This design comes from an exercise in tuning for small area, a short achievable clock period and few clock cycles on the open sky130 flow, not from production work.
In this exercise RTL edits were held to simulation tests only and were not proved equivalent to the original.
The series may have gaps, and a smaller design here may also do less where the tests do not look.

$ cat design/flow/flow/run.sh
#!/bin/bash
# Standard synthesis, then the standard layout with stronger port buffers
# and timing repair aimed below the design's clock period.
set -euo pipefail
bash standard.sh synth > synth.log 2>&1
bash standard.sh "BUFFER_PORTS_ARGS=-buffer_cell sky130_fd_sc_hd__buf_4" "SETUP_SLACK_MARGIN=8.0" finish > layout.log 2>&1
$ cat design/flow/standard.sh
#!/bin/bash
# synth_recipe.tcl (not shown) runs the flow's synth.tcl, then flattens the netlist and writes it again
# the make line also repeats each setting of config.mk as NAME=value (left out here)
make -C /OpenROAD-flow-scripts/flow DESIGN_CONFIG=/design/flow/config.mk WORK_HOME=/design/flow/orfs CLKGATE_MAP_FILE= SYNTH_SCRIPT=/design/flow/synth_recipe.tcl "${@:-finish}"
$ cat design/flow/config.mk
export PLATFORM = sky130hd
export DESIGN_NAME = m1
export DESIGN_NICKNAME = m1
export VERILOG_FILES = /design/flow/design.v
export SDC_FILE = /design/flow/constraint.sdc
export NUM_CORES = 4
export LEC_CHECK = 0
export CAP_MARGIN = 20
export CORE_MARGIN = 2
export CORE_UTILIZATION = 40
export CTS_BUF_LIST = sky130_fd_sc_hd__clkbuf_16
export CTS_CLUSTER_DIAMETER = 80
export CTS_CLUSTER_SIZE = 18
export SLEW_MARGIN = 20
$ cat design/flow/constraint.sdc
create_clock -name core_clock -period 12.0 [get_ports {Clock}]
set_input_delay 2.4000 -clock core_clock [delete_from_list [all_inputs] [get_ports {Clock}]]
set_output_delay 2.4000 -clock core_clock [all_outputs]
set_load 0.01 [all_outputs]
$ cat design/flow/design.v
`timescale 1ns/100ps
`default_nettype none
module m1(
input logic Clock,
input logic StartBit,
input logic Resetn,
input logic [15:0] ReadData,
output logic [15:0] WriteData,
output logic [17:0] SRAM_Address,
output logic Wen,
output logic StopBit
);
localparam logic [17:0] U_BASE   = 18'd38400;
localparam logic [17:0] V_BASE   = 18'd57600;
localparam logic [17:0] RGB_BASE = 18'd146944;
logic        run;
logic [4:0]  p;        
logic [15:0] S;        
logic [7:0]  col;      
logic [17:0] Wa;       
logic        w5, w6;   
logic        wr;       
logic        f0, f1, f157, f158, f159, quirk;    
logic        start;    
assign Wen = ~wr;
always_ff @(posedge Clock or negedge Resetn) begin
	if (~Resetn) begin
		run <= 1'b0;
		start <= 1'b0;
		p <= 5'b00001;
		S <= 16'd0;
		col <= 8'd156;
		Wa <= RGB_BASE;
		w5 <= 1'b0;
		w6 <= 1'b0;
		f0 <= 1'b0;
		f1 <= 1'b0;
		f157 <= 1'b0;
		f158 <= 1'b0;
		f159 <= 1'b0;
		quirk <= 1'b0;
		SRAM_Address <= 18'd0;
		wr <= 1'b0;
		StopBit <= 1'b0;
	end else if (~run) begin
		start <= StartBit;
		if (start && ~StopBit) begin
			run <= 1'b1;
			SRAM_Address <= U_BASE;
		end
	end else begin
		p <= {p[3:0], p[4]};
		wr <= 1'b0;
		if (p[0] | p[2] | p[3]) begin
			SRAM_Address <= Wa;
			if (p[0] ? w6 : w5) begin
				wr <= 1'b1;
				Wa <= Wa + 18'd1;
			end
		end
		if (p[1]) begin
			SRAM_Address <= {2'b00, S - 16'd4};
			if (wr && (&SRAM_Address)) begin
				StopBit <= 1'b1;
				run <= 1'b0;
			end
		end
		if (p[4]) begin
			S <= S + 16'd1;
			col <= f159 ? 8'd0 : col + 8'd1;
			f0 <= f159;
			f1 <= f0;
			f157 <= (col == 8'd156);
			f158 <= f157;
			f159 <= f158;
			quirk <= (S == 16'd5);
			if (S == 16'd4) w5 <= 1'b1;
			if (S == 16'd5) w6 <= 1'b1;
			SRAM_Address <= (S[0] ? U_BASE + 18'd1 : V_BASE) + {3'b000, S[15:1]};
		end
	end
end
logic [7:0] ur [0:5];
logic [7:0] vr [0:5];
logic [15:0] upend;
logic [7:0]  vpend;
wire ins = run & p[2];
always_ff @(posedge Clock) begin
	for (int k = 0; k < 5; k++) begin
		ur[k] <= ur[k+1];
		vr[k] <= vr[k+1];
	end
	ur[5] <= ur[0];
	vr[5] <= vr[0];
	if (ins) begin
		ur[0] <= S[0] ? upend[15:8] : upend[7:0];
		vr[0] <= S[0] ? ReadData[15:8] : vpend;
	end
	if (ins & ~S[0]) upend <= ReadData;
	if (ins & S[0]) vpend <= ReadData[7:0];
end
logic [7:0] w [0:5];
always_comb begin
	if (p[3]) for (int k = 0; k < 6; k++) w[k] = ur[5-k];
	else      for (int k = 0; k < 6; k++) w[k] = vr[(10-k) % 6];
end
logic [7:0] a1, b1, a2, b2, a3, b3;
always_comb begin
	a1 = w[2];
	b1 = f159 ? w[2] : w[3];
	a2 = f0 ? w[2] : w[1];
	b2 = f159 ? w[2] : f158 ? w[3] : w[4];
	a3 = f0 ? w[2] : f1 ? w[1] : w[0];
	b3 = f159 ? w[2] : f158 ? w[3] : (f157 || quirk) ? w[4] : w[5];
end
logic [8:0] s1, s2, s3;
always_ff @(posedge Clock) begin
	s1 <= a1 + b1;
	s2 <= a2 + b2;
	s3 <= a3 + b3;
end
wire [8:0] io;
wire [10:0] io3;
m1_interp u_interp(.Clock(Clock), .s1(s1), .s2(s2), .s3(s3), .o(io), .o3(io3));
logic [8:0] uo;     
always_ff @(posedge Clock) uo <= io;
logic [7:0] yb, yl;
always_ff @(posedge Clock) begin
	yb <= p[4] ? ReadData[15:8] : yl;
	if (p[4]) yl <= ReadData[7:0];
end
wire [7:0] ue = ur[1];
wire [7:0] ve = vr[1];
wire [8:0] eu = {ue[7], ~ue[7], ue[6:0]};
wire [8:0] ev = {ve[7], ~ve[7], ve[6:0]};
wire [8:0] xu = p[0] ? eu : uo;
wire [22:0] xt;
m1_yterm u_yterm(.Y(yb), .T(xt));
logic [22:0] pt;
logic [8:0] pu, pv;
logic [10:0] pu3, pv3;
always_ff @(posedge Clock) begin
	pt <= xt;
	pu <= xu;
	pu3 <= {xu, 1'b0} + {2'b00, xu};
	if (p[0]) begin
		pv <= ev;
		pv3 <= {ev, 1'b0} + {2'b00, ev};
	end else begin
		pv <= io;
		pv3 <= io3;
	end
end
wire [7:0] rr, gg, bb;
m1_pix u_pix(.Clock(Clock), .T(pt), .U(pu), .U3(pu3), .V(pv), .V3(pv3), .R(rr), .G(gg), .B(bb));
logic [7:0]  bh;
logic [15:0] gbh;
always_ff @(posedge Clock) begin
	bh <= bb;
	gbh <= {gg, bb};
	if (p[2])      WriteData <= {rr, gg};
	else if (p[3]) WriteData <= {bh, rr};
	else if (p[4]) WriteData <= gbh;
end
endmodule
module m1_yterm(
input logic [7:0] Y,
output logic [24:2] T
);
wire yt_1 = Y[0] ^ Y[3];
wire yt_2 = Y[0] & Y[3];
wire yt_3 = Y[1] ^ Y[4];
wire yt_4 = Y[1] & Y[4];
wire yt_5 = Y[2] ^ Y[5];
wire yt_6 = Y[2] & Y[5];
wire yt_7 = Y[0] ^ Y[2];
wire yt_8 = Y[0] & Y[2];
wire yt_9 = Y[1] ^ Y[3] ^ Y[5];
wire yt_10 = (Y[1] & Y[3]) | (Y[1] & Y[5]) | (Y[3] & Y[5]);
wire yt_11 = Y[2] ^ Y[4] ^ Y[6];
wire yt_12 = (Y[2] & Y[4]) | (Y[2] & Y[6]) | (Y[4] & Y[6]);
wire yt_13 = Y[5] ^ Y[7] ^ yt_1;
wire yt_14 = (Y[5] & Y[7]) | (Y[5] & yt_1) | (Y[7] & yt_1);
wire yt_15 = Y[6] ^ yt_2 ^ yt_3;
wire yt_16 = (Y[6] & yt_2) | (Y[6] & yt_3) | (yt_2 & yt_3);
wire yt_17 = Y[7] ^ yt_4 ^ yt_5;
wire yt_18 = (Y[7] & yt_4) | (Y[7] & yt_5) | (yt_4 & yt_5);
wire yt_19 = Y[3] ^ Y[6] ^ yt_6;
wire yt_20 = (Y[3] & Y[6]) | (Y[3] & yt_6) | (Y[6] & yt_6);
wire yt_21 = Y[4] ^ Y[7];
wire yt_22 = Y[4] & Y[7];
wire yt_23 = Y[0] ^ Y[2];
wire yt_24 = Y[0] & Y[2];
wire yt_25 = ~1'b0 ^ Y[1] ^ Y[3];
wire yt_26 = (~1'b0 & Y[1]) | (~1'b0 & Y[3]) | (Y[1] & Y[3]);
wire yt_27 = ~1'b0 ^ Y[4] ^ yt_7;
wire yt_28 = (~1'b0 & Y[4]) | (~1'b0 & yt_7) | (Y[4] & yt_7);
wire yt_29 = ~1'b0 ^ yt_8 ^ yt_9;
wire yt_30 = (~1'b0 & yt_8) | (~1'b0 & yt_9) | (yt_8 & yt_9);
wire yt_31 = ~1'b0 ^ yt_10 ^ yt_11;
wire yt_32 = (~1'b0 & yt_10) | (~1'b0 & yt_11) | (yt_10 & yt_11);
wire yt_33 = ~1'b0 ^ yt_12 ^ yt_13;
wire yt_34 = (~1'b0 & yt_12) | (~1'b0 & yt_13) | (yt_12 & yt_13);
wire yt_35 = ~1'b0 ^ yt_14 ^ yt_15;
wire yt_36 = (~1'b0 & yt_14) | (~1'b0 & yt_15) | (yt_14 & yt_15);
wire yt_37 = ~1'b0 ^ yt_16 ^ yt_17;
wire yt_38 = (~1'b0 & yt_16) | (~1'b0 & yt_17) | (yt_16 & yt_17);
wire yt_39 = ~1'b0 ^ yt_18 ^ yt_19;
wire yt_40 = (~1'b0 & yt_18) | (~1'b0 & yt_19) | (yt_18 & yt_19);
wire yt_41 = ~1'b0 ^ yt_21 ^ yt_20;
wire yt_42 = (~1'b0 & yt_21) | (~1'b0 & yt_20) | (yt_21 & yt_20);
wire yt_43 = ~1'b0 ^ Y[5] ^ yt_22;
wire yt_44 = (~1'b0 & Y[5]) | (~1'b0 & yt_22) | (Y[5] & yt_22);
wire yt_45 = ~1'b0 ^ Y[6];
wire yt_46 = ~1'b0 & Y[6];
wire yt_47 = ~1'b0 ^ Y[7];
wire yt_48 = ~1'b0 & Y[7];
wire [24:0] yt_a = {yt_48, yt_46, yt_44, yt_42, yt_40, yt_38, yt_36, yt_34, yt_32, yt_30, yt_28, yt_26, yt_24, yt_23, ~1'b0, Y[0], ~Y[6], ~Y[5], ~Y[4], ~Y[3], ~Y[2], ~Y[1], ~1'b0, 1'b0, 1'b0};
wire [24:0] yt_b = {~1'b0, yt_47, yt_45, yt_43, yt_41, yt_39, yt_37, yt_35, yt_33, yt_31, yt_29, yt_27, yt_25, ~1'b0, Y[1], ~Y[7], 1'b0, 1'b0, 1'b0, 1'b0, 1'b0, 1'b0, ~Y[0], 1'b0, 1'b0};
wire [24:0] yts = yt_a + yt_b;
assign T = yts[24:2];
endmodule
module m1_pix(
input logic Clock,
input logic [24:2] T,
input logic [8:0] U,
input logic [10:0] U3,
input logic [8:0] V,
input logic [10:0] V3,
output logic [7:0] R,
output logic [7:0] G,
output logic [7:0] B
);
wire r_1 = T[8] ^ V[1];
wire r_2 = T[8] & V[1];
wire r_3 = T[9] ^ V[2];
wire r_4 = T[9] & V[2];
wire r_5 = T[10] ^ V[3] ^ V[6];
wire r_6 = (T[10] & V[3]) | (T[10] & V[6]) | (V[3] & V[6]);
wire r_7 = T[11] ^ V3[0] ^ V[4];
wire r_8 = (T[11] & V3[0]) | (T[11] & V[4]) | (V3[0] & V[4]);
wire r_9 = T[12] ^ V3[1];
wire r_10 = T[12] & V3[1];
wire r_11 = T[15] ^ V3[0];
wire r_12 = T[15] & V3[0];
wire r_13 = T[6] ^ V[2];
wire r_14 = T[6] & V[2];
wire r_15 = T[7] ^ V[0] ^ V[3];
wire r_16 = (T[7] & V[0]) | (T[7] & V[3]) | (V[0] & V[3]);
wire r_17 = V[4] ^ V3[8] ^ r_1;
wire r_18 = (V[4] & V3[8]) | (V[4] & r_1) | (V3[8] & r_1);
wire r_19 = V[5] ^ V3[9] ^ r_2;
wire r_20 = (V[5] & V3[9]) | (V[5] & r_2) | (V3[9] & r_2);
wire r_21 = V3[10] ^ r_4 ^ r_5;
wire r_22 = (V3[10] & r_4) | (V3[10] & r_5) | (r_4 & r_5);
wire r_23 = V[7] ^ r_6 ^ r_7;
wire r_24 = (V[7] & r_6) | (V[7] & r_7) | (r_6 & r_7);
wire r_25 = V[5] ^ V[8] ^ r_9;
wire r_26 = (V[5] & V[8]) | (V[5] & r_9) | (V[8] & r_9);
wire r_27 = T[13] ^ V3[2] ^ V[6];
wire r_28 = (T[13] & V3[2]) | (T[13] & V[6]) | (V3[2] & V[6]);
wire r_29 = T[14] ^ V3[3] ^ V[7];
wire r_30 = (T[14] & V3[3]) | (T[14] & V[7]) | (V3[3] & V[7]);
wire r_31 = V3[4] ^ V[8] ^ r_11;
wire r_32 = (V3[4] & V[8]) | (V3[4] & r_11) | (V[8] & r_11);
wire r_33 = T[16] ^ V3[1] ^ V3[5];
wire r_34 = (T[16] & V3[1]) | (T[16] & V3[5]) | (V3[1] & V3[5]);
wire r_35 = T[17] ^ V3[2];
wire r_36 = T[17] & V3[2];
wire r_37 = T[18] ^ V3[3] ^ V3[7];
wire r_38 = (T[18] & V3[3]) | (T[18] & V3[7]) | (V3[3] & V3[7]);
wire r_39 = T[19] ^ V3[4];
wire r_40 = T[19] & V3[4];
wire r_41 = T[20] ^ V3[5] ^ V3[9];
wire r_42 = (T[20] & V3[5]) | (T[20] & V3[9]) | (V3[5] & V3[9]);
wire r_43 = T[21] ^ V3[6];
wire r_44 = T[21] & V3[6];
wire r_45 = T[22] ^ V3[7];
wire r_46 = T[22] & V3[7];
wire r_47 = T[4] ^ V[0];
wire r_48 = T[4] & V[0];
wire r_49 = T[5] ^ V[1] ^ V3[5];
wire r_50 = (T[5] & V[1]) | (T[5] & V3[5]) | (V[1] & V3[5]);
wire r_51 = ~1'b0 ^ V3[6] ^ r_13;
wire r_52 = (~1'b0 & V3[6]) | (~1'b0 & r_13) | (V3[6] & r_13);
wire r_53 = V3[7] ^ r_14 ^ r_15;
wire r_54 = (V3[7] & r_14) | (V3[7] & r_15) | (r_14 & r_15);
wire r_55 = ~1'b0 ^ r_16 ^ r_17;
wire r_56 = (~1'b0 & r_16) | (~1'b0 & r_17) | (r_16 & r_17);
wire r_57 = r_3 ^ r_18 ^ r_19;
wire r_58 = (r_3 & r_18) | (r_3 & r_19) | (r_18 & r_19);
wire r_59 = ~1'b0 ^ r_20 ^ r_21;
wire r_60 = (~1'b0 & r_20) | (~1'b0 & r_21) | (r_20 & r_21);
wire r_61 = ~1'b0 ^ r_22 ^ r_23;
wire r_62 = (~1'b0 & r_22) | (~1'b0 & r_23) | (r_22 & r_23);
wire r_63 = r_8 ^ r_25 ^ r_24;
wire r_64 = (r_8 & r_25) | (r_8 & r_24) | (r_25 & r_24);
wire r_65 = r_10 ^ r_27 ^ r_26;
wire r_66 = (r_10 & r_27) | (r_10 & r_26) | (r_27 & r_26);
wire r_67 = ~1'b0 ^ r_28 ^ r_29;
wire r_68 = (~1'b0 & r_28) | (~1'b0 & r_29) | (r_28 & r_29);
wire r_69 = ~1'b0 ^ r_30 ^ r_31;
wire r_70 = (~1'b0 & r_30) | (~1'b0 & r_31) | (r_30 & r_31);
wire r_71 = r_12 ^ r_33 ^ r_32;
wire r_72 = (r_12 & r_33) | (r_12 & r_32) | (r_33 & r_32);
wire r_73 = V3[6] ^ r_35 ^ r_34;
wire r_74 = (V3[6] & r_35) | (V3[6] & r_34) | (r_35 & r_34);
wire r_75 = ~1'b0 ^ r_36 ^ r_37;
wire r_76 = (~1'b0 & r_36) | (~1'b0 & r_37) | (r_36 & r_37);
wire r_77 = V3[8] ^ r_39 ^ r_38;
wire r_78 = (V3[8] & r_39) | (V3[8] & r_38) | (r_39 & r_38);
wire r_79 = ~1'b0 ^ r_40 ^ r_41;
wire r_80 = (~1'b0 & r_40) | (~1'b0 & r_41) | (r_40 & r_41);
wire r_81 = V3[10] ^ r_43 ^ r_42;
wire r_82 = (V3[10] & r_43) | (V3[10] & r_42) | (r_43 & r_42);
wire r_83 = ~1'b0 ^ r_44 ^ r_45;
wire r_84 = (~1'b0 & r_44) | (~1'b0 & r_45) | (r_44 & r_45);
wire r_85 = T[23] ^ V3[8] ^ r_46;
wire r_86 = (T[23] & V3[8]) | (T[23] & r_46) | (V3[8] & r_46);
wire r_87 = T[24] ^ V3[9];
wire r_88 = T[24] & V3[9];
wire r_89 = ~1'b0 ^ V3[10];
wire r_90 = ~1'b0 & V3[10];
wire [26:0] r_a = {r_90, r_88, r_86, r_84, r_82, r_80, r_78, r_76, r_74, r_72, r_70, r_68, r_66, r_64, r_62, r_60, r_58, r_56, r_54, r_52, r_50, r_48, r_47, T[3], T[2], V3[1], V3[0]};
wire [26:0] r_b = {~1'b0, r_89, r_87, r_85, r_83, r_81, r_79, r_77, r_75, r_73, r_71, r_69, r_67, r_65, r_63, r_61, r_59, r_57, r_55, r_53, r_51, r_49, V3[4], V3[3], V3[2], 1'b0, 1'b0};
wire [18:0] r_lo = {1'b0, r_a[17:0]} + {1'b0, r_b[17:0]};
logic [26:18] r_ha, r_hb;
logic r_c;
logic [17:16] r_l;
always_ff @(posedge Clock) begin
	r_ha <= r_a[26:18];
	r_hb <= r_b[26:18];
	r_c <= r_lo[18];
	r_l <= r_lo[17:16];
end
wire [26:18] r_s = r_ha + r_hb + {{(8){1'b0}}, r_c};
wire [26:16] r_f = {r_s, r_l};
assign R = r_f[26] ? 8'd0 : (|r_f[25:24]) ? 8'd255 : r_f[23:16];
wire g_1 = ~1'b0 ^ ~U3[2];
wire g_2 = ~1'b0 & ~U3[2];
wire g_3 = 1'b0 ^ U3[3] ^ V[1];
wire g_4 = (1'b0 & U3[3]) | (1'b0 & V[1]) | (U3[3] & V[1]);
wire g_5 = ~U3[4] ^ ~V[2];
wire g_6 = ~U3[4] & ~V[2];
wire g_7 = 1'b0 ^ U3[5] ^ V[3];
wire g_8 = (1'b0 & U3[5]) | (1'b0 & V[3]) | (U3[5] & V[3]);
wire g_9 = ~1'b0 ^ ~U3[6];
wire g_10 = ~1'b0 & ~U3[6];
wire g_11 = ~U[0] ^ ~U3[7];
wire g_12 = ~U[0] & ~U3[7];
wire g_13 = 1'b0 ^ U[1] ^ U3[8];
wire g_14 = (1'b0 & U[1]) | (1'b0 & U3[8]) | (U[1] & U3[8]);
wire g_15 = U[2] ^ U3[9] ^ V[0];
wire g_16 = (U[2] & U3[9]) | (U[2] & V[0]) | (U3[9] & V[0]);
wire g_17 = U3[0] ^ U[3] ^ U3[10];
wire g_18 = (U3[0] & U[3]) | (U3[0] & U3[10]) | (U[3] & U3[10]);
wire g_19 = ~V[1] ^ ~V[8];
wire g_20 = ~V[1] & ~V[8];
wire g_21 = U3[1] ^ U[4] ^ V3[0];
wire g_22 = (U3[1] & U[4]) | (U3[1] & V3[0]) | (U[4] & V3[0]);
wire g_23 = T[14] ^ ~V[2];
wire g_24 = T[14] & ~V[2];
wire g_25 = 1'b0 ^ U3[2] ^ U[5];
wire g_26 = (1'b0 & U3[2]) | (1'b0 & U[5]) | (U3[2] & U[5]);
wire g_27 = ~T[15] ^ V3[1] ^ V[3];
wire g_28 = (~T[15] & V3[1]) | (~T[15] & V[3]) | (V3[1] & V[3]);
wire g_29 = 1'b0 ^ U3[3] ^ U[6];
wire g_30 = (1'b0 & U3[3]) | (1'b0 & U[6]) | (U3[3] & U[6]);
wire g_31 = ~T[16] ^ V3[2] ^ V[4];
wire g_32 = (~T[16] & V3[2]) | (~T[16] & V[4]) | (V3[2] & V[4]);
wire g_33 = U3[4] ^ U[7] ^ V3[3];
wire g_34 = (U3[4] & U[7]) | (U3[4] & V3[3]) | (U[7] & V3[3]);
wire g_35 = T[17] ^ ~V[5];
wire g_36 = T[17] & ~V[5];
wire g_37 = U3[5] ^ U[8] ^ V3[4];
wire g_38 = (U3[5] & U[8]) | (U3[5] & V3[4]) | (U[8] & V3[4]);
wire g_39 = T[18] ^ ~V[6];
wire g_40 = T[18] & ~V[6];
wire g_41 = 1'b0 ^ U3[6] ^ V3[5];
wire g_42 = (1'b0 & U3[6]) | (1'b0 & V3[5]) | (U3[6] & V3[5]);
wire g_43 = T[19] ^ ~V[7];
wire g_44 = T[19] & ~V[7];
wire g_45 = 1'b0 ^ U3[7] ^ V3[6];
wire g_46 = (1'b0 & U3[7]) | (1'b0 & V3[6]) | (U3[7] & V3[6]);
wire g_47 = T[20] ^ ~V[8];
wire g_48 = T[20] & ~V[8];
wire g_49 = 1'b0 ^ U3[8] ^ V3[7];
wire g_50 = (1'b0 & U3[8]) | (1'b0 & V3[7]) | (U3[8] & V3[7]);
wire g_51 = ~1'b0 ^ ~U3[9];
wire g_52 = ~1'b0 & ~U3[9];
wire g_53 = ~1'b0 ^ ~U3[10];
wire g_54 = ~1'b0 & ~U3[10];
wire g_55 = ~1'b0 ^ ~U3[0];
wire g_56 = ~1'b0 & ~U3[0];
wire g_57 = ~U3[1] ^ ~V[4];
wire g_58 = ~U3[1] & ~V[4];
wire g_59 = ~T[5] ^ V[0] ^ V[5];
wire g_60 = (~T[5] & V[0]) | (~T[5] & V[5]) | (V[0] & V[5]);
wire g_61 = T[6] ^ ~V[6] ^ g_2;
wire g_62 = (T[6] & ~V[6]) | (T[6] & g_2) | (~V[6] & g_2);
wire g_63 = T[7] ^ ~V[7] ^ g_5;
wire g_64 = (T[7] & ~V[7]) | (T[7] & g_5) | (~V[7] & g_5);
wire g_65 = T[8] ^ ~V[8] ^ g_6;
wire g_66 = (T[8] & ~V[8]) | (T[8] & g_6) | (~V[8] & g_6);
wire g_67 = T[9] ^ ~V[4] ^ g_9;
wire g_68 = (T[9] & ~V[4]) | (T[9] & g_9) | (~V[4] & g_9);
wire g_69 = T[10] ^ g_10 ^ g_11;
wire g_70 = (T[10] & g_10) | (T[10] & g_11) | (g_10 & g_11);
wire g_71 = T[11] ^ ~V[6] ^ g_12;
wire g_72 = (T[11] & ~V[6]) | (T[11] & g_12) | (~V[6] & g_12);
wire g_73 = V[7] ^ g_14 ^ g_15;
wire g_74 = (V[7] & g_14) | (V[7] & g_15) | (g_14 & g_15);
wire g_75 = T[13] ^ g_19 ^ ~g_16;
wire g_76 = (T[13] & g_19) | (T[13] & ~g_16) | (g_19 & ~g_16);
wire g_77 = g_20 ^ g_23 ^ ~g_18;
wire g_78 = (g_20 & g_23) | (g_20 & ~g_18) | (g_23 & ~g_18);
wire g_79 = g_22 ^ g_25 ^ g_27;
wire g_80 = (g_22 & g_25) | (g_22 & g_27) | (g_25 & g_27);
wire g_81 = g_26 ^ g_28 ^ g_29;
wire g_82 = (g_26 & g_28) | (g_26 & g_29) | (g_28 & g_29);
wire g_83 = g_30 ^ g_32 ^ g_33;
wire g_84 = (g_30 & g_32) | (g_30 & g_33) | (g_32 & g_33);
wire g_85 = g_36 ^ g_39 ^ ~g_34;
wire g_86 = (g_36 & g_39) | (g_36 & ~g_34) | (g_39 & ~g_34);
wire g_87 = g_40 ^ g_43 ^ ~g_38;
wire g_88 = (g_40 & g_43) | (g_40 & ~g_38) | (g_43 & ~g_38);
wire g_89 = g_44 ^ g_47 ^ ~g_42;
wire g_90 = (g_44 & g_47) | (g_44 & ~g_42) | (g_47 & ~g_42);
wire g_91 = T[21] ^ g_48 ^ ~g_46;
wire g_92 = (T[21] & g_48) | (T[21] & ~g_46) | (g_48 & ~g_46);
wire g_93 = T[22] ^ ~V3[8] ^ g_51;
wire g_94 = (T[22] & ~V3[8]) | (T[22] & g_51) | (~V3[8] & g_51);
wire g_95 = T[23] ^ g_52 ^ g_53;
wire g_96 = (T[23] & g_52) | (T[23] & g_53) | (g_52 & g_53);
wire g_97 = 1'b0 ^ ~T[24] ^ V3[10];
wire g_98 = (1'b0 & ~T[24]) | (1'b0 & V3[10]) | (~T[24] & V3[10]);
wire g_99 = T[3] ^ g_55;
wire g_100 = T[3] & g_55;
wire g_101 = T[4] ^ g_56 ^ g_57;
wire g_102 = (T[4] & g_56) | (T[4] & g_57) | (g_56 & g_57);
wire g_103 = g_58 ^ g_1 ^ ~g_59;
wire g_104 = (g_58 & g_1) | (g_58 & ~g_59) | (g_1 & ~g_59);
wire g_105 = g_60 ^ g_3 ^ ~g_61;
wire g_106 = (g_60 & g_3) | (g_60 & ~g_61) | (g_3 & ~g_61);
wire g_107 = ~g_4 ^ g_62 ^ g_63;
wire g_108 = (~g_4 & g_62) | (~g_4 & g_63) | (g_62 & g_63);
wire g_109 = ~g_7 ^ g_64 ^ g_65;
wire g_110 = (~g_7 & g_64) | (~g_7 & g_65) | (g_64 & g_65);
wire g_111 = ~g_8 ^ g_66 ^ g_67;
wire g_112 = (~g_8 & g_66) | (~g_8 & g_67) | (g_66 & g_67);
wire g_113 = ~V[5] ^ g_68 ^ g_69;
wire g_114 = (~V[5] & g_68) | (~V[5] & g_69) | (g_68 & g_69);
wire g_115 = ~g_13 ^ g_70 ^ g_71;
wire g_116 = (~g_13 & g_70) | (~g_13 & g_71) | (g_70 & g_71);
wire g_117 = T[12] ^ g_72 ^ ~g_73;
wire g_118 = (T[12] & g_72) | (T[12] & ~g_73) | (g_72 & ~g_73);
wire g_119 = g_17 ^ g_74 ^ ~g_75;
wire g_120 = (g_17 & g_74) | (g_17 & ~g_75) | (g_74 & ~g_75);
wire g_121 = ~g_21 ^ g_76 ^ g_77;
wire g_122 = (~g_21 & g_76) | (~g_21 & g_77) | (g_76 & g_77);
wire g_123 = g_24 ^ g_78 ^ ~g_79;
wire g_124 = (g_24 & g_78) | (g_24 & ~g_79) | (g_78 & ~g_79);
wire g_125 = g_31 ^ g_80 ^ g_81;
wire g_126 = (g_31 & g_80) | (g_31 & g_81) | (g_80 & g_81);
wire g_127 = ~g_35 ^ g_82 ^ g_83;
wire g_128 = (~g_35 & g_82) | (~g_35 & g_83) | (g_82 & g_83);
wire g_129 = g_37 ^ g_84 ^ ~g_85;
wire g_130 = (g_37 & g_84) | (g_37 & ~g_85) | (g_84 & ~g_85);
wire g_131 = ~g_41 ^ g_86 ^ g_87;
wire g_132 = (~g_41 & g_86) | (~g_41 & g_87) | (g_86 & g_87);
wire g_133 = ~g_45 ^ g_88 ^ g_89;
wire g_134 = (~g_45 & g_88) | (~g_45 & g_89) | (g_88 & g_89);
wire g_135 = ~g_49 ^ g_90 ^ g_91;
wire g_136 = (~g_49 & g_90) | (~g_49 & g_91) | (g_90 & g_91);
wire g_137 = ~g_50 ^ g_92 ^ g_93;
wire g_138 = (~g_50 & g_92) | (~g_50 & g_93) | (g_92 & g_93);
wire g_139 = ~V3[9] ^ g_94 ^ g_95;
wire g_140 = (~V3[9] & g_94) | (~V3[9] & g_95) | (g_94 & g_95);
wire g_141 = g_54 ^ ~g_97 ^ g_96;
wire g_142 = (g_54 & ~g_97) | (g_54 & g_96) | (~g_97 & g_96);
wire [26:0] g_a = {~1'b0, g_142, g_140, g_138, g_136, g_134, g_132, ~g_130, ~g_128, ~g_126, g_124, g_122, ~g_120, g_118, g_116, g_114, g_112, g_110, g_108, ~g_106, g_104, g_102, g_100, g_99, T[2], ~V[1], ~1'b0};
wire [26:0] g_b = {1'b0, ~g_98, g_141, g_139, g_137, g_135, g_133, g_131, ~g_129, ~g_127, ~g_125, g_123, g_121, ~g_119, g_117, g_115, g_113, g_111, g_109, g_107, ~g_105, g_103, g_101, ~V[3], ~V[2], 1'b0, ~V[0]};
wire [18:0] g_lo = {1'b0, g_a[17:0]} + {1'b0, g_b[17:0]};
logic [26:18] g_ha, g_hb;
logic g_c;
logic [17:16] g_l;
always_ff @(posedge Clock) begin
	g_ha <= g_a[26:18];
	g_hb <= g_b[26:18];
	g_c <= g_lo[18];
	g_l <= g_lo[17:16];
end
wire [26:18] g_s = g_ha + g_hb + {{(8){1'b0}}, g_c};
wire [26:16] g_f = {g_s, g_l};
assign G = g_f[26] ? 8'd0 : (|g_f[25:24]) ? 8'd255 : g_f[23:16];
wire b_1 = T[8] ^ U[1];
wire b_2 = T[8] & U[1];
wire b_3 = T[9] ^ U[2];
wire b_4 = T[9] & U[2];
wire b_5 = T[10] ^ U[0] ^ U[3];
wire b_6 = (T[10] & U[0]) | (T[10] & U[3]) | (U[0] & U[3]);
wire b_7 = U3[7] ^ U3[10];
wire b_8 = U3[7] & U3[10];
wire b_9 = T[11] ^ U[1] ^ U[4];
wire b_10 = (T[11] & U[1]) | (T[11] & U[4]) | (U[1] & U[4]);
wire b_11 = T[12] ^ U[2];
wire b_12 = T[12] & U[2];
wire b_13 = T[13] ^ U[3];
wire b_14 = T[13] & U[3];
wire b_15 = T[14] ^ U[4];
wire b_16 = T[14] & U[4];
wire b_17 = T[15] ^ U[5];
wire b_18 = T[15] & U[5];
wire b_19 = T[6] ^ U3[3];
wire b_20 = T[6] & U3[3];
wire b_21 = T[7] ^ U[0] ^ U3[4];
wire b_22 = (T[7] & U[0]) | (T[7] & U3[4]) | (U[0] & U3[4]);
wire b_23 = U3[5] ^ U3[8] ^ b_1;
wire b_24 = (U3[5] & U3[8]) | (U3[5] & b_1) | (U3[8] & b_1);
wire b_25 = U3[6] ^ U3[9] ^ b_2;
wire b_26 = (U3[6] & U3[9]) | (U3[6] & b_2) | (U3[9] & b_2);
wire b_27 = b_4 ^ b_7 ^ b_5;
wire b_28 = (b_4 & b_7) | (b_4 & b_5) | (b_7 & b_5);
wire b_29 = U3[8] ^ b_8 ^ b_6;
wire b_30 = (U3[8] & b_8) | (U3[8] & b_6) | (b_8 & b_6);
wire b_31 = U[5] ^ U3[9] ^ b_11;
wire b_32 = (U[5] & U3[9]) | (U[5] & b_11) | (U3[9] & b_11);
wire b_33 = U[6] ^ U3[10] ^ b_12;
wire b_34 = (U[6] & U3[10]) | (U[6] & b_12) | (U3[10] & b_12);
wire b_35 = U[7] ^ b_14 ^ b_15;
wire b_36 = (U[7] & b_14) | (U[7] & b_15) | (b_14 & b_15);
wire b_37 = U[8] ^ b_16 ^ b_17;
wire b_38 = (U[8] & b_16) | (U[8] & b_17) | (b_16 & b_17);
wire b_39 = T[16] ^ U[6];
wire b_40 = T[16] & U[6];
wire b_41 = T[17] ^ U[0];
wire b_42 = T[17] & U[0];
wire b_43 = T[18] ^ U[1];
wire b_44 = T[18] & U[1];
wire b_45 = T[19] ^ U[2];
wire b_46 = T[19] & U[2];
wire b_47 = T[3] ^ U3[0];
wire b_48 = T[3] & U3[0];
wire b_49 = T[4] ^ U3[1] ^ U3[4];
wire b_50 = (T[4] & U3[1]) | (T[4] & U3[4]) | (U3[1] & U3[4]);
wire b_51 = T[5] ^ U3[2] ^ U3[5];
wire b_52 = (T[5] & U3[2]) | (T[5] & U3[5]) | (U3[2] & U3[5]);
wire b_53 = ~1'b0 ^ U3[6] ^ b_19;
wire b_54 = (~1'b0 & U3[6]) | (~1'b0 & b_19) | (U3[6] & b_19);
wire b_55 = U3[7] ^ b_20 ^ b_21;
wire b_56 = (U3[7] & b_20) | (U3[7] & b_21) | (b_20 & b_21);
wire b_57 = ~1'b0 ^ b_22 ^ b_23;
wire b_58 = (~1'b0 & b_22) | (~1'b0 & b_23) | (b_22 & b_23);
wire b_59 = b_3 ^ b_24 ^ b_25;
wire b_60 = (b_3 & b_24) | (b_3 & b_25) | (b_24 & b_25);
wire b_61 = ~1'b0 ^ b_26 ^ b_27;
wire b_62 = (~1'b0 & b_26) | (~1'b0 & b_27) | (b_26 & b_27);
wire b_63 = b_9 ^ b_28 ^ b_29;
wire b_64 = (b_9 & b_28) | (b_9 & b_29) | (b_28 & b_29);
wire b_65 = b_10 ^ b_30 ^ b_31;
wire b_66 = (b_10 & b_30) | (b_10 & b_31) | (b_30 & b_31);
wire b_67 = b_13 ^ b_32 ^ b_33;
wire b_68 = (b_13 & b_32) | (b_13 & b_33) | (b_32 & b_33);
wire b_69 = ~1'b0 ^ b_34 ^ b_35;
wire b_70 = (~1'b0 & b_34) | (~1'b0 & b_35) | (b_34 & b_35);
wire b_71 = ~1'b0 ^ b_36 ^ b_37;
wire b_72 = (~1'b0 & b_36) | (~1'b0 & b_37) | (b_36 & b_37);
wire b_73 = b_18 ^ b_39 ^ b_38;
wire b_74 = (b_18 & b_39) | (b_18 & b_38) | (b_39 & b_38);
wire b_75 = U[7] ^ b_40 ^ b_41;
wire b_76 = (U[7] & b_40) | (U[7] & b_41) | (b_40 & b_41);
wire b_77 = U[8] ^ b_42 ^ b_43;
wire b_78 = (U[8] & b_42) | (U[8] & b_43) | (b_42 & b_43);
wire b_79 = ~1'b0 ^ b_44 ^ b_45;
wire b_80 = (~1'b0 & b_44) | (~1'b0 & b_45) | (b_44 & b_45);
wire b_81 = T[20] ^ U[3] ^ b_46;
wire b_82 = (T[20] & U[3]) | (T[20] & b_46) | (U[3] & b_46);
wire b_83 = ~1'b0 ^ T[21] ^ U[4];
wire b_84 = (~1'b0 & T[21]) | (~1'b0 & U[4]) | (T[21] & U[4]);
wire b_85 = ~1'b0 ^ T[22] ^ U[5];
wire b_86 = (~1'b0 & T[22]) | (~1'b0 & U[5]) | (T[22] & U[5]);
wire b_87 = ~1'b0 ^ T[23] ^ U[6];
wire b_88 = (~1'b0 & T[23]) | (~1'b0 & U[6]) | (T[23] & U[6]);
wire b_89 = ~1'b0 ^ T[24] ^ U[7];
wire b_90 = (~1'b0 & T[24]) | (~1'b0 & U[7]) | (T[24] & U[7]);
wire [26:0] b_a = {~1'b0, b_90, b_88, b_86, b_84, b_82, b_80, b_78, b_76, b_74, b_72, b_70, b_68, b_66, b_64, b_62, b_60, b_58, b_56, b_54, b_52, b_50, b_48, b_47, T[2], U3[1], U3[0]};
wire [26:0] b_b = {1'b0, U[8], b_89, b_87, b_85, b_83, b_81, b_79, b_77, b_75, b_73, b_71, b_69, b_67, b_65, b_63, b_61, b_59, b_57, b_55, b_53, b_51, b_49, U3[3], U3[2], 1'b0, 1'b0};
wire [18:0] b_lo = {1'b0, b_a[17:0]} + {1'b0, b_b[17:0]};
logic [26:18] b_ha, b_hb;
logic b_c;
logic [17:16] b_l;
always_ff @(posedge Clock) begin
	b_ha <= b_a[26:18];
	b_hb <= b_b[26:18];
	b_c <= b_lo[18];
	b_l <= b_lo[17:16];
end
wire [26:18] b_s = b_ha + b_hb + {{(8){1'b0}}, b_c};
wire [26:16] b_f = {b_s, b_l};
assign B = b_f[26] ? 8'd0 : (|b_f[25:24]) ? 8'd255 : b_f[23:16];
endmodule
module m1_interp(
input logic Clock,
input logic [8:0] s1,
input logic [8:0] s2,
input logic [8:0] s3,
output logic [8:0] o,
output logic [10:0] o3
);
wire ip_1 = s1[0] ^ s1[2];
wire ip_2 = s1[0] & s1[2];
wire ip_3 = s1[1] ^ s1[3];
wire ip_4 = s1[1] & s1[3];
wire ip_5 = s1[0] ^ s2[1];
wire ip_6 = s1[0] & s2[1];
wire ip_7 = 1'b0 ^ s1[6] ^ s2[0];
wire ip_8 = (1'b0 & s1[6]) | (1'b0 & s2[0]) | (s1[6] & s2[0]);
wire ip_9 = s1[1] ^ s2[2] ^ s3[2];
wire ip_10 = (s1[1] & s2[2]) | (s1[1] & s3[2]) | (s2[2] & s3[2]);
wire ip_11 = 1'b0 ^ s1[7] ^ s2[1];
wire ip_12 = (1'b0 & s1[7]) | (1'b0 & s2[1]) | (s1[7] & s2[1]);
wire ip_13 = s2[3] ^ s3[3] ^ s3[5];
wire ip_14 = (s2[3] & s3[3]) | (s2[3] & s3[5]) | (s3[3] & s3[5]);
wire ip_15 = s3[7] ^ ip_1;
wire ip_16 = s3[7] & ip_1;
wire ip_17 = s1[8] ^ s2[2] ^ s2[6];
wire ip_18 = (s1[8] & s2[2]) | (s1[8] & s2[6]) | (s2[2] & s2[6]);
wire ip_19 = s2[4] ^ s3[4] ^ s3[6];
wire ip_20 = (s2[4] & s3[4]) | (s2[4] & s3[6]) | (s3[4] & s3[6]);
wire ip_21 = s3[8] ^ ip_2 ^ ip_3;
wire ip_22 = (s3[8] & ip_2) | (s3[8] & ip_3) | (ip_2 & ip_3);
wire ip_23 = ~1'b0 ^ s1[2] ^ s1[4];
wire ip_24 = (~1'b0 & s1[2]) | (~1'b0 & s1[4]) | (s1[2] & s1[4]);
wire ip_25 = s2[3] ^ ~s2[5] ^ s2[7];
wire ip_26 = (s2[3] & ~s2[5]) | (s2[3] & s2[7]) | (~s2[5] & s2[7]);
wire ip_27 = s3[5] ^ s3[7] ^ ip_4;
wire ip_28 = (s3[5] & s3[7]) | (s3[5] & ip_4) | (s3[7] & ip_4);
wire ip_29 = ~1'b0 ^ s1[3] ^ s1[5];
wire ip_30 = (~1'b0 & s1[3]) | (~1'b0 & s1[5]) | (s1[3] & s1[5]);
wire ip_31 = s2[4] ^ ~s2[6] ^ s2[8];
wire ip_32 = (s2[4] & ~s2[6]) | (s2[4] & s2[8]) | (~s2[6] & s2[8]);
wire ip_33 = s3[6] ^ s3[8];
wire ip_34 = s3[6] & s3[8];
wire ip_35 = s1[4] ^ s1[6] ^ s2[7];
wire ip_36 = (s1[4] & s1[6]) | (s1[4] & s2[7]) | (s1[6] & s2[7]);
wire ip_37 = s1[5] ^ s1[7];
wire ip_38 = s1[5] & s1[7];
wire ip_39 = ~1'b0 ^ ~s1[2];
wire ip_40 = ~1'b0 & ~s1[2];
wire ip_41 = ~s1[3] ^ ~s2[1];
wire ip_42 = ~s1[3] & ~s2[1];
wire ip_43 = s1[4] ^ ~s2[0] ^ s2[2];
wire ip_44 = (s1[4] & ~s2[0]) | (s1[4] & s2[2]) | (~s2[0] & s2[2]);
wire ip_45 = s3[0] ^ s3[2];
wire ip_46 = s3[0] & s3[2];
wire ip_47 = s1[5] ^ s2[3] ^ ~s3[1];
wire ip_48 = (s1[5] & s2[3]) | (s1[5] & ~s3[1]) | (s2[3] & ~s3[1]);
wire ip_49 = s3[3] ^ s3[5] ^ ip_5;
wire ip_50 = (s3[3] & s3[5]) | (s3[3] & ip_5) | (s3[5] & ip_5);
wire ip_51 = s3[4] ^ s3[6] ^ ip_6;
wire ip_52 = (s3[4] & s3[6]) | (s3[4] & ip_6) | (s3[6] & ip_6);
wire ip_53 = s2[4] ^ ip_7 ^ ~ip_9;
wire ip_54 = (s2[4] & ip_7) | (s2[4] & ~ip_9) | (ip_7 & ~ip_9);
wire ip_55 = s2[5] ^ ip_8 ^ ip_11;
wire ip_56 = (s2[5] & ip_8) | (s2[5] & ip_11) | (ip_8 & ip_11);
wire ip_57 = ip_10 ^ ip_13 ^ ip_15;
wire ip_58 = (ip_10 & ip_13) | (ip_10 & ip_15) | (ip_13 & ip_15);
wire ip_59 = ip_12 ^ ~ip_14 ^ ip_17;
wire ip_60 = (ip_12 & ~ip_14) | (ip_12 & ip_17) | (~ip_14 & ip_17);
wire ip_61 = ip_19 ^ ip_16 ^ ip_21;
wire ip_62 = (ip_19 & ip_16) | (ip_19 & ip_21) | (ip_16 & ip_21);
wire ip_63 = ~ip_18 ^ ip_20 ^ ip_23;
wire ip_64 = (~ip_18 & ip_20) | (~ip_18 & ip_23) | (ip_20 & ip_23);
wire ip_65 = ~ip_25 ^ ip_22 ^ ip_27;
wire ip_66 = (~ip_25 & ip_22) | (~ip_25 & ip_27) | (ip_22 & ip_27);
wire ip_67 = ip_33 ^ ip_24 ^ ip_29;
wire ip_68 = (ip_33 & ip_24) | (ip_33 & ip_29) | (ip_24 & ip_29);
wire ip_69 = ip_26 ^ ip_31 ^ ~ip_28;
wire ip_70 = (ip_26 & ip_31) | (ip_26 & ~ip_28) | (ip_31 & ~ip_28);
wire ip_71 = s3[7] ^ ip_34 ^ ip_30;
wire ip_72 = (s3[7] & ip_34) | (s3[7] & ip_30) | (ip_34 & ip_30);
wire ip_73 = s2[5] ^ ip_32 ^ ~ip_35;
wire ip_74 = (s2[5] & ip_32) | (s2[5] & ~ip_35) | (ip_32 & ~ip_35);
wire ip_75 = 1'b0 ^ s2[6] ^ ~s2[8];
wire ip_76 = (1'b0 & s2[6]) | (1'b0 & ~s2[8]) | (s2[6] & ~s2[8]);
wire ip_77 = s3[8] ^ ip_37 ^ ip_36;
wire ip_78 = (s3[8] & ip_37) | (s3[8] & ip_36) | (ip_37 & ip_36);
wire ip_79 = ~1'b0 ^ s1[6] ^ s1[8];
wire ip_80 = (~1'b0 & s1[6]) | (~1'b0 & s1[8]) | (s1[6] & s1[8]);
wire ip_81 = ~s2[7] ^ ip_38;
wire ip_82 = ~s2[7] & ip_38;
wire ip_83 = ~1'b0 ^ ~s2[8];
wire ip_84 = ~1'b0 & ~s2[8];
wire ip_85 = s3[0] ^ s3[2];
wire ip_86 = s3[0] & s3[2];
wire ip_87 = s3[1] ^ s3[3] ^ ip_40;
wire ip_88 = (s3[1] & s3[3]) | (s3[1] & ip_40) | (s3[3] & ip_40);
wire ip_89 = s3[4] ^ ip_45 ^ ip_42;
wire ip_90 = (s3[4] & ip_45) | (s3[4] & ip_42) | (ip_45 & ip_42);
wire ip_91 = ~ip_46 ^ ip_44 ^ ip_47;
wire ip_92 = (~ip_46 & ip_44) | (~ip_46 & ip_47) | (ip_44 & ip_47);
wire ip_93 = ~ip_48 ^ ip_50 ^ ip_51;
wire ip_94 = (~ip_48 & ip_50) | (~ip_48 & ip_51) | (ip_50 & ip_51);
wire ip_95 = ~ip_52 ^ ip_54 ^ ip_55;
wire ip_96 = (~ip_52 & ip_54) | (~ip_52 & ip_55) | (ip_54 & ip_55);
wire ip_97 = ip_56 ^ ip_59 ^ ~ip_58;
wire ip_98 = (ip_56 & ip_59) | (ip_56 & ~ip_58) | (ip_59 & ~ip_58);
wire ip_99 = ip_63 ^ ip_62 ^ ip_65;
wire ip_100 = (ip_63 & ip_62) | (ip_63 & ip_65) | (ip_62 & ip_65);
wire ip_101 = ip_64 ^ ip_67 ^ ip_66;
wire ip_102 = (ip_64 & ip_67) | (ip_64 & ip_66) | (ip_67 & ip_66);
wire ip_103 = ip_68 ^ ip_71 ^ ~ip_73;
wire ip_104 = (ip_68 & ip_71) | (ip_68 & ~ip_73) | (ip_71 & ~ip_73);
wire ip_105 = ~ip_75 ^ ip_72 ^ ip_77;
wire ip_106 = (~ip_75 & ip_72) | (~ip_75 & ip_77) | (ip_72 & ip_77);
wire ip_107 = ip_79 ^ ip_81 ^ ip_78;
wire ip_108 = (ip_79 & ip_81) | (ip_79 & ip_78) | (ip_81 & ip_78);
wire ip_109 = s1[7] ^ ip_83 ^ ip_80;
wire ip_110 = (s1[7] & ip_83) | (s1[7] & ip_80) | (ip_83 & ip_80);
wire ip_111 = s1[8] ^ ip_84;
wire ip_112 = s1[8] & ip_84;
wire ip_113 = ~1'b0 ^ ~s1[0];
wire ip_114 = ~1'b0 & ~s1[0];
wire ip_115 = ~s1[1] ^ s3[1];
wire ip_116 = ~s1[1] & s3[1];
wire ip_117 = ~s2[0] ^ ip_85 ^ ip_39;
wire ip_118 = (~s2[0] & ip_85) | (~s2[0] & ip_39) | (ip_85 & ip_39);
wire ip_119 = ip_86 ^ ip_41 ^ ip_87;
wire ip_120 = (ip_86 & ip_41) | (ip_86 & ip_87) | (ip_41 & ip_87);
wire ip_121 = ~ip_43 ^ ip_88 ^ ip_89;
wire ip_122 = (~ip_43 & ip_88) | (~ip_43 & ip_89) | (ip_88 & ip_89);
wire ip_123 = ip_90 ^ ip_49 ^ ~ip_91;
wire ip_124 = (ip_90 & ip_49) | (ip_90 & ~ip_91) | (ip_49 & ~ip_91);
wire ip_125 = ip_92 ^ ip_53 ^ ~ip_93;
wire ip_126 = (ip_92 & ip_53) | (ip_92 & ~ip_93) | (ip_53 & ~ip_93);
wire ip_127 = ip_57 ^ ip_94 ^ ~ip_95;
wire ip_128 = (ip_57 & ip_94) | (ip_57 & ~ip_95) | (ip_94 & ~ip_95);
wire ip_129 = ~ip_61 ^ ip_96 ^ ip_97;
wire ip_130 = (~ip_61 & ip_96) | (~ip_61 & ip_97) | (ip_96 & ip_97);
wire ip_131 = ip_60 ^ ip_98 ^ ~ip_99;
wire ip_132 = (ip_60 & ip_98) | (ip_60 & ~ip_99) | (ip_98 & ~ip_99);
wire ip_133 = ~ip_69 ^ ip_100 ^ ip_101;
wire ip_134 = (~ip_69 & ip_100) | (~ip_69 & ip_101) | (ip_100 & ip_101);
wire ip_135 = ~ip_70 ^ ip_103 ^ ip_102;
wire ip_136 = (~ip_70 & ip_103) | (~ip_70 & ip_102) | (ip_103 & ip_102);
wire ip_137 = ~ip_74 ^ ip_105 ^ ip_104;
wire ip_138 = (~ip_74 & ip_105) | (~ip_74 & ip_104) | (ip_105 & ip_104);
wire ip_139 = ~ip_76 ^ ip_106 ^ ip_107;
wire ip_140 = (~ip_76 & ip_106) | (~ip_76 & ip_107) | (ip_106 & ip_107);
wire ip_141 = ip_82 ^ ip_109 ^ ip_108;
wire ip_142 = (ip_82 & ip_109) | (ip_82 & ip_108) | (ip_109 & ip_108);
wire ip_143 = ~1'b0 ^ ip_111 ^ ip_110;
wire ip_144 = (~1'b0 & ip_111) | (~1'b0 & ip_110) | (ip_111 & ip_110);
wire ip_145 = ~1'b0 ^ ip_112;
wire ip_146 = ~1'b0 & ip_112;
wire [16:0] ip_a = {ip_144, ip_142, ip_140, ip_138, ip_136, ip_134, ~ip_132, ~ip_130, ip_128, ~ip_126, ip_124, ip_122, ip_120, ip_118, ip_116, ip_114, ip_113};
wire [16:0] ip_b = {ip_145, ip_143, ip_141, ip_139, ip_137, ip_135, ip_133, ~ip_131, ~ip_129, ip_127, ~ip_125, ip_123, ip_121, ip_119, ip_117, ip_115, s3[0]};
wire [8:0] ip_lo = {1'b0, ip_a[7:0]} + {1'b0, ip_b[7:0]};
logic [16:8] ip_ha, ip_hb;
logic ip_c;
always_ff @(posedge Clock) begin
	ip_ha <= ip_a[16:8];
	ip_hb <= ip_b[16:8];
	ip_c <= ip_lo[8];
end
wire [16:8] ip_s = ip_ha + ip_hb + {{(8){1'b0}}, ip_c};
assign o = ip_s[16:8];
assign o3 = {o, 1'b0} + {2'b00, o};
endmodule
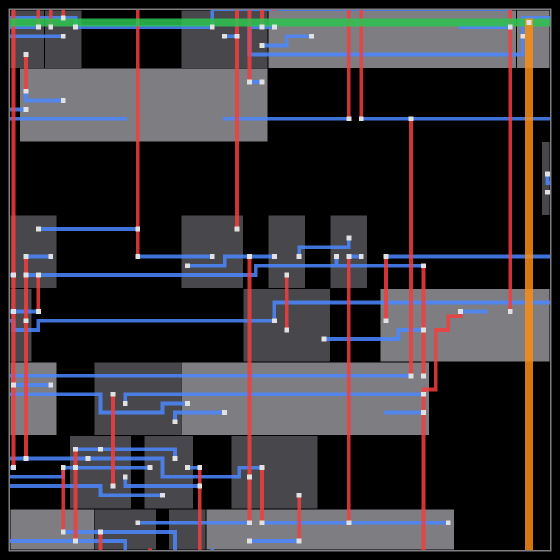
Fig. 1. Zoomed window (run 1).
Region (53, 178) to (73, 198) µm. Cells in gray, sequential cells in the stronger gray; small squares are vias.
| layer | color |
|---|---|
| M2 | red |
| M1 | blue |
| M4 | orange |
| M3 | green |
cells with their middle in the window: 18
most frequent: dfrtp_1 (5)
netlist names of flops here include: `Wa` (5)
sequential cells in the window: 5

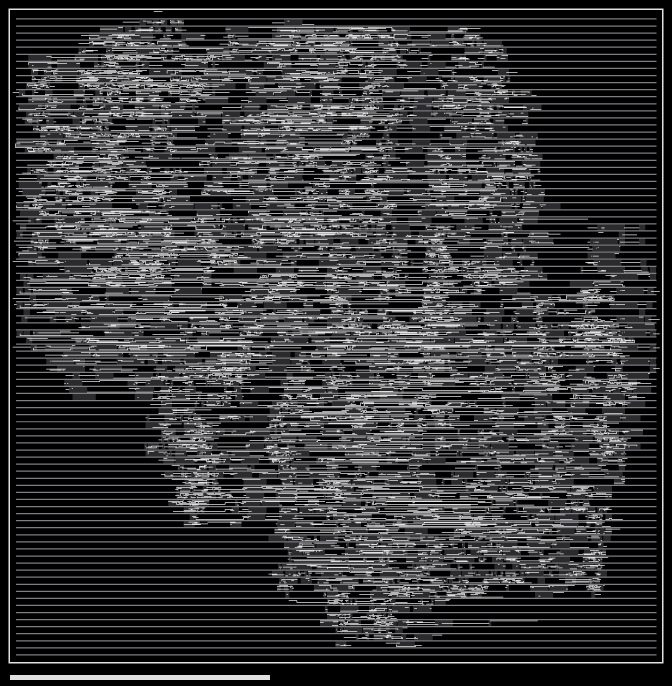
Fig. 2. Met1 routing (run 1).
Scale bar: 100 µm. Supply wires on this layer in gray. Cells faint in the background.
wire length on this layer: 27.7 mm
nets with wire on the layer: 2,717
total via count in the routed design: 15,900
routed wire length: 58,200 µm

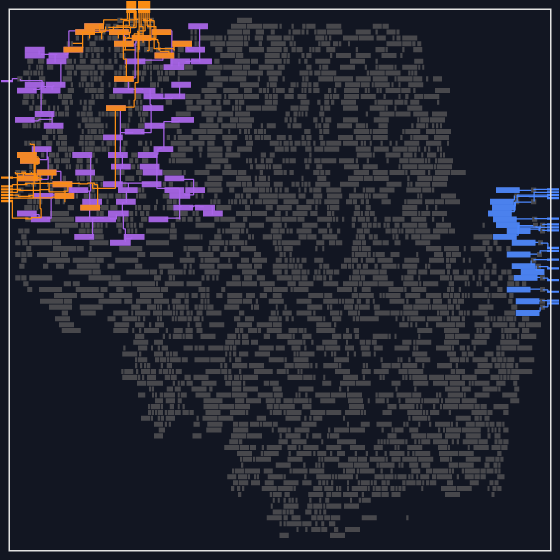
Fig. 3. Port wiring (run 1).
| port | color | direction | end cells | buffers | wire |
|---|---|---|---|---|---|
| `SRAM_Address` | orange | output | 18 | 18 | 732 µm |
| `WriteData` | blue | output | 16 | 16 | 198 µm |
| `Resetn` | purple | input | 77 | 1 | 586 µm |

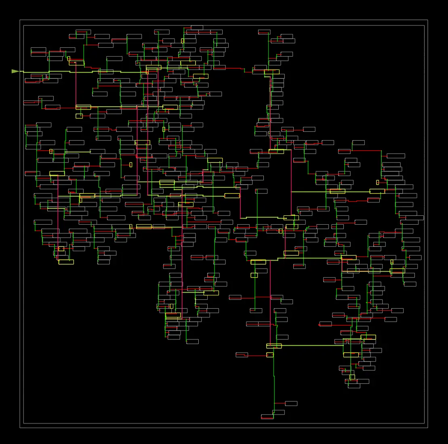
Fig. 4. Clock nets (run 1).
Num CTS Buffers: 29
Seq Cell Count: 419

==> summary.md, run 1 <==
| Metric | Value |
|---|---|
| Min-Delay Endpoint | `ur[2][2]` |
| Utilization of the core after routing | `43.9%` |
| Start point of the worst min-delay path | `ur[3][2]` |
| Basic-gate share of the synthesized area counting and, or, nand and nor cells | `7.94%` |
| Area used by sequential logic in the layout | `9270 µm²` |
| Horizontal die dimension | `251 µm` |
| Multi-input logic area | `13,300 µm²` |
| Post-layout instance count excluding filler cells | `3,185` |
| First-pass GRT wire length | `91,700 µm` |
| Main combinational cell family by area after synthesis | `adder cells` |
| Clock H-tree levels | `1` |
| Worst setup timing slack at the placement stage | `8.18 ns` |
| Number of pins exceeding their max-slew limit in the final report | `0` |
| Total Routing Usage GR | `18.6%` |
| Highest-count cells in the layout ignoring fill and taps | `inv_1 (434), dfxtp_1 (294), ha_1 (256)` |
| FP Rows | `90` |
| Leading registers by flop count | `ur: 48 flops, vr: 48 flops, pt: 23 flops` |
| Post-route design area | `26,500 µm²` |
| Clk sinks | `419` |
| Max_cap viols | `0` |
| Fraction of layout cells with a size suffix above 1 | `7.74%` |
| Critical-path top delay cell | `fa_1` |
| Clock-cell share of area | `3.19%` |
| GR Layer Usage met2 | `30.6%` |
| Synthesized-area fraction occupied by xor and xnor cells | `4.56%` |
| GR met3 Demand/Resource | `2.63%` |
| Global-route track usage on met1 | `26.0%` |
| Setup-violating endpoint count in the final report | `0` |
| Reg clk slew, reported paths | `0.08 ns` |
| Post-synthesis async set-or-reset flop share | `18.4%` |
| Total number of yosys warnings | `6` |
| Endpoint class of the critical path | `flop` |
| DPL Wire Length | `46,500 µm` |
| Critical Path End | `pv3[9]` |
| Antenna violations before repair | `1` |
| Setup repair bufs after CTS | `0` |
| Clkbuf count | `29` |
| Instance count after placement with tap cells included | `3,137` |
| Register-to-register path setup slack | `8.20 ns` |
| Transition time at the pin with the least slew margin | `1.09 ns` |
| Final weighted congestion of routability-driven global placement | `0.907` |
| Worst hold slack after final layout | `0.349 ns` |
| Count of buffer and inverter cells on the critical path | `3` |
| Critical register-to-register path startpoint | `u_interp.ip_c` |
| Final critical-path required period | `3.80 ns` |
| DR WL met3 | `2550 µm` |
| Placed Instance Area | `25,600 µm²` |
| Logic depth of the worst setup path including buffers | `15` |
| Clock tree skew after final layout | `0.0278 ns` |
| Area Growth Syn to Fin | `8.53%` |
| Detailed Route Iter0 Violations | `858` |
| Leading post-synthesis cells by cell area | `dfxtp_1 (24%), fa_1 (13%), ha_1 (13%)` |
| Share of cell area taken by multi-input logic gates | `50.3%` |
| Buffers outside the clock class | `62` |
| Multi-input logic cell count | `1,449` |
| Cell at the root of the clock tree | `clkbuf_16` |
| Synthesized-area fraction occupied by ao, oa, aoi and oai cells | `10.4%` |
| Area inside the core boundary | `60,400 µm²` |
| Wire length on met1 | `27,700 µm` |
| Mapped Nets | `2,786` |
| Library cell with the largest summed area after synthesis | `dfxtp_1` |
| Initial Util | `40.4%` |
| Post-route setup TNS | `0 ns` |
| Critical Path AT | `4.27 ns` |
| Run status | `timing/DRC/antenna clean` |
| Launching instance or port of the critical path | `u_interp.ip_c` |
| Area fraction of the dominant cell type after synthesis | `24.1%` |
| Most utilized layer in the global route result | `met2` |
| Part of the Yosys area used for sequential elements | `38.0%` |
| Detail-routed net length per standard cell | `18.3 µm` |
| DRC violation count after routing | `0` |
| Gate count of the mapped netlist | `2,348` |
| Sum of met2 wire segment lengths after detailed routing | `26,600 µm` |
| Tcrit/Tclk final | `31.6%` |
| Most common cell in the netlist | `inv_1` |
| Final Hold Fails | `0` |
| Number of resized instances in the post-cts repair step | `0` |
| Via count of the first global-routing pass | `16,100` |
| Number of non-clock inverters | `425` |
| Total inserted antenna cells | `1` |
| Seq area share | `35.0%` |
| Type of the worst setup path | `flop to flop` |
| Mux share of post-synthesis cell area | `5.13%` |
| Clock tree from TritonCTS | `done` |
| Non-clk buf share | `1.76%` |
| Cell family with most CP delay | `adder cells` |
| Most numerous cell types in the synthesized netlist | `inv_1 (424), dfxtp_1 (294), ha_1 (256), fa_1 (163), nand2_1 (120)` |
| Number of tap cells inserted | `782` |
| Max clock buf depth | `3` |
| Number of ports placed on the die boundary | `55` |
| Input/output buffers | `54` |
| Worst slew margin | `27.0%` |
Testbench counts for the RTL of run 1, summed over its fixed seeds: cycles 1,152,174.
## Run 2: what changed since run 1
--- a/design/flow/config.mk
+++ b/design/flow/config.mk
@@ -8,7 +8,8 @@
 export CAP_MARGIN = 20
 export CORE_MARGIN = 2
-export CORE_UTILIZATION = 40
+export CORE_UTILIZATION = 65
 export CTS_BUF_LIST = sky130_fd_sc_hd__clkbuf_16
 export CTS_CLUSTER_DIAMETER = 80
 export CTS_CLUSTER_SIZE = 18
+export PLACE_DENSITY = 0.75
 export SLEW_MARGIN = 20
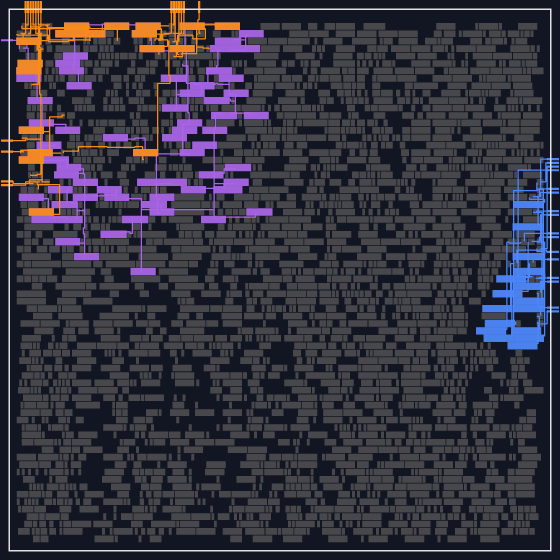
Fig. 5. Port wiring (run 2).
| port | color | direction | end cells | buffers | wire |
|---|---|---|---|---|---|
| `WriteData` | blue | output | 16 | 16 | 547 µm |
| `Resetn` | purple | input | 77 | 2 | 608 µm |
| `SRAM_Address` | orange | output | 18 | 18 | 689 µm |

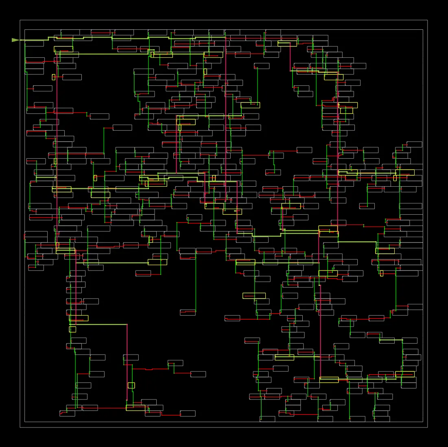
Fig. 6. Clock nets (run 2).
clock tree skew after final layout: 0.0326 ns
clkbuf count: 29
clock network latency to the later pin of the worst-skew pair: 0.59 ns
Num CTS Buffers: 28

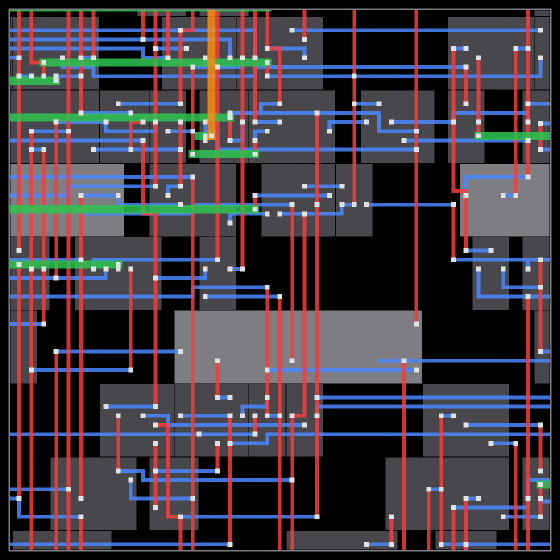
Fig. 7. Zoomed window (run 2).
Region (39, 138) to (59, 158) µm. Cells in gray, sequential cells in the stronger gray; small squares are vias.
| layer | color |
|---|---|
| M1 | blue |
| M3 | green |
| M4 | orange |
| M2 | red |
sequential cells in the window: 1
cells with their middle in the window: 30
netlist names of flops here include: `SRAM_Address` (1)
most frequent: nor2_1 (6), nand2_1 (4)

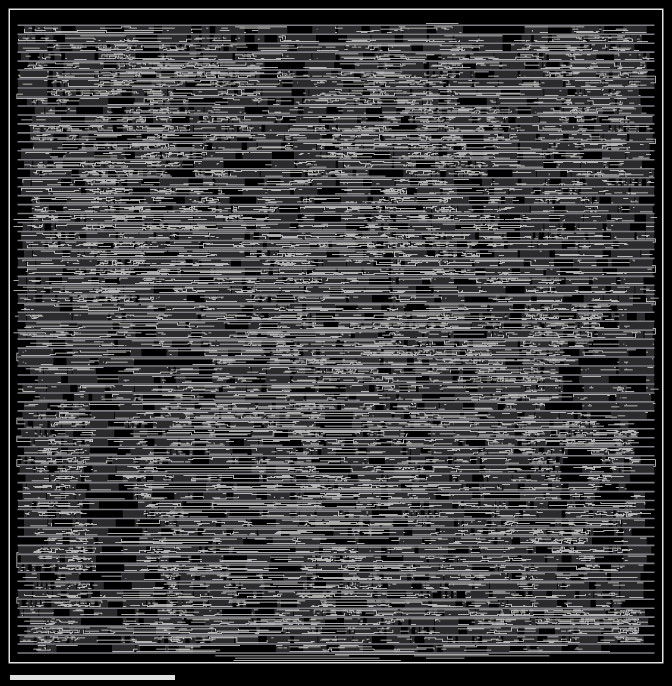
Fig. 8. Met1 routing (run 2).
Scale bar: 50 µm. Supply wires on this layer in gray. Cells faint in the background.
share of all routed wire: 47%
nets with wire on the layer: 2,726

==> run 2 against run 1 <==
Net effect: via count rose by 2.5%; still clean on timing, DRC and antenna; utilization increased by 27 points; setup slack lost 0.031 ns.
==> summary.md, run 2 <==
| Metric | Value |
|---|---|
| Run status | `timing/DRC/antenna clean` |
| Clock-cell share of area | `3.20% (+0.014 points)` |
| Start point of the worst min-delay path | `ur[5][1]` |
| Detail-routed net length per standard cell | `20.0 µm (+9.5%)` |
| Multi-input logic cell count | `1,449 (unchanged)` |
| Buffers outside the clock class | `61 (-1.6%)` |
| Number of non-clock inverters | `425 (unchanged)` |
| Area inside the core boundary | `36,800 µm² (-39%)` |
| Logic depth of the worst setup path including buffers | `15 (unchanged)` |
| Critical Path End | `pv3[9]` |
| Gate count of the mapped netlist | `2,348 (unchanged)` |
| Fraction of layout cells with a size suffix above 1 | `7.71% (-0.032 points)` |
| Input/output buffers | `54 (unchanged)` |
| First-pass GRT wire length | `91,100 µm (-0.65%)` |
| Clock H-tree levels | `1 (unchanged)` |
| Number of pins exceeding their max-slew limit in the final report | `0 (unchanged)` |
| Clk sinks | `419 (unchanged)` |
| Max_cap viols | `0 (unchanged)` |
| Final critical-path required period | `3.83 ns (+0.0313 ns)` |
| Cell at the root of the clock tree | `clkbuf_16` |
| Area fraction of the dominant cell type after synthesis | `24.1% (unchanged)` |
| Endpoint class of the critical path | `flop` |
| GR met3 Demand/Resource | `3.12% (+0.49 points)` |
| Critical Path AT | `4.28 ns (about the same)` |
| Mapped Nets | `2,786 (unchanged)` |
| Antenna violations before repair | `0 (-1)` |
| Most common cell in the netlist | `inv_1` |
| Most utilized layer in the global route result | `met2` |
| Area used by sequential logic in the layout | `9270 µm² (about the same)` |
| Post-synthesis async set-or-reset flop share | `18.4% (unchanged)` |
| Via count of the first global-routing pass | `16,400 (+1.9%)` |
| Setup-violating endpoint count in the final report | `0 (unchanged)` |
| Library cell with the largest summed area after synthesis | `dfxtp_1` |
| Leading post-synthesis cells by cell area | `dfxtp_1 (24%), fa_1 (13%), ha_1 (13%)` |
| Wire length on met1 | `27,200 µm (-1.8%)` |
| Number of tap cells inserted | `468 (-40%)` |
| Basic-gate share of the synthesized area counting and, or, nand and nor cells | `7.94% (unchanged)` |
| Highest-count cells in the layout ignoring fill and taps | `inv_1 (435), dfxtp_1 (293), ha_1 (256)` |
| Detailed Route Iter0 Violations | `1,024 (+19%)` |
| FP Rows | `70 (-22%)` |
| Synthesized-area fraction occupied by ao, oa, aoi and oai cells | `10.4% (unchanged)` |
| Tcrit/Tclk final | `31.9% (+0.26 points)` |
| Placed Instance Area | `25,200 µm² (-1.6%)` |
| Total number of yosys warnings | `6 (unchanged)` |
| Routed wire length | `57,400 µm (-1.4%)` |
## Run 3: what changed since run 2
--- a/design/flow/config.mk
+++ b/design/flow/config.mk
@@ -8,8 +8,7 @@
 export CAP_MARGIN = 20
 export CORE_MARGIN = 2
-export CORE_UTILIZATION = 65
+export CORE_UTILIZATION = 40
 export CTS_BUF_LIST = sky130_fd_sc_hd__clkbuf_16
-export CTS_CLUSTER_DIAMETER = 80
-export CTS_CLUSTER_SIZE = 18
-export PLACE_DENSITY = 0.75
+export CTS_CLUSTER_DIAMETER = 100
+export CTS_CLUSTER_SIZE = 28
 export SLEW_MARGIN = 20
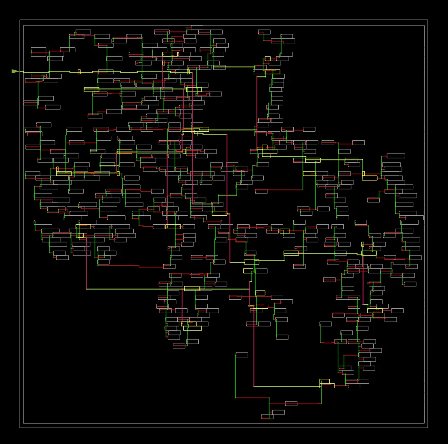
Fig. 9. Clock nets (run 3).
clock tree skew after final layout: 0.0344 ns
Num CTS Buffers: 22
clkbuf count: 22
clk sinks: 419

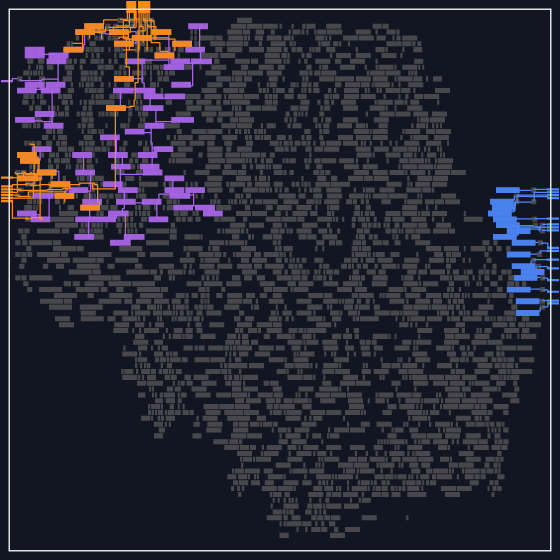
Fig. 10. Port wiring (run 3).
| port | color | direction | end cells | buffers | wire |
|---|---|---|---|---|---|
| `WriteData` | blue | output | 16 | 16 | 198 µm |
| `Resetn` | purple | input | 77 | 1 | 581 µm |
| `SRAM_Address` | orange | output | 18 | 18 | 727 µm |

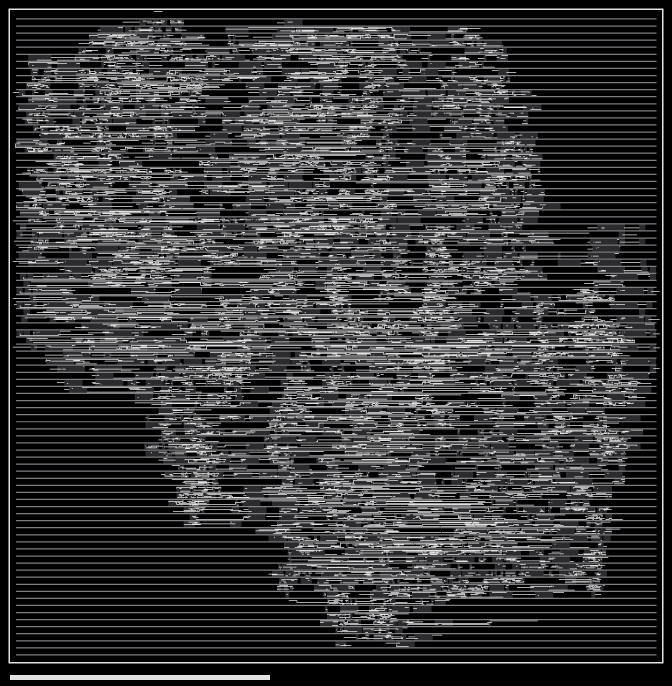
Fig. 11. Met1 routing (run 3).
Scale bar: 100 µm. Supply wires on this layer in gray. Cells faint in the background.
share of all routed wire: 48%
wire length on this layer: 27.9 mm
nets with wire on the layer: 2,708
main direction: horizontal
longest straight run: 132 µm
routed wire length: 57,900 µm
global-route track usage on met1: 26.0%
total via count in the routed design: 15,900

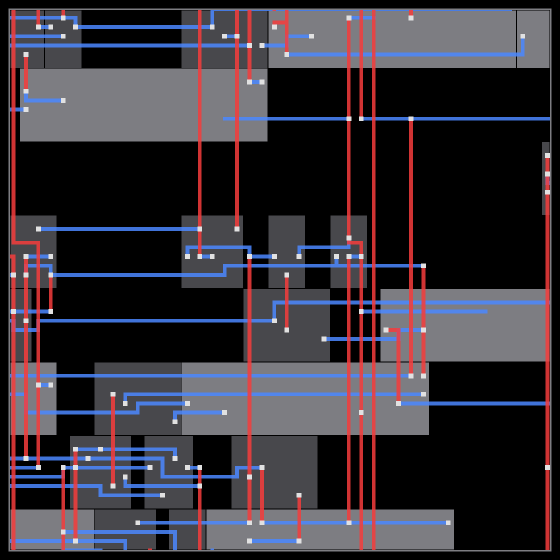
Fig. 12. Zoomed window (run 3).
Region (53, 178) to (73, 198) µm. Cells in gray, sequential cells in the stronger gray; small squares are vias.
| layer | color |
|---|---|
| M1 | blue |
| M2 | red |
cells with their middle in the window: 18
netlist names of flops here include: `Wa` (5)
sequential cells in the window: 5
most frequent: dfrtp_1 (5)

==> run 3 against run 2 <==
Net effect: area after synthesis unchanged; sequential cell count unchanged; routed wire length increased by 0.96%; global-route usage decreased by 12 points; critical path type unchanged.
==> summary.md, run 3 <==
| Metric | Value |
|---|---|
| Run status | `timing/DRC/antenna clean` |
| Synthesized-area fraction occupied by xor and xnor cells | `4.56%` |
| Tcrit/Tclk final | `31.5% (-0.39 points)` |
| FP Rows | `90 (+29%)` |
| Clock-cell share of area | `2.74% (-0.46 points)` |
| Area inside the core boundary | `60,400 µm² (+64%)` |
| Highest-count cells in the layout ignoring fill and taps | `inv_1 (431), dfxtp_1 (294), ha_1 (256)` |
| Clock network latency to the later pin of the worst-skew pair | `0.58 ns (about the same)` |
| Placed Instance Area | `25,600 µm² (+1.6%)` |
| Buffers outside the clock class | `62 (+1.6%)` |
| Synthesized-area fraction occupied by ao, oa, aoi and oai cells | `10.4% (unchanged)` |
| Max_cap viols | `0 (unchanged)` |
| Basic-gate share of the synthesized area counting and, or, nand and nor cells | `7.94% (unchanged)` |
| Number of tap cells inserted | `782 (+67%)` |
| Post-Syn Area per Cell | `10.4 µm²` |
| Leading post-synthesis cells by cell area | `dfxtp_1 (24%), fa_1 (13%), ha_1 (13%)` |
| Multi-input logic cell count | `1,449 (unchanged)` |
| Reg clk slew, reported paths | `0.10 ns` |
| Antenna violations before repair | `1 (+1)` |
| Number of enable-type register cells in the synthesized netlist | `48` |
| Critical Path End | `pv3[9]` |
| GR met3 Demand/Resource | `2.25% (-0.87 points)` |
| Maximum fanout encountered on the critical timing path | `4` |
| Wire length on met1 | `27,900 µm (+2.5%)` |
| Critical Path AT | `4.24 ns (-0.04 ns)` |
| Input/output buffers | `54 (unchanged)` |
| Total inserted antenna cells | `1` |
| Number of non-clock inverters | `425 (unchanged)` |
| First-pass GRT wire length | `91,200 µm (about the same)` |
| Final critical-path required period | `3.78 ns (-0.0465 ns)` |
| Library cell with the largest summed area after synthesis | `dfxtp_1` |
| Total number of yosys warnings | `6 (unchanged)` |
| Post-synthesis async set-or-reset flop share | `18.4% (unchanged)` |
| Setup-violating endpoint count in the final report | `0 (unchanged)` |
| Detailed Route Iter0 Violations | `891 (-13%)` |
| Mapped Nets | `2,786 (unchanged)` |
| Critical-path top delay cell | `fa_1` |
| Total Routing Usage GR | `18.5%` |
| Cell at the root of the clock tree | `clkbuf_16` |
| Most common cell in the netlist | `inv_1` |
| Area fraction of the dominant cell type after synthesis | `24.1% (unchanged)` |
| Logic depth of the worst setup path including buffers | `15 (unchanged)` |
| Fraction of layout cells with a size suffix above 1 | `7.56% (-0.15 points)` |
| Gate count of the mapped netlist | `2,348 (unchanged)` |
| Via count of the first global-routing pass | `16,100 (-2.2%)` |
| Clock H-tree levels | `1 (unchanged)` |
| Endpoint class of the critical path | `flop` |
| Start point of the worst min-delay path | `ur[3][2]` |
| Detail-routed net length per standard cell | `18.2 µm (-8.9%)` |
| Area used by sequential logic in the layout | `9270 µm² (about the same)` |
## Run 4: what changed since run 3
--- a/design/flow/config.mk
+++ b/design/flow/config.mk
@@ -9,6 +9,3 @@
 export CORE_MARGIN = 2
 export CORE_UTILIZATION = 40
-export CTS_BUF_LIST = sky130_fd_sc_hd__clkbuf_16
-export CTS_CLUSTER_DIAMETER = 100
-export CTS_CLUSTER_SIZE = 28
 export SLEW_MARGIN = 20
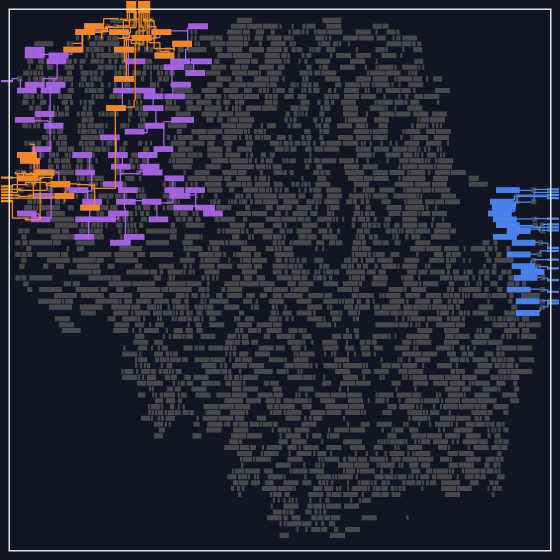
Fig. 13. Port wiring (run 4).
| port | color | direction | end cells | buffers | wire |
|---|---|---|---|---|---|
| `SRAM_Address` | orange | output | 18 | 18 | 730 µm |
| `WriteData` | blue | output | 16 | 16 | 198 µm |
| `Resetn` | purple | input | 77 | 2 | 574 µm |

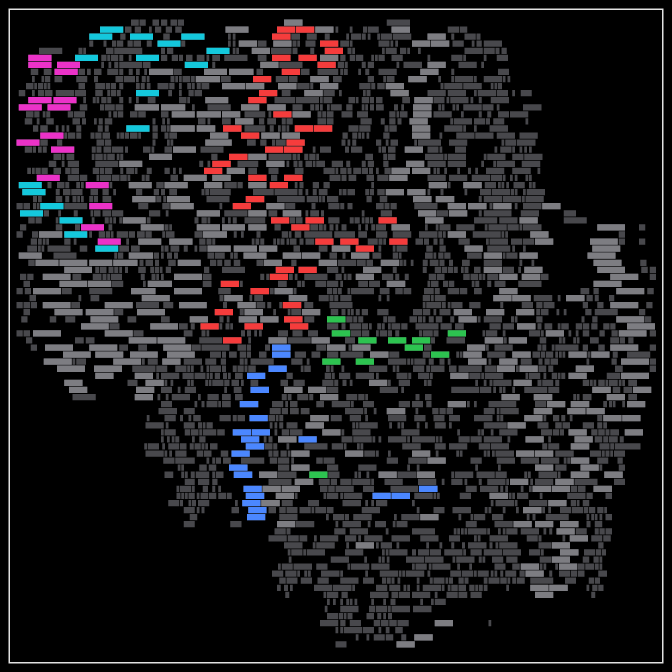
Fig. 14. Sequential cells colored by netlist name (run 4).
Other sequential cells in the stronger gray, the rest of the logic in the fainter gray.
| netlist name | color | flops |
|---|---|---|
| `SRAM_Address` | cyan | 18 |
| `ur` | red | 48 |
| `pt` | blue | 23 |
| `S` | magenta | 16 |
| `pv3` | green | 11 |
not colored: 303

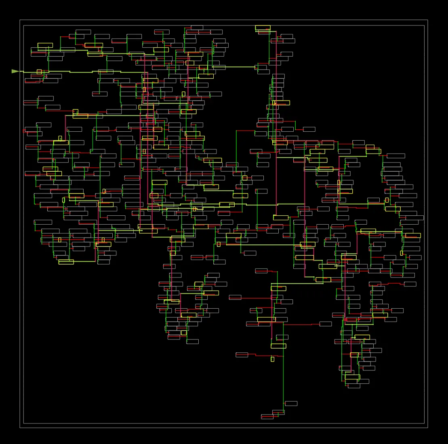
Fig. 15. Clock nets (run 4).
clock tree skew after final layout: 0.0493 ns
clock network latency to the later pin of the worst-skew pair: 0.61 ns
clkbuf count: 66

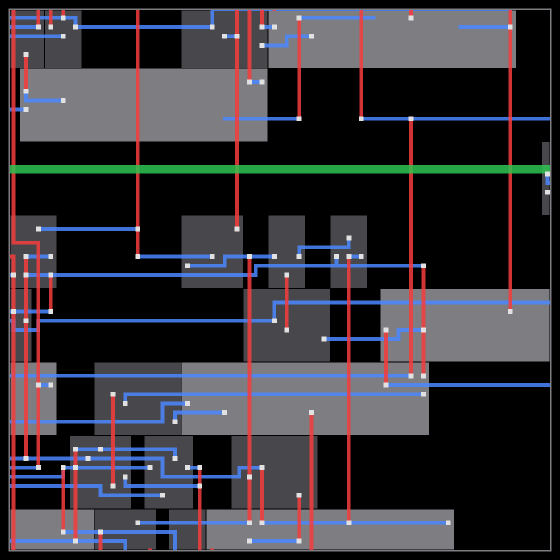
Fig. 16. Zoomed window (run 4).
Region (53, 178) to (73, 198) µm. Cells in gray, sequential cells in the stronger gray; small squares are vias.
| layer | color |
|---|---|
| M1 | blue |
| M2 | red |
| M3 | green |
netlist names of flops here include: `Wa` (5)
cells with their middle in the window: 18
most frequent: dfrtp_1 (5)
sequential cells in the window: 5

==> run 4 against run 3 <==
Net effect: die area unchanged; register-to-register slack barely moved; critical endpoint is now u_pix.b_l[17]; highest routed layer unchanged; cell count rose by 1.5%; area after synthesis unchanged; utilization increased by 1.6 points; hold slack got worse by 0.0087 ns; sequential cell count did not move; sequential share of layout area shrank 1.3 points.
==> summary.md, run 4 <==
| Metric | Value |
|---|---|
| Post-Syn Area per Cell | `10.4 µm² (unchanged)` |
| Maximum fanout encountered on the critical timing path | `3 (-1)` |
| Area used by sequential logic in the layout | `9270 µm² (unchanged)` |
| Area fraction of the dominant cell type after synthesis | `24.1% (unchanged)` |
| Total via count in the routed design | `16,100 (+1.1%)` |
| Most common cell in the netlist | `inv_1` |
| Input/output buffers | `54 (unchanged)` |
| Antenna violations before repair | `1 (unchanged)` |
| Buffers outside the clock class | `63 (+1.6%)` |
| GR met3 Demand/Resource | `3.00% (+0.76 points)` |
| Placed Instance Area | `25,600 µm² (unchanged)` |
| Clock tree from TritonCTS | `done` |
| Number of resized instances in the post-cts repair step | `0` |
| Total Routing Usage GR | `18.9% (+0.40 points)` |
| Global-route track usage on met1 | `26.0% (+0.037 points)` |
| Number of non-clock inverters | `425 (unchanged)` |
| Gate count of the mapped netlist | `2,348 (unchanged)` |
| Routed wire length | `58,900 µm (+1.7%)` |
| Highest-count cells in the layout ignoring fill and taps | `inv_1 (424), dfxtp_1 (294), ha_1 (256)` |
| Post-layout instance count excluding filler cells | `3,224` |
| Endpoint class of the critical path | `flop` |
| Post-CTS Hold Buffers | `0` |
| Critical Path End | `u_pix.b_l[17]` |
| Number of ports placed on the die boundary | `55` |
| Setup-violating endpoint count in the final report | `0 (unchanged)` |
| Critical Path AT | `4.33 ns (+0.09 ns)` |
| Number of antenna-violating nets in the routed design | `0` |
| Detailed Route Iter0 Violations | `896 (+0.56%)` |
| Overall die height | `251 µm` |
| Synthesized-area fraction occupied by ao, oa, aoi and oai cells | `10.4% (unchanged)` |
| Critical-path top delay cell | `a2111oi_1` |
| Filler instances | `5,627` |
| Run status | `timing/DRC/antenna clean` |
| Multi-input logic cell count | `1,449 (unchanged)` |
| Cell at the root of the clock tree | `clkbuf_16` |
| Final critical-path required period | `3.79 ns (+0.00547 ns)` |
| First-pass GRT wire length | `92,500 µm (+1.4%)` |
| Crit-path max cell delay | `0.55 ns` |
| Number of enable-type register cells in the synthesized netlist | `48 (unchanged)` |
| Clock-cell share of area | `6.20% (+3.5 points)` |
| Synthesized-area fraction occupied by xor and xnor cells | `4.56% (unchanged)` |
| Via count of the first global-routing pass | `16,300 (+1.5%)` |
| Library cell with the largest summed area after synthesis | `dfxtp_1` |
| Number of tap cells inserted | `782 (unchanged)` |
| First-pass detailed-route iteration total | `5` |
| Max_cap viols | `0 (unchanged)` |
| Tcrit/Tclk final | `31.6% (+0.046 points)` |
| Mapped Nets | `2,786 (unchanged)` |
| Horizontal die dimension | `251 µm` |
| Area inside the core boundary | `60,400 µm² (unchanged)` |
| Wire length on met1 | `27,500 µm (-1.4%)` |
| Reg clk slew, reported paths | `0.07 ns (-0.03 ns)` |
| Total inserted antenna cells | `1 (unchanged)` |
| Leading post-synthesis cells by cell area | `dfxtp_1 (24%), fa_1 (13%), ha_1 (13%)` |
| Initial Util | `40.4%` |
| Total number of yosys warnings | `6 (unchanged)` |
| Num CTS Buffers | `48 (+120%)` |
| Basic-gate share of the synthesized area counting and, or, nand and nor cells | `7.94% (unchanged)` |
| Start point of the worst min-delay path | `ur[2][1]` |
| Clock H-tree levels | `2 (+1)` |
| Leading registers by flop count | `ur: 48 flops, vr: 48 flops, pt: 23 flops` |
| FP Rows | `90 (unchanged)` |
| Post-synthesis async set-or-reset flop share | `18.4% (unchanged)` |
| Logic depth of the worst setup path including buffers | `12 (-3)` |
| Clk sinks | `419 (unchanged)` |
| Depth of the worst hold-timing path | `0` |
| Detail-routed net length per standard cell | `18.3 µm (+0.18%)` |
| Fraction of layout cells with a size suffix above 1 | `9.22% (+1.7 points)` |
## Run 5: what changed since run 4
--- a/design/flow/design.v
+++ b/design/flow/design.v
@@ -324,16 +324,14 @@
 wire [26:0] r_a = {r_90, r_88, r_86, r_84, r_82, r_80, r_78, r_76, r_74, r_72, r_70, r_68, r_66, r_64, r_62, r_60, r_58, r_56, r_54, r_52, r_50, r_48, r_47, T[3], T[2], V3[1], V3[0]};
 wire [26:0] r_b = {~1'b0, r_89, r_87, r_85, r_83, r_81, r_79, r_77, r_75, r_73, r_71, r_69, r_67, r_65, r_63, r_61, r_59, r_57, r_55, r_53, r_51, r_49, V3[4], V3[3], V3[2], 1'b0, 1'b0};
-wire [18:0] r_lo = {1'b0, r_a[17:0]} + {1'b0, r_b[17:0]};
-logic [26:18] r_ha, r_hb;
+wire [16:0] r_lo = {1'b0, r_a[15:0]} + {1'b0, r_b[15:0]};
+logic [26:16] r_ha, r_hb;
 logic r_c;
-logic [17:16] r_l;
 always_ff @(posedge Clock) begin
-	r_ha <= r_a[26:18];
-	r_hb <= r_b[26:18];
-	r_c <= r_lo[18];
-	r_l <= r_lo[17:16];
+	r_ha <= r_a[26:16];
+	r_hb <= r_b[26:16];
+	r_c <= r_lo[16];
 end
-wire [26:18] r_s = r_ha + r_hb + {{(8){1'b0}}, r_c};
-wire [26:16] r_f = {r_s, r_l};
+wire [26:16] r_s = r_ha + r_hb + {{(10){1'b0}}, r_c};
+wire [26:16] r_f = r_s;
 assign R = r_f[26] ? 8'd0 : (|r_f[25:24]) ? 8'd255 : r_f[23:16];
 wire g_1 = ~1'b0 ^ ~U3[2];
@@ -481,16 +479,14 @@
 wire [26:0] g_a = {~1'b0, g_142, g_140, g_138, g_136, g_134, g_132, ~g_130, ~g_128, ~g_126, g_124, g_122, ~g_120, g_118, g_116, g_114, g_112, g_110, g_108, ~g_106, g_104, g_102, g_100, g_99, T[2], ~V[1], ~1'b0};
 wire [26:0] g_b = {1'b0, ~g_98, g_141, g_139, g_137, g_135, g_133, g_131, ~g_129, ~g_127, ~g_125, g_123, g_121, ~g_119, g_117, g_115, g_113, g_111, g_109, g_107, ~g_105, g_103, g_101, ~V[3], ~V[2], 1'b0, ~V[0]};
-wire [18:0] g_lo = {1'b0, g_a[17:0]} + {1'b0, g_b[17:0]};
-logic [26:18] g_ha, g_hb;
+wire [16:0] g_lo = {1'b0, g_a[15:0]} + {1'b0, g_b[15:0]};
+logic [26:16] g_ha, g_hb;
 logic g_c;
-logic [17:16] g_l;
 always_ff @(posedge Clock) begin
-	g_ha <= g_a[26:18];
-	g_hb <= g_b[26:18];
-	g_c <= g_lo[18];
-	g_l <= g_lo[17:16];
+	g_ha <= g_a[26:16];
+	g_hb <= g_b[26:16];
+	g_c <= g_lo[16];
 end
-wire [26:18] g_s = g_ha + g_hb + {{(8){1'b0}}, g_c};
-wire [26:16] g_f = {g_s, g_l};
+wire [26:16] g_s = g_ha + g_hb + {{(10){1'b0}}, g_c};
+wire [26:16] g_f = g_s;
 assign G = g_f[26] ? 8'd0 : (|g_f[25:24]) ? 8'd255 : g_f[23:16];
 wire b_1 = T[8] ^ U[1];
@@ -586,16 +582,14 @@
 wire [26:0] b_a = {~1'b0, b_90, b_88, b_86, b_84, b_82, b_80, b_78, b_76, b_74, b_72, b_70, b_68, b_66, b_64, b_62, b_60, b_58, b_56, b_54, b_52, b_50, b_48, b_47, T[2], U3[1], U3[0]};
 wire [26:0] b_b = {1'b0, U[8], b_89, b_87, b_85, b_83, b_81, b_79, b_77, b_75, b_73, b_71, b_69, b_67, b_65, b_63, b_61, b_59, b_57, b_55, b_53, b_51, b_49, U3[3], U3[2], 1'b0, 1'b0};
-wire [18:0] b_lo = {1'b0, b_a[17:0]} + {1'b0, b_b[17:0]};
-logic [26:18] b_ha, b_hb;
+wire [16:0] b_lo = {1'b0, b_a[15:0]} + {1'b0, b_b[15:0]};
+logic [26:16] b_ha, b_hb;
 logic b_c;
-logic [17:16] b_l;
 always_ff @(posedge Clock) begin
-	b_ha <= b_a[26:18];
-	b_hb <= b_b[26:18];
-	b_c <= b_lo[18];
-	b_l <= b_lo[17:16];
+	b_ha <= b_a[26:16];
+	b_hb <= b_b[26:16];
+	b_c <= b_lo[16];
 end
-wire [26:18] b_s = b_ha + b_hb + {{(8){1'b0}}, b_c};
-wire [26:16] b_f = {b_s, b_l};
+wire [26:16] b_s = b_ha + b_hb + {{(10){1'b0}}, b_c};
+wire [26:16] b_f = b_s;
 assign B = b_f[26] ? 8'd0 : (|b_f[25:24]) ? 8'd255 : b_f[23:16];
 endmodule
@@ -756,14 +750,17 @@
 wire [16:0] ip_a = {ip_144, ip_142, ip_140, ip_138, ip_136, ip_134, ~ip_132, ~ip_130, ip_128, ~ip_126, ip_124, ip_122, ip_120, ip_118, ip_116, ip_114, ip_113};
 wire [16:0] ip_b = {ip_145, ip_143, ip_141, ip_139, ip_137, ip_135, ip_133, ~ip_131, ~ip_129, ip_127, ~ip_125, ip_123, ip_121, ip_119, ip_117, ip_115, s3[0]};
-wire [8:0] ip_lo = {1'b0, ip_a[7:0]} + {1'b0, ip_b[7:0]};
-logic [16:8] ip_ha, ip_hb;
+wire [11:0] ip_lo = {1'b0, ip_a[10:0]} + {1'b0, ip_b[10:0]};
+logic [16:11] ip_ha, ip_hb;
 logic ip_c;
+logic [10:8] ip_l;
 always_ff @(posedge Clock) begin
-	ip_ha <= ip_a[16:8];
-	ip_hb <= ip_b[16:8];
-	ip_c <= ip_lo[8];
+	ip_ha <= ip_a[16:11];
+	ip_hb <= ip_b[16:11];
+	ip_c <= ip_lo[11];
+	ip_l <= ip_lo[10:8];
 end
-wire [16:8] ip_s = ip_ha + ip_hb + {{(8){1'b0}}, ip_c};
-assign o = ip_s[16:8];
+wire [16:11] ip_s = ip_ha + ip_hb + {{(5){1'b0}}, ip_c};
+wire [16:8] ip_f = {ip_s, ip_l};
+assign o = ip_f;
 assign o3 = {o, 1'b0} + {2'b00, o};
 endmodule
==> design/flow/flow/run.sh (replaced) <==
#!/bin/bash
# Standard synthesis, then the standard layout with stronger port buffers
# and timing repair aimed below the design's clock period.
set -euo pipefail
bash standard.sh synth > synth.log 2>&1
bash standard.sh "BUFFER_PORTS_ARGS=-buffer_cell sky130_fd_sc_hd__buf_4" "SETUP_SLACK_MARGIN=8.4" finish > layout.log 2>&1
--- a/design/flow/config.mk
+++ b/design/flow/config.mk
@@ -9,3 +9,6 @@
 export CORE_MARGIN = 2
 export CORE_UTILIZATION = 40
+export CTS_BUF_LIST = sky130_fd_sc_hd__clkbuf_16
+export CTS_CLUSTER_DIAMETER = 90
+export CTS_CLUSTER_SIZE = 22
 export SLEW_MARGIN = 20
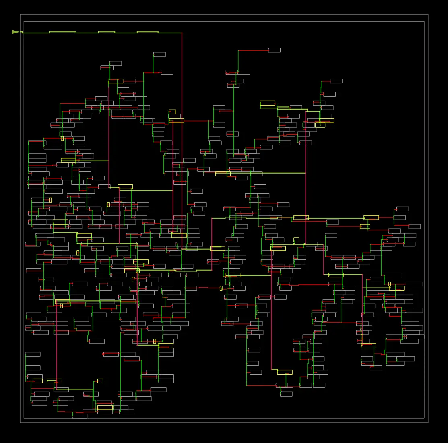
Fig. 17. Clock nets (run 5).
Seq Cell Count: 422
Num CTS Buffers: 25
clk sinks: 422

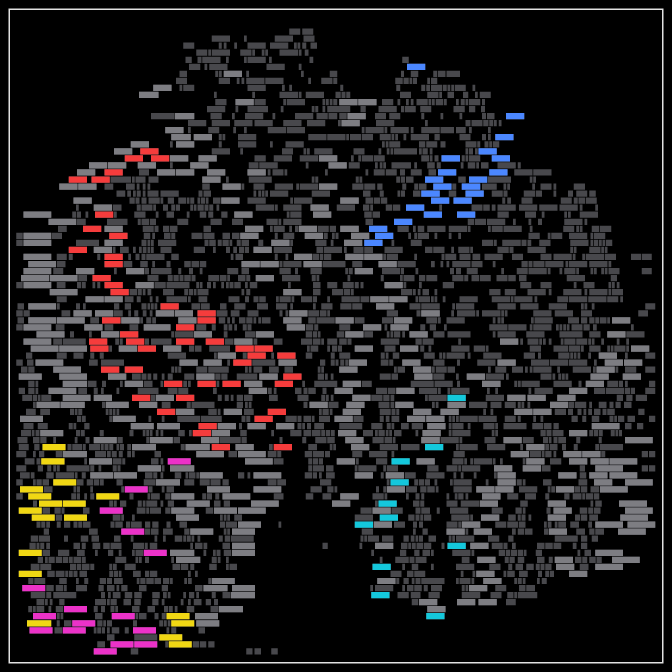
Fig. 18. Sequential cells colored by netlist name (run 5).
Other sequential cells in the stronger gray, the rest of the logic in the fainter gray.
| netlist name | color | flops |
|---|---|---|
| `ur` | red | 48 |
| `pt` | blue | 23 |
| `SRAM_Address` | yellow | 18 |
| `u_pix.r_ha` | cyan | 11 |
| `S` | magenta | 16 |
not colored: 306

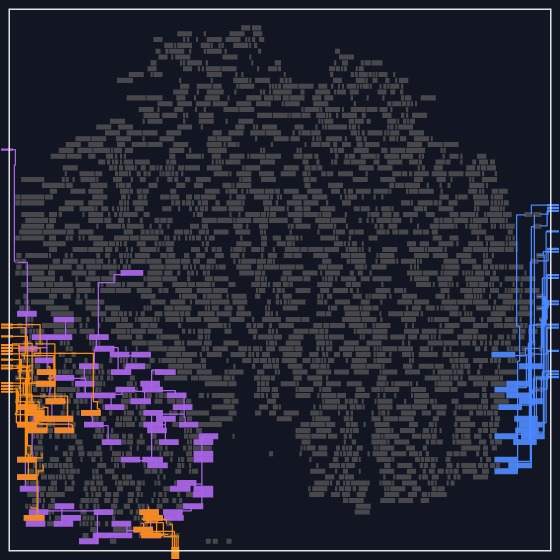
Fig. 19. Port wiring (run 5).
| port | color | direction | end cells | buffers | wire |
|---|---|---|---|---|---|
| `SRAM_Address` | orange | output | 18 | 18 | 934 µm |
| `WriteData` | blue | output | 16 | 16 | 1,100 µm |
| `Resetn` | purple | input | 77 | 2 | 658 µm |

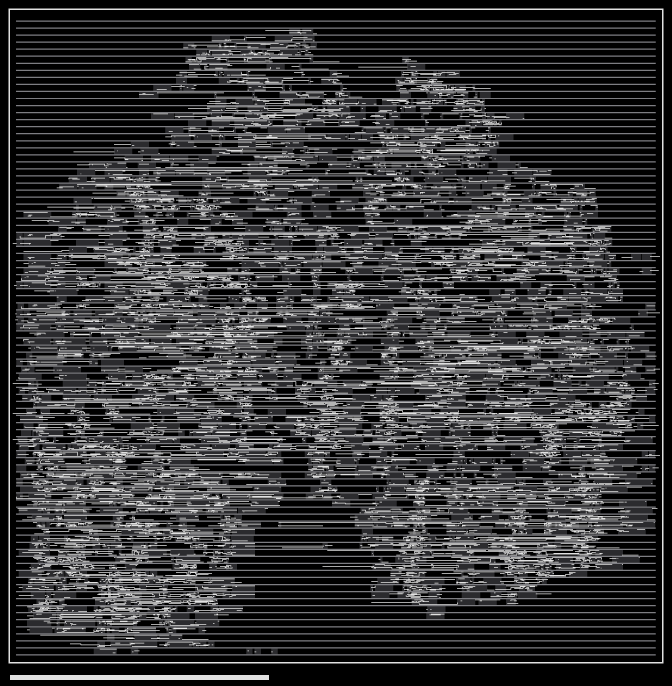
Fig. 20. Met1 routing (run 5).
Scale bar: 100 µm. Supply wires on this layer in gray. Cells faint in the background.
nets with wire on the layer: 2,731
wire length on this layer: 26.2 mm
share of all routed wire: 44%

==> run 5 against run 4 <==
Net effect: area after synthesis increased by 0.65%; utilization decreased by 1.1 points; first-iteration DRC count increased by 12%; critical endpoint is now WriteData[13].
==> summary.md, run 5 <==
| Metric | Value |
|---|---|
| Max_cap viols | `0 (unchanged)` |
| Most utilized layer in the global route result | `met2` |
| Library cell with the largest summed area after synthesis | `dfxtp_1` |
| Synthesized-area fraction occupied by adder cells | `26.4%` |
| Critical-path top delay cell | `edfxtp_1` |
| FP Rows | `90 (unchanged)` |
| Synthesized-area fraction occupied by xor and xnor cells | `4.71% (+0.15 points)` |
| Total Routing Usage GR | `19.2% (+0.29 points)` |
| Fraction of layout cells with a size suffix above 1 | `8.09% (-1.1 points)` |
| Input/output buffers | `54 (unchanged)` |
| Area Growth Syn to Fin | `8.89%` |
| Overall die height | `252 µm (+0.32%)` |
| Endpoint class of the critical path | `output pin` |
| Critical Path End | `WriteData[13]` |
| Max clock buf depth | `3` |
| Biggest Area Class | `multi-input gates` |
| Leading post-synthesis cells by cell area | `dfxtp_1 (24%), fa_1 (13%), ha_1 (13%)` |
| Cell at the root of the clock tree | `clkbuf_16` |
| Tcrit/Tclk final | `30.3% (-1.2 points)` |
| Total via count in the routed design | `16,300 (+1.0%)` |
| GR Layer Usage met2 | `34.3%` |
| Number of resized instances in the post-cts repair step | `21 (+21)` |
| Clock network latency to the later pin of the worst-skew pair | `0.59 ns (-0.02 ns)` |
| Clock tree from TritonCTS | `done` |
| Wire length on met1 | `26,200 µm (-4.8%)` |
| Run status | `timing/DRC/antenna clean` |
| Highest-count cells in the layout ignoring fill and taps | `inv_1 (427), dfxtp_1 (294), ha_1 (256)` |
| Via count of the first global-routing pass | `17,100 (+4.5%)` |
| GR met3 Demand/Resource | `2.58% (-0.42 points)` |
| First-pass detailed-route iteration total | `5 (unchanged)` |
| Horizontal die dimension | `252 µm (+0.32%)` |
| Placed Instance Area | `25,800 µm² (+0.61%)` |
| Synthesized-area fraction occupied by ao, oa, aoi and oai cells | `10.7% (+0.38 points)` |
| Depth of the worst hold-timing path | `0 (unchanged)` |
| Area used by sequential logic in the layout | `9340 µm² (+0.70%)` |
| Detail-routed net length per standard cell | `18.6 µm (+1.6%)` |
| Total number of yosys warnings | `6 (unchanged)` |
| DR WL met3 | `2290 µm` |
| Setup-violating endpoint count in the final report | `0 (unchanged)` |
| Clkbuf count | `25 (-62%)` |
| Initial Util | `40.6% (+0.19 points)` |
| Gate count of the mapped netlist | `2,377 (+1.2%)` |
| Final critical-path required period | `3.64 ns (-0.149 ns)` |
| Number of non-clock inverters | `418 (-1.6%)` |
| Post-synthesis sequential element count | `422` |
| Clock H-tree levels | `1 (-1)` |
| Element type at the critical path start | `flop` |
| Post-Syn Area per Cell | `10.3 µm² (-0.58%)` |
| Post-layout instance count excluding filler cells | `3,216 (-0.25%)` |
| Crit-path max cell delay | `0.48 ns (-0.07 ns)` |
| Critical Path AT | `1.24 ns (-3.09 ns)` |
| Logic depth of the worst setup path including buffers | `1 (-11)` |
| Cell family with most CP delay | `flip-flops` |
| Number of tap cells inserted | `782 (unchanged)` |
| Total inserted antenna cells | `0 (-1)` |
| F_max | `275 MHz` |
| Area fraction of the dominant cell type after synthesis | `24.2% (+0.088 points)` |
| Antenna violations before repair | `3 (+2)` |
| Launching instance or port of the critical path | `WriteData[13]` |
| Clock-cell share of area | `2.77% (-3.4 points)` |
| Basic-gate share of the synthesized area counting and, or, nand and nor cells | `7.75% (-0.19 points)` |
| Number of antenna-violating nets in the routed design | `0 (unchanged)` |
| Reg clk slew, reported paths | `0.09 ns (+0.02 ns)` |
| Number of enable-type register cells in the synthesized netlist | `48 (unchanged)` |
| Clock tree skew after final layout | `0.0280 ns (-0.0213 ns)` |
| Filler instances | `5,615 (-0.21%)` |
| First-pass GRT wire length | `95,000 µm (+2.7%)` |
| Routed wire length | `59,700 µm (+1.4%)` |
| Post-CTS Hold Buffers | `0 (unchanged)` |
| Detailed Route Iter0 Violations | `1,001 (+12%)` |
| Mapped Nets | `2,816 (+1.1%)` |
| Area inside the core boundary | `60,500 µm² (+0.19%)` |
| Leading registers by flop count | `ur: 48 flops, vr: 48 flops, pt: 23 flops` |
| Multi-input logic cell count | `1,480 (+2.1%)` |
| Maximum fanout encountered on the critical timing path | `1 (-2)` |
| Post-synthesis async set-or-reset flop share | `18.2% (-0.13 points)` |
| Start point of the worst min-delay path | `vr[5][2]` |
| Buffers outside the clock class | `73 (+16%)` |
| Post-Synthesis Cell Area | `24,600 µm²` |
| Number of ports placed on the die boundary | `55 (unchanged)` |
| Most common cell in the netlist | `inv_1` |
| Global-route track usage on met1 | `24.4% (-1.6 points)` |
Testbench counts for the RTL of run 5, summed over its fixed seeds: cycles 1,152,174.
## Run 6: what changed since run 5
==> design/flow/flow/run.sh (replaced) <==
#!/bin/bash
# Standard synthesis, then the standard layout with stronger port buffers
# and timing repair aimed below the design's clock period.
set -euo pipefail
bash standard.sh synth > synth.log 2>&1
bash standard.sh "BUFFER_PORTS_ARGS=-buffer_cell sky130_fd_sc_hd__buf_4" "SETUP_SLACK_MARGIN=8.0" finish > layout.log 2>&1
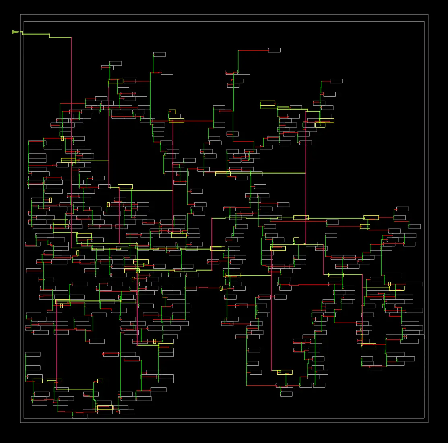
Fig. 21. Clock nets (run 6).
clock tree skew after final layout: 0.0284 ns
clkbuf count: 25
clock network latency to the later pin of the worst-skew pair: 0.59 ns

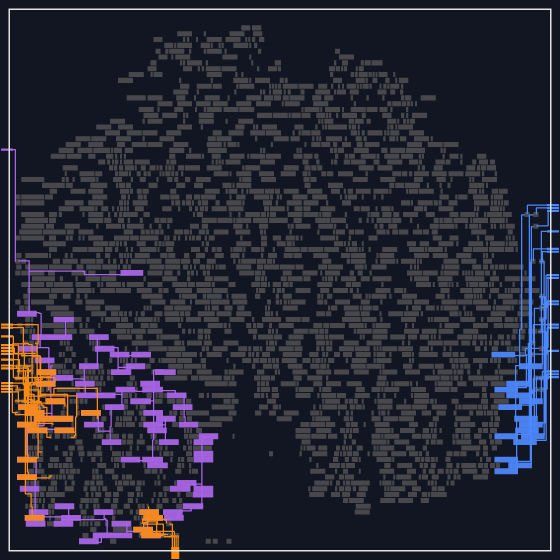
Fig. 22. Port wiring (run 6).
| port | color | direction | end cells | buffers | wire |
|---|---|---|---|---|---|
| `Resetn` | purple | input | 77 | 2 | 697 µm |
| `WriteData` | blue | output | 16 | 16 | 1,100 µm |
| `SRAM_Address` | orange | output | 18 | 18 | 968 µm |
input/output buffers: 54
number of ports placed on the die boundary: 55

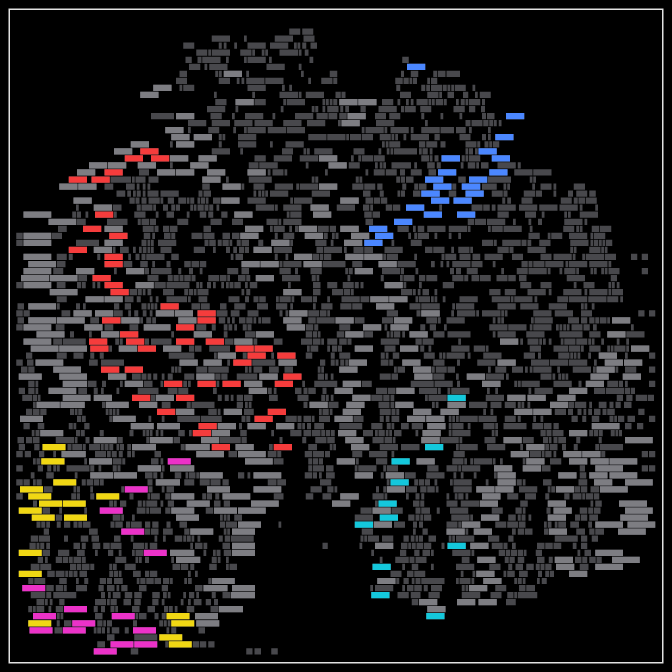
Fig. 23. Sequential cells colored by netlist name (run 6).
Other sequential cells in the stronger gray, the rest of the logic in the fainter gray.
| netlist name | color | flops |
|---|---|---|
| `pt` | blue | 23 |
| `ur` | red | 48 |
| `S` | magenta | 16 |
| `SRAM_Address` | yellow | 18 |
| `u_pix.r_ha` | cyan | 11 |
not colored: 306
utilization of the core after routing: 43.9%
area used by sequential logic in the layout: 9330 µm²
Seq area share: 35.1%

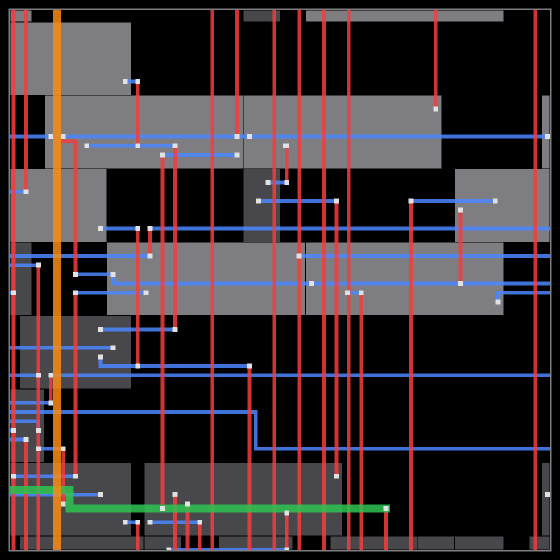
Fig. 24. Zoomed window (run 6).
Region (53, 179) to (73, 199) µm. Cells in gray, sequential cells in the stronger gray; small squares are vias.
| layer | color |
|---|---|
| M3 | green |
| M1 | blue |
| M4 | orange |
| M2 | red |
most frequent: dfxtp_1 (5)
netlist names of flops here include: `s2` (2), `ur` (2)
cells with their middle in the window: 10
sequential cells in the window: 5

==> run 6 against run 5 <==
Net effect: hold slack better by 0.0010 ns; clock-buffer cell count is the same; highest routed layer unchanged; setup slack worse by 0.015 ns; largest cell class unchanged; synthesized cell count unchanged; design area down 0.64%; sequential cell count did not move; die area unchanged; critical path depth unchanged.
==> summary.md, run 6 <==
| Metric | Value |
|---|---|
| Launching instance or port of the critical path | `WriteData[13]` |
| Seq Cell Count | `422 (unchanged)` |
| DR WL met3 | `2380 µm (+4.1%)` |
| Detailed Route Iter0 Violations | `1,004 (+0.30%)` |
| Post-CTS Hold Buffers | `0 (unchanged)` |
| Most utilized layer in the global route result | `met2` |
| Buffers outside the clock class | `64 (-12%)` |
| Total via count in the routed design | `16,200 (-0.42%)` |
| Global-route track usage on met1 | `24.2% (-0.18 points)` |
| Routed wire length | `59,400 µm (-0.48%)` |
| Wire length on met1 | `26,000 µm (-0.48%)` |
| Post-layout instance count excluding filler cells | `3,208 (-0.25%)` |
| Biggest Area Class | `multi-input gates` |
| Number of non-clock inverters | `418 (unchanged)` |
| Max clock buf depth | `3 (unchanged)` |
| Clock H-tree levels | `1 (unchanged)` |
| Leading registers by flop count | `ur: 48 flops, vr: 48 flops, pt: 23 flops` |
| Filler instances | `5,628 (+0.23%)` |
| Depth of the worst hold-timing path | `0 (unchanged)` |
| Synthesized-area fraction occupied by ao, oa, aoi and oai cells | `10.7% (unchanged)` |
| Library cell with the largest summed area after synthesis | `dfxtp_1` |
| Area Growth Syn to Fin | `8.19%` |
| GR Layer Usage met2 | `33.9% (-0.34 points)` |
| First-pass detailed-route iteration total | `5 (unchanged)` |
| Critical Path AT | `1.25 ns (about the same)` |
| Synthesized-area fraction occupied by xor and xnor cells | `4.71% (unchanged)` |
| Number of antenna-violating nets in the routed design | `0 (unchanged)` |
| Highest-count cells in the layout ignoring fill and taps | `inv_1 (428), dfxtp_1 (297), ha_1 (257)` |
| Total Routing Usage GR | `19.1% (-0.14 points)` |
| Synthesized-area fraction occupied by adder cells | `26.4% (unchanged)` |
| Tcrit/Tclk final | `30.4% (+0.13 points)` |
| Leading post-synthesis cells by cell area | `dfxtp_1 (24%), fa_1 (13%), ha_1 (13%)` |
| Number of enable-type register cells in the synthesized netlist | `48 (unchanged)` |
| Endpoint class of the critical path | `output pin` |
| Cell family with most CP delay | `flip-flops` |
| Area fraction of the dominant cell type after synthesis | `24.2% (unchanged)` |
| Area inside the core boundary | `60,500 µm² (unchanged)` |
| Start point of the worst min-delay path | `vr[5][2]` |
| Post-synthesis async set-or-reset flop share | `18.2% (unchanged)` |
| Via count of the first global-routing pass | `17,000 (-0.38%)` |
| Post-synthesis sequential element count | `422 (unchanged)` |
| Post-Synthesis Cell Area | `24,600 µm² (unchanged)` |
| FP Rows | `90 (unchanged)` |
| First-pass GRT wire length | `94,400 µm (-0.65%)` |
| Cell at the root of the clock tree | `clkbuf_16` |
| F_max | `274 MHz (-0.41%)` |
| Final critical-path required period | `3.65 ns (+0.0151 ns)` |
| Fraction of layout cells with a size suffix above 1 | `7.42% (-0.67 points)` |
| Multi-input logic cell count | `1,480 (unchanged)` |
| Crit-path max cell delay | `0.48 ns (about the same)` |
| Clock tree from TritonCTS | `done` |
| Mapped Nets | `2,816 (unchanged)` |
| Setup-violating endpoint count in the final report | `0 (unchanged)` |
| Clock-cell share of area | `2.79% (+0.018 points)` |
| Most common cell in the netlist | `inv_1` |
| Overall die height | `252 µm (unchanged)` |
| Element type at the critical path start | `flop` |
| Run status | `timing/DRC/antenna clean` |
| Antenna violations before repair | `3 (unchanged)` |
## Run 7: what changed since run 6
--- a/design/flow/design.v
+++ b/design/flow/design.v
@@ -158,8 +158,8 @@
 always_ff @(posedge Clock) begin
 	bh <= bb;
-	gbh <= {gg, bb};
+	if (p[3]) gbh <= {gg, bb};
 	if (p[2])      WriteData <= {rr, gg};
 	else if (p[3]) WriteData <= {bh, rr};
-	else if (p[4]) WriteData <= gbh;
+	else           WriteData <= gbh;
 end
 endmodule
@@ -750,15 +750,15 @@
 wire [16:0] ip_a = {ip_144, ip_142, ip_140, ip_138, ip_136, ip_134, ~ip_132, ~ip_130, ip_128, ~ip_126, ip_124, ip_122, ip_120, ip_118, ip_116, ip_114, ip_113};
 wire [16:0] ip_b = {ip_145, ip_143, ip_141, ip_139, ip_137, ip_135, ip_133, ~ip_131, ~ip_129, ip_127, ~ip_125, ip_123, ip_121, ip_119, ip_117, ip_115, s3[0]};
-wire [11:0] ip_lo = {1'b0, ip_a[10:0]} + {1'b0, ip_b[10:0]};
-logic [16:11] ip_ha, ip_hb;
+wire [10:0] ip_lo = {1'b0, ip_a[9:0]} + {1'b0, ip_b[9:0]};
+logic [16:10] ip_ha, ip_hb;
 logic ip_c;
-logic [10:8] ip_l;
+logic [9:8] ip_l;
 always_ff @(posedge Clock) begin
-	ip_ha <= ip_a[16:11];
-	ip_hb <= ip_b[16:11];
-	ip_c <= ip_lo[11];
-	ip_l <= ip_lo[10:8];
+	ip_ha <= ip_a[16:10];
+	ip_hb <= ip_b[16:10];
+	ip_c <= ip_lo[10];
+	ip_l <= ip_lo[9:8];
 end
-wire [16:11] ip_s = ip_ha + ip_hb + {{(5){1'b0}}, ip_c};
+wire [16:10] ip_s = ip_ha + ip_hb + {{(6){1'b0}}, ip_c};
 wire [16:8] ip_f = {ip_s, ip_l};
 assign o = ip_f;
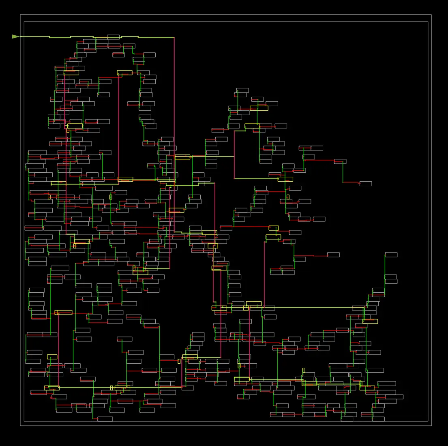
Fig. 25. Clock nets (run 7).
clk sinks: 431
clock tree skew after final layout: 0.0239 ns

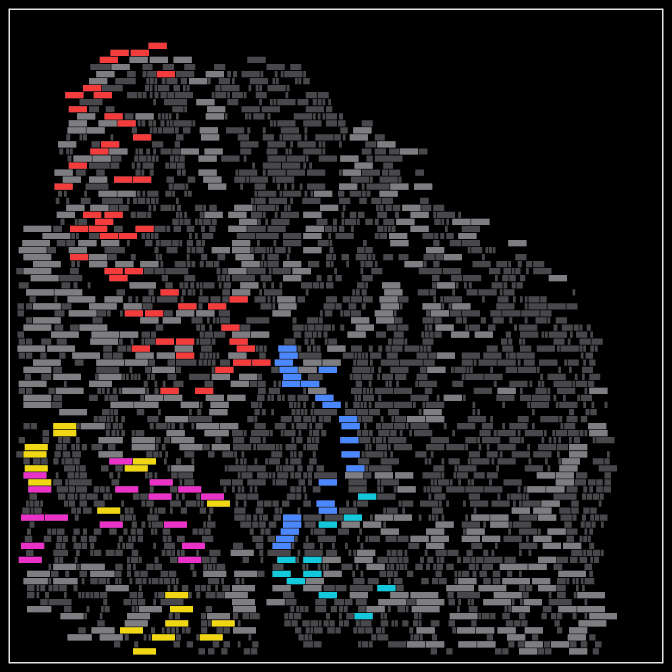
Fig. 26. Sequential cells colored by netlist name (run 7).
Other sequential cells in the stronger gray, the rest of the logic in the fainter gray.
| netlist name | color | flops |
|---|---|---|
| `S` | magenta | 16 |
| `ur` | red | 48 |
| `SRAM_Address` | yellow | 18 |
| `pt` | blue | 23 |
| `u_pix.r_ha` | cyan | 11 |
not colored: 315
area used by sequential logic in the layout: 9510 µm²
Seq area share: 35.7%

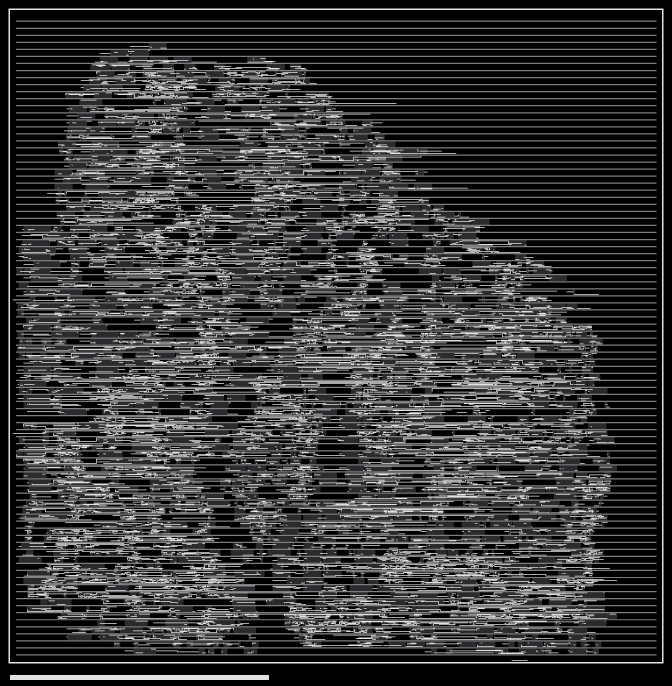
Fig. 27. Met1 routing (run 7).
Scale bar: 100 µm. Supply wires on this layer in gray. Cells faint in the background.
share of all routed wire: 48%
nets with wire on the layer: 2,734
global-route track usage on met1: 25.2%
routed wire length: 55,500 µm

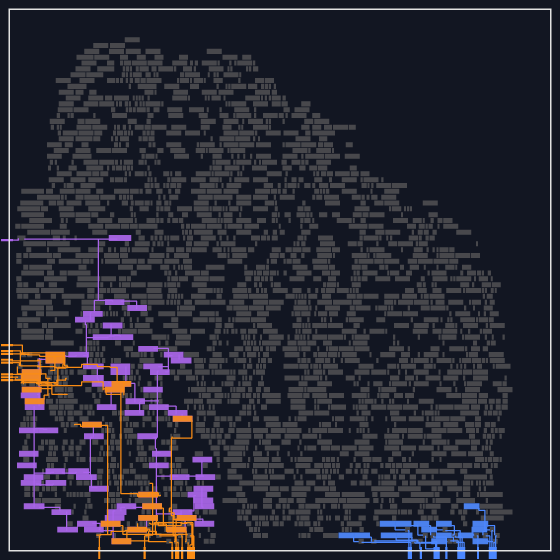
Fig. 28. Port wiring (run 7).
| port | color | direction | end cells | buffers | wire |
|---|---|---|---|---|---|
| `Resetn` | purple | input | 77 | 1 | 635 µm |
| `SRAM_Address` | orange | output | 18 | 18 | 909 µm |
| `WriteData` | blue | output | 16 | 16 | 273 µm |

==> run 7 against run 6 <==
Net effect: utilization barely moved; first-iteration DRC count down 5.3%; critical endpoint is now SRAM_Address[9]; cell count rose by 0.28%; die area about the same; largest cell class unchanged; critical path type unchanged; clock skew is 0.0045 ns lower; setup slack better by 0.010 ns.
==> summary.md, run 7 <==
| Metric | Value |
|---|---|
| Highest-count cells in the layout ignoring fill and taps | `inv_1 (441), dfxtp_1 (306), ha_1 (257)` |
| Element type at the critical path start | `flop` |
| Mux share of post-synthesis cell area | `5.01%` |
| Max clock buf depth | `3 (unchanged)` |
| Cell at the root of the clock tree | `clkbuf_16` |
| Min-Delay Endpoint | `ur[5][5]` |
| Post-Synthesis Cell Area | `24,600 µm² (about the same)` |
| Final critical-path required period | `3.64 ns (-0.0105 ns)` |
| Post-synthesis sequential element count | `431 (+2.1%)` |
| Vias per cell | `5.01` |
| Endpoint class of the critical path | `output pin` |
| Mapped Nets | `2,818 (+0.071%)` |
| Clock network latency to the later pin of the worst-skew pair | `0.58 ns (about the same)` |
| Tcrit/Tclk final | `30.4% (-0.087 points)` |
| Number of antenna-violating nets in the routed design | `0 (unchanged)` |
| Cell family with most CP delay | `flip-flops` |
| Clkbuf count | `25 (unchanged)` |
| Antenna violations before repair | `4 (+1)` |
| Input/output buffers | `54 (unchanged)` |
| Area inside the core boundary | `60,600 µm² (+0.19%)` |
| First-pass detailed-route iteration total | `7 (+2)` |
| Post-Syn Area per Cell | `10.3 µm²` |
| First-pass GRT wire length | `89,100 µm (-5.6%)` |
| Post-layout instance count excluding filler cells | `3,217 (+0.28%)` |
| Area fraction of the dominant cell type after synthesis | `24.9% (+0.72 points)` |
| Via count of the first global-routing pass | `16,300 (-4.3%)` |
| Setup-violating endpoint count in the final report | `0 (unchanged)` |
| Num CTS Buffers | `25` |
| Run status | `timing/DRC/antenna clean` |
| Total via count in the routed design | `16,100 (-0.40%)` |
| Post-synthesis async set-or-reset flop share | `17.9% (-0.38 points)` |
| Final nets | `2,859` |
| Overall die height | `252 µm (about the same)` |
| Critical-path top delay cell | `dfrtp_1` |
| Number of ports placed on the die boundary | `55 (unchanged)` |
| Number of enable-type register cells in the synthesized netlist | `48 (unchanged)` |
| Seq Cell Count | `431 (+2.1%)` |
| Synthesized-area fraction occupied by ao, oa, aoi and oai cells | `10.4% (-0.34 points)` |
| Synthesized-area fraction occupied by xor and xnor cells | `4.74% (+0.033 points)` |
| GR Layer Usage met2 | `28.9% (-5.0 points)` |
| Filler instances | `5,689 (+1.1%)` |
| Clock-cell share of area | `2.85% (+0.060 points)` |
| Synthesized-area fraction occupied by adder cells | `26.4% (about the same)` |
| Launching instance or port of the critical path | `SRAM_Address[9]` |
| Start point of the worst min-delay path | `ur[0][5]` |
| Most common cell in the netlist | `inv_1` |
| Number of non-clock inverters | `430 (+2.9%)` |
| Transition time at the pin with the least slew margin | `0.959 ns` |
| F_max | `275 MHz (+0.29%)` |
| Logic depth of the worst register-to-register path | `12` |
| Clock tree from TritonCTS | `done` |
| DRC violation count after routing | `0` |
| Leading post-synthesis cells by cell area | `dfxtp_1 (25%), fa_1 (13%), ha_1 (13%)` |
| Wire length on met1 | `26,700 µm (+2.5%)` |
| Crit-path max cell delay | `0.49 ns (about the same)` |
| Multi-input logic cell count | `1,465 (-1.0%)` |
| Post-CTS Hold Buffers | `0 (unchanged)` |
| Detailed Route Iter0 Violations | `951 (-5.3%)` |
| Clock H-tree levels | `1 (unchanged)` |
| R2r endpoint | `u_pix.g_c` |
| Area Growth Syn to Fin | `8.35%` |
| Fraction of layout cells with a size suffix above 1 | `7.47% (+0.052 points)` |
| Leading registers by flop count | `ur: 48 flops, vr: 48 flops, pt: 23 flops` |
| Buffers outside the clock class | `67 (+4.7%)` |
| DR WL met3 | `1860 µm (-22%)` |
| FP Rows | `90 (unchanged)` |
| Biggest Area Class | `multi-input gates` |
| Library cell with the largest summed area after synthesis | `dfxtp_1` |
| Total Routing Usage GR | `17.8% (-1.3 points)` |
| Aggregate global routing overflow | `0` |
| Depth of the worst hold-timing path | `0 (unchanged)` |
| Most utilized layer in the global route result | `met2` |
| Utilization of the core after routing | `43.9% (about the same)` |
| Critical Path AT | `1.24 ns (about the same)` |
| Post-route setup TNS | `0 ns` |
Testbench counts for the RTL of run 7, summed over its fixed seeds: cycles 1,152,174.
## Run 8: what changed since run 7
--- a/design/flow/design.v
+++ b/design/flow/design.v
@@ -40,18 +40,13 @@
 		f159 <= 1'b0;
 		quirk <= 1'b0;
-		SRAM_Address <= 18'd0;
 		wr <= 1'b0;
 		StopBit <= 1'b0;
 	end else if (~run) begin
 		start <= StartBit;
-		if (start && ~StopBit) begin
-			run <= 1'b1;
-			SRAM_Address <= U_BASE;
-		end
+		if (start && ~StopBit) run <= 1'b1;
 	end else begin
 		p <= {p[3:0], p[4]};
 		wr <= 1'b0;
 		if (p[0] | p[2] | p[3]) begin
-			SRAM_Address <= Wa;
 			if (p[0] ? w6 : w5) begin
 				wr <= 1'b1;
@@ -60,5 +55,4 @@
 		end
 		if (p[1]) begin
-			SRAM_Address <= {2'b00, S - 16'd4};
 			if (wr && (&SRAM_Address)) begin
 				StopBit <= 1'b1;
@@ -77,8 +71,13 @@
 			if (S == 16'd4) w5 <= 1'b1;
 			if (S == 16'd5) w6 <= 1'b1;
-			SRAM_Address <= (S[0] ? U_BASE + 18'd1 : V_BASE) + {3'b000, S[15:1]};
 		end
 	end
 end
+always_ff @(posedge Clock) begin
+	if (~run) SRAM_Address <= U_BASE;
+	else if (p[0] | p[2] | p[3]) SRAM_Address <= Wa;
+	else if (p[1]) SRAM_Address <= {2'b00, S - 16'd4};
+	else SRAM_Address <= (S[0] ? U_BASE + 18'd1 : V_BASE) + {3'b000, S[15:1]};
+end
 logic [7:0] ur [0:5];
 logic [7:0] vr [0:5];
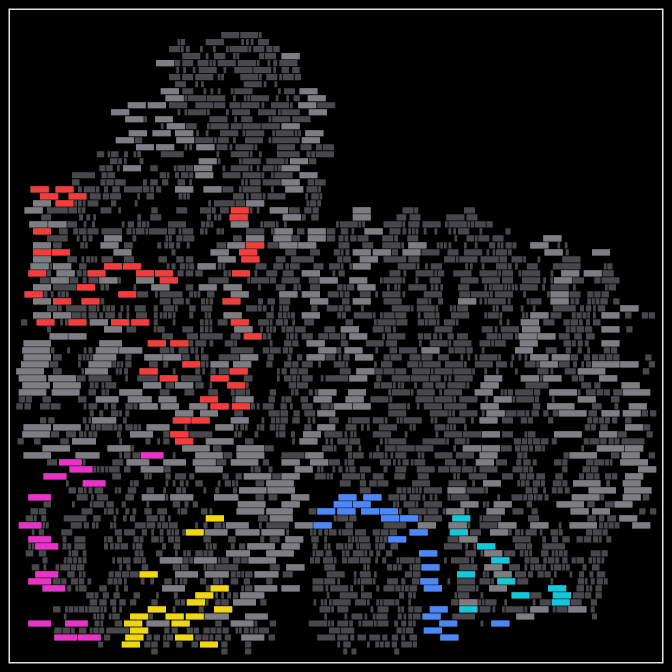
Fig. 29. Sequential cells colored by netlist name (run 8).
Other sequential cells in the stronger gray, the rest of the logic in the fainter gray.
| netlist name | color | flops | where |
|---|---|---|---|
| `S` | magenta | 16 | south-west |
| `pt` | blue | 23 | south |
| `ur` | red | 48 | west |
| `u_pix.r_ha` | cyan | 11 | south-east |
| `SRAM_Address` | yellow | 18 | south-west |
not colored: 315
area used by sequential logic in the layout: 9420 µm²
utilization of the core after routing: 43.8%
Seq area share: 34.9%

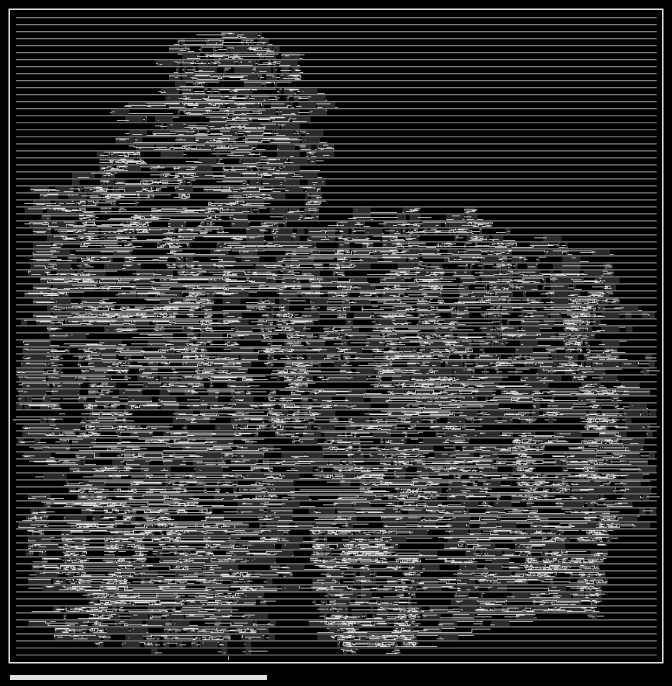
Fig. 30. Met1 routing (run 8).
Scale bar: 100 µm. Supply wires on this layer in gray. Cells faint in the background.
share of all routed wire: 44%
nets with wire on the layer: 2,788
wire length on this layer: 25.5 mm
main direction: horizontal

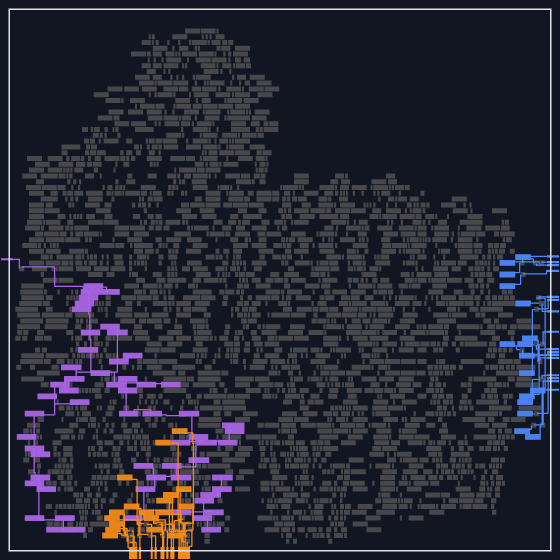
Fig. 31. Port wiring (run 8).
| port | color | direction | end cells | buffers | wire |
|---|---|---|---|---|---|
| `WriteData` | blue | output | 16 | 16 | 353 µm |
| `SRAM_Address` | orange | output | 18 | 18 | 504 µm |
| `Resetn` | purple | input | 59 | 1 | 504 µm |

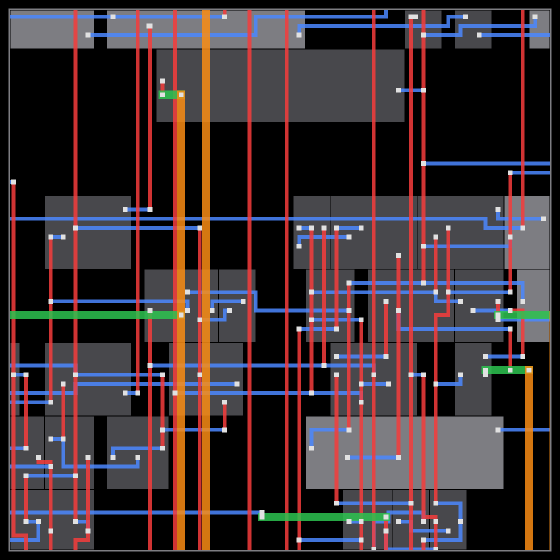
Fig. 32. Zoomed window (run 8).
Region (53, 180) to (73, 200) µm. Cells in gray, sequential cells in the stronger gray; small squares are vias.
| layer | color |
|---|---|
| M2 | red |
| M1 | blue |
| M3 | green |
| M4 | orange |
most frequent: xnor2_1 (5), nor2_1 (3), inv_1 (3)
netlist names of flops here include: `s2` (2)
cells with their middle in the window: 24
sequential cells in the window: 2

==> run 8 against run 7 <==
Net effect: still clean; design area up 1.3%; fmax down 2.5%; utilization down 0.17 points; non-clock buffer count decreased by 3; hold slack barely moved; routed wire length grew 3.9%; via count rose by 2.7%; global-route usage grew 0.64 points; clock-buffer cell count unchanged; largest cell class unchanged.
==> summary.md, run 8 <==
| Metric | Value |
|---|---|
| Highest-count cells in the layout ignoring fill and taps | `inv_1 (436), dfxtp_1 (324), ha_1 (257)` |
| Clock network latency to the later pin of the worst-skew pair | `0.60 ns (+0.02 ns)` |
| Most utilized layer in the global route result | `met2` |
| Post-CTS Hold Buffers | `0 (unchanged)` |
| Area inside the core boundary | `61,600 µm² (+1.7%)` |
| Fraction of layout cells with a size suffix above 1 | `7.84% (+0.36 points)` |
| Max clock buf depth | `3 (unchanged)` |
| Leading registers by flop count | `ur: 48 flops, vr: 48 flops, pt: 23 flops` |
| Cell at the root of the clock tree | `clkbuf_16` |
| R2r endpoint | `s2[7]` |
| Buffers outside the clock class | `64 (-4.5%)` |
| Vias per cell | `5.00 (-0.29%)` |
| Element type at the critical path start | `flop` |
| Gate count of the mapped netlist | `2,424` |
| Multi-input logic cell count | `1,506 (+2.8%)` |
| Clock H-tree levels | `1 (unchanged)` |
| Setup-violating endpoint count in the final report | `0 (unchanged)` |
| Total Routing Usage GR | `18.4% (+0.64 points)` |
| Post-Syn Area per Cell | `10.3 µm² (-0.77%)` |
| Mux share of post-synthesis cell area | `4.90% (-0.11 points)` |
| Synthesized-area fraction occupied by adder cells | `26.1% (-0.29 points)` |
| Clkbuf count | `25 (unchanged)` |
| Post-route setup TNS | `0 ns (unchanged)` |
| Most common cell in the netlist | `inv_1` |
| Aggregate global routing overflow | `0 (unchanged)` |
| First-pass GRT wire length | `92,600 µm (+3.9%)` |
| Tcrit/Tclk final | `31.1% (+0.77 points)` |
| Final nets | `2,896 (+1.3%)` |
| Most common cell after layout, fill and taps aside | `inv_1` |
| Via count of the first global-routing pass | `17,000 (+4.8%)` |
| Synthesized-area fraction occupied by xor and xnor cells | `4.41% (-0.33 points)` |
| Leading post-synthesis cells by cell area | `dfxtp_1 (26%), fa_1 (13%), ha_1 (13%)` |
| Synthesized-area fraction occupied by ao, oa, aoi and oai cells | `11.1% (+0.74 points)` |
| Total via count in the routed design | `16,600 (+2.7%)` |
| Transition time at the pin with the least slew margin | `0.960 ns (+0.000949 ns)` |
| F_max | `268 MHz (-2.5%)` |
| Area Growth Syn to Fin | `8.54%` |
| Critical register-to-register path startpoint | `p[3]` |
| Start point of the worst min-delay path | `vr[2][4]` |
| Clock tree skew after final layout | `0.0316 ns (+0.00771 ns)` |
| Number of ports placed on the die boundary | `55 (unchanged)` |
| Num CTS Buffers | `25 (unchanged)` |
| Number of non-clock inverters | `429 (-0.23%)` |
| Depth of the worst hold-timing path | `0 (unchanged)` |
| Endpoint class of the critical path | `flop` |
| Worst slew margin | `36.0%` |
| Critical-path top delay cell | `dfrtp_4` |
| Most numerous cell types in the synthesized netlist | `inv_1 (427), dfxtp_1 (324), ha_1 (257), fa_1 (163), nand2_1 (139)` |
| Mapped Nets | `2,863 (+1.6%)` |
| Wire length on met1 | `25,500 µm (-4.5%)` |
| Detailed Route Iter0 Violations | `788 (-17%)` |
| Min-Delay Endpoint | `vr[1][4]` |
| GR Layer Usage met2 | `32.7% (+3.9 points)` |
| Launching instance or port of the critical path | `p[3]` |
| Post-synthesis async set-or-reset flop share | `13.7% (-4.2 points)` |
| DRC violation count after routing | `0 (unchanged)` |
| Floorplan die area | `64,100 µm²` |
| Library cell with the largest summed area after synthesis | `dfxtp_1` |
| Overall die height | `253 µm (+0.54%)` |
| Final critical-path required period | `3.73 ns (+0.0921 ns)` |
| Clk sinks | `431 (unchanged)` |
| Post-synthesis sequential element count | `431 (unchanged)` |
| Number of antenna-violating nets in the routed design | `0 (unchanged)` |
| Cell family with most CP delay | `compound AO/OA/AOI/OAI gates` |
| Run status | `timing/DRC/antenna clean` |
| Input/output buffers | `54 (unchanged)` |
| Crit-path max cell delay | `0.79 ns (+0.30 ns)` |
| First-pass detailed-route iteration total | `5 (-2)` |
| Routed wire length | `57,700 µm (+3.9%)` |
| Post-Synthesis Cell Area | `24,800 µm² (+1.1%)` |
| Clock-cell share of area | `2.97% (+0.12 points)` |
| DR WL met3 | `2180 µm (+17%)` |
| Post-layout instance count excluding filler cells | `3,313 (+3.0%)` |
| FP Rows | `91 (+1.1%)` |
| Antenna violations before repair | `6 (+2)` |
| Seq Cell Count | `431 (unchanged)` |
| Area fraction of the dominant cell type after synthesis | `26.1% (+1.2 points)` |
| Filler instances | `5,850 (+2.8%)` |
| Critical Path AT | `4.26 ns (+3.02 ns)` |
| Biggest Area Class | `multi-input gates` |
| Clock tree from TritonCTS | `done` |
Testbench counts for the RTL of run 8, summed over its fixed seeds: cycles 1,152,174.
## Run 9: what changed since run 8
==> design/flow/flow/run.sh (replaced) <==
#!/bin/bash
set -euo pipefail
bash standard.sh synth > synth.log 2>&1
bash standard.sh "BUFFER_PORTS_ARGS=-buffer_cell sky130_fd_sc_hd__buf_4" "SETUP_SLACK_MARGIN=8.3" "CTS_ARGS=-sink_clustering_enable -repair_clock_nets -buf_list sky130_fd_sc_hd__clkbuf_16 -root_buf sky130_fd_sc_hd__clkbuf_16 -sink_clustering_size 30 -sink_clustering_max_diameter 150" finish > layout.log 2>&1
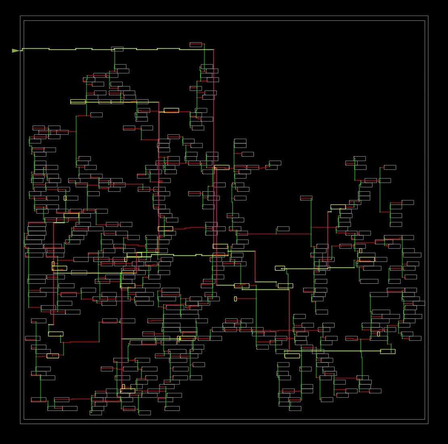
Fig. 33. Clock nets (run 9).
clock network latency to the later pin of the worst-skew pair: 0.57 ns
Seq Cell Count: 431
Num CTS Buffers: 18
clock tree skew after final layout: 0.0277 ns
clkbuf count: 18

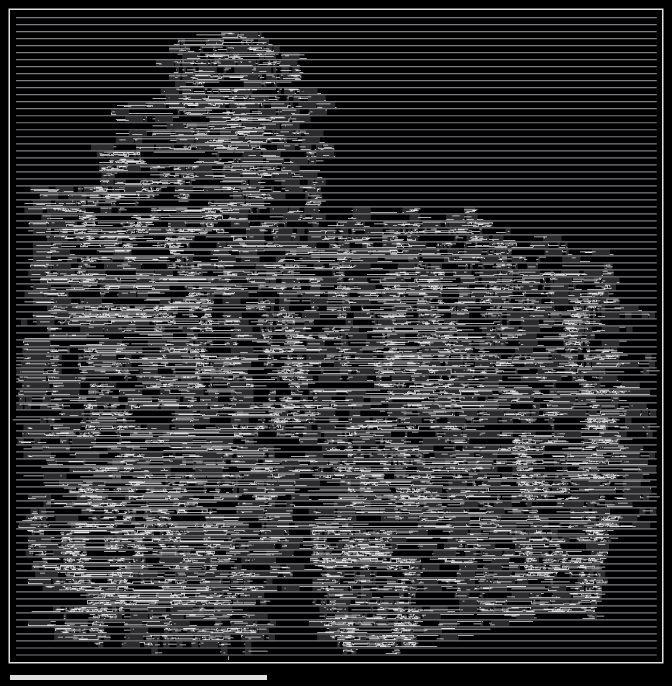
Fig. 34. Met1 routing (run 9).
Scale bar: 100 µm. Supply wires on this layer in gray. Cells faint in the background.
main direction: horizontal
longest straight run: 70.8 µm

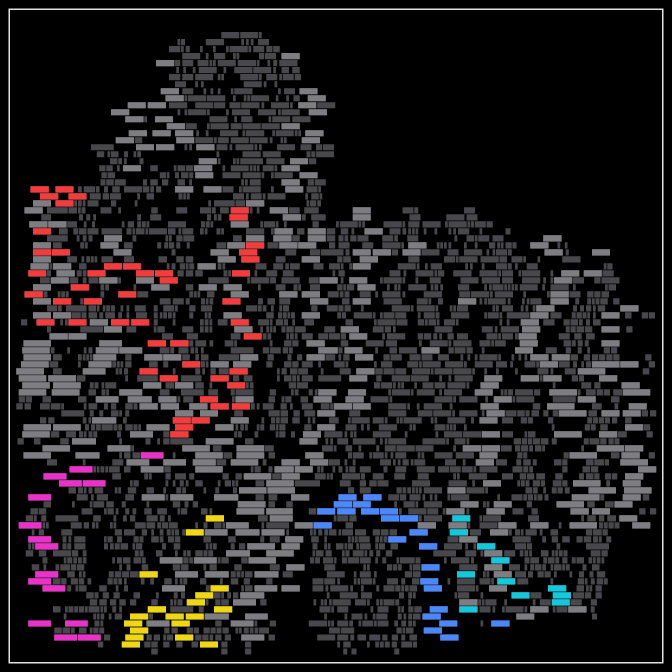
Fig. 35. Sequential cells colored by netlist name (run 9).
Other sequential cells in the stronger gray, the rest of the logic in the fainter gray.
| netlist name | color | flops | where |
|---|---|---|---|
| `pt` | blue | 23 | south |
| `u_pix.r_ha` | cyan | 11 | south-east |
| `S` | magenta | 16 | south-west |
| `ur` | red | 48 | west |
| `SRAM_Address` | yellow | 18 | south-west |
not colored: 315
area used by sequential logic in the layout: 9420 µm²
utilization of the core after routing: 43.5%
Seq area share: 35.2%

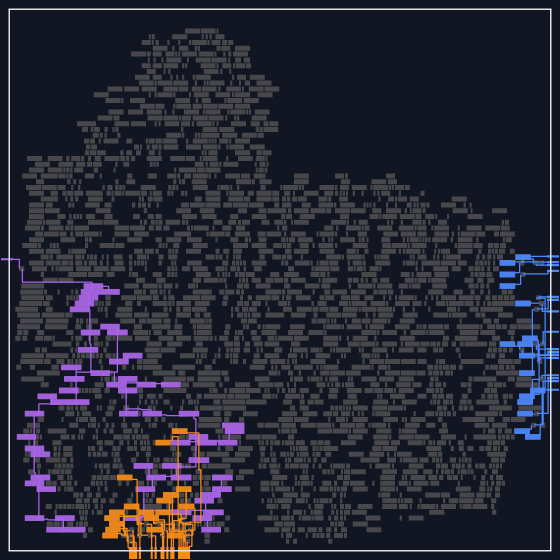
Fig. 36. Port wiring (run 9).
| port | color | direction | end cells | buffers | wire |
|---|---|---|---|---|---|
| `SRAM_Address` | orange | output | 18 | 18 | 520 µm |
| `Resetn` | purple | input | 59 | 1 | 495 µm |
| `WriteData` | blue | output | 16 | 16 | 353 µm |

==> run 9 against run 8 <==
Net effect: routed wire length grew 0.12%; hold slack lost 0.0043 ns; register-to-register slack improved by 0.25 ns; still clean on timing, DRC and antenna; global-route usage shrank 0.15 points; setup slack improved by 0.18 ns; via count down 0.28%; clock-buffer cell count down 7; synthesized cell count is the same; first-iteration DRC count fell by 4.7%; fmax rose by 5.1%.
==> summary.md, run 9 <==
| Metric | Value |
|---|---|
| Filler instances | `5,871 (+0.36%)` |
| Final critical-path required period | `3.56 ns (-0.180 ns)` |
| Vias per cell | `5.00 (about the same)` |
| Buffers outside the clock class | `69 (+7.8%)` |
| Start point of the worst min-delay path | `ur[2][0]` |
| Post-route setup TNS | `0 ns (unchanged)` |
| Run status | `timing/DRC/antenna clean` |
| Detailed Route Iter0 Violations | `751 (-4.7%)` |
| Highest-count cells in the layout ignoring fill and taps | `inv_1 (435), dfxtp_1 (322), ha_1 (257)` |
| DRC violation count after routing | `0 (unchanged)` |
| Routed wire length | `57,800 µm (+0.12%)` |
| Overall die height | `253 µm (unchanged)` |
| Wire length on met1 | `25,600 µm (+0.29%)` |
| Library cell with the largest summed area after synthesis | `dfxtp_1` |
| Area inside the core boundary | `61,600 µm² (unchanged)` |
| Post-synthesis sequential element count | `431 (unchanged)` |
| Number of non-clock inverters | `429 (unchanged)` |
| Mapped Nets | `2,863 (unchanged)` |
| Clk sinks | `431 (unchanged)` |
| Biggest Area Class | `multi-input gates` |
| Launching instance or port of the critical path | `wr` |
| Cell family with most CP delay | `flip-flops` |
| Max clock buf depth | `3 (unchanged)` |
| Post-Syn Area per Cell | `10.3 µm² (unchanged)` |
| Clock H-tree levels | `1 (unchanged)` |
| Gate count of the mapped netlist | `2,424 (unchanged)` |
| Number of antenna-violating nets in the routed design | `0 (unchanged)` |
| Number of ports placed on the die boundary | `55 (unchanged)` |
| Critical-path top delay cell | `dfrtp_1` |
| Tcrit/Tclk final | `29.6% (-1.5 points)` |
| Transition time at the pin with the least slew margin | `0.959 ns (-0.000363 ns)` |
| Antenna violations before repair | `6 (unchanged)` |
| Clock tree from TritonCTS | `done` |
| Most utilized layer in the global route result | `met2` |
| Leading registers by flop count | `ur: 48 flops, vr: 48 flops, pt: 23 flops` |
| Critical Path AT | `1.16 ns (-3.10 ns)` |
| Min-Delay Endpoint | `ur[1][0]` |
| R2r endpoint | `SRAM_Address[14]` |
| Most numerous cell types in the synthesized netlist | `inv_1 (427), dfxtp_1 (324), ha_1 (257), fa_1 (163), nand2_1 (139)` |
| Mux share of post-synthesis cell area | `4.90% (unchanged)` |
| Post-synthesis async set-or-reset flop share | `13.7% (unchanged)` |
| Aggregate global routing overflow | `0 (unchanged)` |
| Post-CTS Hold Buffers | `0 (unchanged)` |
| Via count of the first global-routing pass | `16,900 (-0.60%)` |
| Fraction of layout cells with a size suffix above 1 | `7.67% (-0.16 points)` |
| First-pass detailed-route iteration total | `5 (unchanged)` |
| Most common cell in the netlist | `inv_1` |
| GR Layer Usage met2 | `32.8% (+0.047 points)` |
| Endpoint class of the critical path | `output pin` |
| Multi-input logic cell count | `1,506 (unchanged)` |
| FP Rows | `91 (unchanged)` |
| Area fraction of the dominant cell type after synthesis | `26.1% (unchanged)` |
| DR WL met3 | `2010 µm (-7.8%)` |
| Total via count in the routed design | `16,500 (-0.28%)` |
| Leading post-synthesis cells by cell area | `dfxtp_1 (26%), fa_1 (13%), ha_1 (13%)` |
## Run 10: what changed since run 9
--- a/design/flow/design.v
+++ b/design/flow/design.v
@@ -40,13 +40,18 @@
 		f159 <= 1'b0;
 		quirk <= 1'b0;
+		SRAM_Address <= 18'd0;
 		wr <= 1'b0;
 		StopBit <= 1'b0;
 	end else if (~run) begin
 		start <= StartBit;
-		if (start && ~StopBit) run <= 1'b1;
+		if (start && ~StopBit) begin
+			run <= 1'b1;
+			SRAM_Address <= U_BASE;
+		end
 	end else begin
 		p <= {p[3:0], p[4]};
 		wr <= 1'b0;
 		if (p[0] | p[2] | p[3]) begin
+			SRAM_Address <= Wa;
 			if (p[0] ? w6 : w5) begin
 				wr <= 1'b1;
@@ -55,4 +60,5 @@
 		end
 		if (p[1]) begin
+			SRAM_Address <= {2'b00, S - 16'd4};
 			if (wr && (&SRAM_Address)) begin
 				StopBit <= 1'b1;
@@ -71,13 +77,8 @@
 			if (S == 16'd4) w5 <= 1'b1;
 			if (S == 16'd5) w6 <= 1'b1;
+			SRAM_Address <= (S[0] ? U_BASE + 18'd1 : V_BASE) + {3'b000, S[15:1]};
 		end
 	end
 end
-always_ff @(posedge Clock) begin
-	if (~run) SRAM_Address <= U_BASE;
-	else if (p[0] | p[2] | p[3]) SRAM_Address <= Wa;
-	else if (p[1]) SRAM_Address <= {2'b00, S - 16'd4};
-	else SRAM_Address <= (S[0] ? U_BASE + 18'd1 : V_BASE) + {3'b000, S[15:1]};
-end
 logic [7:0] ur [0:5];
 logic [7:0] vr [0:5];
@@ -99,7 +100,9 @@
 	if (ins & S[0]) vpend <= ReadData[7:0];
 end
+logic usel;
+always_ff @(posedge Clock) usel <= p[2];
 logic [7:0] w [0:5];
 always_comb begin
-	if (p[3]) for (int k = 0; k < 6; k++) w[k] = ur[5-k];
+	if (usel) for (int k = 0; k < 6; k++) w[k] = ur[5-k];
 	else      for (int k = 0; k < 6; k++) w[k] = vr[(10-k) % 6];
 end
@@ -133,5 +136,7 @@
 wire [8:0] eu = {ue[7], ~ue[7], ue[6:0]};
 wire [8:0] ev = {ve[7], ~ve[7], ve[6:0]};
-wire [8:0] xu = p[0] ? eu : uo;
+logic esel;
+always_ff @(posedge Clock) esel <= p[4];
+wire [8:0] xu = esel ? eu : uo;
 wire [22:0] xt;
 m1_yterm u_yterm(.Y(yb), .T(xt));
@@ -143,5 +148,5 @@
 	pu <= xu;
 	pu3 <= {xu, 1'b0} + {2'b00, xu};
-	if (p[0]) begin
+	if (esel) begin
 		pv <= ev;
 		pv3 <= {ev, 1'b0} + {2'b00, ev};
==> design/flow/flow/run.sh (replaced) <==
#!/bin/bash
# Standard synthesis, then the standard layout with stronger port buffers,
# a clock tree with a strong root buffer and larger sink clusters, and
# timing repair aimed below the design's clock period. Each make run's
# full output goes to its own log here; ORFS keeps per-step logs in orfs/logs.
set -euo pipefail
bash standard.sh synth > synth.log 2>&1
bash standard.sh "BUFFER_PORTS_ARGS=-buffer_cell sky130_fd_sc_hd__buf_4" "SETUP_SLACK_MARGIN=8.6" \
  "CTS_ARGS=-sink_clustering_enable -repair_clock_nets -buf_list sky130_fd_sc_hd__clkbuf_16 -root_buf sky130_fd_sc_hd__clkbuf_16 -sink_clustering_size 26 -sink_clustering_max_diameter 150" \
  finish > layout.log 2>&1
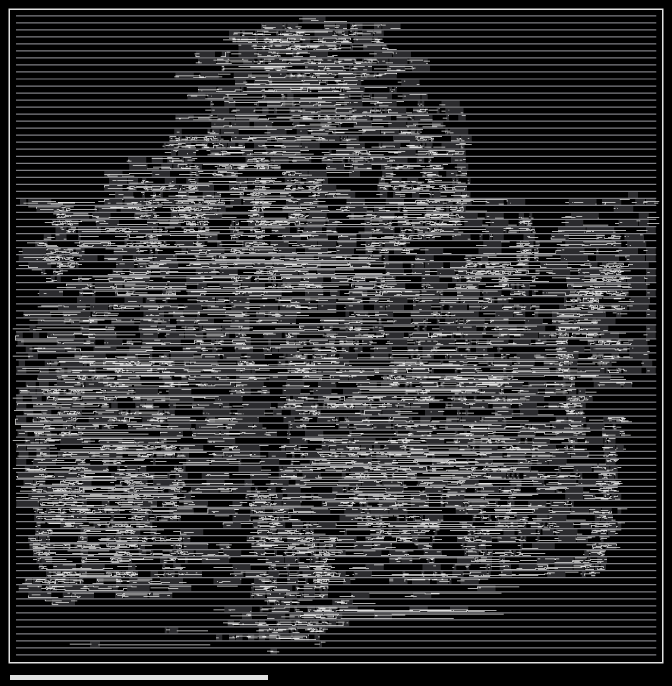
Fig. 37. Met1 routing (run 10).
Scale bar: 100 µm. Supply wires on this layer in gray. Cells faint in the background.
wire length on this layer: 25.9 mm
main direction: horizontal
nets with wire on the layer: 2,745
longest straight run: 76.8 µm

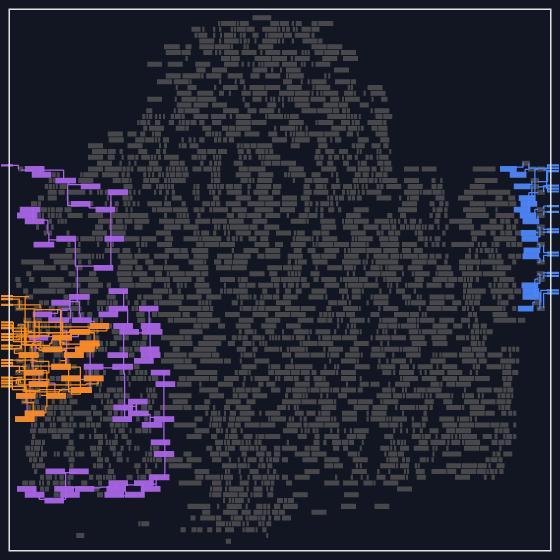
Fig. 38. Port wiring (run 10).
| port | color | direction | end cells | buffers | wire |
|---|---|---|---|---|---|
| `WriteData` | blue | output | 16 | 16 | 202 µm |
| `Resetn` | purple | input | 77 | 2 | 637 µm |
| `SRAM_Address` | orange | output | 18 | 18 | 868 µm |

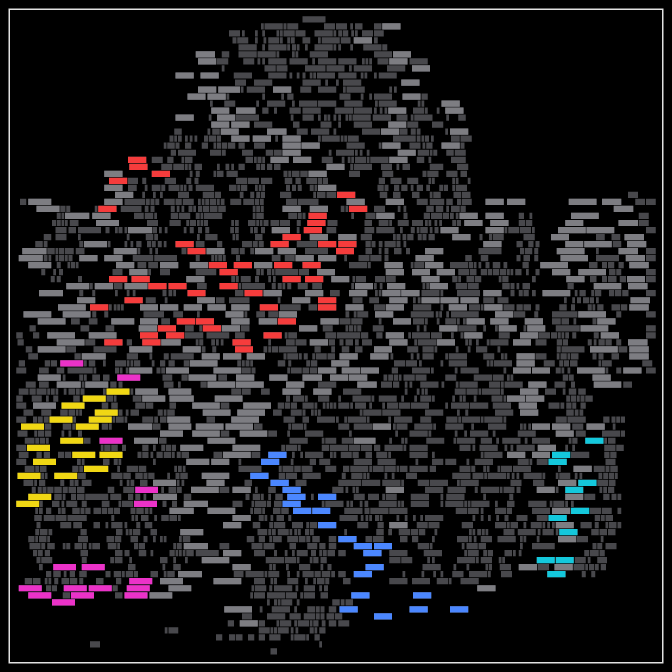
Fig. 39. Sequential cells colored by netlist name (run 10).
Other sequential cells in the stronger gray, the rest of the logic in the fainter gray.
| netlist name | color | flops |
|---|---|---|
| `pt` | blue | 23 |
| `ur` | red | 48 |
| `SRAM_Address` | yellow | 18 |
| `u_pix.r_ha` | cyan | 11 |
| `S` | magenta | 16 |
area used by sequential logic in the layout: 9590 µm²

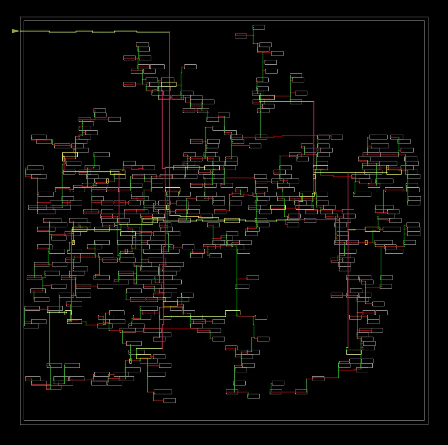
Fig. 40. Clock nets (run 10).
Seq Cell Count: 433
clock tree skew after final layout: 0.0427 ns
clk sinks: 433

==> run 10 against run 9 <==
Net effect: still clean on timing, DRC and antenna; synthesized cell count decreased by 2.1%; area after synthesis decreased by 0.60%; hold slack improved by 0.0055 ns; global-route usage decreased by 0.13 points; non-clock buffer count increased by 10; utilization increased by 0.48 points; critical path type unchanged; critical endpoint is now StopBit; largest cell class unchanged.
==> summary.md, run 10 <==
| Metric | Value |
|---|---|
| Run status | `timing/DRC/antenna clean` |
| Mux share of post-synthesis cell area | `4.86% (-0.046 points)` |
| Launching instance or port of the critical path | `StopBit` |
| Clock H-tree levels | `1 (unchanged)` |
| Seq area share | `35.6% (+0.35 points)` |
| Num CTS Buffers | `20 (+2)` |
| Instance count after placement with tap cells included | `3,171` |
| Setup repair after global routing missed its margin | `yes` |
| Crit path cell chain | `buf_6` |
| Clkbuf count | `20 (+2)` |
| Post-CTS Hold Buffers | `0 (unchanged)` |
| Detailed Route Iter0 Violations | `1,009 (+34%)` |
| Worst slew margin | `29.8%` |
| Multi-input logic cell count | `1,455 (-3.4%)` |
| Via count of the first global-routing pass | `16,500 (-2.3%)` |
| Fraction of layout cells with a size suffix above 1 | `10.0% (+2.3 points)` |
| Library cell with the largest summed area after synthesis | `dfxtp_1` |
| GR Layer Usage met2 | `31.8% (-0.96 points)` |
| Max clock buf depth | `3 (unchanged)` |
| Filler instances | `5,779 (-1.6%)` |
| Most common cell in the netlist | `inv_1` |
| Area fraction of the dominant cell type after synthesis | `25.0% (-1.1 points)` |
| Buffers outside the clock class | `79 (+14%)` |
| Overall die height | `252 µm (-0.30%)` |
| Clock network latency to the later pin of the worst-skew pair | `0.58 ns (about the same)` |
| Endpoint class of the critical path | `output pin` |
| Maximum number of pins on one net before global-route repair | `78` |
| Number of non-clock inverters | `432 (+0.70%)` |
| Horizontal die dimension | `252 µm` |
| Leading post-synthesis cells by cell area | `dfxtp_1 (25%), fa_1 (13%), ha_1 (13%)` |
| Cell family with most CP delay | `flip-flops` |
| Total number of yosys warnings | `6` |
| Antenna violations before repair | `0 (-6)` |
| Transition time at the pin with the least slew margin | `1.05 ns (+0.0934 ns)` |
| DRC violation count after routing | `0 (unchanged)` |
| Final critical-path required period | `3.59 ns (+0.0300 ns)` |
| Critical-path top delay cell | `dfrtp_2` |
| Type of the worst setup path | `flop to output pin` |
| Flip-flop cell with the highest count after synthesis | `dfxtp_1` |
| Biggest Area Class | `multi-input gates` |
| Worst hold slack after final layout | `0.348 ns` |
| Start point of the worst min-delay path | `ur[2][6]` |
| Area Growth Syn to Fin | `9.16%` |
| Initial Util | `40.2%` |
| Gate count of the mapped netlist | `2,374 (-2.1%)` |
| First-pass detailed-route iteration total | `5 (unchanged)` |
| Synthesized-area fraction occupied by ao, oa, aoi and oai cells | `10.5%` |
| Routed wire length | `57,000 µm (-1.3%)` |
| FP Rows | `91 (unchanged)` |
| Worst path required time | `9.60 ns` |
| Number of antenna-violating nets in the routed design | `0 (unchanged)` |
| Number of pins exceeding their max-slew limit in the final report | `0` |
| Part of the Yosys area used for sequential elements | `38.7%` |
| Clock tree from TritonCTS | `done` |
| Most utilized layer in the global route result | `met2` |
| Post-route setup TNS | `0 ns (unchanged)` |
| Leading registers by flop count | `ur: 48 flops, vr: 48 flops, pt: 23 flops` |
| Total inserted antenna cells | `1` |
| R2r endpoint | `u_interp.ip_c` |
| Highest-count cells in the layout ignoring fill and taps | `inv_1 (438), dfxtp_1 (286), ha_1 (256)` |
| Post-synthesis sequential element count | `433 (+0.46%)` |
| Total via count in the routed design | `16,100 (-2.6%)` |
| Critical Path AT | `1.19 ns (+0.03 ns)` |
| Post-Syn Area per Cell | `10.4 µm² (+1.5%)` |
| Hold Crit Class | `flop to flop` |
| Wire length on met1 | `25,900 µm (+1.2%)` |
| Critical register-to-register path startpoint | `s1[5]` |
| Aggregate global routing overflow | `0 (unchanged)` |
| Post-synthesis async set-or-reset flop share | `17.8% (+4.1 points)` |
| Most numerous cell types in the synthesized netlist | `inv_1 (431), dfxtp_1 (308), ha_1 (257), fa_1 (163), nand2_1 (136)` |
| Tcrit/Tclk final | `29.9% (+0.25 points)` |
| Vias per cell | `4.99 (-0.22%)` |
| Post-route design area | `27,000 µm²` |
| Mapped Nets | `2,813 (-1.7%)` |
| Number of ports placed on the die boundary | `55 (unchanged)` |
| Global-route track usage on met1 | `23.9%` |
| DR WL met3 | `1800 µm (-10%)` |
| Utilization of the core after routing | `43.9% (+0.48 points)` |
| Min-Delay Endpoint | `ur[1][6]` |
| Area inside the core boundary | `61,400 µm² (-0.37%)` |
Testbench counts for the RTL of run 10, summed over its fixed seeds: cycles 1,152,174.
## Run 11: what changed since run 10
--- a/design/flow/flow/run.sh
+++ b/design/flow/flow/run.sh
@@ -6,5 +6,5 @@
 set -euo pipefail
 bash standard.sh synth > synth.log 2>&1
-bash standard.sh "BUFFER_PORTS_ARGS=-buffer_cell sky130_fd_sc_hd__buf_4" "SETUP_SLACK_MARGIN=8.6" \
+bash standard.sh "BUFFER_PORTS_ARGS=-buffer_cell sky130_fd_sc_hd__buf_4" "SETUP_SLACK_MARGIN=8.3" \
   "CTS_ARGS=-sink_clustering_enable -repair_clock_nets -buf_list sky130_fd_sc_hd__clkbuf_16 -root_buf sky130_fd_sc_hd__clkbuf_16 -sink_clustering_size 26 -sink_clustering_max_diameter 150" \
   finish > layout.log 2>&1
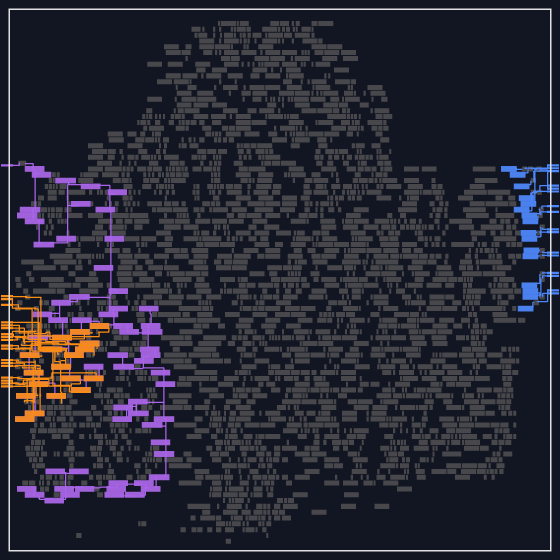
Fig. 41. Port wiring (run 11).
| port | color | direction | end cells | buffers | wire |
|---|---|---|---|---|---|
| `SRAM_Address` | orange | output | 18 | 18 | 833 µm |
| `Resetn` | purple | input | 77 | 1 | 592 µm |
| `WriteData` | blue | output | 16 | 16 | 187 µm |

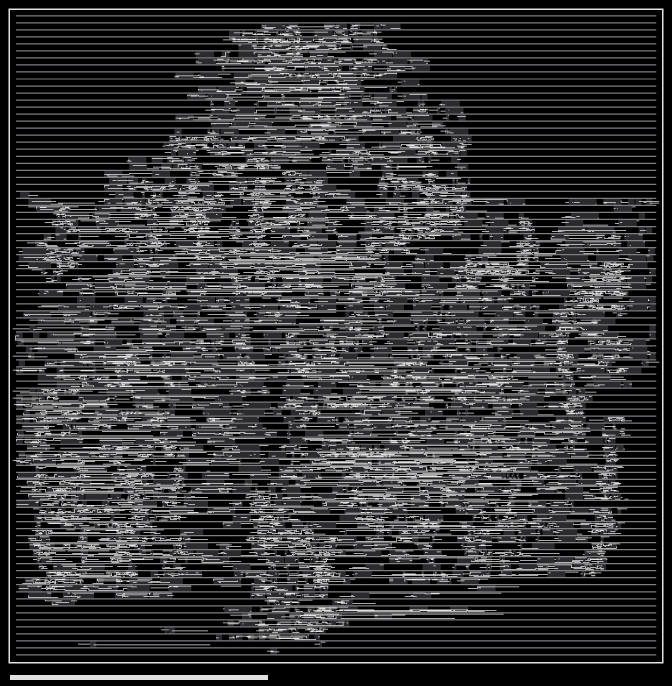
Fig. 42. Met1 routing (run 11).
Scale bar: 100 µm. Supply wires on this layer in gray. Cells faint in the background.
nets with wire on the layer: 2,736
wire length on this layer: 25.8 mm
main direction: horizontal

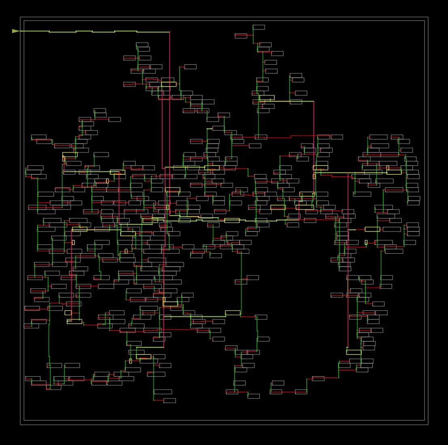
Fig. 43. Clock nets (run 11).
clock tree skew after final layout: 0.0391 ns
Num CTS Buffers: 20
clock network latency to the later pin of the worst-skew pair: 0.58 ns

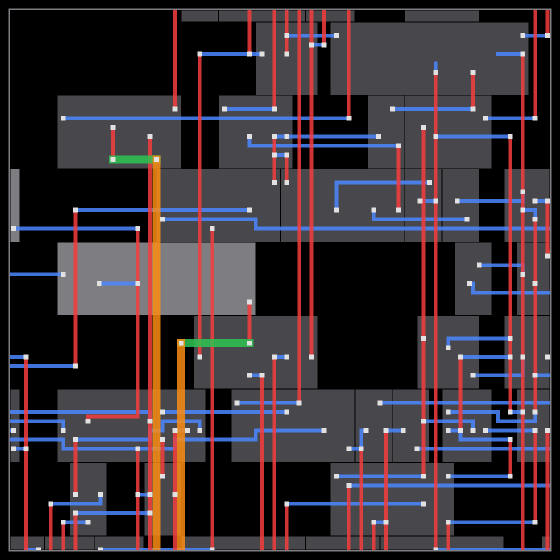
Fig. 44. Zoomed window (run 11).
Region (53, 179) to (73, 199) µm. Cells in gray, sequential cells in the stronger gray; small squares are vias.
| layer | color |
|---|---|
| M1 | blue |
| M4 | orange |
| M2 | red |
| M3 | green |
cells with their middle in the window: 26
sequential cells in the window: 1
netlist names of flops here include: `ur` (1)
most frequent: inv_1 (6), ha_1 (6)

==> run 11 against run 10 <==
Net effect: global-route usage is 0.11 points lower; setup slack worse by 0.038 ns; cell count fell by 0.56%.
==> summary.md, run 11 <==
| Metric | Value |
|---|---|
| Horizontal die dimension | `252 µm (unchanged)` |
| Clock tree from TritonCTS | `done` |
| Most common cell in the netlist | `inv_1` |
| Vias per cell | `4.97 (-0.38%)` |
| Fraction of layout cells with a size suffix above 1 | `7.71% (-2.3 points)` |
| Total number of yosys warnings | `6 (unchanged)` |
| Worst slew margin | `29.6% (-0.25 points)` |
| DR WL met3 | `1660 µm (-7.8%)` |
| Aggregate global routing overflow | `0 (unchanged)` |
| Area used by sequential logic in the layout | `9550 µm² (-0.35%)` |
| Highest-count cells in the layout ignoring fill and taps | `inv_1 (441), dfxtp_1 (306), ha_1 (257)` |
| Critical Path End | `Wen` |
| Total inserted antenna cells | `1 (unchanged)` |
| Critical register-to-register path startpoint | `s1[5]` |
| Global-route track usage on met1 | `23.8% (-0.065 points)` |
| Number of antenna-violating nets in the routed design | `0 (unchanged)` |
| Cell family with most CP delay | `flip-flops` |
| Transition time at the pin with the least slew margin | `1.06 ns (+0.00378 ns)` |
| Clkbuf count | `20 (unchanged)` |
| Leading post-synthesis cells by cell area | `dfxtp_1 (25%), fa_1 (13%), ha_1 (13%)` |
| R2r endpoint | `u_interp.ip_l[9]` |
| Start point of the worst min-delay path | `ur[2][6]` |
| Number of pins exceeding their max-slew limit in the final report | `0 (unchanged)` |
| Via count of the first global-routing pass | `16,400 (-0.63%)` |
| Leading registers by flop count | `ur: 48 flops, vr: 48 flops, pt: 23 flops` |
| Setup repair after global routing missed its margin | `no` |
| Biggest Area Class | `multi-input gates` |
| Max clock buf depth | `3 (unchanged)` |
| Endpoint class of the critical path | `output pin` |
| Tcrit/Tclk final | `30.2% (+0.32 points)` |
| Number of ports placed on the die boundary | `55 (unchanged)` |
| Min-Delay Endpoint | `ur[1][6]` |
| Filler instances | `5,820 (+0.71%)` |
| Detailed Route Iter0 Violations | `893 (-11%)` |
| Run status | `timing/DRC/antenna clean` |
| Utilization of the core after routing | `43.2% (-0.71 points)` |
| Most utilized layer in the global route result | `met2` |
| Overall die height | `252 µm (unchanged)` |
| Antenna violations before repair | `0 (unchanged)` |
| Critical-path top delay cell | `dfrtp_2` |
| Instance count after placement with tap cells included | `3,171 (unchanged)` |
| Multi-input logic cell count | `1,455 (unchanged)` |
| Final critical-path required period | `3.62 ns (+0.0384 ns)` |
| Most numerous cell types in the synthesized netlist | `inv_1 (431), dfxtp_1 (308), ha_1 (257), fa_1 (163), nand2_1 (136)` |
| Area Growth Syn to Fin | `7.40%` |
| Wire length on met1 | `25,800 µm (-0.16%)` |
| Post-route design area | `26,500 µm² (-1.6%)` |
| GR Layer Usage met2 | `31.6% (-0.27 points)` |
| Critical Path AT | `1.22 ns (+0.03 ns)` |
| Initial Util | `40.2% (unchanged)` |
| Post-synthesis async set-or-reset flop share | `17.8% (unchanged)` |
| First-pass detailed-route iteration total | `5 (unchanged)` |
| Clock H-tree levels | `1 (unchanged)` |
| Area fraction of the dominant cell type after synthesis | `25.0% (unchanged)` |
| Buffers outside the clock class | `61 (-23%)` |
| Worst path required time | `9.60 ns (about the same)` |
| Post-CTS Hold Buffers | `0 (unchanged)` |
| Post-Syn Area per Cell | `10.4 µm² (unchanged)` |
| Number of tap cells inserted | `790` |
| Flip-flop cell with the highest count after synthesis | `dfxtp_1` |
| Crit path cell chain | `inv_1 > buf_4` |
| Post-route setup TNS | `0 ns (unchanged)` |
| FP Rows | `91 (unchanged)` |
| Maximum number of pins on one net before global-route repair | `78 (unchanged)` |
| Seq area share | `36.0% (+0.45 points)` |
| Part of the Yosys area used for sequential elements | `38.7% (unchanged)` |
| Worst hold slack after final layout | `0.350 ns (+0.00212 ns)` |
## Run 12: what changed since run 11
--- a/design/flow/config.mk
+++ b/design/flow/config.mk
@@ -8,5 +8,5 @@
 export CAP_MARGIN = 20
 export CORE_MARGIN = 2
-export CORE_UTILIZATION = 40
+export CORE_UTILIZATION = 60
 export CTS_BUF_LIST = sky130_fd_sc_hd__clkbuf_16
 export CTS_CLUSTER_DIAMETER = 90
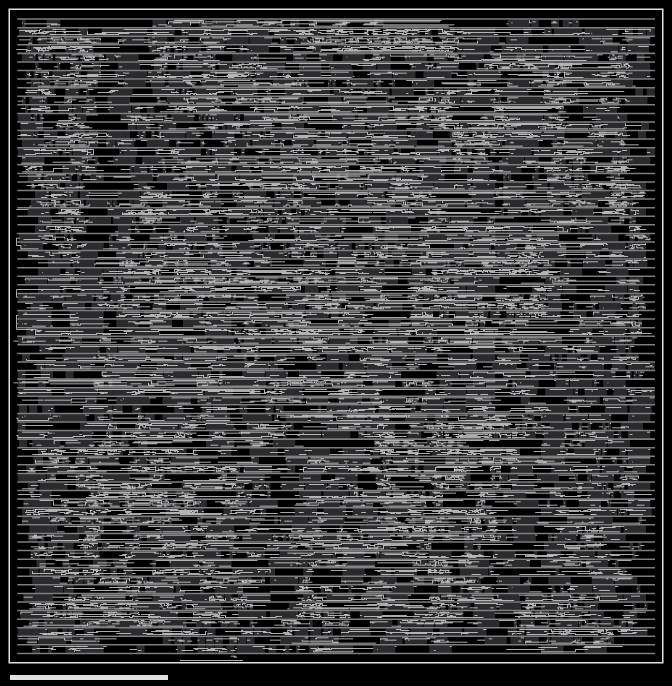
Fig. 45. Met1 routing (run 12).
Scale bar: 50 µm. Supply wires on this layer in gray. Cells faint in the background.
main direction: horizontal
longest straight run: 80.5 µm
nets with wire on the layer: 2,733
routed wire length: 55,300 µm
total via count in the routed design: 16,200
global-route track usage on met1: 39.1%

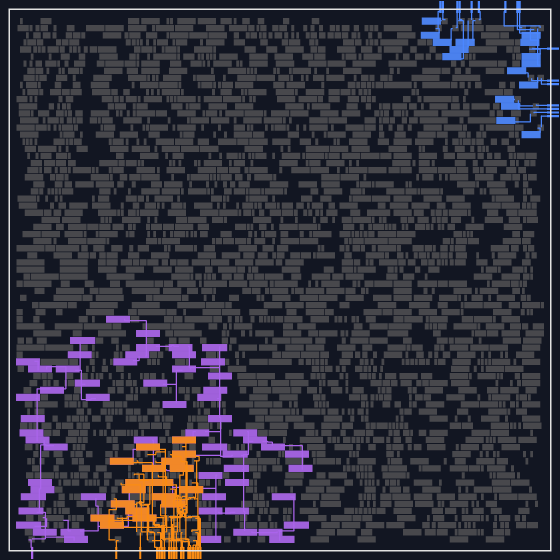
Fig. 46. Port wiring (run 12).
| port | color | direction | end cells | buffers | wire |
|---|---|---|---|---|---|
| `Resetn` | purple | input | 77 | 2 | 569 µm |
| `SRAM_Address` | orange | output | 18 | 18 | 725 µm |
| `WriteData` | blue | output | 16 | 16 | 232 µm |

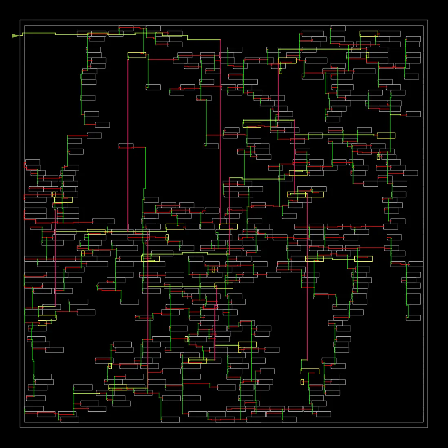
Fig. 47. Clock nets (run 12).
clock network latency to the later pin of the worst-skew pair: 0.56 ns
clock tree skew after final layout: 0.0238 ns
clkbuf count: 21

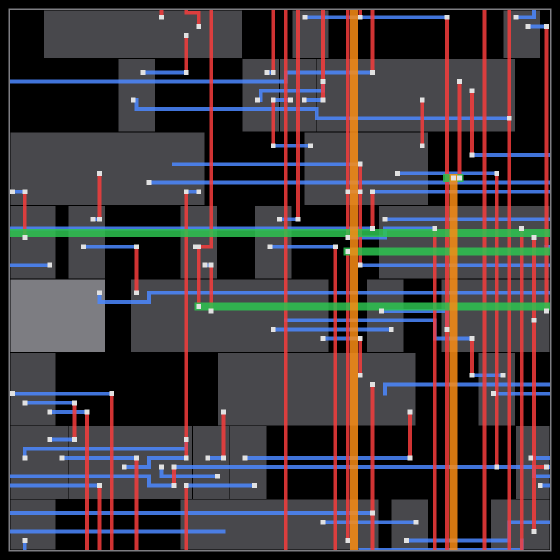
Fig. 48. Zoomed window (run 12).
Region (42, 145) to (62, 165) µm. Cells in gray, sequential cells in the stronger gray; small squares are vias.
| layer | color |
|---|---|
| M3 | green |
| M1 | blue |
| M4 | orange |
| M2 | red |
sequential cells in the window: 0
most frequent: inv_1 (14), fa_1 (8), ha_1 (2)
cells with their middle in the window: 26

==> run 12 against run 11 <==
Net effect: area after synthesis stayed put; die area is 33% lower; via count is 2.0% higher; clock skew is 0.015 ns lower; register-to-register slack hardly changed; sequential cell count stayed put; global-route usage is 8.8 points higher; hold slack better by 0.0038 ns; cell count is 7.9% lower; critical endpoint unchanged.
==> summary.md, run 12 <==
| Metric | Value |
|---|---|
| Maximum number of pins on one net before global-route repair | `78 (unchanged)` |
| Cell family with most CP delay | `flip-flops` |
| Instance count after placement with tap cells included | `2,915 (-8.1%)` |
| Utilization of the core after routing | `64.4% (+21 points)` |
| Highest-count cells in the layout ignoring fill and taps | `inv_1 (442), dfxtp_1 (307), ha_1 (257)` |
| Critical Path End | `Wen` |
| Critical Path AT | `1.19 ns (-0.03 ns)` |
| Leading registers by flop count | `ur: 48 flops, vr: 48 flops, pt: 23 flops` |
| Worst path required time | `9.60 ns (about the same)` |
| Post-route setup TNS | `0 ns (unchanged)` |
| Clock tree from TritonCTS | `done` |
| Area used by sequential logic in the layout | `9550 µm² (about the same)` |
| Worst hold slack after final layout | `0.354 ns (+0.00380 ns)` |
| Horizontal die dimension | `207 µm (-18%)` |
| Tcrit/Tclk final | `29.9% (-0.30 points)` |
| Vias per cell | `5.51 (+11%)` |
| Aggregate global routing overflow | `0 (unchanged)` |
| Min-Delay Endpoint | `vr[1][5]` |
| Overall die height | `207 µm (-18%)` |
| Part of the Yosys area used for sequential elements | `38.7% (unchanged)` |
| Wire length on met1 | `26,200 µm (+1.3%)` |
| Most common cell in the netlist | `inv_1` |
| Post-route design area | `26,200 µm² (-1.1%)` |
| Setup repair after global routing missed its margin | `no` |
| Total number of yosys warnings | `6 (unchanged)` |
| Leading post-synthesis cells by cell area | `dfxtp_1 (25%), fa_1 (13%), ha_1 (13%)` |
| Number of ports placed on the die boundary | `55 (unchanged)` |
| Num CTS Buffers | `20 (unchanged)` |
| Post-Syn Area per Cell | `10.4 µm² (unchanged)` |
| R2r endpoint | `u_interp.ip_c` |
| DR WL met3 | `2700 µm (+63%)` |
| Fraction of layout cells with a size suffix above 1 | `7.65% (-0.054 points)` |
| Most utilized layer in the global route result | `met2` |
| Via count of the first global-routing pass | `16,200 (-1.4%)` |
| Area fraction of the dominant cell type after synthesis | `25.0% (unchanged)` |
| Run status | `timing/DRC/antenna clean` |
| Critical-path top delay cell | `dfrtp_1` |
| Number of antenna-violating nets in the routed design | `0 (unchanged)` |
| Multi-input logic cell count | `1,455 (unchanged)` |
| Max clock buf depth | `3 (unchanged)` |
| Critical register-to-register path startpoint | `s2[3]` |
| Seq area share | `36.4% (+0.40 points)` |
| Clock H-tree levels | `1 (unchanged)` |
| Detailed Route Iter0 Violations | `1,033 (+16%)` |
| Total inserted antenna cells | `1 (unchanged)` |
| Final critical-path required period | `3.59 ns (-0.0355 ns)` |
| Number of pins exceeding their max-slew limit in the final report | `0 (unchanged)` |
| Area Growth Syn to Fin | `6.21%` |
## Run 13: what changed since run 12
--- a/design/flow/design.v
+++ b/design/flow/design.v
@@ -23,4 +23,5 @@
 logic        f0, f1, f157, f158, f159, quirk;    
 logic        start;    
+logic        last;     
 assign Wen = ~wr;
 always_ff @(posedge Clock or negedge Resetn) begin
@@ -42,8 +43,9 @@
 		SRAM_Address <= 18'd0;
 		wr <= 1'b0;
+		last <= 1'b0;
 		StopBit <= 1'b0;
 	end else if (~run) begin
 		start <= StartBit;
-		if (start && ~StopBit) begin
+		if (start && p[0]) begin
 			run <= 1'b1;
 			SRAM_Address <= U_BASE;
@@ -58,10 +60,12 @@
 				Wa <= Wa + 18'd1;
 			end
+			if (p[0] & w6 & (&Wa)) last <= 1'b1;
 		end
 		if (p[1]) begin
 			SRAM_Address <= {2'b00, S - 16'd4};
-			if (wr && (&SRAM_Address)) begin
+			if (last) begin
 				StopBit <= 1'b1;
 				run <= 1'b0;
+				p <= 5'b00000;
 			end
 		end
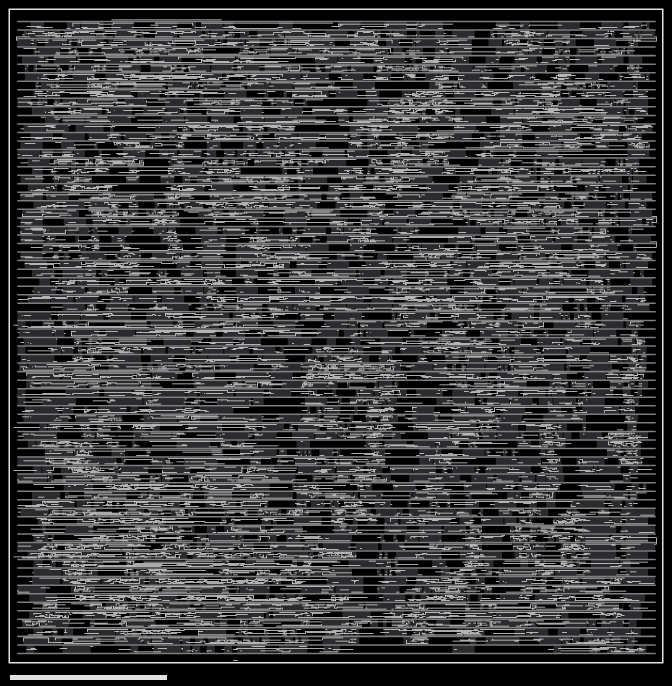
Fig. 49. Met1 routing (run 13).
Scale bar: 50 µm. Supply wires on this layer in gray. Cells faint in the background.
main direction: horizontal
longest straight run: 72.2 µm
share of all routed wire: 45%
wire length on this layer: 24.5 mm

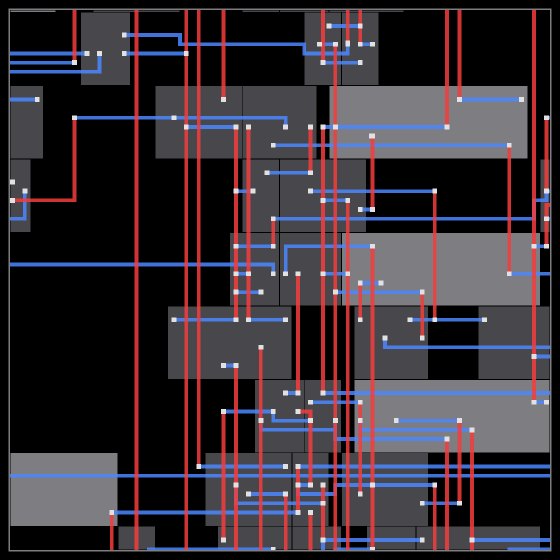
Fig. 50. Zoomed window (run 13).
Region (42, 146) to (62, 166) µm. Cells in gray, sequential cells in the stronger gray; small squares are vias.
| layer | color |
|---|---|
| M1 | blue |
| M2 | red |
netlist names of flops here include: `s3` (3), `ur` (1)
most frequent: dfxtp_1 (4), xnor2_1 (3)
sequential cells in the window: 4
cells with their middle in the window: 21

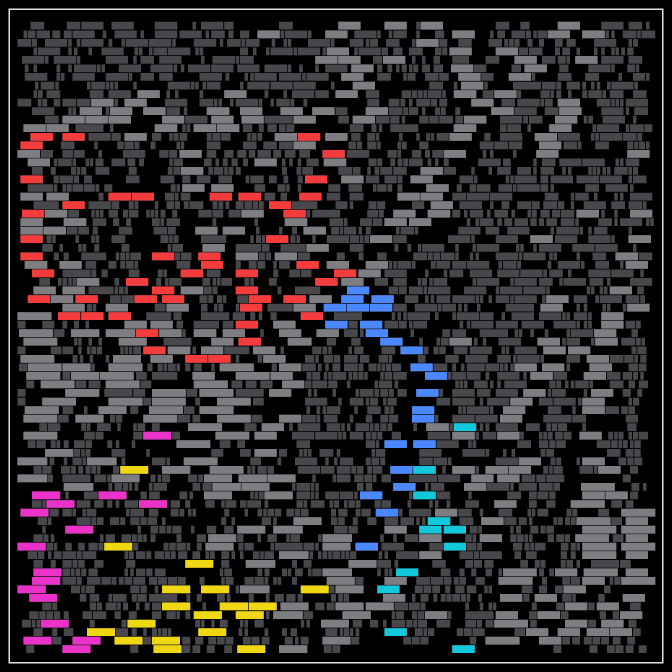
Fig. 51. Sequential cells colored by netlist name (run 13).
Other sequential cells in the stronger gray, the rest of the logic in the fainter gray.
| netlist name | color | flops |
|---|---|---|
| `u_pix.r_ha` | cyan | 11 |
| `SRAM_Address` | yellow | 18 |
| `pt` | blue | 23 |
| `S` | magenta | 16 |
| `ur` | red | 48 |
not colored: 318

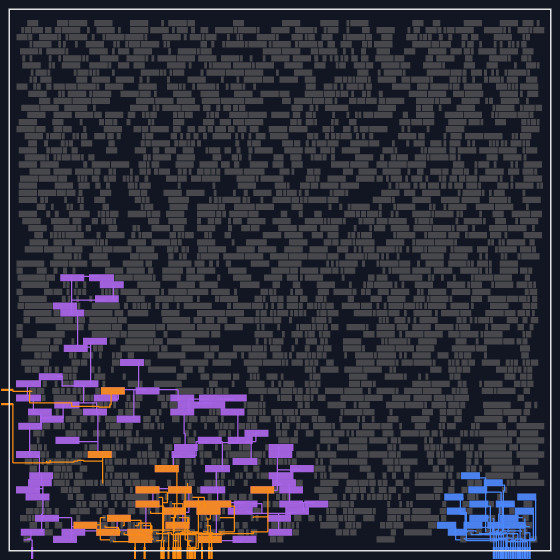
Fig. 52. Port wiring (run 13).
| port | color | direction | end cells | buffers | wire |
|---|---|---|---|---|---|
| `WriteData` | blue | output | 16 | 16 | 384 µm |
| `Resetn` | purple | input | 78 | 1 | 602 µm |
| `SRAM_Address` | orange | output | 18 | 18 | 614 µm |

==> run 13 against run 12 <==
Net effect: global-route usage is 1.0 points lower; area after synthesis grew 0.75%; largest cell class unchanged; sequential share of layout area shrank 0.12 points; synthesized cell count rose by 1.1%; clock skew is 0.0022 ns higher; critical endpoint is now SRAM_Address[14]; sequential cell count is 1 higher; fmax increased by 1.1%; routed wire length shrank 0.50%; setup slack better by 0.038 ns.
==> summary.md, run 13 <==
| Metric | Value |
|---|---|
| Run status | `timing/DRC/antenna clean` |
| Highest-count cells in the layout ignoring fill and taps | `inv_1 (441), dfxtp_1 (307), ha_1 (257)` |
| Clock network latency to the later pin of the worst-skew pair | `0.57 ns (about the same)` |
| Number of pins exceeding their max-slew limit in the final report | `0 (unchanged)` |
| Clock tree from TritonCTS | `done` |
| Post-route design area | `26,400 µm² (+0.59%)` |
| Wire length on met1 | `24,500 µm (-6.4%)` |
| Launching instance or port of the critical path | `SRAM_Address[14]` |
| Transition time at the pin with the least slew margin | `0.992 ns` |
| Total number of yosys warnings | `6 (unchanged)` |
| Leading registers by flop count | `ur: 48 flops, vr: 48 flops, pt: 23 flops` |
| Via count of the first global-routing pass | `16,500 (+1.9%)` |
| Detailed Route Iter0 Violations | `707 (-32%)` |
| Part of the Yosys area used for sequential elements | `38.5% (-0.19 points)` |
| Number of ports placed on the die boundary | `55 (unchanged)` |
| Post-Syn Area per Cell | `10.4 µm² (-0.34%)` |
| Multi-input logic cell count | `1,474 (+1.3%)` |
| Critical Path End | `SRAM_Address[14]` |
| Aggregate global routing overflow | `0 (unchanged)` |
| Routed wire length | `55,000 µm (-0.50%)` |
| Worst path required time | `9.60 ns (about the same)` |
| Fraction of layout cells with a size suffix above 1 | `6.68% (-0.97 points)` |
| Critical Path AT | `1.15 ns (-0.04 ns)` |
| Area used by sequential logic in the layout | `9580 µm² (+0.26%)` |
| Total via count in the routed design | `16,200 (-0.28%)` |
| Area fraction of the dominant cell type after synthesis | `24.8% (-0.19 points)` |
| Maximum number of pins on one net before global-route repair | `79 (+1.3%)` |
| Seq area share | `36.3% (-0.12 points)` |
| Num CTS Buffers | `20 (unchanged)` |
| Utilization of the core after routing | `64.5% (+0.088 points)` |
| Instance count after placement with tap cells included | `2,939 (+0.82%)` |
| Mapped Nets | `2,839` |
| Critical-path top delay cell | `dfrtp_1` |
| Most utilized layer in the global route result | `met2` |
| Total inserted antenna cells | `0 (-1)` |
| Synth unique cells | `74` |
| Setup repair after global routing missed its margin | `yes` |
| DR WL met3 | `2340 µm (-13%)` |
| Tcrit/Tclk final | `29.6% (-0.32 points)` |
| Sum of met2 wire segment lengths after detailed routing | `26,500 µm` |
| Clkbuf count | `20 (-4.8%)` |
| Clock tree skew after final layout | `0.0260 ns (+0.00217 ns)` |
| Clock H-tree levels | `1 (unchanged)` |
| Most numerous cell types in the synthesized netlist | `inv_1 (432), dfxtp_1 (308), ha_1 (257), fa_1 (163), nand2_1 (135)` |
| Vias per cell | `5.45 (-0.99%)` |
| Post-CTS Hold Buffers | `0` |
| Global-route track usage on met1 | `34.5% (-4.6 points)` |
| Final critical-path required period | `3.55 ns (-0.0385 ns)` |
| Most common cell in the netlist | `inv_1` |
| Area Growth Syn to Fin | `6.03%` |
| Biggest Area Class | `multi-input gates` |
| Max clock buf depth | `3 (unchanged)` |
| Number of antenna-violating nets in the routed design | `0 (unchanged)` |
| Leading post-synthesis cells by cell area | `dfxtp_1 (25%), fa_1 (13%), ha_1 (13%)` |
| Critical register-to-register path startpoint | `pv3[0]` |
| Post-route setup TNS | `0 ns (unchanged)` |
| R2r endpoint | `u_pix.g_c` |
| Horizontal die dimension | `208 µm (+0.37%)` |
Testbench counts for the RTL of run 13, summed over its fixed seeds: cycles 1,152,174.
## Run 14: what changed since run 13
--- a/design/flow/design.v
+++ b/design/flow/design.v
@@ -22,5 +22,4 @@
 logic        wr;       
 logic        f0, f1, f157, f158, f159, quirk;    
-logic        start;    
 logic        last;     
 assign Wen = ~wr;
@@ -28,5 +27,4 @@
 	if (~Resetn) begin
 		run <= 1'b0;
-		start <= 1'b0;
 		p <= 5'b00001;
 		S <= 16'd0;
@@ -46,6 +44,5 @@
 		StopBit <= 1'b0;
 	end else if (~run) begin
-		start <= StartBit;
-		if (start && p[0]) begin
+		if (StartBit && p[0]) begin
 			run <= 1'b1;
 			SRAM_Address <= U_BASE;
@@ -332,14 +329,16 @@
 wire [26:0] r_a = {r_90, r_88, r_86, r_84, r_82, r_80, r_78, r_76, r_74, r_72, r_70, r_68, r_66, r_64, r_62, r_60, r_58, r_56, r_54, r_52, r_50, r_48, r_47, T[3], T[2], V3[1], V3[0]};
 wire [26:0] r_b = {~1'b0, r_89, r_87, r_85, r_83, r_81, r_79, r_77, r_75, r_73, r_71, r_69, r_67, r_65, r_63, r_61, r_59, r_57, r_55, r_53, r_51, r_49, V3[4], V3[3], V3[2], 1'b0, 1'b0};
-wire [16:0] r_lo = {1'b0, r_a[15:0]} + {1'b0, r_b[15:0]};
-logic [26:16] r_ha, r_hb;
+wire [20:0] r_lo = {1'b0, r_a[19:0]} + {1'b0, r_b[19:0]};
+logic [26:20] r_ha, r_hb;
 logic r_c;
+logic [19:16] r_l;
 always_ff @(posedge Clock) begin
-	r_ha <= r_a[26:16];
-	r_hb <= r_b[26:16];
-	r_c <= r_lo[16];
+	r_ha <= r_a[26:20];
+	r_hb <= r_b[26:20];
+	r_c <= r_lo[20];
+	r_l <= r_lo[19:16];
 end
-wire [26:16] r_s = r_ha + r_hb + {{(10){1'b0}}, r_c};
-wire [26:16] r_f = r_s;
+wire [26:20] r_s = r_ha + r_hb + {{(6){1'b0}}, r_c};
+wire [26:16] r_f = {r_s, r_l};
 assign R = r_f[26] ? 8'd0 : (|r_f[25:24]) ? 8'd255 : r_f[23:16];
 wire g_1 = ~1'b0 ^ ~U3[2];
@@ -590,14 +589,16 @@
 wire [26:0] b_a = {~1'b0, b_90, b_88, b_86, b_84, b_82, b_80, b_78, b_76, b_74, b_72, b_70, b_68, b_66, b_64, b_62, b_60, b_58, b_56, b_54, b_52, b_50, b_48, b_47, T[2], U3[1], U3[0]};
 wire [26:0] b_b = {1'b0, U[8], b_89, b_87, b_85, b_83, b_81, b_79, b_77, b_75, b_73, b_71, b_69, b_67, b_65, b_63, b_61, b_59, b_57, b_55, b_53, b_51, b_49, U3[3], U3[2], 1'b0, 1'b0};
-wire [16:0] b_lo = {1'b0, b_a[15:0]} + {1'b0, b_b[15:0]};
-logic [26:16] b_ha, b_hb;
+wire [20:0] b_lo = {1'b0, b_a[19:0]} + {1'b0, b_b[19:0]};
+logic [26:20] b_ha, b_hb;
 logic b_c;
+logic [19:16] b_l;
 always_ff @(posedge Clock) begin
-	b_ha <= b_a[26:16];
-	b_hb <= b_b[26:16];
-	b_c <= b_lo[16];
+	b_ha <= b_a[26:20];
+	b_hb <= b_b[26:20];
+	b_c <= b_lo[20];
+	b_l <= b_lo[19:16];
 end
-wire [26:16] b_s = b_ha + b_hb + {{(10){1'b0}}, b_c};
-wire [26:16] b_f = b_s;
+wire [26:20] b_s = b_ha + b_hb + {{(6){1'b0}}, b_c};
+wire [26:16] b_f = {b_s, b_l};
 assign B = b_f[26] ? 8'd0 : (|b_f[25:24]) ? 8'd255 : b_f[23:16];
 endmodule
--- a/design/flow/config.mk
+++ b/design/flow/config.mk
@@ -9,6 +9,3 @@
 export CORE_MARGIN = 2
 export CORE_UTILIZATION = 60
-export CTS_BUF_LIST = sky130_fd_sc_hd__clkbuf_16
-export CTS_CLUSTER_DIAMETER = 90
-export CTS_CLUSTER_SIZE = 22
 export SLEW_MARGIN = 20
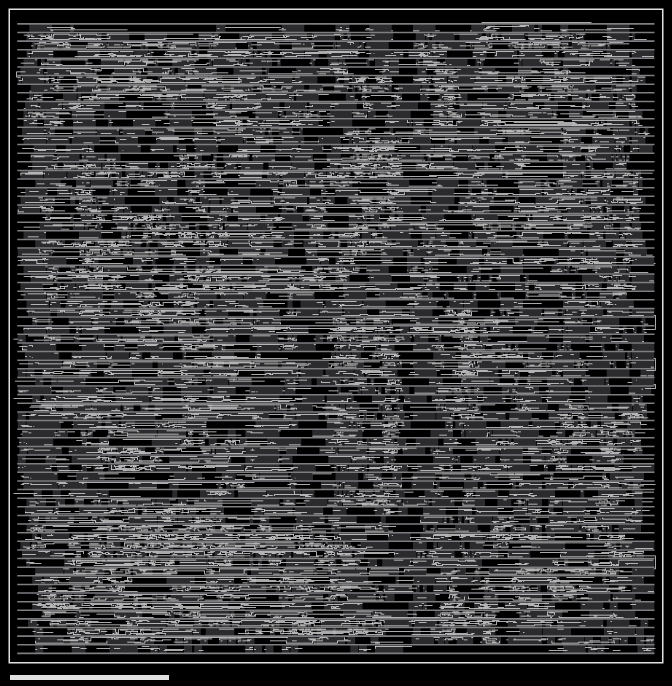
Fig. 53. Met1 routing (run 14).
Scale bar: 50 µm. Supply wires on this layer in gray. Cells faint in the background.
share of all routed wire: 43%
longest straight run: 75.4 µm

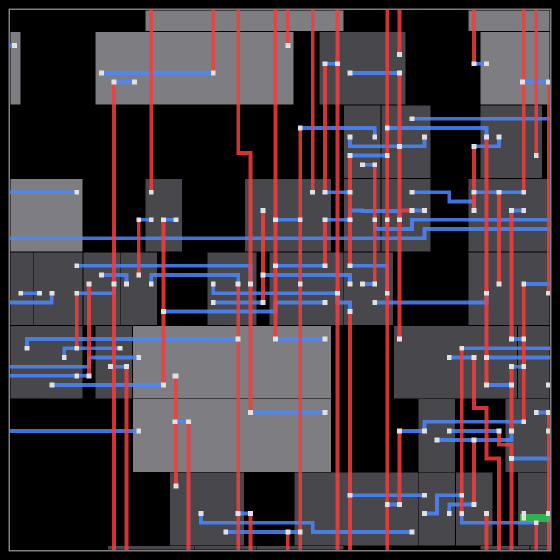
Fig. 54. Zoomed window (run 14).
Region (41, 144) to (61, 164) µm. Cells in gray, sequential cells in the stronger gray; small squares are vias.
| layer | color |
|---|---|
| M1 | blue |
| M2 | red |
| M3 | green |
netlist names of flops here include: `s1` (3)
cells with their middle in the window: 30
sequential cells in the window: 3
most frequent: nor2_1 (6), a21oi_1 (4)

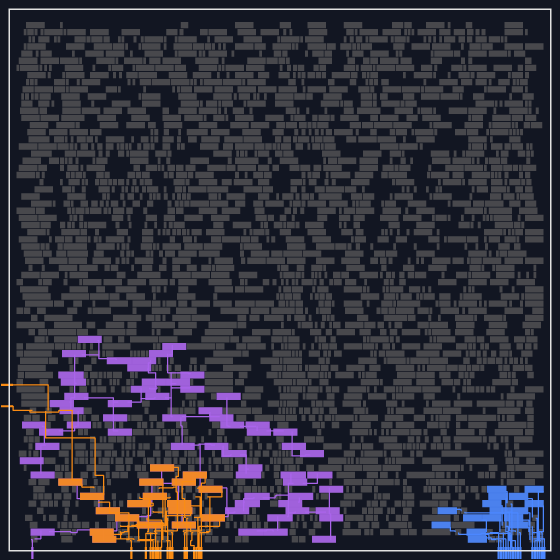
Fig. 55. Port wiring (run 14).
| port | color | direction | end cells | buffers | wire |
|---|---|---|---|---|---|
| `WriteData` | blue | output | 16 | 16 | 305 µm |
| `SRAM_Address` | orange | output | 18 | 18 | 599 µm |
| `Resetn` | purple | input | 77 | 1 | 555 µm |

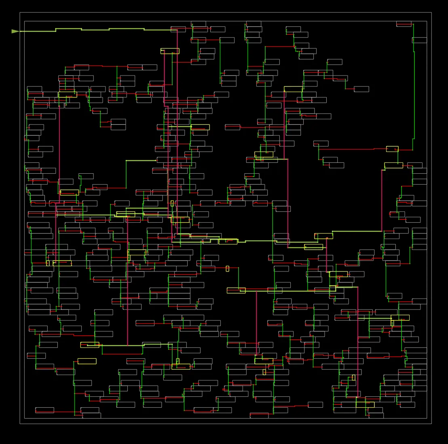
Fig. 56. Clock nets (run 14).
clk sinks: 425
Seq Cell Count: 425
clkbuf count: 22

==> run 14 against run 13 <==
Net effect: via count fell by 1.6%; cell count shrank 1.9%; still clean; non-clock buffer count down 4; routed wire length is 0.40% higher; first-iteration DRC count increased by 27%; critical endpoint unchanged.
==> summary.md, run 14 <==
| Metric | Value |
|---|---|
| Multi-input logic cell count | `1,459 (-1.0%)` |
| Instance count after placement with tap cells included | `2,884 (-1.9%)` |
| Area fraction of the dominant cell type after synthesis | `24.6% (-0.16 points)` |
| Most numerous cell types in the synthesized netlist | `inv_1 (412), dfxtp_1 (300), ha_1 (257), fa_1 (163), nand2_1 (140)` |
| Main combinational cell family by area after synthesis | `adder cells` |
| Detail-routed net length per standard cell | `18.9 µm` |
| First-pass detailed-route iteration total | `7` |
| Setup repair after global routing missed its margin | `no` |
| Clock tree skew after final layout | `0.0177 ns (-0.00833 ns)` |
| Wire length on met1 | `24,000 µm (-2.1%)` |
| Final Hold Fails | `0` |
| Non-clk buf share | `1.81%` |
| Synthesized-area fraction occupied by adder cells | `26.6%` |
| R2r endpoint | `u_pix.b_l[17]` |
| Critical Path End | `SRAM_Address[14]` |
| Critical register-to-register path startpoint | `pu3[0]` |
| Flip-flop cell with the highest count after synthesis | `dfxtp_1` |
| Sum of met2 wire segment lengths after detailed routing | `26,900 µm (+1.7%)` |
| Element type at the critical path start | `flop` |
| Final nets | `2,820` |
| Leading post-synthesis cells by cell area | `dfxtp_1 (25%), fa_1 (13%), ha_1 (13%)` |
| Biggest Area Class | `multi-input gates` |
| Part of the Yosys area used for sequential elements | `38.5% (about the same)` |
| Setup repair bufs after CTS | `0` |
| Fraction of layout cells with a size suffix above 1 | `7.62% (+0.93 points)` |
| Area inside the core boundary | `39,900 µm²` |
| Area used by sequential logic in the layout | `9390 µm² (-1.9%)` |
| Number of pins exceeding their max-slew limit in the final report | `0 (unchanged)` |
| Setup-violating endpoint count in the final report | `0` |
| Library cell with the largest summed area after synthesis | `dfxtp_1` |
| Clock network latency to the later pin of the worst-skew pair | `0.56 ns (about the same)` |
| Area Growth Syn to Fin | `6.24%` |
| Clock H-tree levels | `1 (unchanged)` |
| Detailed Route Iter0 Violations | `900 (+27%)` |
| Critical-path top delay cell | `dfrtp_1` |
| Input/output buffers | `54` |
| Logic depth of the worst setup path including buffers | `1` |
| Critical Path AT | `1.15 ns (about the same)` |
| Number of antenna-violating nets in the routed design | `0 (unchanged)` |
| Mapped Nets | `2,788 (-1.8%)` |
| Horizontal die dimension | `206 µm (-0.96%)` |
| Worst path required time | `9.60 ns (about the same)` |
| Maximum fanout encountered on the critical timing path | `2` |
| First-pass GRT wire length | `87,600 µm` |
| Overall die height | `206 µm` |
| Global-route track usage on met1 | `34.2% (-0.31 points)` |
| Post-CTS Hold Buffers | `0 (unchanged)` |
| Post-layout instance count excluding filler cells | `2,916` |
| Total inserted antenna cells | `1 (+1)` |
| Max clock buf depth | `3 (unchanged)` |
| Endpoint class of the critical path | `output pin` |
| Worst setup margin | `8.45 ns` |
| Number of ports placed on the die boundary | `55 (unchanged)` |
| DR WL met3 | `2110 µm (-9.7%)` |
| Hold Crit Class | `flop to flop` |
| Worst slew margin | `34.8%` |
| Vias per cell | `5.46 (+0.24%)` |
| Synthesized-area fraction occupied by xor and xnor cells | `4.92%` |
| Start point of the worst min-delay path | `ur[5][3]` |
| Highest-count cells in the layout ignoring fill and taps | `inv_1 (420), dfxtp_1 (298), ha_1 (257)` |
| Total Routing Usage GR | `27.0%` |
| Count of buffer and inverter cells on the critical path | `1` |
| Run status | `timing/DRC/antenna clean` |
| Aggregate global routing overflow | `0 (unchanged)` |
| Register-to-register path setup slack | `8.49 ns` |
| Total number of yosys warnings | `6 (unchanged)` |
| F_max | `282 MHz` |
| Post-route design area | `25,900 µm² (-1.8%)` |
| GR Layer Usage met2 | `47.1%` |
| DRC violation count after routing | `0` |
| Synth unique cells | `76 (+2.7%)` |
| Most utilized layer in the global route result | `met2` |
| Num CTS Buffers | `20 (unchanged)` |
| Initial Util | `61.1%` |
| Final critical-path required period | `3.55 ns (-0.00356 ns)` |
| Post-Syn Area per Cell | `10.4 µm² (+0.18%)` |
| Clock tree from TritonCTS | `done` |
| Via count of the first global-routing pass | `16,400 (-0.36%)` |
| Filler instances | `3,259` |
| Max_cap viols | `0` |
| Tcrit/Tclk final | `29.5% (-0.030 points)` |
| Seq area share | `36.2% (-0.058 points)` |
| Gate count of the mapped netlist | `2,349` |
| Maximum number of pins on one net before global-route repair | `78 (-1.3%)` |
| Routed wire length | `55,200 µm (+0.40%)` |
| Post-synthesis sequential element count | `425` |
| Synthesized-area fraction occupied by ao, oa, aoi and oai cells | `10.3%` |
| DPL Wire Length | `44,800 µm` |
| Most common cell in the netlist | `inv_1` |
| Leading registers by flop count | `ur: 48 flops, vr: 48 flops, pt: 23 flops` |
| Total via count in the routed design | `15,900 (-1.6%)` |
| Transition time at the pin with the least slew margin | `0.978 ns (-0.0148 ns)` |
| Launching instance or port of the critical path | `SRAM_Address[14]` |
| Share of cell area taken by multi-input logic gates | `51.1%` |
| Post-route setup TNS | `0 ns (unchanged)` |
| Utilization of the core after routing | `64.9% (+0.46 points)` |
Testbench counts for the RTL of run 14, summed over its fixed seeds: cycles 1,152,168.
## Run 15: what changed since run 14
--- a/design/flow/design.v
+++ b/design/flow/design.v
@@ -17,5 +17,5 @@
 logic [4:0]  p;        
 logic [15:0] S;        
-logic [7:0]  col;      
+logic [2:0]  m5;       
 logic [17:0] Wa;       
 logic        w5, w6;   
@@ -29,5 +29,5 @@
 		p <= 5'b00001;
 		S <= 16'd0;
-		col <= 8'd156;
+		m5 <= 3'd0;
 		Wa <= RGB_BASE;
 		w5 <= 1'b0;
@@ -69,8 +69,8 @@
 		if (p[4]) begin
 			S <= S + 16'd1;
-			col <= f159 ? 8'd0 : col + 8'd1;
+			m5 <= (m5 == 3'd4) ? 3'd0 : m5 + 3'd1;
 			f0 <= f159;
 			f1 <= f0;
-			f157 <= (col == 8'd156);
+			f157 <= (S[4:0] == 5'd0) && (m5 == 3'd0);    
 			f158 <= f157;
 			f159 <= f158;
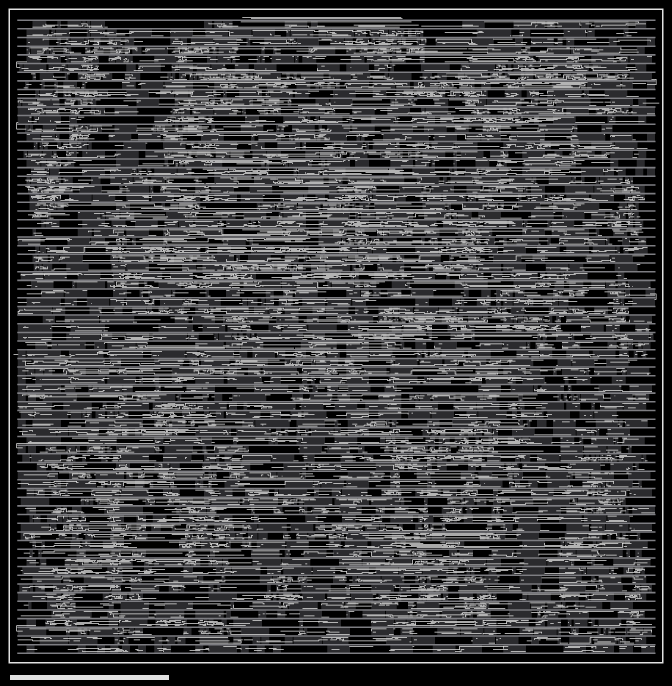
Fig. 57. Met1 routing (run 15).
Scale bar: 50 µm. Supply wires on this layer in gray. Cells faint in the background.
share of all routed wire: 48%
wire length on this layer: 26.8 mm
main direction: horizontal
nets with wire on the layer: 2,684
longest straight run: 93.8 µm

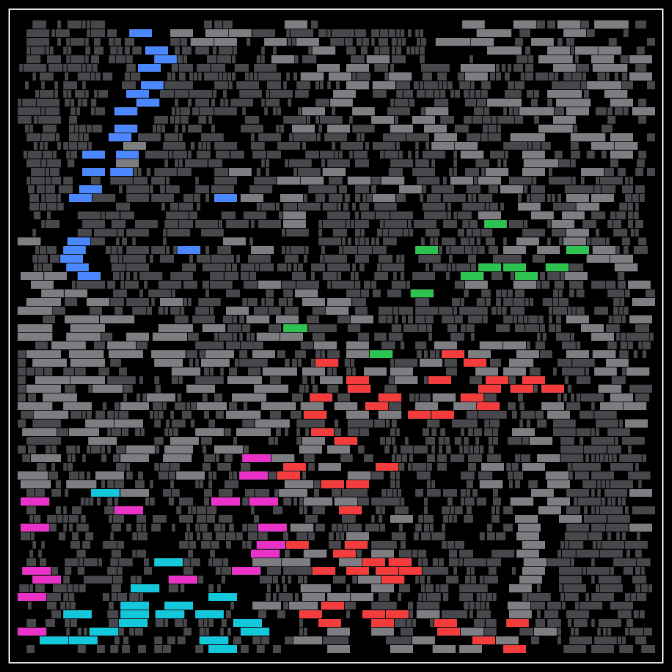
Fig. 58. Sequential cells colored by netlist name (run 15).
Other sequential cells in the stronger gray, the rest of the logic in the fainter gray.
| netlist name | color | flops |
|---|---|---|
| `SRAM_Address` | cyan | 18 |
| `S` | magenta | 16 |
| `ur` | red | 48 |
| `pt` | blue | 23 |
| `pv3` | green | 11 |
area used by sequential logic in the layout: 9260 µm²
Seq area share: 36.1%
utilization of the core after routing: 64.6%

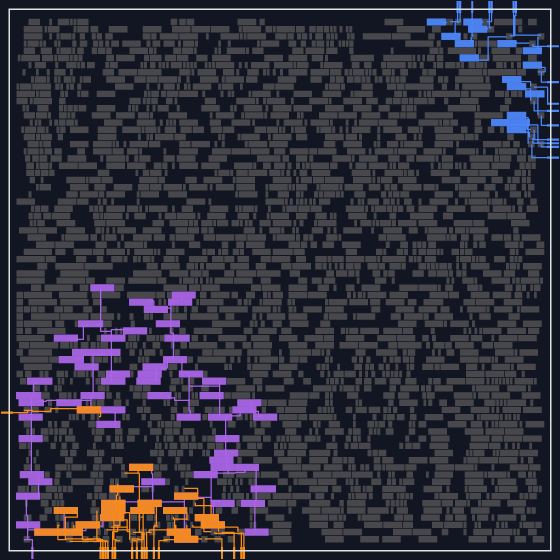
Fig. 59. Port wiring (run 15).
| port | color | direction | end cells | buffers | wire |
|---|---|---|---|---|---|
| `SRAM_Address` | orange | output | 18 | 18 | 497 µm |
| `WriteData` | blue | output | 16 | 16 | 242 µm |
| `Resetn` | purple | input | 72 | 1 | 517 µm |

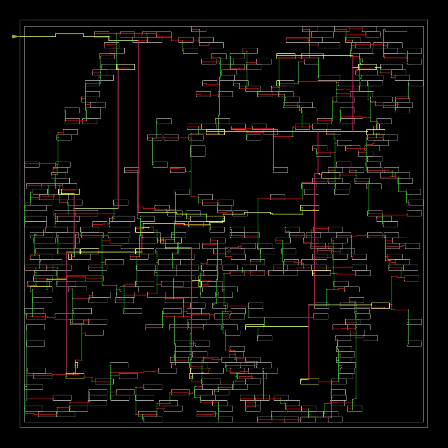
Fig. 60. Clock nets (run 15).
clkbuf count: 21
clock tree skew after final layout: 0.0302 ns
clk sinks: 420
clock network latency to the later pin of the worst-skew pair: 0.55 ns

==> run 15 against run 14 <==
Net effect: highest routed layer unchanged; die area shrank 1.1%; critical endpoint is now Wen; synthesized cell count down 0.81%; still clean; global-route usage up 0.57 points; via count hardly changed.
==> summary.md, run 15 <==
| Metric | Value |
|---|---|
| Worst path required time | `9.60 ns (about the same)` |
| Most common cell in the netlist | `inv_1` |
| Seq Cell Count | `420 (-1.2%)` |
| Hold Crit Class | `flop to flop` |
| Synthesized-area fraction occupied by ao, oa, aoi and oai cells | `10.4% (+0.11 points)` |
| Share of cell area taken by multi-input logic gates | `51.2% (+0.057 points)` |
| First-pass detailed-route iteration total | `5 (-2)` |
| Setup-violating endpoint count in the final report | `0 (unchanged)` |
| Critical Path AT | `1.13 ns (-0.02 ns)` |
| Post-route setup TNS | `0 ns (unchanged)` |
| Final nets | `2,805 (-0.53%)` |
| Total inserted antenna cells | `0 (-1)` |
| Setup repair bufs after CTS | `0 (unchanged)` |
| Maximum fanout encountered on the critical timing path | `2 (unchanged)` |
| Setup repair after global routing missed its margin | `yes` |
| Area Growth Syn to Fin | `6.50%` |
| Max_cap viols | `0 (unchanged)` |
| F_max | `283 MHz (+0.44%)` |
| Critical-path top delay cell | `dfrtp_1` |
| Horizontal die dimension | `204 µm (-0.58%)` |
| Number of ports placed on the die boundary | `55 (unchanged)` |
| Number of antenna-violating nets in the routed design | `0 (unchanged)` |
| Instance count after placement with tap cells included | `2,868 (-0.55%)` |
| Transition time at the pin with the least slew margin | `1.02 ns (+0.0453 ns)` |
| Start point of the worst min-delay path | `vr[2][0]` |
| Non-clk buf share | `1.86% (+0.046 points)` |
| DPL Wire Length | `45,100 µm (+0.63%)` |
| Synth unique cells | `76 (unchanged)` |
| Total Routing Usage GR | `27.6% (+0.57 points)` |
| Post-Syn Area per Cell | `10.3 µm² (-0.36%)` |
| Post-CTS Hold Buffers | `0 (unchanged)` |
| Sum of met2 wire segment lengths after detailed routing | `25,300 µm (-6.2%)` |
| Final critical-path required period | `3.53 ns (-0.0154 ns)` |
| Number of pins exceeding their max-slew limit in the final report | `0 (unchanged)` |
| Filler instances | `3,292 (+1.0%)` |
| R2r endpoint | `u_pix.b_c` |
| Leading post-synthesis cells by cell area | `dfxtp_1 (25%), fa_1 (14%), ha_1 (13%)` |
| Multi-input logic cell count | `1,447 (-0.82%)` |
| Clock H-tree levels | `1 (unchanged)` |
| Part of the Yosys area used for sequential elements | `38.4% (-0.084 points)` |
| Launching instance or port of the critical path | `wr` |
| Run status | `timing/DRC/antenna clean` |
| Overall die height | `204 µm (-0.58%)` |
| Count of buffer and inverter cells on the critical path | `2 (+1)` |
| Post-route design area | `25,700 µm² (-0.92%)` |
| Maximum number of pins on one net before global-route repair | `73 (-6.4%)` |
| Synthesized-area fraction occupied by adder cells | `26.9% (+0.37 points)` |
| Element type at the critical path start | `flop` |
| Register-to-register path setup slack | `8.50 ns (about the same)` |
| Gate count of the mapped netlist | `2,330 (-0.81%)` |
| Initial Util | `60.7% (-0.44 points)` |
| Worst slew margin | `31.8% (-3.0 points)` |
| Highest-count cells in the layout ignoring fill and taps | `inv_1 (421), dfxtp_1 (297), ha_1 (258)` |
| Critical Path End | `Wen` |
| Num CTS Buffers | `20 (unchanged)` |
| Logic depth of the worst setup path including buffers | `2 (+1)` |
| Total via count in the routed design | `15,900 (+0.0063%)` |
| Routed wire length | `56,000 µm (+1.4%)` |
| Fraction of layout cells with a size suffix above 1 | `7.50% (-0.12 points)` |
| Leading registers by flop count | `ur: 48 flops, vr: 48 flops, pt: 23 flops` |
| Post-layout instance count excluding filler cells | `2,899 (-0.58%)` |
| First-pass GRT wire length | `88,700 µm (+1.2%)` |
| Main combinational cell family by area after synthesis | `adder cells` |
| Vias per cell | `5.50 (+0.59%)` |
| Tcrit/Tclk final | `29.4% (-0.13 points)` |
| Flip-flop cell with the highest count after synthesis | `dfxtp_1` |
| Detail-routed net length per standard cell | `19.3 µm (+2.0%)` |
| Library cell with the largest summed area after synthesis | `dfxtp_1` |
| Final Hold Fails | `0 (unchanged)` |
| Antenna violations before repair | `0` |
| Most numerous cell types in the synthesized netlist | `inv_1 (412), dfxtp_1 (300), ha_1 (258), fa_1 (163), nand2_1 (133)` |
| DR WL met3 | `2890 µm (+37%)` |
| Synthesized-area fraction occupied by xor and xnor cells | `4.69% (-0.23 points)` |
| Most utilized layer in the global route result | `met2` |
| Biggest Area Class | `multi-input gates` |
| Area inside the core boundary | `39,700 µm² (-0.46%)` |
| Max clock buf depth | `3 (unchanged)` |
Testbench counts for the RTL of run 15, summed over its fixed seeds: cycles 1,152,168.
## Run 16: what changed since run 15
--- a/design/flow/flow/run.sh
+++ b/design/flow/flow/run.sh
@@ -6,5 +6,5 @@
 set -euo pipefail
 bash standard.sh synth > synth.log 2>&1
-bash standard.sh "BUFFER_PORTS_ARGS=-buffer_cell sky130_fd_sc_hd__buf_4" "SETUP_SLACK_MARGIN=8.3" \
+bash standard.sh "BUFFER_PORTS_ARGS=-buffer_cell sky130_fd_sc_hd__buf_4" "SETUP_SLACK_MARGIN=8.5" \
   "CTS_ARGS=-sink_clustering_enable -repair_clock_nets -buf_list sky130_fd_sc_hd__clkbuf_16 -root_buf sky130_fd_sc_hd__clkbuf_16 -sink_clustering_size 26 -sink_clustering_max_diameter 150" \
   finish > layout.log 2>&1
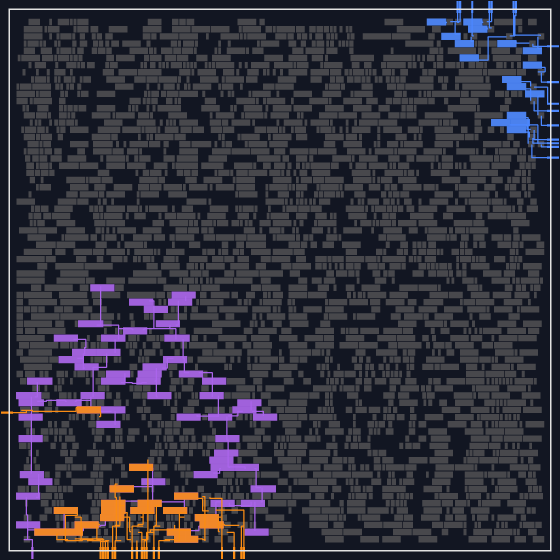
Fig. 61. Port wiring (run 16).
| port | color | direction | end cells | buffers | wire |
|---|---|---|---|---|---|
| `SRAM_Address` | orange | output | 18 | 18 | 469 µm |
| `Resetn` | purple | input | 72 | 1 | 509 µm |
| `WriteData` | blue | output | 16 | 16 | 242 µm |

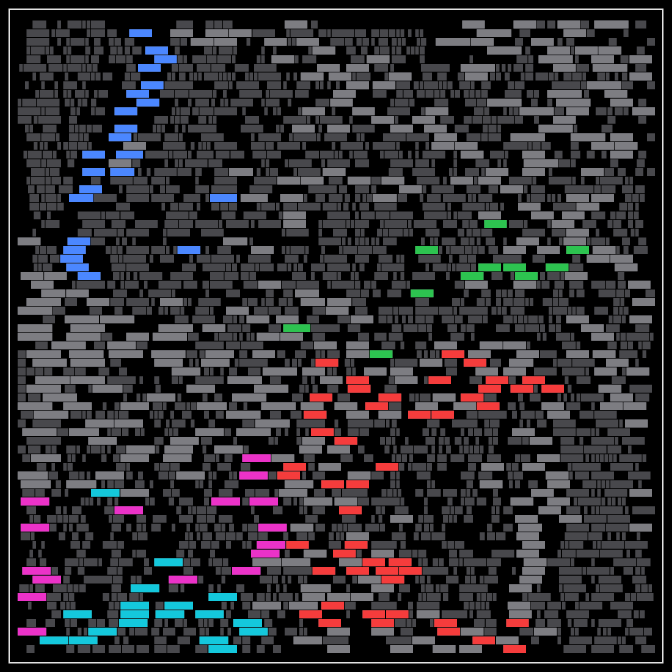
Fig. 62. Sequential cells colored by netlist name (run 16).
Other sequential cells in the stronger gray, the rest of the logic in the fainter gray.
| netlist name | color | flops |
|---|---|---|
| `pt` | blue | 23 |
| `pv3` | green | 11 |
| `S` | magenta | 16 |
| `ur` | red | 48 |
| `SRAM_Address` | cyan | 18 |
utilization of the core after routing: 65.5%
Seq area share: 35.7%
area used by sequential logic in the layout: 9290 µm²

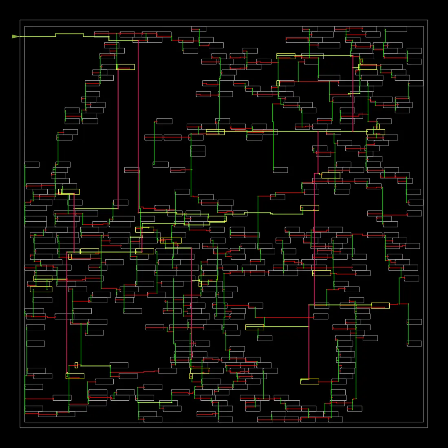
Fig. 63. Clock nets (run 16).
Seq Cell Count: 420

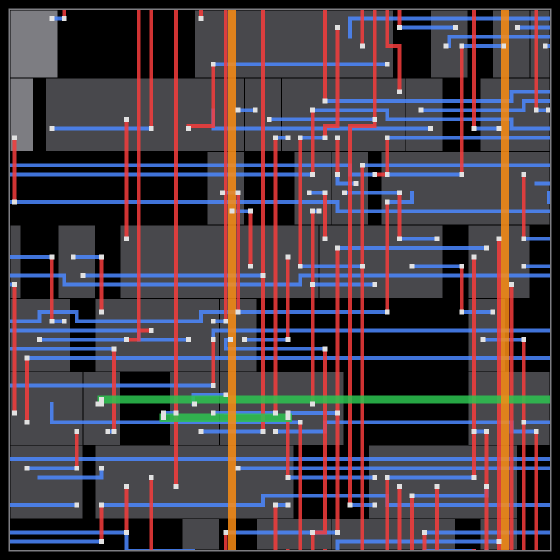
Fig. 64. Zoomed window (run 16).
Region (41, 143) to (61, 163) µm. Cells in gray, sequential cells in the stronger gray; small squares are vias.
| layer | color |
|---|---|
| M1 | blue |
| M2 | red |
| M4 | orange |
| M3 | green |
sequential cells in the window: 0
cells with their middle in the window: 25
most frequent: inv_1 (12), fa_1 (5), ha_1 (5)

==> run 16 against run 15 <==
Net effect: critical path type unchanged; routed wire length is 0.62% higher; first-iteration DRC count fell by 2.0%; synthesized cell count unchanged; area after synthesis did not move; cell count rose by 0.86%; clock-buffer cell count unchanged.
==> summary.md, run 16 <==
| Metric | Value |
|---|---|
| Post-CTS Hold Buffers | `0 (unchanged)` |
| Most common cell in the netlist | `inv_1` |
| Worst hold slack after final layout | `0.341 ns` |
| Transition time at the pin with the least slew margin | `1.03 ns (+0.00288 ns)` |
| Initial Util | `60.7% (unchanged)` |
| Gate count of the mapped netlist | `2,330 (unchanged)` |
| Clock tree skew after final layout | `0.0324 ns (+0.00216 ns)` |
| Hold Crit Class | `flop to flop` |
| Start point of the worst min-delay path | `vr[2][0]` |
| Element type at the critical path start | `flop` |
| Maximum number of pins on one net before global-route repair | `73 (unchanged)` |
| Max clock buf depth | `3 (unchanged)` |
| Flip-flop cell with the highest count after synthesis | `dfxtp_1` |
| Sum of met2 wire segment lengths after detailed routing | `25,400 µm (+0.66%)` |
| Total via count in the routed design | `16,000 (+0.45%)` |
| Leading post-synthesis cells by cell area | `dfxtp_1 (25%), fa_1 (14%), ha_1 (13%)` |
| Max_cap viols | `0 (unchanged)` |
| Worst setup timing slack at the placement stage | `8.34 ns` |
| Run status | `timing/DRC/antenna clean` |
| Multi-input logic cell count | `1,447 (unchanged)` |
| First-pass GRT wire length | `88,900 µm (+0.28%)` |
| Critical-path top delay cell | `dfrtp_1` |
| Routed wire length | `56,300 µm (+0.62%)` |
| Num CTS Buffers | `20 (unchanged)` |
| Clock H-tree levels | `1 (unchanged)` |
| Instance count after placement with tap cells included | `2,868 (unchanged)` |
| Detail-routed net length per standard cell | `19.3 µm (-0.24%)` |
| R2r endpoint | `u_pix.b_l[19]` |
| DPL Wire Length | `45,100 µm (unchanged)` |
| Total inserted antenna cells | `0 (unchanged)` |
| Setup repair after global routing missed its margin | `yes` |
| Filler instances | `3,246 (-1.4%)` |
| Maximum fanout encountered on the critical timing path | `2 (unchanged)` |
| Final critical-path required period | `3.51 ns (-0.0218 ns)` |
| DR WL met3 | `2660 µm (-8.0%)` |
| Overall die height | `204 µm (unchanged)` |
| Setup-violating endpoint count in the final report | `0 (unchanged)` |
| Share of cell area taken by multi-input logic gates | `50.7% (-0.47 points)` |
| Fraction of layout cells with a size suffix above 1 | `9.38% (+1.9 points)` |
| Post-layout instance count excluding filler cells | `2,924 (+0.86%)` |
| Synth unique cells | `76 (unchanged)` |
| Synthesized-area fraction occupied by xor and xnor cells | `4.69% (unchanged)` |
| Launching instance or port of the critical path | `StopBit` |
| F_max | `285 MHz (+0.62%)` |
| Horizontal die dimension | `204 µm (unchanged)` |
| Highest-count cells in the layout ignoring fill and taps | `inv_1 (420), dfxtp_1 (285), ha_1 (256)` |
| Count of buffer and inverter cells on the critical path | `1 (-1)` |
| Post-Syn Area per Cell | `10.3 µm² (unchanged)` |
| Clkbuf count | `21 (unchanged)` |
| Most utilized layer in the global route result | `met2` |
| Post-route design area | `26,000 µm² (+1.4%)` |
| Tcrit/Tclk final | `29.2% (-0.18 points)` |
| Number of ports placed on the die boundary | `55 (unchanged)` |
| Clock network latency to the later pin of the worst-skew pair | `0.55 ns (about the same)` |
| Vias per cell | `5.47 (-0.41%)` |
| Number of pins exceeding their max-slew limit in the final report | `0 (unchanged)` |
| Final Hold Fails | `0 (unchanged)` |
| Biggest Area Class | `multi-input gates` |
| Final nets | `2,830 (+0.89%)` |
| Most numerous cell types in the synthesized netlist | `inv_1 (412), dfxtp_1 (300), ha_1 (258), fa_1 (163), nand2_1 (133)` |
| Logic depth of the worst setup path including buffers | `1 (-1)` |
| Logic depth of the worst register-to-register path | `13` |
| Setup repair bufs after CTS | `8 (+8)` |
| Critical Path End | `StopBit` |
| Main combinational cell family by area after synthesis | `adder cells` |
| Critical Path AT | `1.11 ns (-0.02 ns)` |
| Post-route setup TNS | `0 ns (unchanged)` |
| Clk sinks | `420 (unchanged)` |
| Leading registers by flop count | `ur: 48 flops, vr: 48 flops, pt: 23 flops` |
| Synthesized-area fraction occupied by ao, oa, aoi and oai cells | `10.4% (unchanged)` |
| Area inside the core boundary | `39,700 µm² (unchanged)` |
## Run 17: what changed since run 16
--- a/design/flow/config.mk
+++ b/design/flow/config.mk
@@ -8,4 +8,4 @@
 export CAP_MARGIN = 20
 export CORE_MARGIN = 2
-export CORE_UTILIZATION = 60
+export CORE_UTILIZATION = 70
 export SLEW_MARGIN = 20
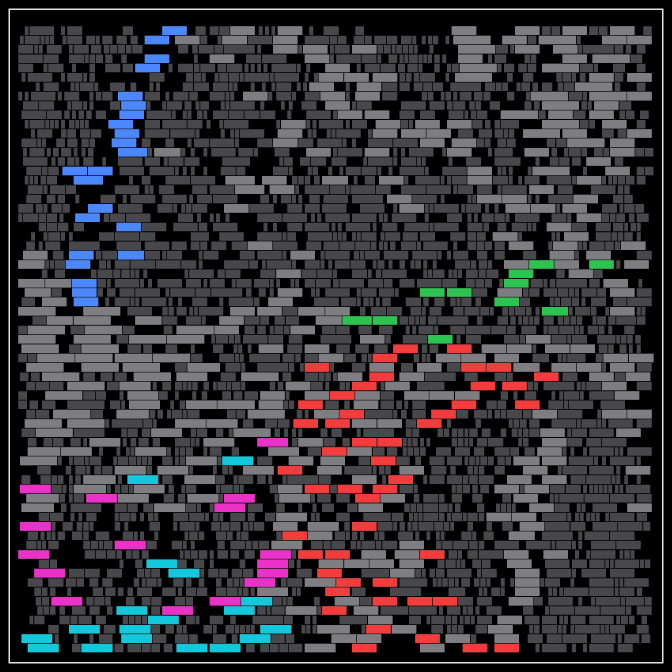
Fig. 65. Sequential cells colored by netlist name (run 17).
Other sequential cells in the stronger gray, the rest of the logic in the fainter gray.
| netlist name | color | flops |
|---|---|---|
| `ur` | red | 48 |
| `SRAM_Address` | cyan | 18 |
| `pt` | blue | 23 |
| `pv3` | green | 11 |
| `S` | magenta | 16 |
not colored: 304
area used by sequential logic in the layout: 9300 µm²
Seq area share: 35.9%

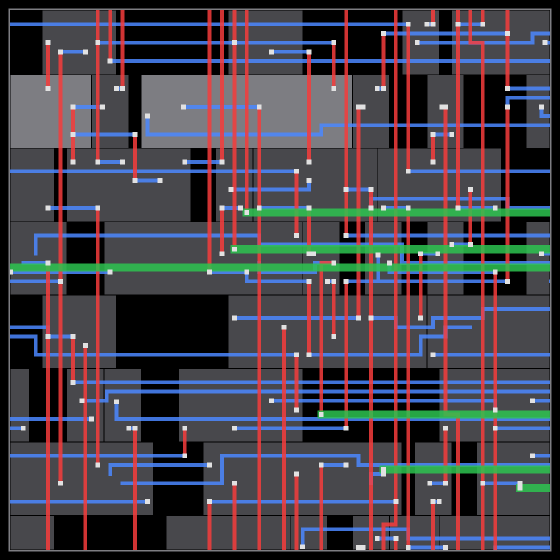
Fig. 66. Zoomed window (run 17).
Region (37, 132) to (57, 152) µm. Cells in gray, sequential cells in the stronger gray; small squares are vias.
| layer | color |
|---|---|
| M3 | green |
| M2 | red |
| M1 | blue |
netlist names of flops here include: `pu` (1)
cells with their middle in the window: 29
sequential cells in the window: 1
most frequent: inv_1 (13), ha_1 (7), fa_1 (5)

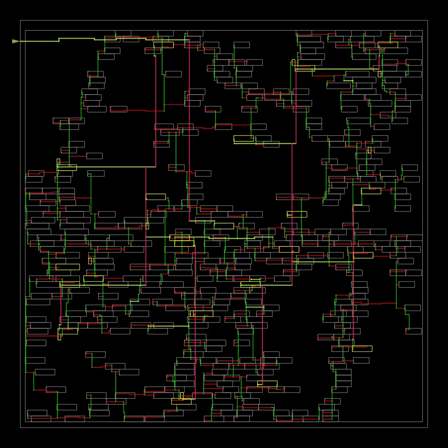
Fig. 67. Clock nets (run 17).
clock network latency to the later pin of the worst-skew pair: 0.54 ns
clock tree skew after final layout: 0.0277 ns

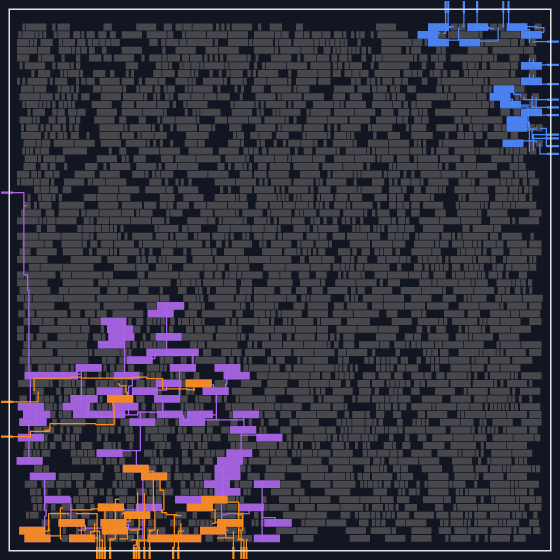
Fig. 68. Port wiring (run 17).
| port | color | direction | end cells | buffers | wire |
|---|---|---|---|---|---|
| `WriteData` | blue | output | 16 | 16 | 238 µm |
| `SRAM_Address` | orange | output | 18 | 18 | 533 µm |
| `Resetn` | purple | input | 72 | 1 | 564 µm |

==> run 17 against run 16 <==
Net effect: still clean on timing, DRC and antenna; global-route usage increased by 4.3 points; non-clock buffer count decreased by 1; clock skew decreased by 0.0047 ns; critical path depth unchanged; first-iteration DRC count increased by 24%; register-to-register slack about the same; fmax decreased by 0.74%; area after synthesis unchanged; hold slack improved by 0.0062 ns; largest cell class unchanged.
==> summary.md, run 17 <==
| Metric | Value |
|---|---|
| Max clock buf depth | `3 (unchanged)` |
| Critical Path End | `SRAM_Address[0]` |
| Vias per cell | `5.76 (+5.3%)` |
| R2r endpoint | `u_pix.r_l[17]` |
| Setup-violating endpoint count in the final report | `0 (unchanged)` |
| Biggest Area Class | `multi-input gates` |
| Seq Cell Count | `420 (unchanged)` |
| Most utilized layer in the global route result | `met2` |
| Num CTS Buffers | `20 (unchanged)` |
| Clk sinks | `420 (unchanged)` |
| Overall die height | `190 µm (-7.3%)` |
| Post-layout instance count excluding filler cells | `2,846 (-2.7%)` |
| Launching instance or port of the critical path | `SRAM_Address[0]` |
| Leading post-synthesis cells by cell area | `dfxtp_1 (25%), fa_1 (14%), ha_1 (13%)` |
| Transition time at the pin with the least slew margin | `1.04 ns (+0.0101 ns)` |
| Post-route design area | `25,900 µm² (-0.47%)` |
| Maximum fanout encountered on the critical timing path | `2 (unchanged)` |
| Total inserted antenna cells | `0 (unchanged)` |
| Instance count after placement with tap cells included | `2,791 (-2.7%)` |
| Max_cap viols | `0 (unchanged)` |
| Element type at the critical path start | `flop` |
| Flip-flop cell with the highest count after synthesis | `dfxtp_1` |
| Logic depth of the worst setup path including buffers | `1 (unchanged)` |
| First-pass GRT wire length | `89,100 µm (+0.19%)` |
| DR WL met3 | `3870 µm (+45%)` |
| F_max | `283 MHz (-0.74%)` |
| Most common cell in the netlist | `inv_1` |
| Setup repair after global routing missed its margin | `yes` |
| Synth unique cells | `76 (unchanged)` |
| Critical Path AT | `1.13 ns (+0.02 ns)` |
| Post-CTS Hold Buffers | `0 (unchanged)` |
| Share of cell area taken by multi-input logic gates | `50.9% (+0.22 points)` |
| Final nets | `2,829 (-0.035%)` |
| Number of ports placed on the die boundary | `55 (unchanged)` |
| Start point of the worst min-delay path | `vr[5][4]` |
| Critical-path top delay cell | `dfrtp_1` |
| Final critical-path required period | `3.53 ns (+0.0260 ns)` |
| Logic depth of the worst register-to-register path | `14 (+1)` |
| Maximum number of pins on one net before global-route repair | `73 (unchanged)` |
| Synthesized-area fraction occupied by ao, oa, aoi and oai cells | `10.4% (unchanged)` |
| Aggregate global routing overflow | `0` |
| Filler instances | `2,293 (-29%)` |
| Area inside the core boundary | `33,700 µm² (-15%)` |
| Run status | `timing/DRC/antenna clean` |
| Fraction of layout cells with a size suffix above 1 | `9.63% (+0.25 points)` |
| Most numerous cell types in the synthesized netlist | `inv_1 (412), dfxtp_1 (300), ha_1 (258), fa_1 (163), nand2_1 (133)` |
| Worst hold slack after final layout | `0.347 ns (+0.00625 ns)` |
| Tcrit/Tclk final | `29.5% (+0.22 points)` |
| Horizontal die dimension | `190 µm (-7.3%)` |
| DPL Wire Length | `44,300 µm (-1.7%)` |
| Leading registers by flop count | `ur: 48 flops, vr: 48 flops, pt: 23 flops` |
| Detail-routed net length per standard cell | `19.6 µm (+1.7%)` |
| Number of pins exceeding their max-slew limit in the final report | `0 (unchanged)` |
| Worst setup timing slack at the placement stage | `8.20 ns (-0.131 ns)` |
| Post-route setup TNS | `0 ns (unchanged)` |
| Clock H-tree levels | `1 (unchanged)` |
| Final Hold Fails | `0 (unchanged)` |
| Clkbuf count | `21 (unchanged)` |
| Count of buffer and inverter cells on the critical path | `1 (unchanged)` |
| Initial Util | `71.6% (+11 points)` |
| Main combinational cell family by area after synthesis | `adder cells` |
| Routed wire length | `55,800 µm (-0.98%)` |
| Highest-count cells in the layout ignoring fill and taps | `inv_1 (419), dfxtp_1 (280), ha_1 (258)` |
## Run 18: what changed since run 17
--- a/design/flow/design.v
+++ b/design/flow/design.v
@@ -18,5 +18,5 @@
 logic [15:0] S;        
 logic [2:0]  m5;       
-logic [17:0] Wa;       
+logic [16:0] Wa;       
 logic        w5, w6;   
 logic        wr;       
@@ -30,5 +30,5 @@
 		S <= 16'd0;
 		m5 <= 3'd0;
-		Wa <= RGB_BASE;
+		Wa <= RGB_BASE[16:0];
 		w5 <= 1'b0;
 		w6 <= 1'b0;
@@ -52,8 +52,8 @@
 		wr <= 1'b0;
 		if (p[0] | p[2] | p[3]) begin
-			SRAM_Address <= Wa;
+			SRAM_Address <= {1'b1, Wa};
 			if (p[0] ? w6 : w5) begin
 				wr <= 1'b1;
-				Wa <= Wa + 18'd1;
+				Wa <= Wa + 17'd1;
 			end
 			if (p[0] & w6 & (&Wa)) last <= 1'b1;
@@ -131,5 +131,5 @@
 always_ff @(posedge Clock) begin
 	yb <= p[4] ? ReadData[15:8] : yl;
-	if (p[4]) yl <= ReadData[7:0];
+	yl <= ReadData[7:0];    
 end
 wire [7:0] ue = ur[1];
--- a/design/flow/flow/run.sh
+++ b/design/flow/flow/run.sh
@@ -6,5 +6,5 @@
 set -euo pipefail
 bash standard.sh synth > synth.log 2>&1
-bash standard.sh "BUFFER_PORTS_ARGS=-buffer_cell sky130_fd_sc_hd__buf_4" "SETUP_SLACK_MARGIN=8.5" \
+bash standard.sh "BUFFER_PORTS_ARGS=-buffer_cell sky130_fd_sc_hd__buf_4" "SETUP_SLACK_MARGIN=8.3" \
   "CTS_ARGS=-sink_clustering_enable -repair_clock_nets -buf_list sky130_fd_sc_hd__clkbuf_16 -root_buf sky130_fd_sc_hd__clkbuf_16 -sink_clustering_size 26 -sink_clustering_max_diameter 150" \
   finish > layout.log 2>&1
--- a/design/flow/config.mk
+++ b/design/flow/config.mk
@@ -8,4 +8,4 @@
 export CAP_MARGIN = 20
 export CORE_MARGIN = 2
-export CORE_UTILIZATION = 70
+export CORE_UTILIZATION = 60
 export SLEW_MARGIN = 20
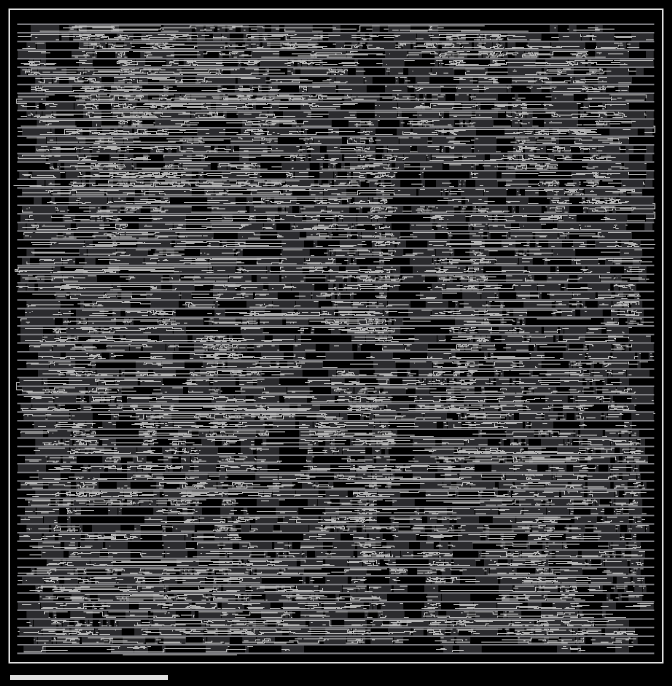
Fig. 69. Met1 routing (run 18).
Scale bar: 50 µm. Supply wires on this layer in gray. Cells faint in the background.
wire length on this layer: 24.6 mm
main direction: horizontal
nets with wire on the layer: 2,747
longest straight run: 69.0 µm

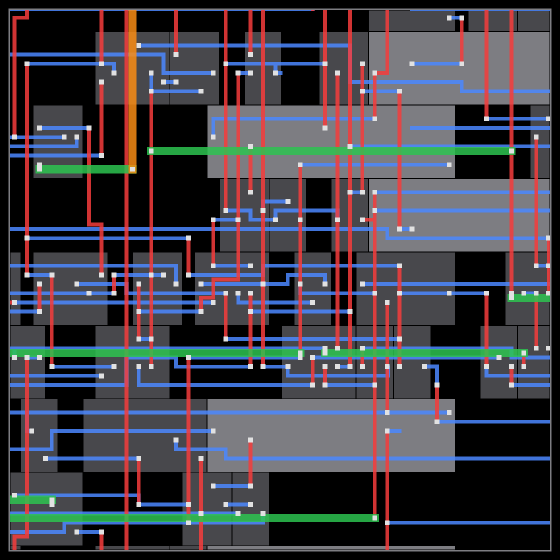
Fig. 70. Zoomed window (run 18).
Region (41, 144) to (61, 164) µm. Cells in gray, sequential cells in the stronger gray; small squares are vias.
| layer | color |
|---|---|
| M4 | orange |
| M2 | red |
| M3 | green |
| M1 | blue |
cells with their middle in the window: 29
most frequent: nand2_1 (6), dfrtp_1 (4), o21ai_0 (4)
netlist names of flops here include: `SRAM_Address` (3), `S` (1)
sequential cells in the window: 4

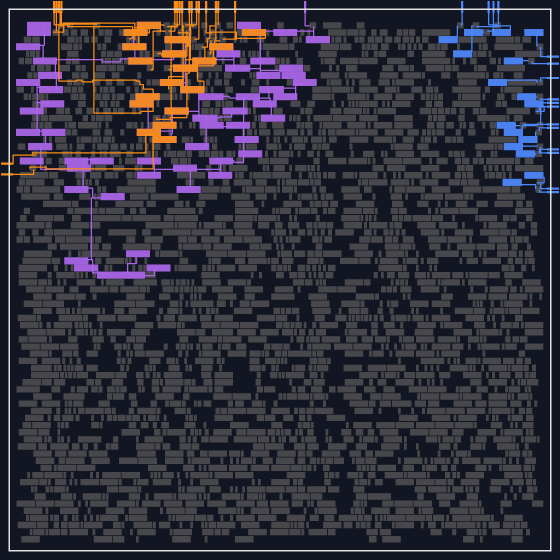
Fig. 71. Port wiring (run 18).
| port | color | direction | end cells | buffers | wire |
|---|---|---|---|---|---|
| `WriteData` | blue | output | 16 | 16 | 198 µm |
| `Resetn` | purple | input | 71 | 1 | 564 µm |
| `SRAM_Address` | orange | output | 18 | 18 | 823 µm |

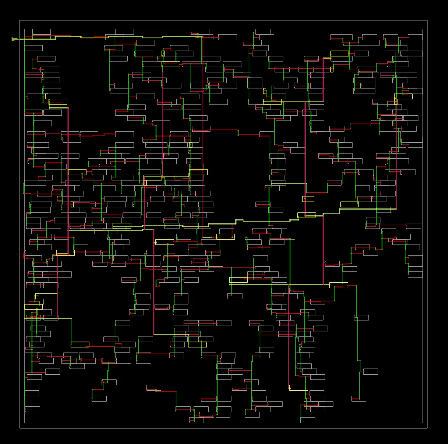
Fig. 72. Clock nets (run 18).
clock network latency to the later pin of the worst-skew pair: 0.56 ns
clock tree skew after final layout: 0.0260 ns
Seq Cell Count: 419

==> run 18 against run 17 <==
Net effect: cell count grew 3.9%; clock skew shrank 0.0017 ns; critical path type unchanged; synthesized cell count grew 2.7%; utilization shrank 12 points; hold slack lost 0.015 ns; design area grew 0.11%; die area grew 18%; first-iteration DRC count shrank 27%; non-clock buffer count shrank 21; routed wire length grew 0.85%; critical path depth is the same.
==> summary.md, run 18 <==
| Metric | Value |
|---|---|
| Critical register-to-register path startpoint | `pt[8]` |
| Area used by sequential logic in the layout | `9150 µm² (-1.5%)` |
| Floorplan die area | `42,300 µm²` |
| Num CTS Buffers | `20 (unchanged)` |
| Type of the worst setup path | `flop to output pin` |
| First-pass detailed-route iteration total | `5` |
| Initial Util | `61.2% (-10 points)` |
| Launching instance or port of the critical path | `SRAM_Address[0]` |
| Clock H-tree levels | `1 (unchanged)` |
| Crit-path max cell delay | `0.44 ns` |
| Main combinational cell family by area after synthesis | `adder cells` |
| Post-Synthesis Cell Area | `24,400 µm²` |
| Area inside the core boundary | `39,900 µm² (+18%)` |
| Instance count after placement with tap cells included | `2,926 (+4.8%)` |
| Endpoint class of the critical path | `output pin` |
| Worst setup timing slack at the placement stage | `8.29 ns (+0.0823 ns)` |
| Post-CTS Hold Buffers | `0 (unchanged)` |
| Seq area share | `35.3% (-0.59 points)` |
| R2r endpoint | `u_pix.b_l[19]` |
| Aggregate global routing overflow | `0 (unchanged)` |
| Critical Path End | `SRAM_Address[0]` |
| Post-layout instance count excluding filler cells | `2,956 (+3.9%)` |
| F_max | `280 MHz (-1.0%)` |
| Leading post-synthesis cells by cell area | `dfxtp_1 (25%), fa_1 (13%), ha_1 (13%)` |
| Synthesized-area fraction occupied by ao, oa, aoi and oai cells | `11.3% (+0.96 points)` |
| Vias per cell | `5.55 (-3.7%)` |
| Number of antenna-violating nets in the routed design | `0` |
| Biggest Area Class | `multi-input gates` |
| Utilization of the core after routing | `65.0%` |
| Detail-routed net length per standard cell | `19.0 µm (-2.9%)` |
| Final Hold Fails | `0 (unchanged)` |
| DPL Wire Length | `45,400 µm (+2.4%)` |
| Multi-input logic cell count | `1,497` |
| Share of cell area taken by multi-input logic gates | `52.0% (+1.0 points)` |
| Most common cell in the netlist | `inv_1` |
| Cell at the root of the clock tree | `clkbuf_16` |
| Run status | `timing/DRC/antenna clean` |
| Critical Path AT | `1.17 ns (+0.04 ns)` |
| Transition time at the pin with the least slew margin | `0.934 ns (-0.102 ns)` |
| Post-route design area | `25,900 µm² (+0.11%)` |
| Fraction of layout cells with a size suffix above 1 | `6.71% (-2.9 points)` |
| Total inserted antenna cells | `0 (unchanged)` |
| First-pass GRT wire length | `89,900 µm (+0.91%)` |
| Maximum fanout encountered on the critical timing path | `2 (unchanged)` |
| Min-Delay Endpoint | `vr[1][0]` |
| Max_cap viols | `0 (unchanged)` |
| Routed wire length | `56,200 µm (+0.85%)` |
| Post-route setup TNS | `0 ns (unchanged)` |
| Library cell with the largest summed area after synthesis | `dfxtp_1` |
| Number of pins exceeding their max-slew limit in the final report | `0 (unchanged)` |
| Buffers outside the clock class | `66` |
| Maximum number of pins on one net before global-route repair | `72 (-1.4%)` |
| Logic depth of the worst setup path including buffers | `1 (unchanged)` |
| Setup-violating endpoint count in the final report | `0 (unchanged)` |
| DR WL met3 | `2370 µm (-39%)` |
| Most numerous cell types in the synthesized netlist | `inv_1 (418), dfxtp_1 (308), ha_1 (259), fa_1 (163), nand2_1 (151)` |
| Number of tap cells inserted | `525` |
| Filler instances | `3,278 (+43%)` |
| Setup repair after global routing missed its margin | `no` |
| Clock tree from TritonCTS | `done` |
| Highest-count cells in the layout ignoring fill and taps | `inv_1 (426), dfxtp_1 (306), ha_1 (259)` |
| Final nets | `2,864 (+1.2%)` |
| Flip-flop cell with the highest count after synthesis | `dfxtp_1` |
| Worst hold slack after final layout | `0.332 ns (-0.0153 ns)` |
| Start point of the worst min-delay path | `vr[2][0]` |
| Crit path cell chain | `buf_4` |
| Leading registers by flop count | `ur: 48 flops, vr: 48 flops, pt: 23 flops` |
| Clkbuf count | `20 (-4.8%)` |
| Count of buffer and inverter cells on the critical path | `1 (unchanged)` |
| Critical-path top delay cell | `dfrtp_1` |
| Number of ports placed on the die boundary | `55 (unchanged)` |
| Number of enable-type register cells in the synthesized netlist | `40` |
| Overall die height | `206 µm (+8.5%)` |
| Element type at the critical path start | `flop` |
| Post-Syn Area per Cell | `10.2 µm²` |
| Logic depth of the worst register-to-register path | `12 (-2)` |
| Clk sinks | `419 (-0.24%)` |
| GR Layer Usage met2 | `47.3%` |
| Horizontal die dimension | `206 µm (+8.5%)` |
| Total via count in the routed design | `16,400` |
| Tcrit/Tclk final | `29.8% (+0.31 points)` |
| Most utilized layer in the global route result | `met2` |
| Synth unique cells | `81 (+6.6%)` |
| Worst setup margin | `8.43 ns` |
| Final critical-path required period | `3.57 ns (+0.0374 ns)` |
| Max clock buf depth | `3 (unchanged)` |
| Final weighted congestion of routability-driven global placement | `0.958` |
Testbench counts for the RTL of run 18, summed over its fixed seeds: cycles 1,152,168.
## Run 19: what changed since run 18
--- a/design/flow/design.v
+++ b/design/flow/design.v
@@ -131,5 +131,5 @@
 always_ff @(posedge Clock) begin
 	yb <= p[4] ? ReadData[15:8] : yl;
-	yl <= ReadData[7:0];    
+	if (p[4]) yl <= ReadData[7:0];
 end
 wire [7:0] ue = ur[1];
@@ -759,15 +759,15 @@
 wire [16:0] ip_a = {ip_144, ip_142, ip_140, ip_138, ip_136, ip_134, ~ip_132, ~ip_130, ip_128, ~ip_126, ip_124, ip_122, ip_120, ip_118, ip_116, ip_114, ip_113};
 wire [16:0] ip_b = {ip_145, ip_143, ip_141, ip_139, ip_137, ip_135, ip_133, ~ip_131, ~ip_129, ip_127, ~ip_125, ip_123, ip_121, ip_119, ip_117, ip_115, s3[0]};
-wire [10:0] ip_lo = {1'b0, ip_a[9:0]} + {1'b0, ip_b[9:0]};
-logic [16:10] ip_ha, ip_hb;
+wire [12:0] ip_lo = {1'b0, ip_a[11:0]} + {1'b0, ip_b[11:0]};
+logic [16:12] ip_ha, ip_hb;
 logic ip_c;
-logic [9:8] ip_l;
+logic [11:8] ip_l;
 always_ff @(posedge Clock) begin
-	ip_ha <= ip_a[16:10];
-	ip_hb <= ip_b[16:10];
-	ip_c <= ip_lo[10];
-	ip_l <= ip_lo[9:8];
+	ip_ha <= ip_a[16:12];
+	ip_hb <= ip_b[16:12];
+	ip_c <= ip_lo[12];
+	ip_l <= ip_lo[11:8];
 end
-wire [16:10] ip_s = ip_ha + ip_hb + {{(6){1'b0}}, ip_c};
+wire [16:12] ip_s = ip_ha + ip_hb + {{(4){1'b0}}, ip_c};
 wire [16:8] ip_f = {ip_s, ip_l};
 assign o = ip_f;
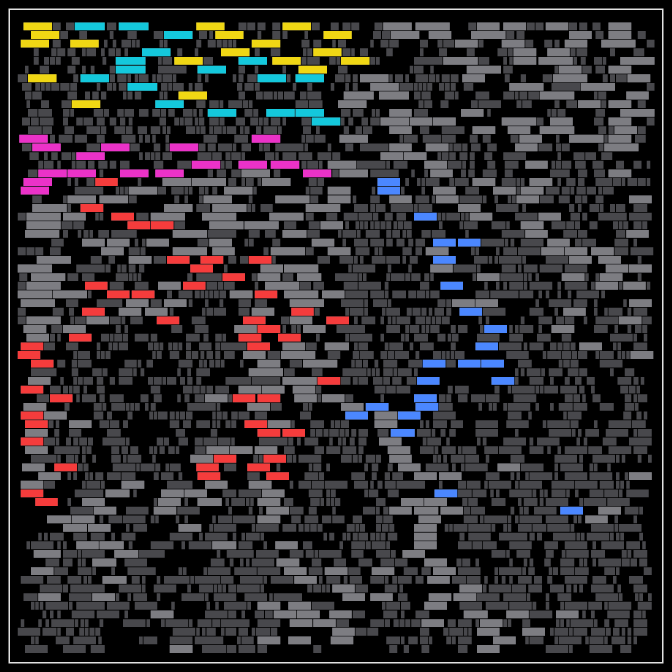
Fig. 73. Sequential cells colored by netlist name (run 19).
Other sequential cells in the stronger gray, the rest of the logic in the fainter gray.
| netlist name | color | flops |
|---|---|---|
| `pt` | blue | 23 |
| `ur` | red | 48 |
| `S` | magenta | 16 |
| `SRAM_Address` | yellow | 18 |
| `Wa` | cyan | 17 |
not colored: 295
Seq area share: 35.5%
area used by sequential logic in the layout: 9220 µm²
utilization of the core after routing: 65.2%

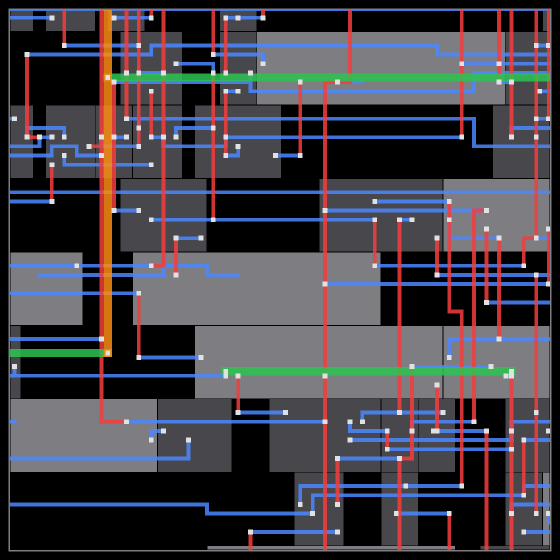
Fig. 74. Zoomed window (run 19).
Region (41, 144) to (61, 164) µm. Cells in gray, sequential cells in the stronger gray; small squares are vias.
| layer | color |
|---|---|
| M1 | blue |
| M4 | orange |
| M2 | red |
| M3 | green |
sequential cells in the window: 4
most frequent: dfrtp_1 (4), nor2_1 (4), inv_1 (2)
cells with their middle in the window: 22
netlist names of flops here include: `S` (2)

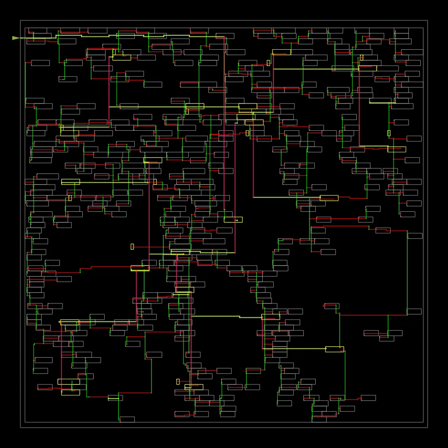
Fig. 75. Clock nets (run 19).
Seq Cell Count: 417
clk sinks: 417

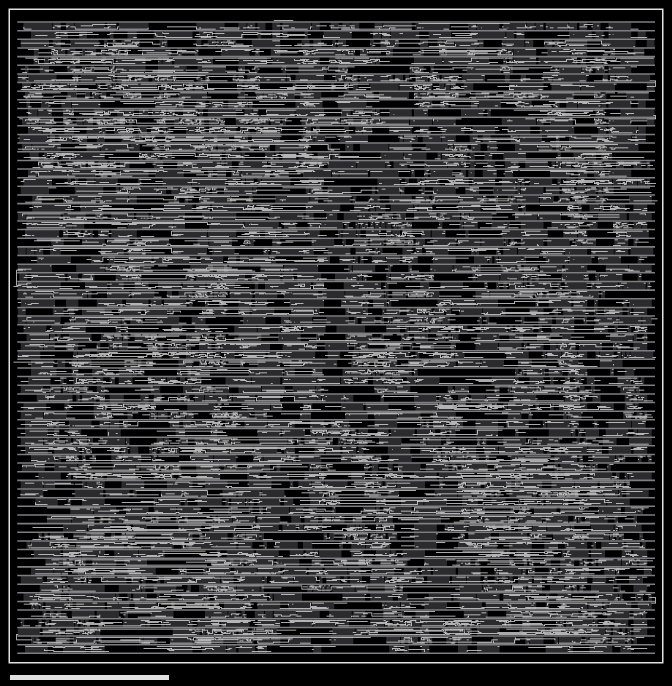
Fig. 76. Met1 routing (run 19).
Scale bar: 50 µm. Supply wires on this layer in gray. Cells faint in the background.
nets with wire on the layer: 2,702
longest straight run: 70.8 µm
wire length on this layer: 24.9 mm
share of all routed wire: 44%
global-route track usage on met1: 36.1%
total via count in the routed design: 16,000

==> run 19 against run 18 <==
Net effect: still clean; clock skew grew 0.0057 ns; area after synthesis down 0.70%; critical endpoint is now u_interp.ip_l[11]; highest routed layer is now met4.
==> summary.md, run 19 <==
| Metric | Value |
|---|---|
| Post-Synthesis Cell Area | `24,300 µm² (-0.70%)` |
| Floorplan die area | `42,000 µm² (-0.68%)` |
| Library cell with the largest summed area after synthesis | `dfxtp_1` |
| Clock H-tree levels | `1 (unchanged)` |
| Highest-count cells in the layout ignoring fill and taps | `inv_1 (448), dfxtp_1 (282), ha_1 (255)` |
| Crit-path max cell delay | `0.51 ns (+0.07 ns)` |
| Final critical-path required period | `3.73 ns (+0.155 ns)` |
| Multi-input logic cell count | `1,431 (-4.4%)` |
| Max_cap viols | `0 (unchanged)` |
| Element type at the critical path start | `flop` |
| Critical Path End | `u_interp.ip_l[11]` |
| Critical register-to-register path startpoint | `s1[7]` |
| Launching instance or port of the critical path | `s1[7]` |
| Cell at the root of the clock tree | `clkbuf_16` |
| Clkbuf count | `21 (+5.0%)` |
| Logic depth of the worst register-to-register path | `14 (+2)` |
| Setup repair after global routing missed its margin | `yes` |
| Total inserted antenna cells | `2 (+2)` |
| Count of buffer and inverter cells on the critical path | `3 (+2)` |
| Post-route setup TNS | `0 ns (unchanged)` |
| Main combinational cell family by area after synthesis | `adder cells` |
| Critical Path AT | `4.23 ns (+3.06 ns)` |
| DPL Wire Length | `44,300 µm (-2.4%)` |
| Run status | `timing/DRC/antenna clean` |
| Final nets | `2,823 (-1.4%)` |
| Most common cell in the netlist | `inv_1` |
| Area inside the core boundary | `39,800 µm² (-0.23%)` |
| F_max | `268 MHz (-4.1%)` |
| Routed wire length | `56,300 µm (+0.14%)` |
| Aggregate global routing overflow | `0 (unchanged)` |
| Biggest Area Class | `multi-input gates` |
| Maximum number of pins on one net before global-route repair | `72 (unchanged)` |
| Vias per cell | `5.48 (-1.2%)` |
| Leading post-synthesis cells by cell area | `dfxtp_1 (25%), fa_1 (13%), ha_1 (13%)` |
| Flip-flop cell with the highest count after synthesis | `dfxtp_1` |
| Number of enable-type register cells in the synthesized netlist | `48 (+20%)` |
| Critical-path top delay cell | `fa_1` |
| Detail-routed net length per standard cell | `19.3 µm (+1.4%)` |
| Leading registers by flop count | `ur: 48 flops, vr: 48 flops, pt: 23 flops` |
| Maximum fanout encountered on the critical timing path | `3 (+1)` |
| Filler instances | `3,317 (+1.2%)` |
Testbench counts for the RTL of run 19, summed over its fixed seeds: cycles 1,152,168.
==> run 20: too many edits to list; what changed since run 19 <==
design/flow/design.v: 775 -> 772 lines; modules unchanged: 1
  m1: edited, 168 -> 163 lines
  m1_pix: edited, 377 -> 379 lines
  m1_interp: edited, 171 -> 171 lines
==> design/flow/flow/run.sh (replaced) <==
#!/bin/bash
set -euo pipefail
bash standard.sh synth > synth.log 2>&1
bash standard.sh "BUFFER_PORTS_ARGS=-buffer_cell sky130_fd_sc_hd__buf_4" "SETUP_SLACK_MARGIN=8.0" "CTS_ARGS=-sink_clustering_enable -repair_clock_nets -buf_list sky130_fd_sc_hd__clkbuf_16 -sink_clustering_size 22 -sink_clustering_max_diameter 90 -sink_clustering_levels 1" finish > layout.log 2>&1
--- a/design/flow/config.mk
+++ b/design/flow/config.mk
@@ -8,4 +8,7 @@
 export CAP_MARGIN = 20
 export CORE_MARGIN = 2
-export CORE_UTILIZATION = 60
+export CORE_UTILIZATION = 40
+export CTS_BUF_LIST = sky130_fd_sc_hd__clkbuf_16
+export CTS_CLUSTER_DIAMETER = 90
+export CTS_CLUSTER_SIZE = 22
 export SLEW_MARGIN = 20
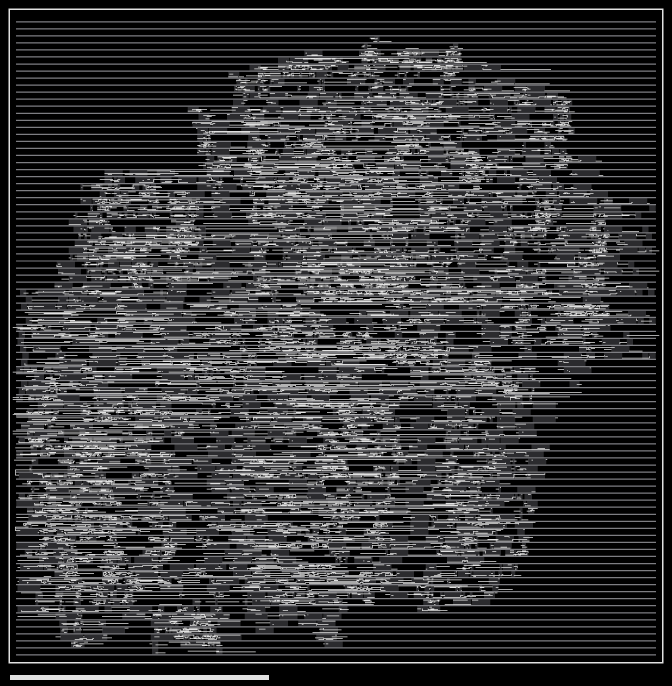
Fig. 77. Met1 routing (run 20).
Scale bar: 100 µm. Supply wires on this layer in gray. Cells faint in the background.
share of all routed wire: 48%
main direction: horizontal
nets with wire on the layer: 2,723
wire length on this layer: 27.3 mm
longest straight run: 102 µm
total via count in the routed design: 16,200
global-route track usage on met1: 26.3%
routed wire length: 56,600 µm

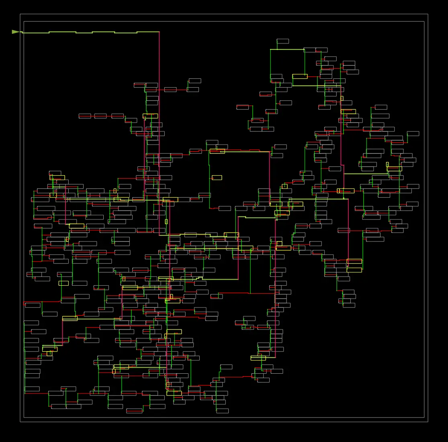
Fig. 78. Clock nets (run 20).
clock tree skew after final layout: 0.0253 ns
clkbuf count: 26
clock network latency to the later pin of the worst-skew pair: 0.59 ns
Num CTS Buffers: 25

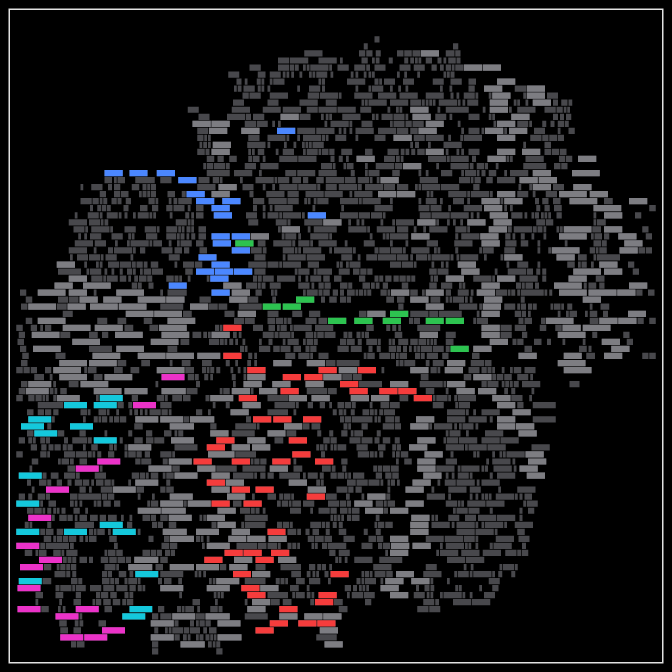
Fig. 79. Sequential cells colored by netlist name (run 20).
Other sequential cells in the stronger gray, the rest of the logic in the fainter gray.
| netlist name | color | flops |
|---|---|---|
| `pt` | blue | 23 |
| `SRAM_Address` | cyan | 18 |
| `pv3` | green | 11 |
| `ur` | red | 48 |
| `S` | magenta | 16 |
not colored: 303

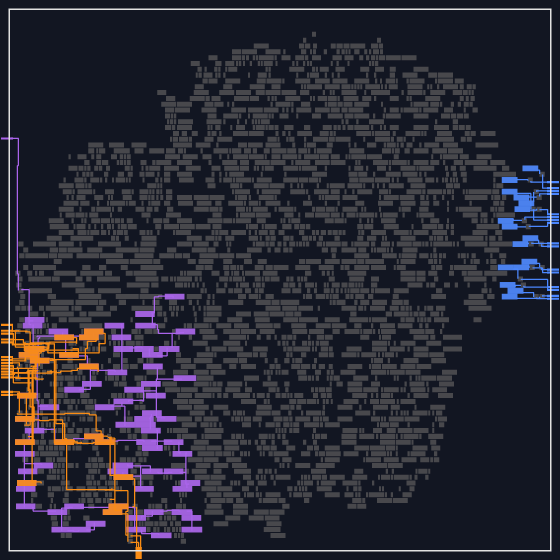
Fig. 80. Port wiring (run 20).
| port | color | direction | end cells | buffers | wire |
|---|---|---|---|---|---|
| `SRAM_Address` | orange | output | 18 | 18 | 1,050 µm |
| `WriteData` | blue | output | 16 | 16 | 218 µm |
| `Resetn` | purple | input | 77 | 2 | 717 µm |

==> run 20 against run 19 <==
Net effect: highest routed layer unchanged; cell count is 9.8% higher; clock skew is 0.0065 ns lower; clock-buffer cell count is 5 higher; area after synthesis is 1.5% higher; synthesized cell count is 1.4% higher; still clean; design area is 2.6% higher; die area is 51% higher.
==> summary.md, run 20 <==
| Metric | Value |
|---|---|
| Run status | `timing/DRC/antenna clean` |
| Post-route setup TNS | `0 ns (unchanged)` |
| Area fraction of the dominant cell type after synthesis | `23.9%` |
| Highest-count cells in the layout ignoring fill and taps | `inv_1 (441), dfxtp_1 (294), ha_1 (257)` |
| Most numerous cell types in the synthesized netlist | `inv_1 (431), dfxtp_1 (294), ha_1 (257), fa_1 (163), nand2_1 (140)` |
| Filler instances | `5,665 (+71%)` |
| Main combinational cell family by area after synthesis | `adder cells` |
| Leading registers by flop count | `ur: 48 flops, vr: 48 flops, pt: 23 flops` |
| Leading post-synthesis cells by cell area | `dfxtp_1 (24%), fa_1 (13%), ha_1 (13%)` |
| Clock H-tree levels | `1 (unchanged)` |
| Library cell with the largest summed area after synthesis | `dfxtp_1` |
| Endpoint class of the critical path | `flop` |
| Synthesized-area fraction occupied by adder cells | `26.3%` |
| Biggest Area Class | `multi-input gates` |
| Post-Synthesis Cell Area | `24,600 µm² (+1.5%)` |
| Post-route design area | `26,600 µm²` |
| Setup repair after global routing missed its margin | `no` |
| Aggregate global routing overflow | `0 (unchanged)` |
| Logic depth of the worst register-to-register path | `14 (unchanged)` |
| Critical Path AT | `4.30 ns (+0.07 ns)` |
| Area used by sequential logic in the layout | `9270 µm² (+0.62%)` |
| Logic depth of the worst setup path including buffers | `14` |
| Worst slew margin | `30.3%` |
| Critical Path End | `u_pix.g_l[18]` |
| Part of the Yosys area used for sequential elements | `37.6%` |
| DPL Wire Length | `45,600 µm (+2.9%)` |
| Total inserted antenna cells | `0 (-2)` |
| Flip-flop cell with the highest count after synthesis | `dfxtp_1` |
| Max_cap viols | `0 (unchanged)` |
| Clk sinks | `419 (+0.48%)` |
| Count of buffer and inverter cells on the critical path | `3 (unchanged)` |
| Worst setup timing slack at the placement stage | `8.19 ns` |
| Final nets | `2,846 (+0.81%)` |
| DRC violation count after routing | `0` |
| Critical-path top delay cell | `fa_1` |
| R2r endpoint | `u_pix.g_l[18]` |
| Detail-routed net length per standard cell | `17.6 µm (-8.5%)` |
| Element type at the critical path start | `flop` |
| Post-layout instance count excluding filler cells | `3,206` |
| Seq Cell Count | `419 (+0.48%)` |
| Vias per cell | `5.06 (-7.7%)` |
| Antenna violations before repair | `0` |
| Synthesized-area fraction occupied by xor and xnor cells | `4.73%` |
| Launching instance or port of the critical path | `pv3[0]` |
| Maximum number of pins on one net before global-route repair | `78 (+8.3%)` |
| Final Hold Fails | `0` |
| Utilization of the core after routing | `44.0% (-21 points)` |
| Number of resized instances in the post-cts repair step | `0` |
| Multi-input logic cell count | `1,468 (+2.6%)` |
| Reg clk slew, reported paths | `0.10 ns` |
| First-pass detailed-route iteration total | `5` |
| Crit-path max cell delay | `0.54 ns (+0.03 ns)` |
| Number of non-clock inverters | `431` |
| Seq area share | `34.8% (-0.69 points)` |
| Input/output buffers | `54` |
| Floorplan die area | `63,500 µm² (+51%)` |
| Maximum fanout encountered on the critical timing path | `5 (+2)` |
| Uppermost layer routed | `met4` |
| GR met3 Demand/Resource | `2.34%` |
| F_max | `262 MHz (-2.5%)` |
| Buffers outside the clock class | `62` |
| Worst path required time | `12.48 ns` |
| Critical register-to-register path startpoint | `pv3[0]` |
| Most common cell in the netlist | `inv_1` |
| Final critical-path required period | `3.82 ns (+0.0972 ns)` |
| Via count of the first global-routing pass | `16,800` |
| Number of enable-type register cells in the synthesized netlist | `48 (unchanged)` |
| Cell at the root of the clock tree | `clkbuf_16` |
| Post-synthesis sequential element count | `419` |
| Area inside the core boundary | `60,600 µm² (+52%)` |
| Final weighted congestion of routability-driven global placement | `0.897` |
Testbench counts for the RTL of run 20, summed over its fixed seeds: cycles 1,152,174.

## re-timing with driven ports
No port has a modelled driver above. Below, the same layouts with a new extraction and two added sets of constraints. Step 1 (the two cells are an assumption about what drives the block):
set clk [get_ports {Clock}]
set_driving_cell -lib_cell sky130_fd_sc_hd__clkbuf_16 $clk
set_driving_cell -lib_cell sky130_fd_sc_hd__buf_2 [delete_from_list [all_inputs] $clk]
Step 2, shift: input delay + t, output delay - t, t = (earliest + latest rising clock arrival at the registers) / 2. This alone moves slack from input paths to output paths. a / b / c = no drivers / after step 1 / after step 2; a / b = the first two.
| run | t, ns | setup WS [ns] | worst setup path at the end |
|---|---|---|---|
| run 1 | 0.651 | 8.203 / 8.203 / 8.203 | register to register |
| run 2 | 0.629 | 8.172 / 8.172 / 8.172 | register to register |
| run 3 | 0.629 | 8.219 / 8.219 / 8.219 | register to register |
| run 4 | 0.646 | 8.213 / 8.213 / 8.213 | register to register |
| run 5 | 0.647 | 8.362 / 8.299 / 8.502 | register to register |
| run 6 | 0.647 | 8.347 / 8.284 / 8.401 | register to register |
| run 7 | 0.625 | 8.357 / 8.300 / 8.439 | register to register |
| run 8 | 0.655 | 8.265 / 8.265 / 8.265 | register to register |
| run 9 | 0.622 | 8.445 / 8.382 / 8.523 | register to register |
| run 10 | 0.621 | 8.415 / 8.357 / 8.617 | register to register |
| run 11 | 0.619 | 8.377 / 8.319 / 8.491 | register to register |
| run 12 | 0.609 | 8.412 / 8.354 / 8.481 | register to register |
| run 13 | 0.613 | 8.451 / 8.393 / 8.474 | register to register |
| run 14 | 0.607 | 8.454 / 8.397 / 8.460 | input to register |
| run 15 | 0.593 | 8.470 / 8.413 / 8.463 | input to register |
| run 16 | 0.593 | 8.491 / 8.434 / 8.468 | input to register |
| run 17 | 0.589 | 8.465 / 8.409 / 8.435 | input to register |
| run 18 | 0.609 | 8.428 / 8.370 / 8.322 | input to register |
| run 19 | 0.602 | 8.273 / 8.273 / 8.273 | register to register |
| run 20 | 0.641 | 8.176 / 8.176 / 8.176 | register to register |
After both steps every run listed still meets setup and hold. The setup slack of run 18, which loses most, moves by -0.058 ns with the drivers and by -0.106 ns with both steps.
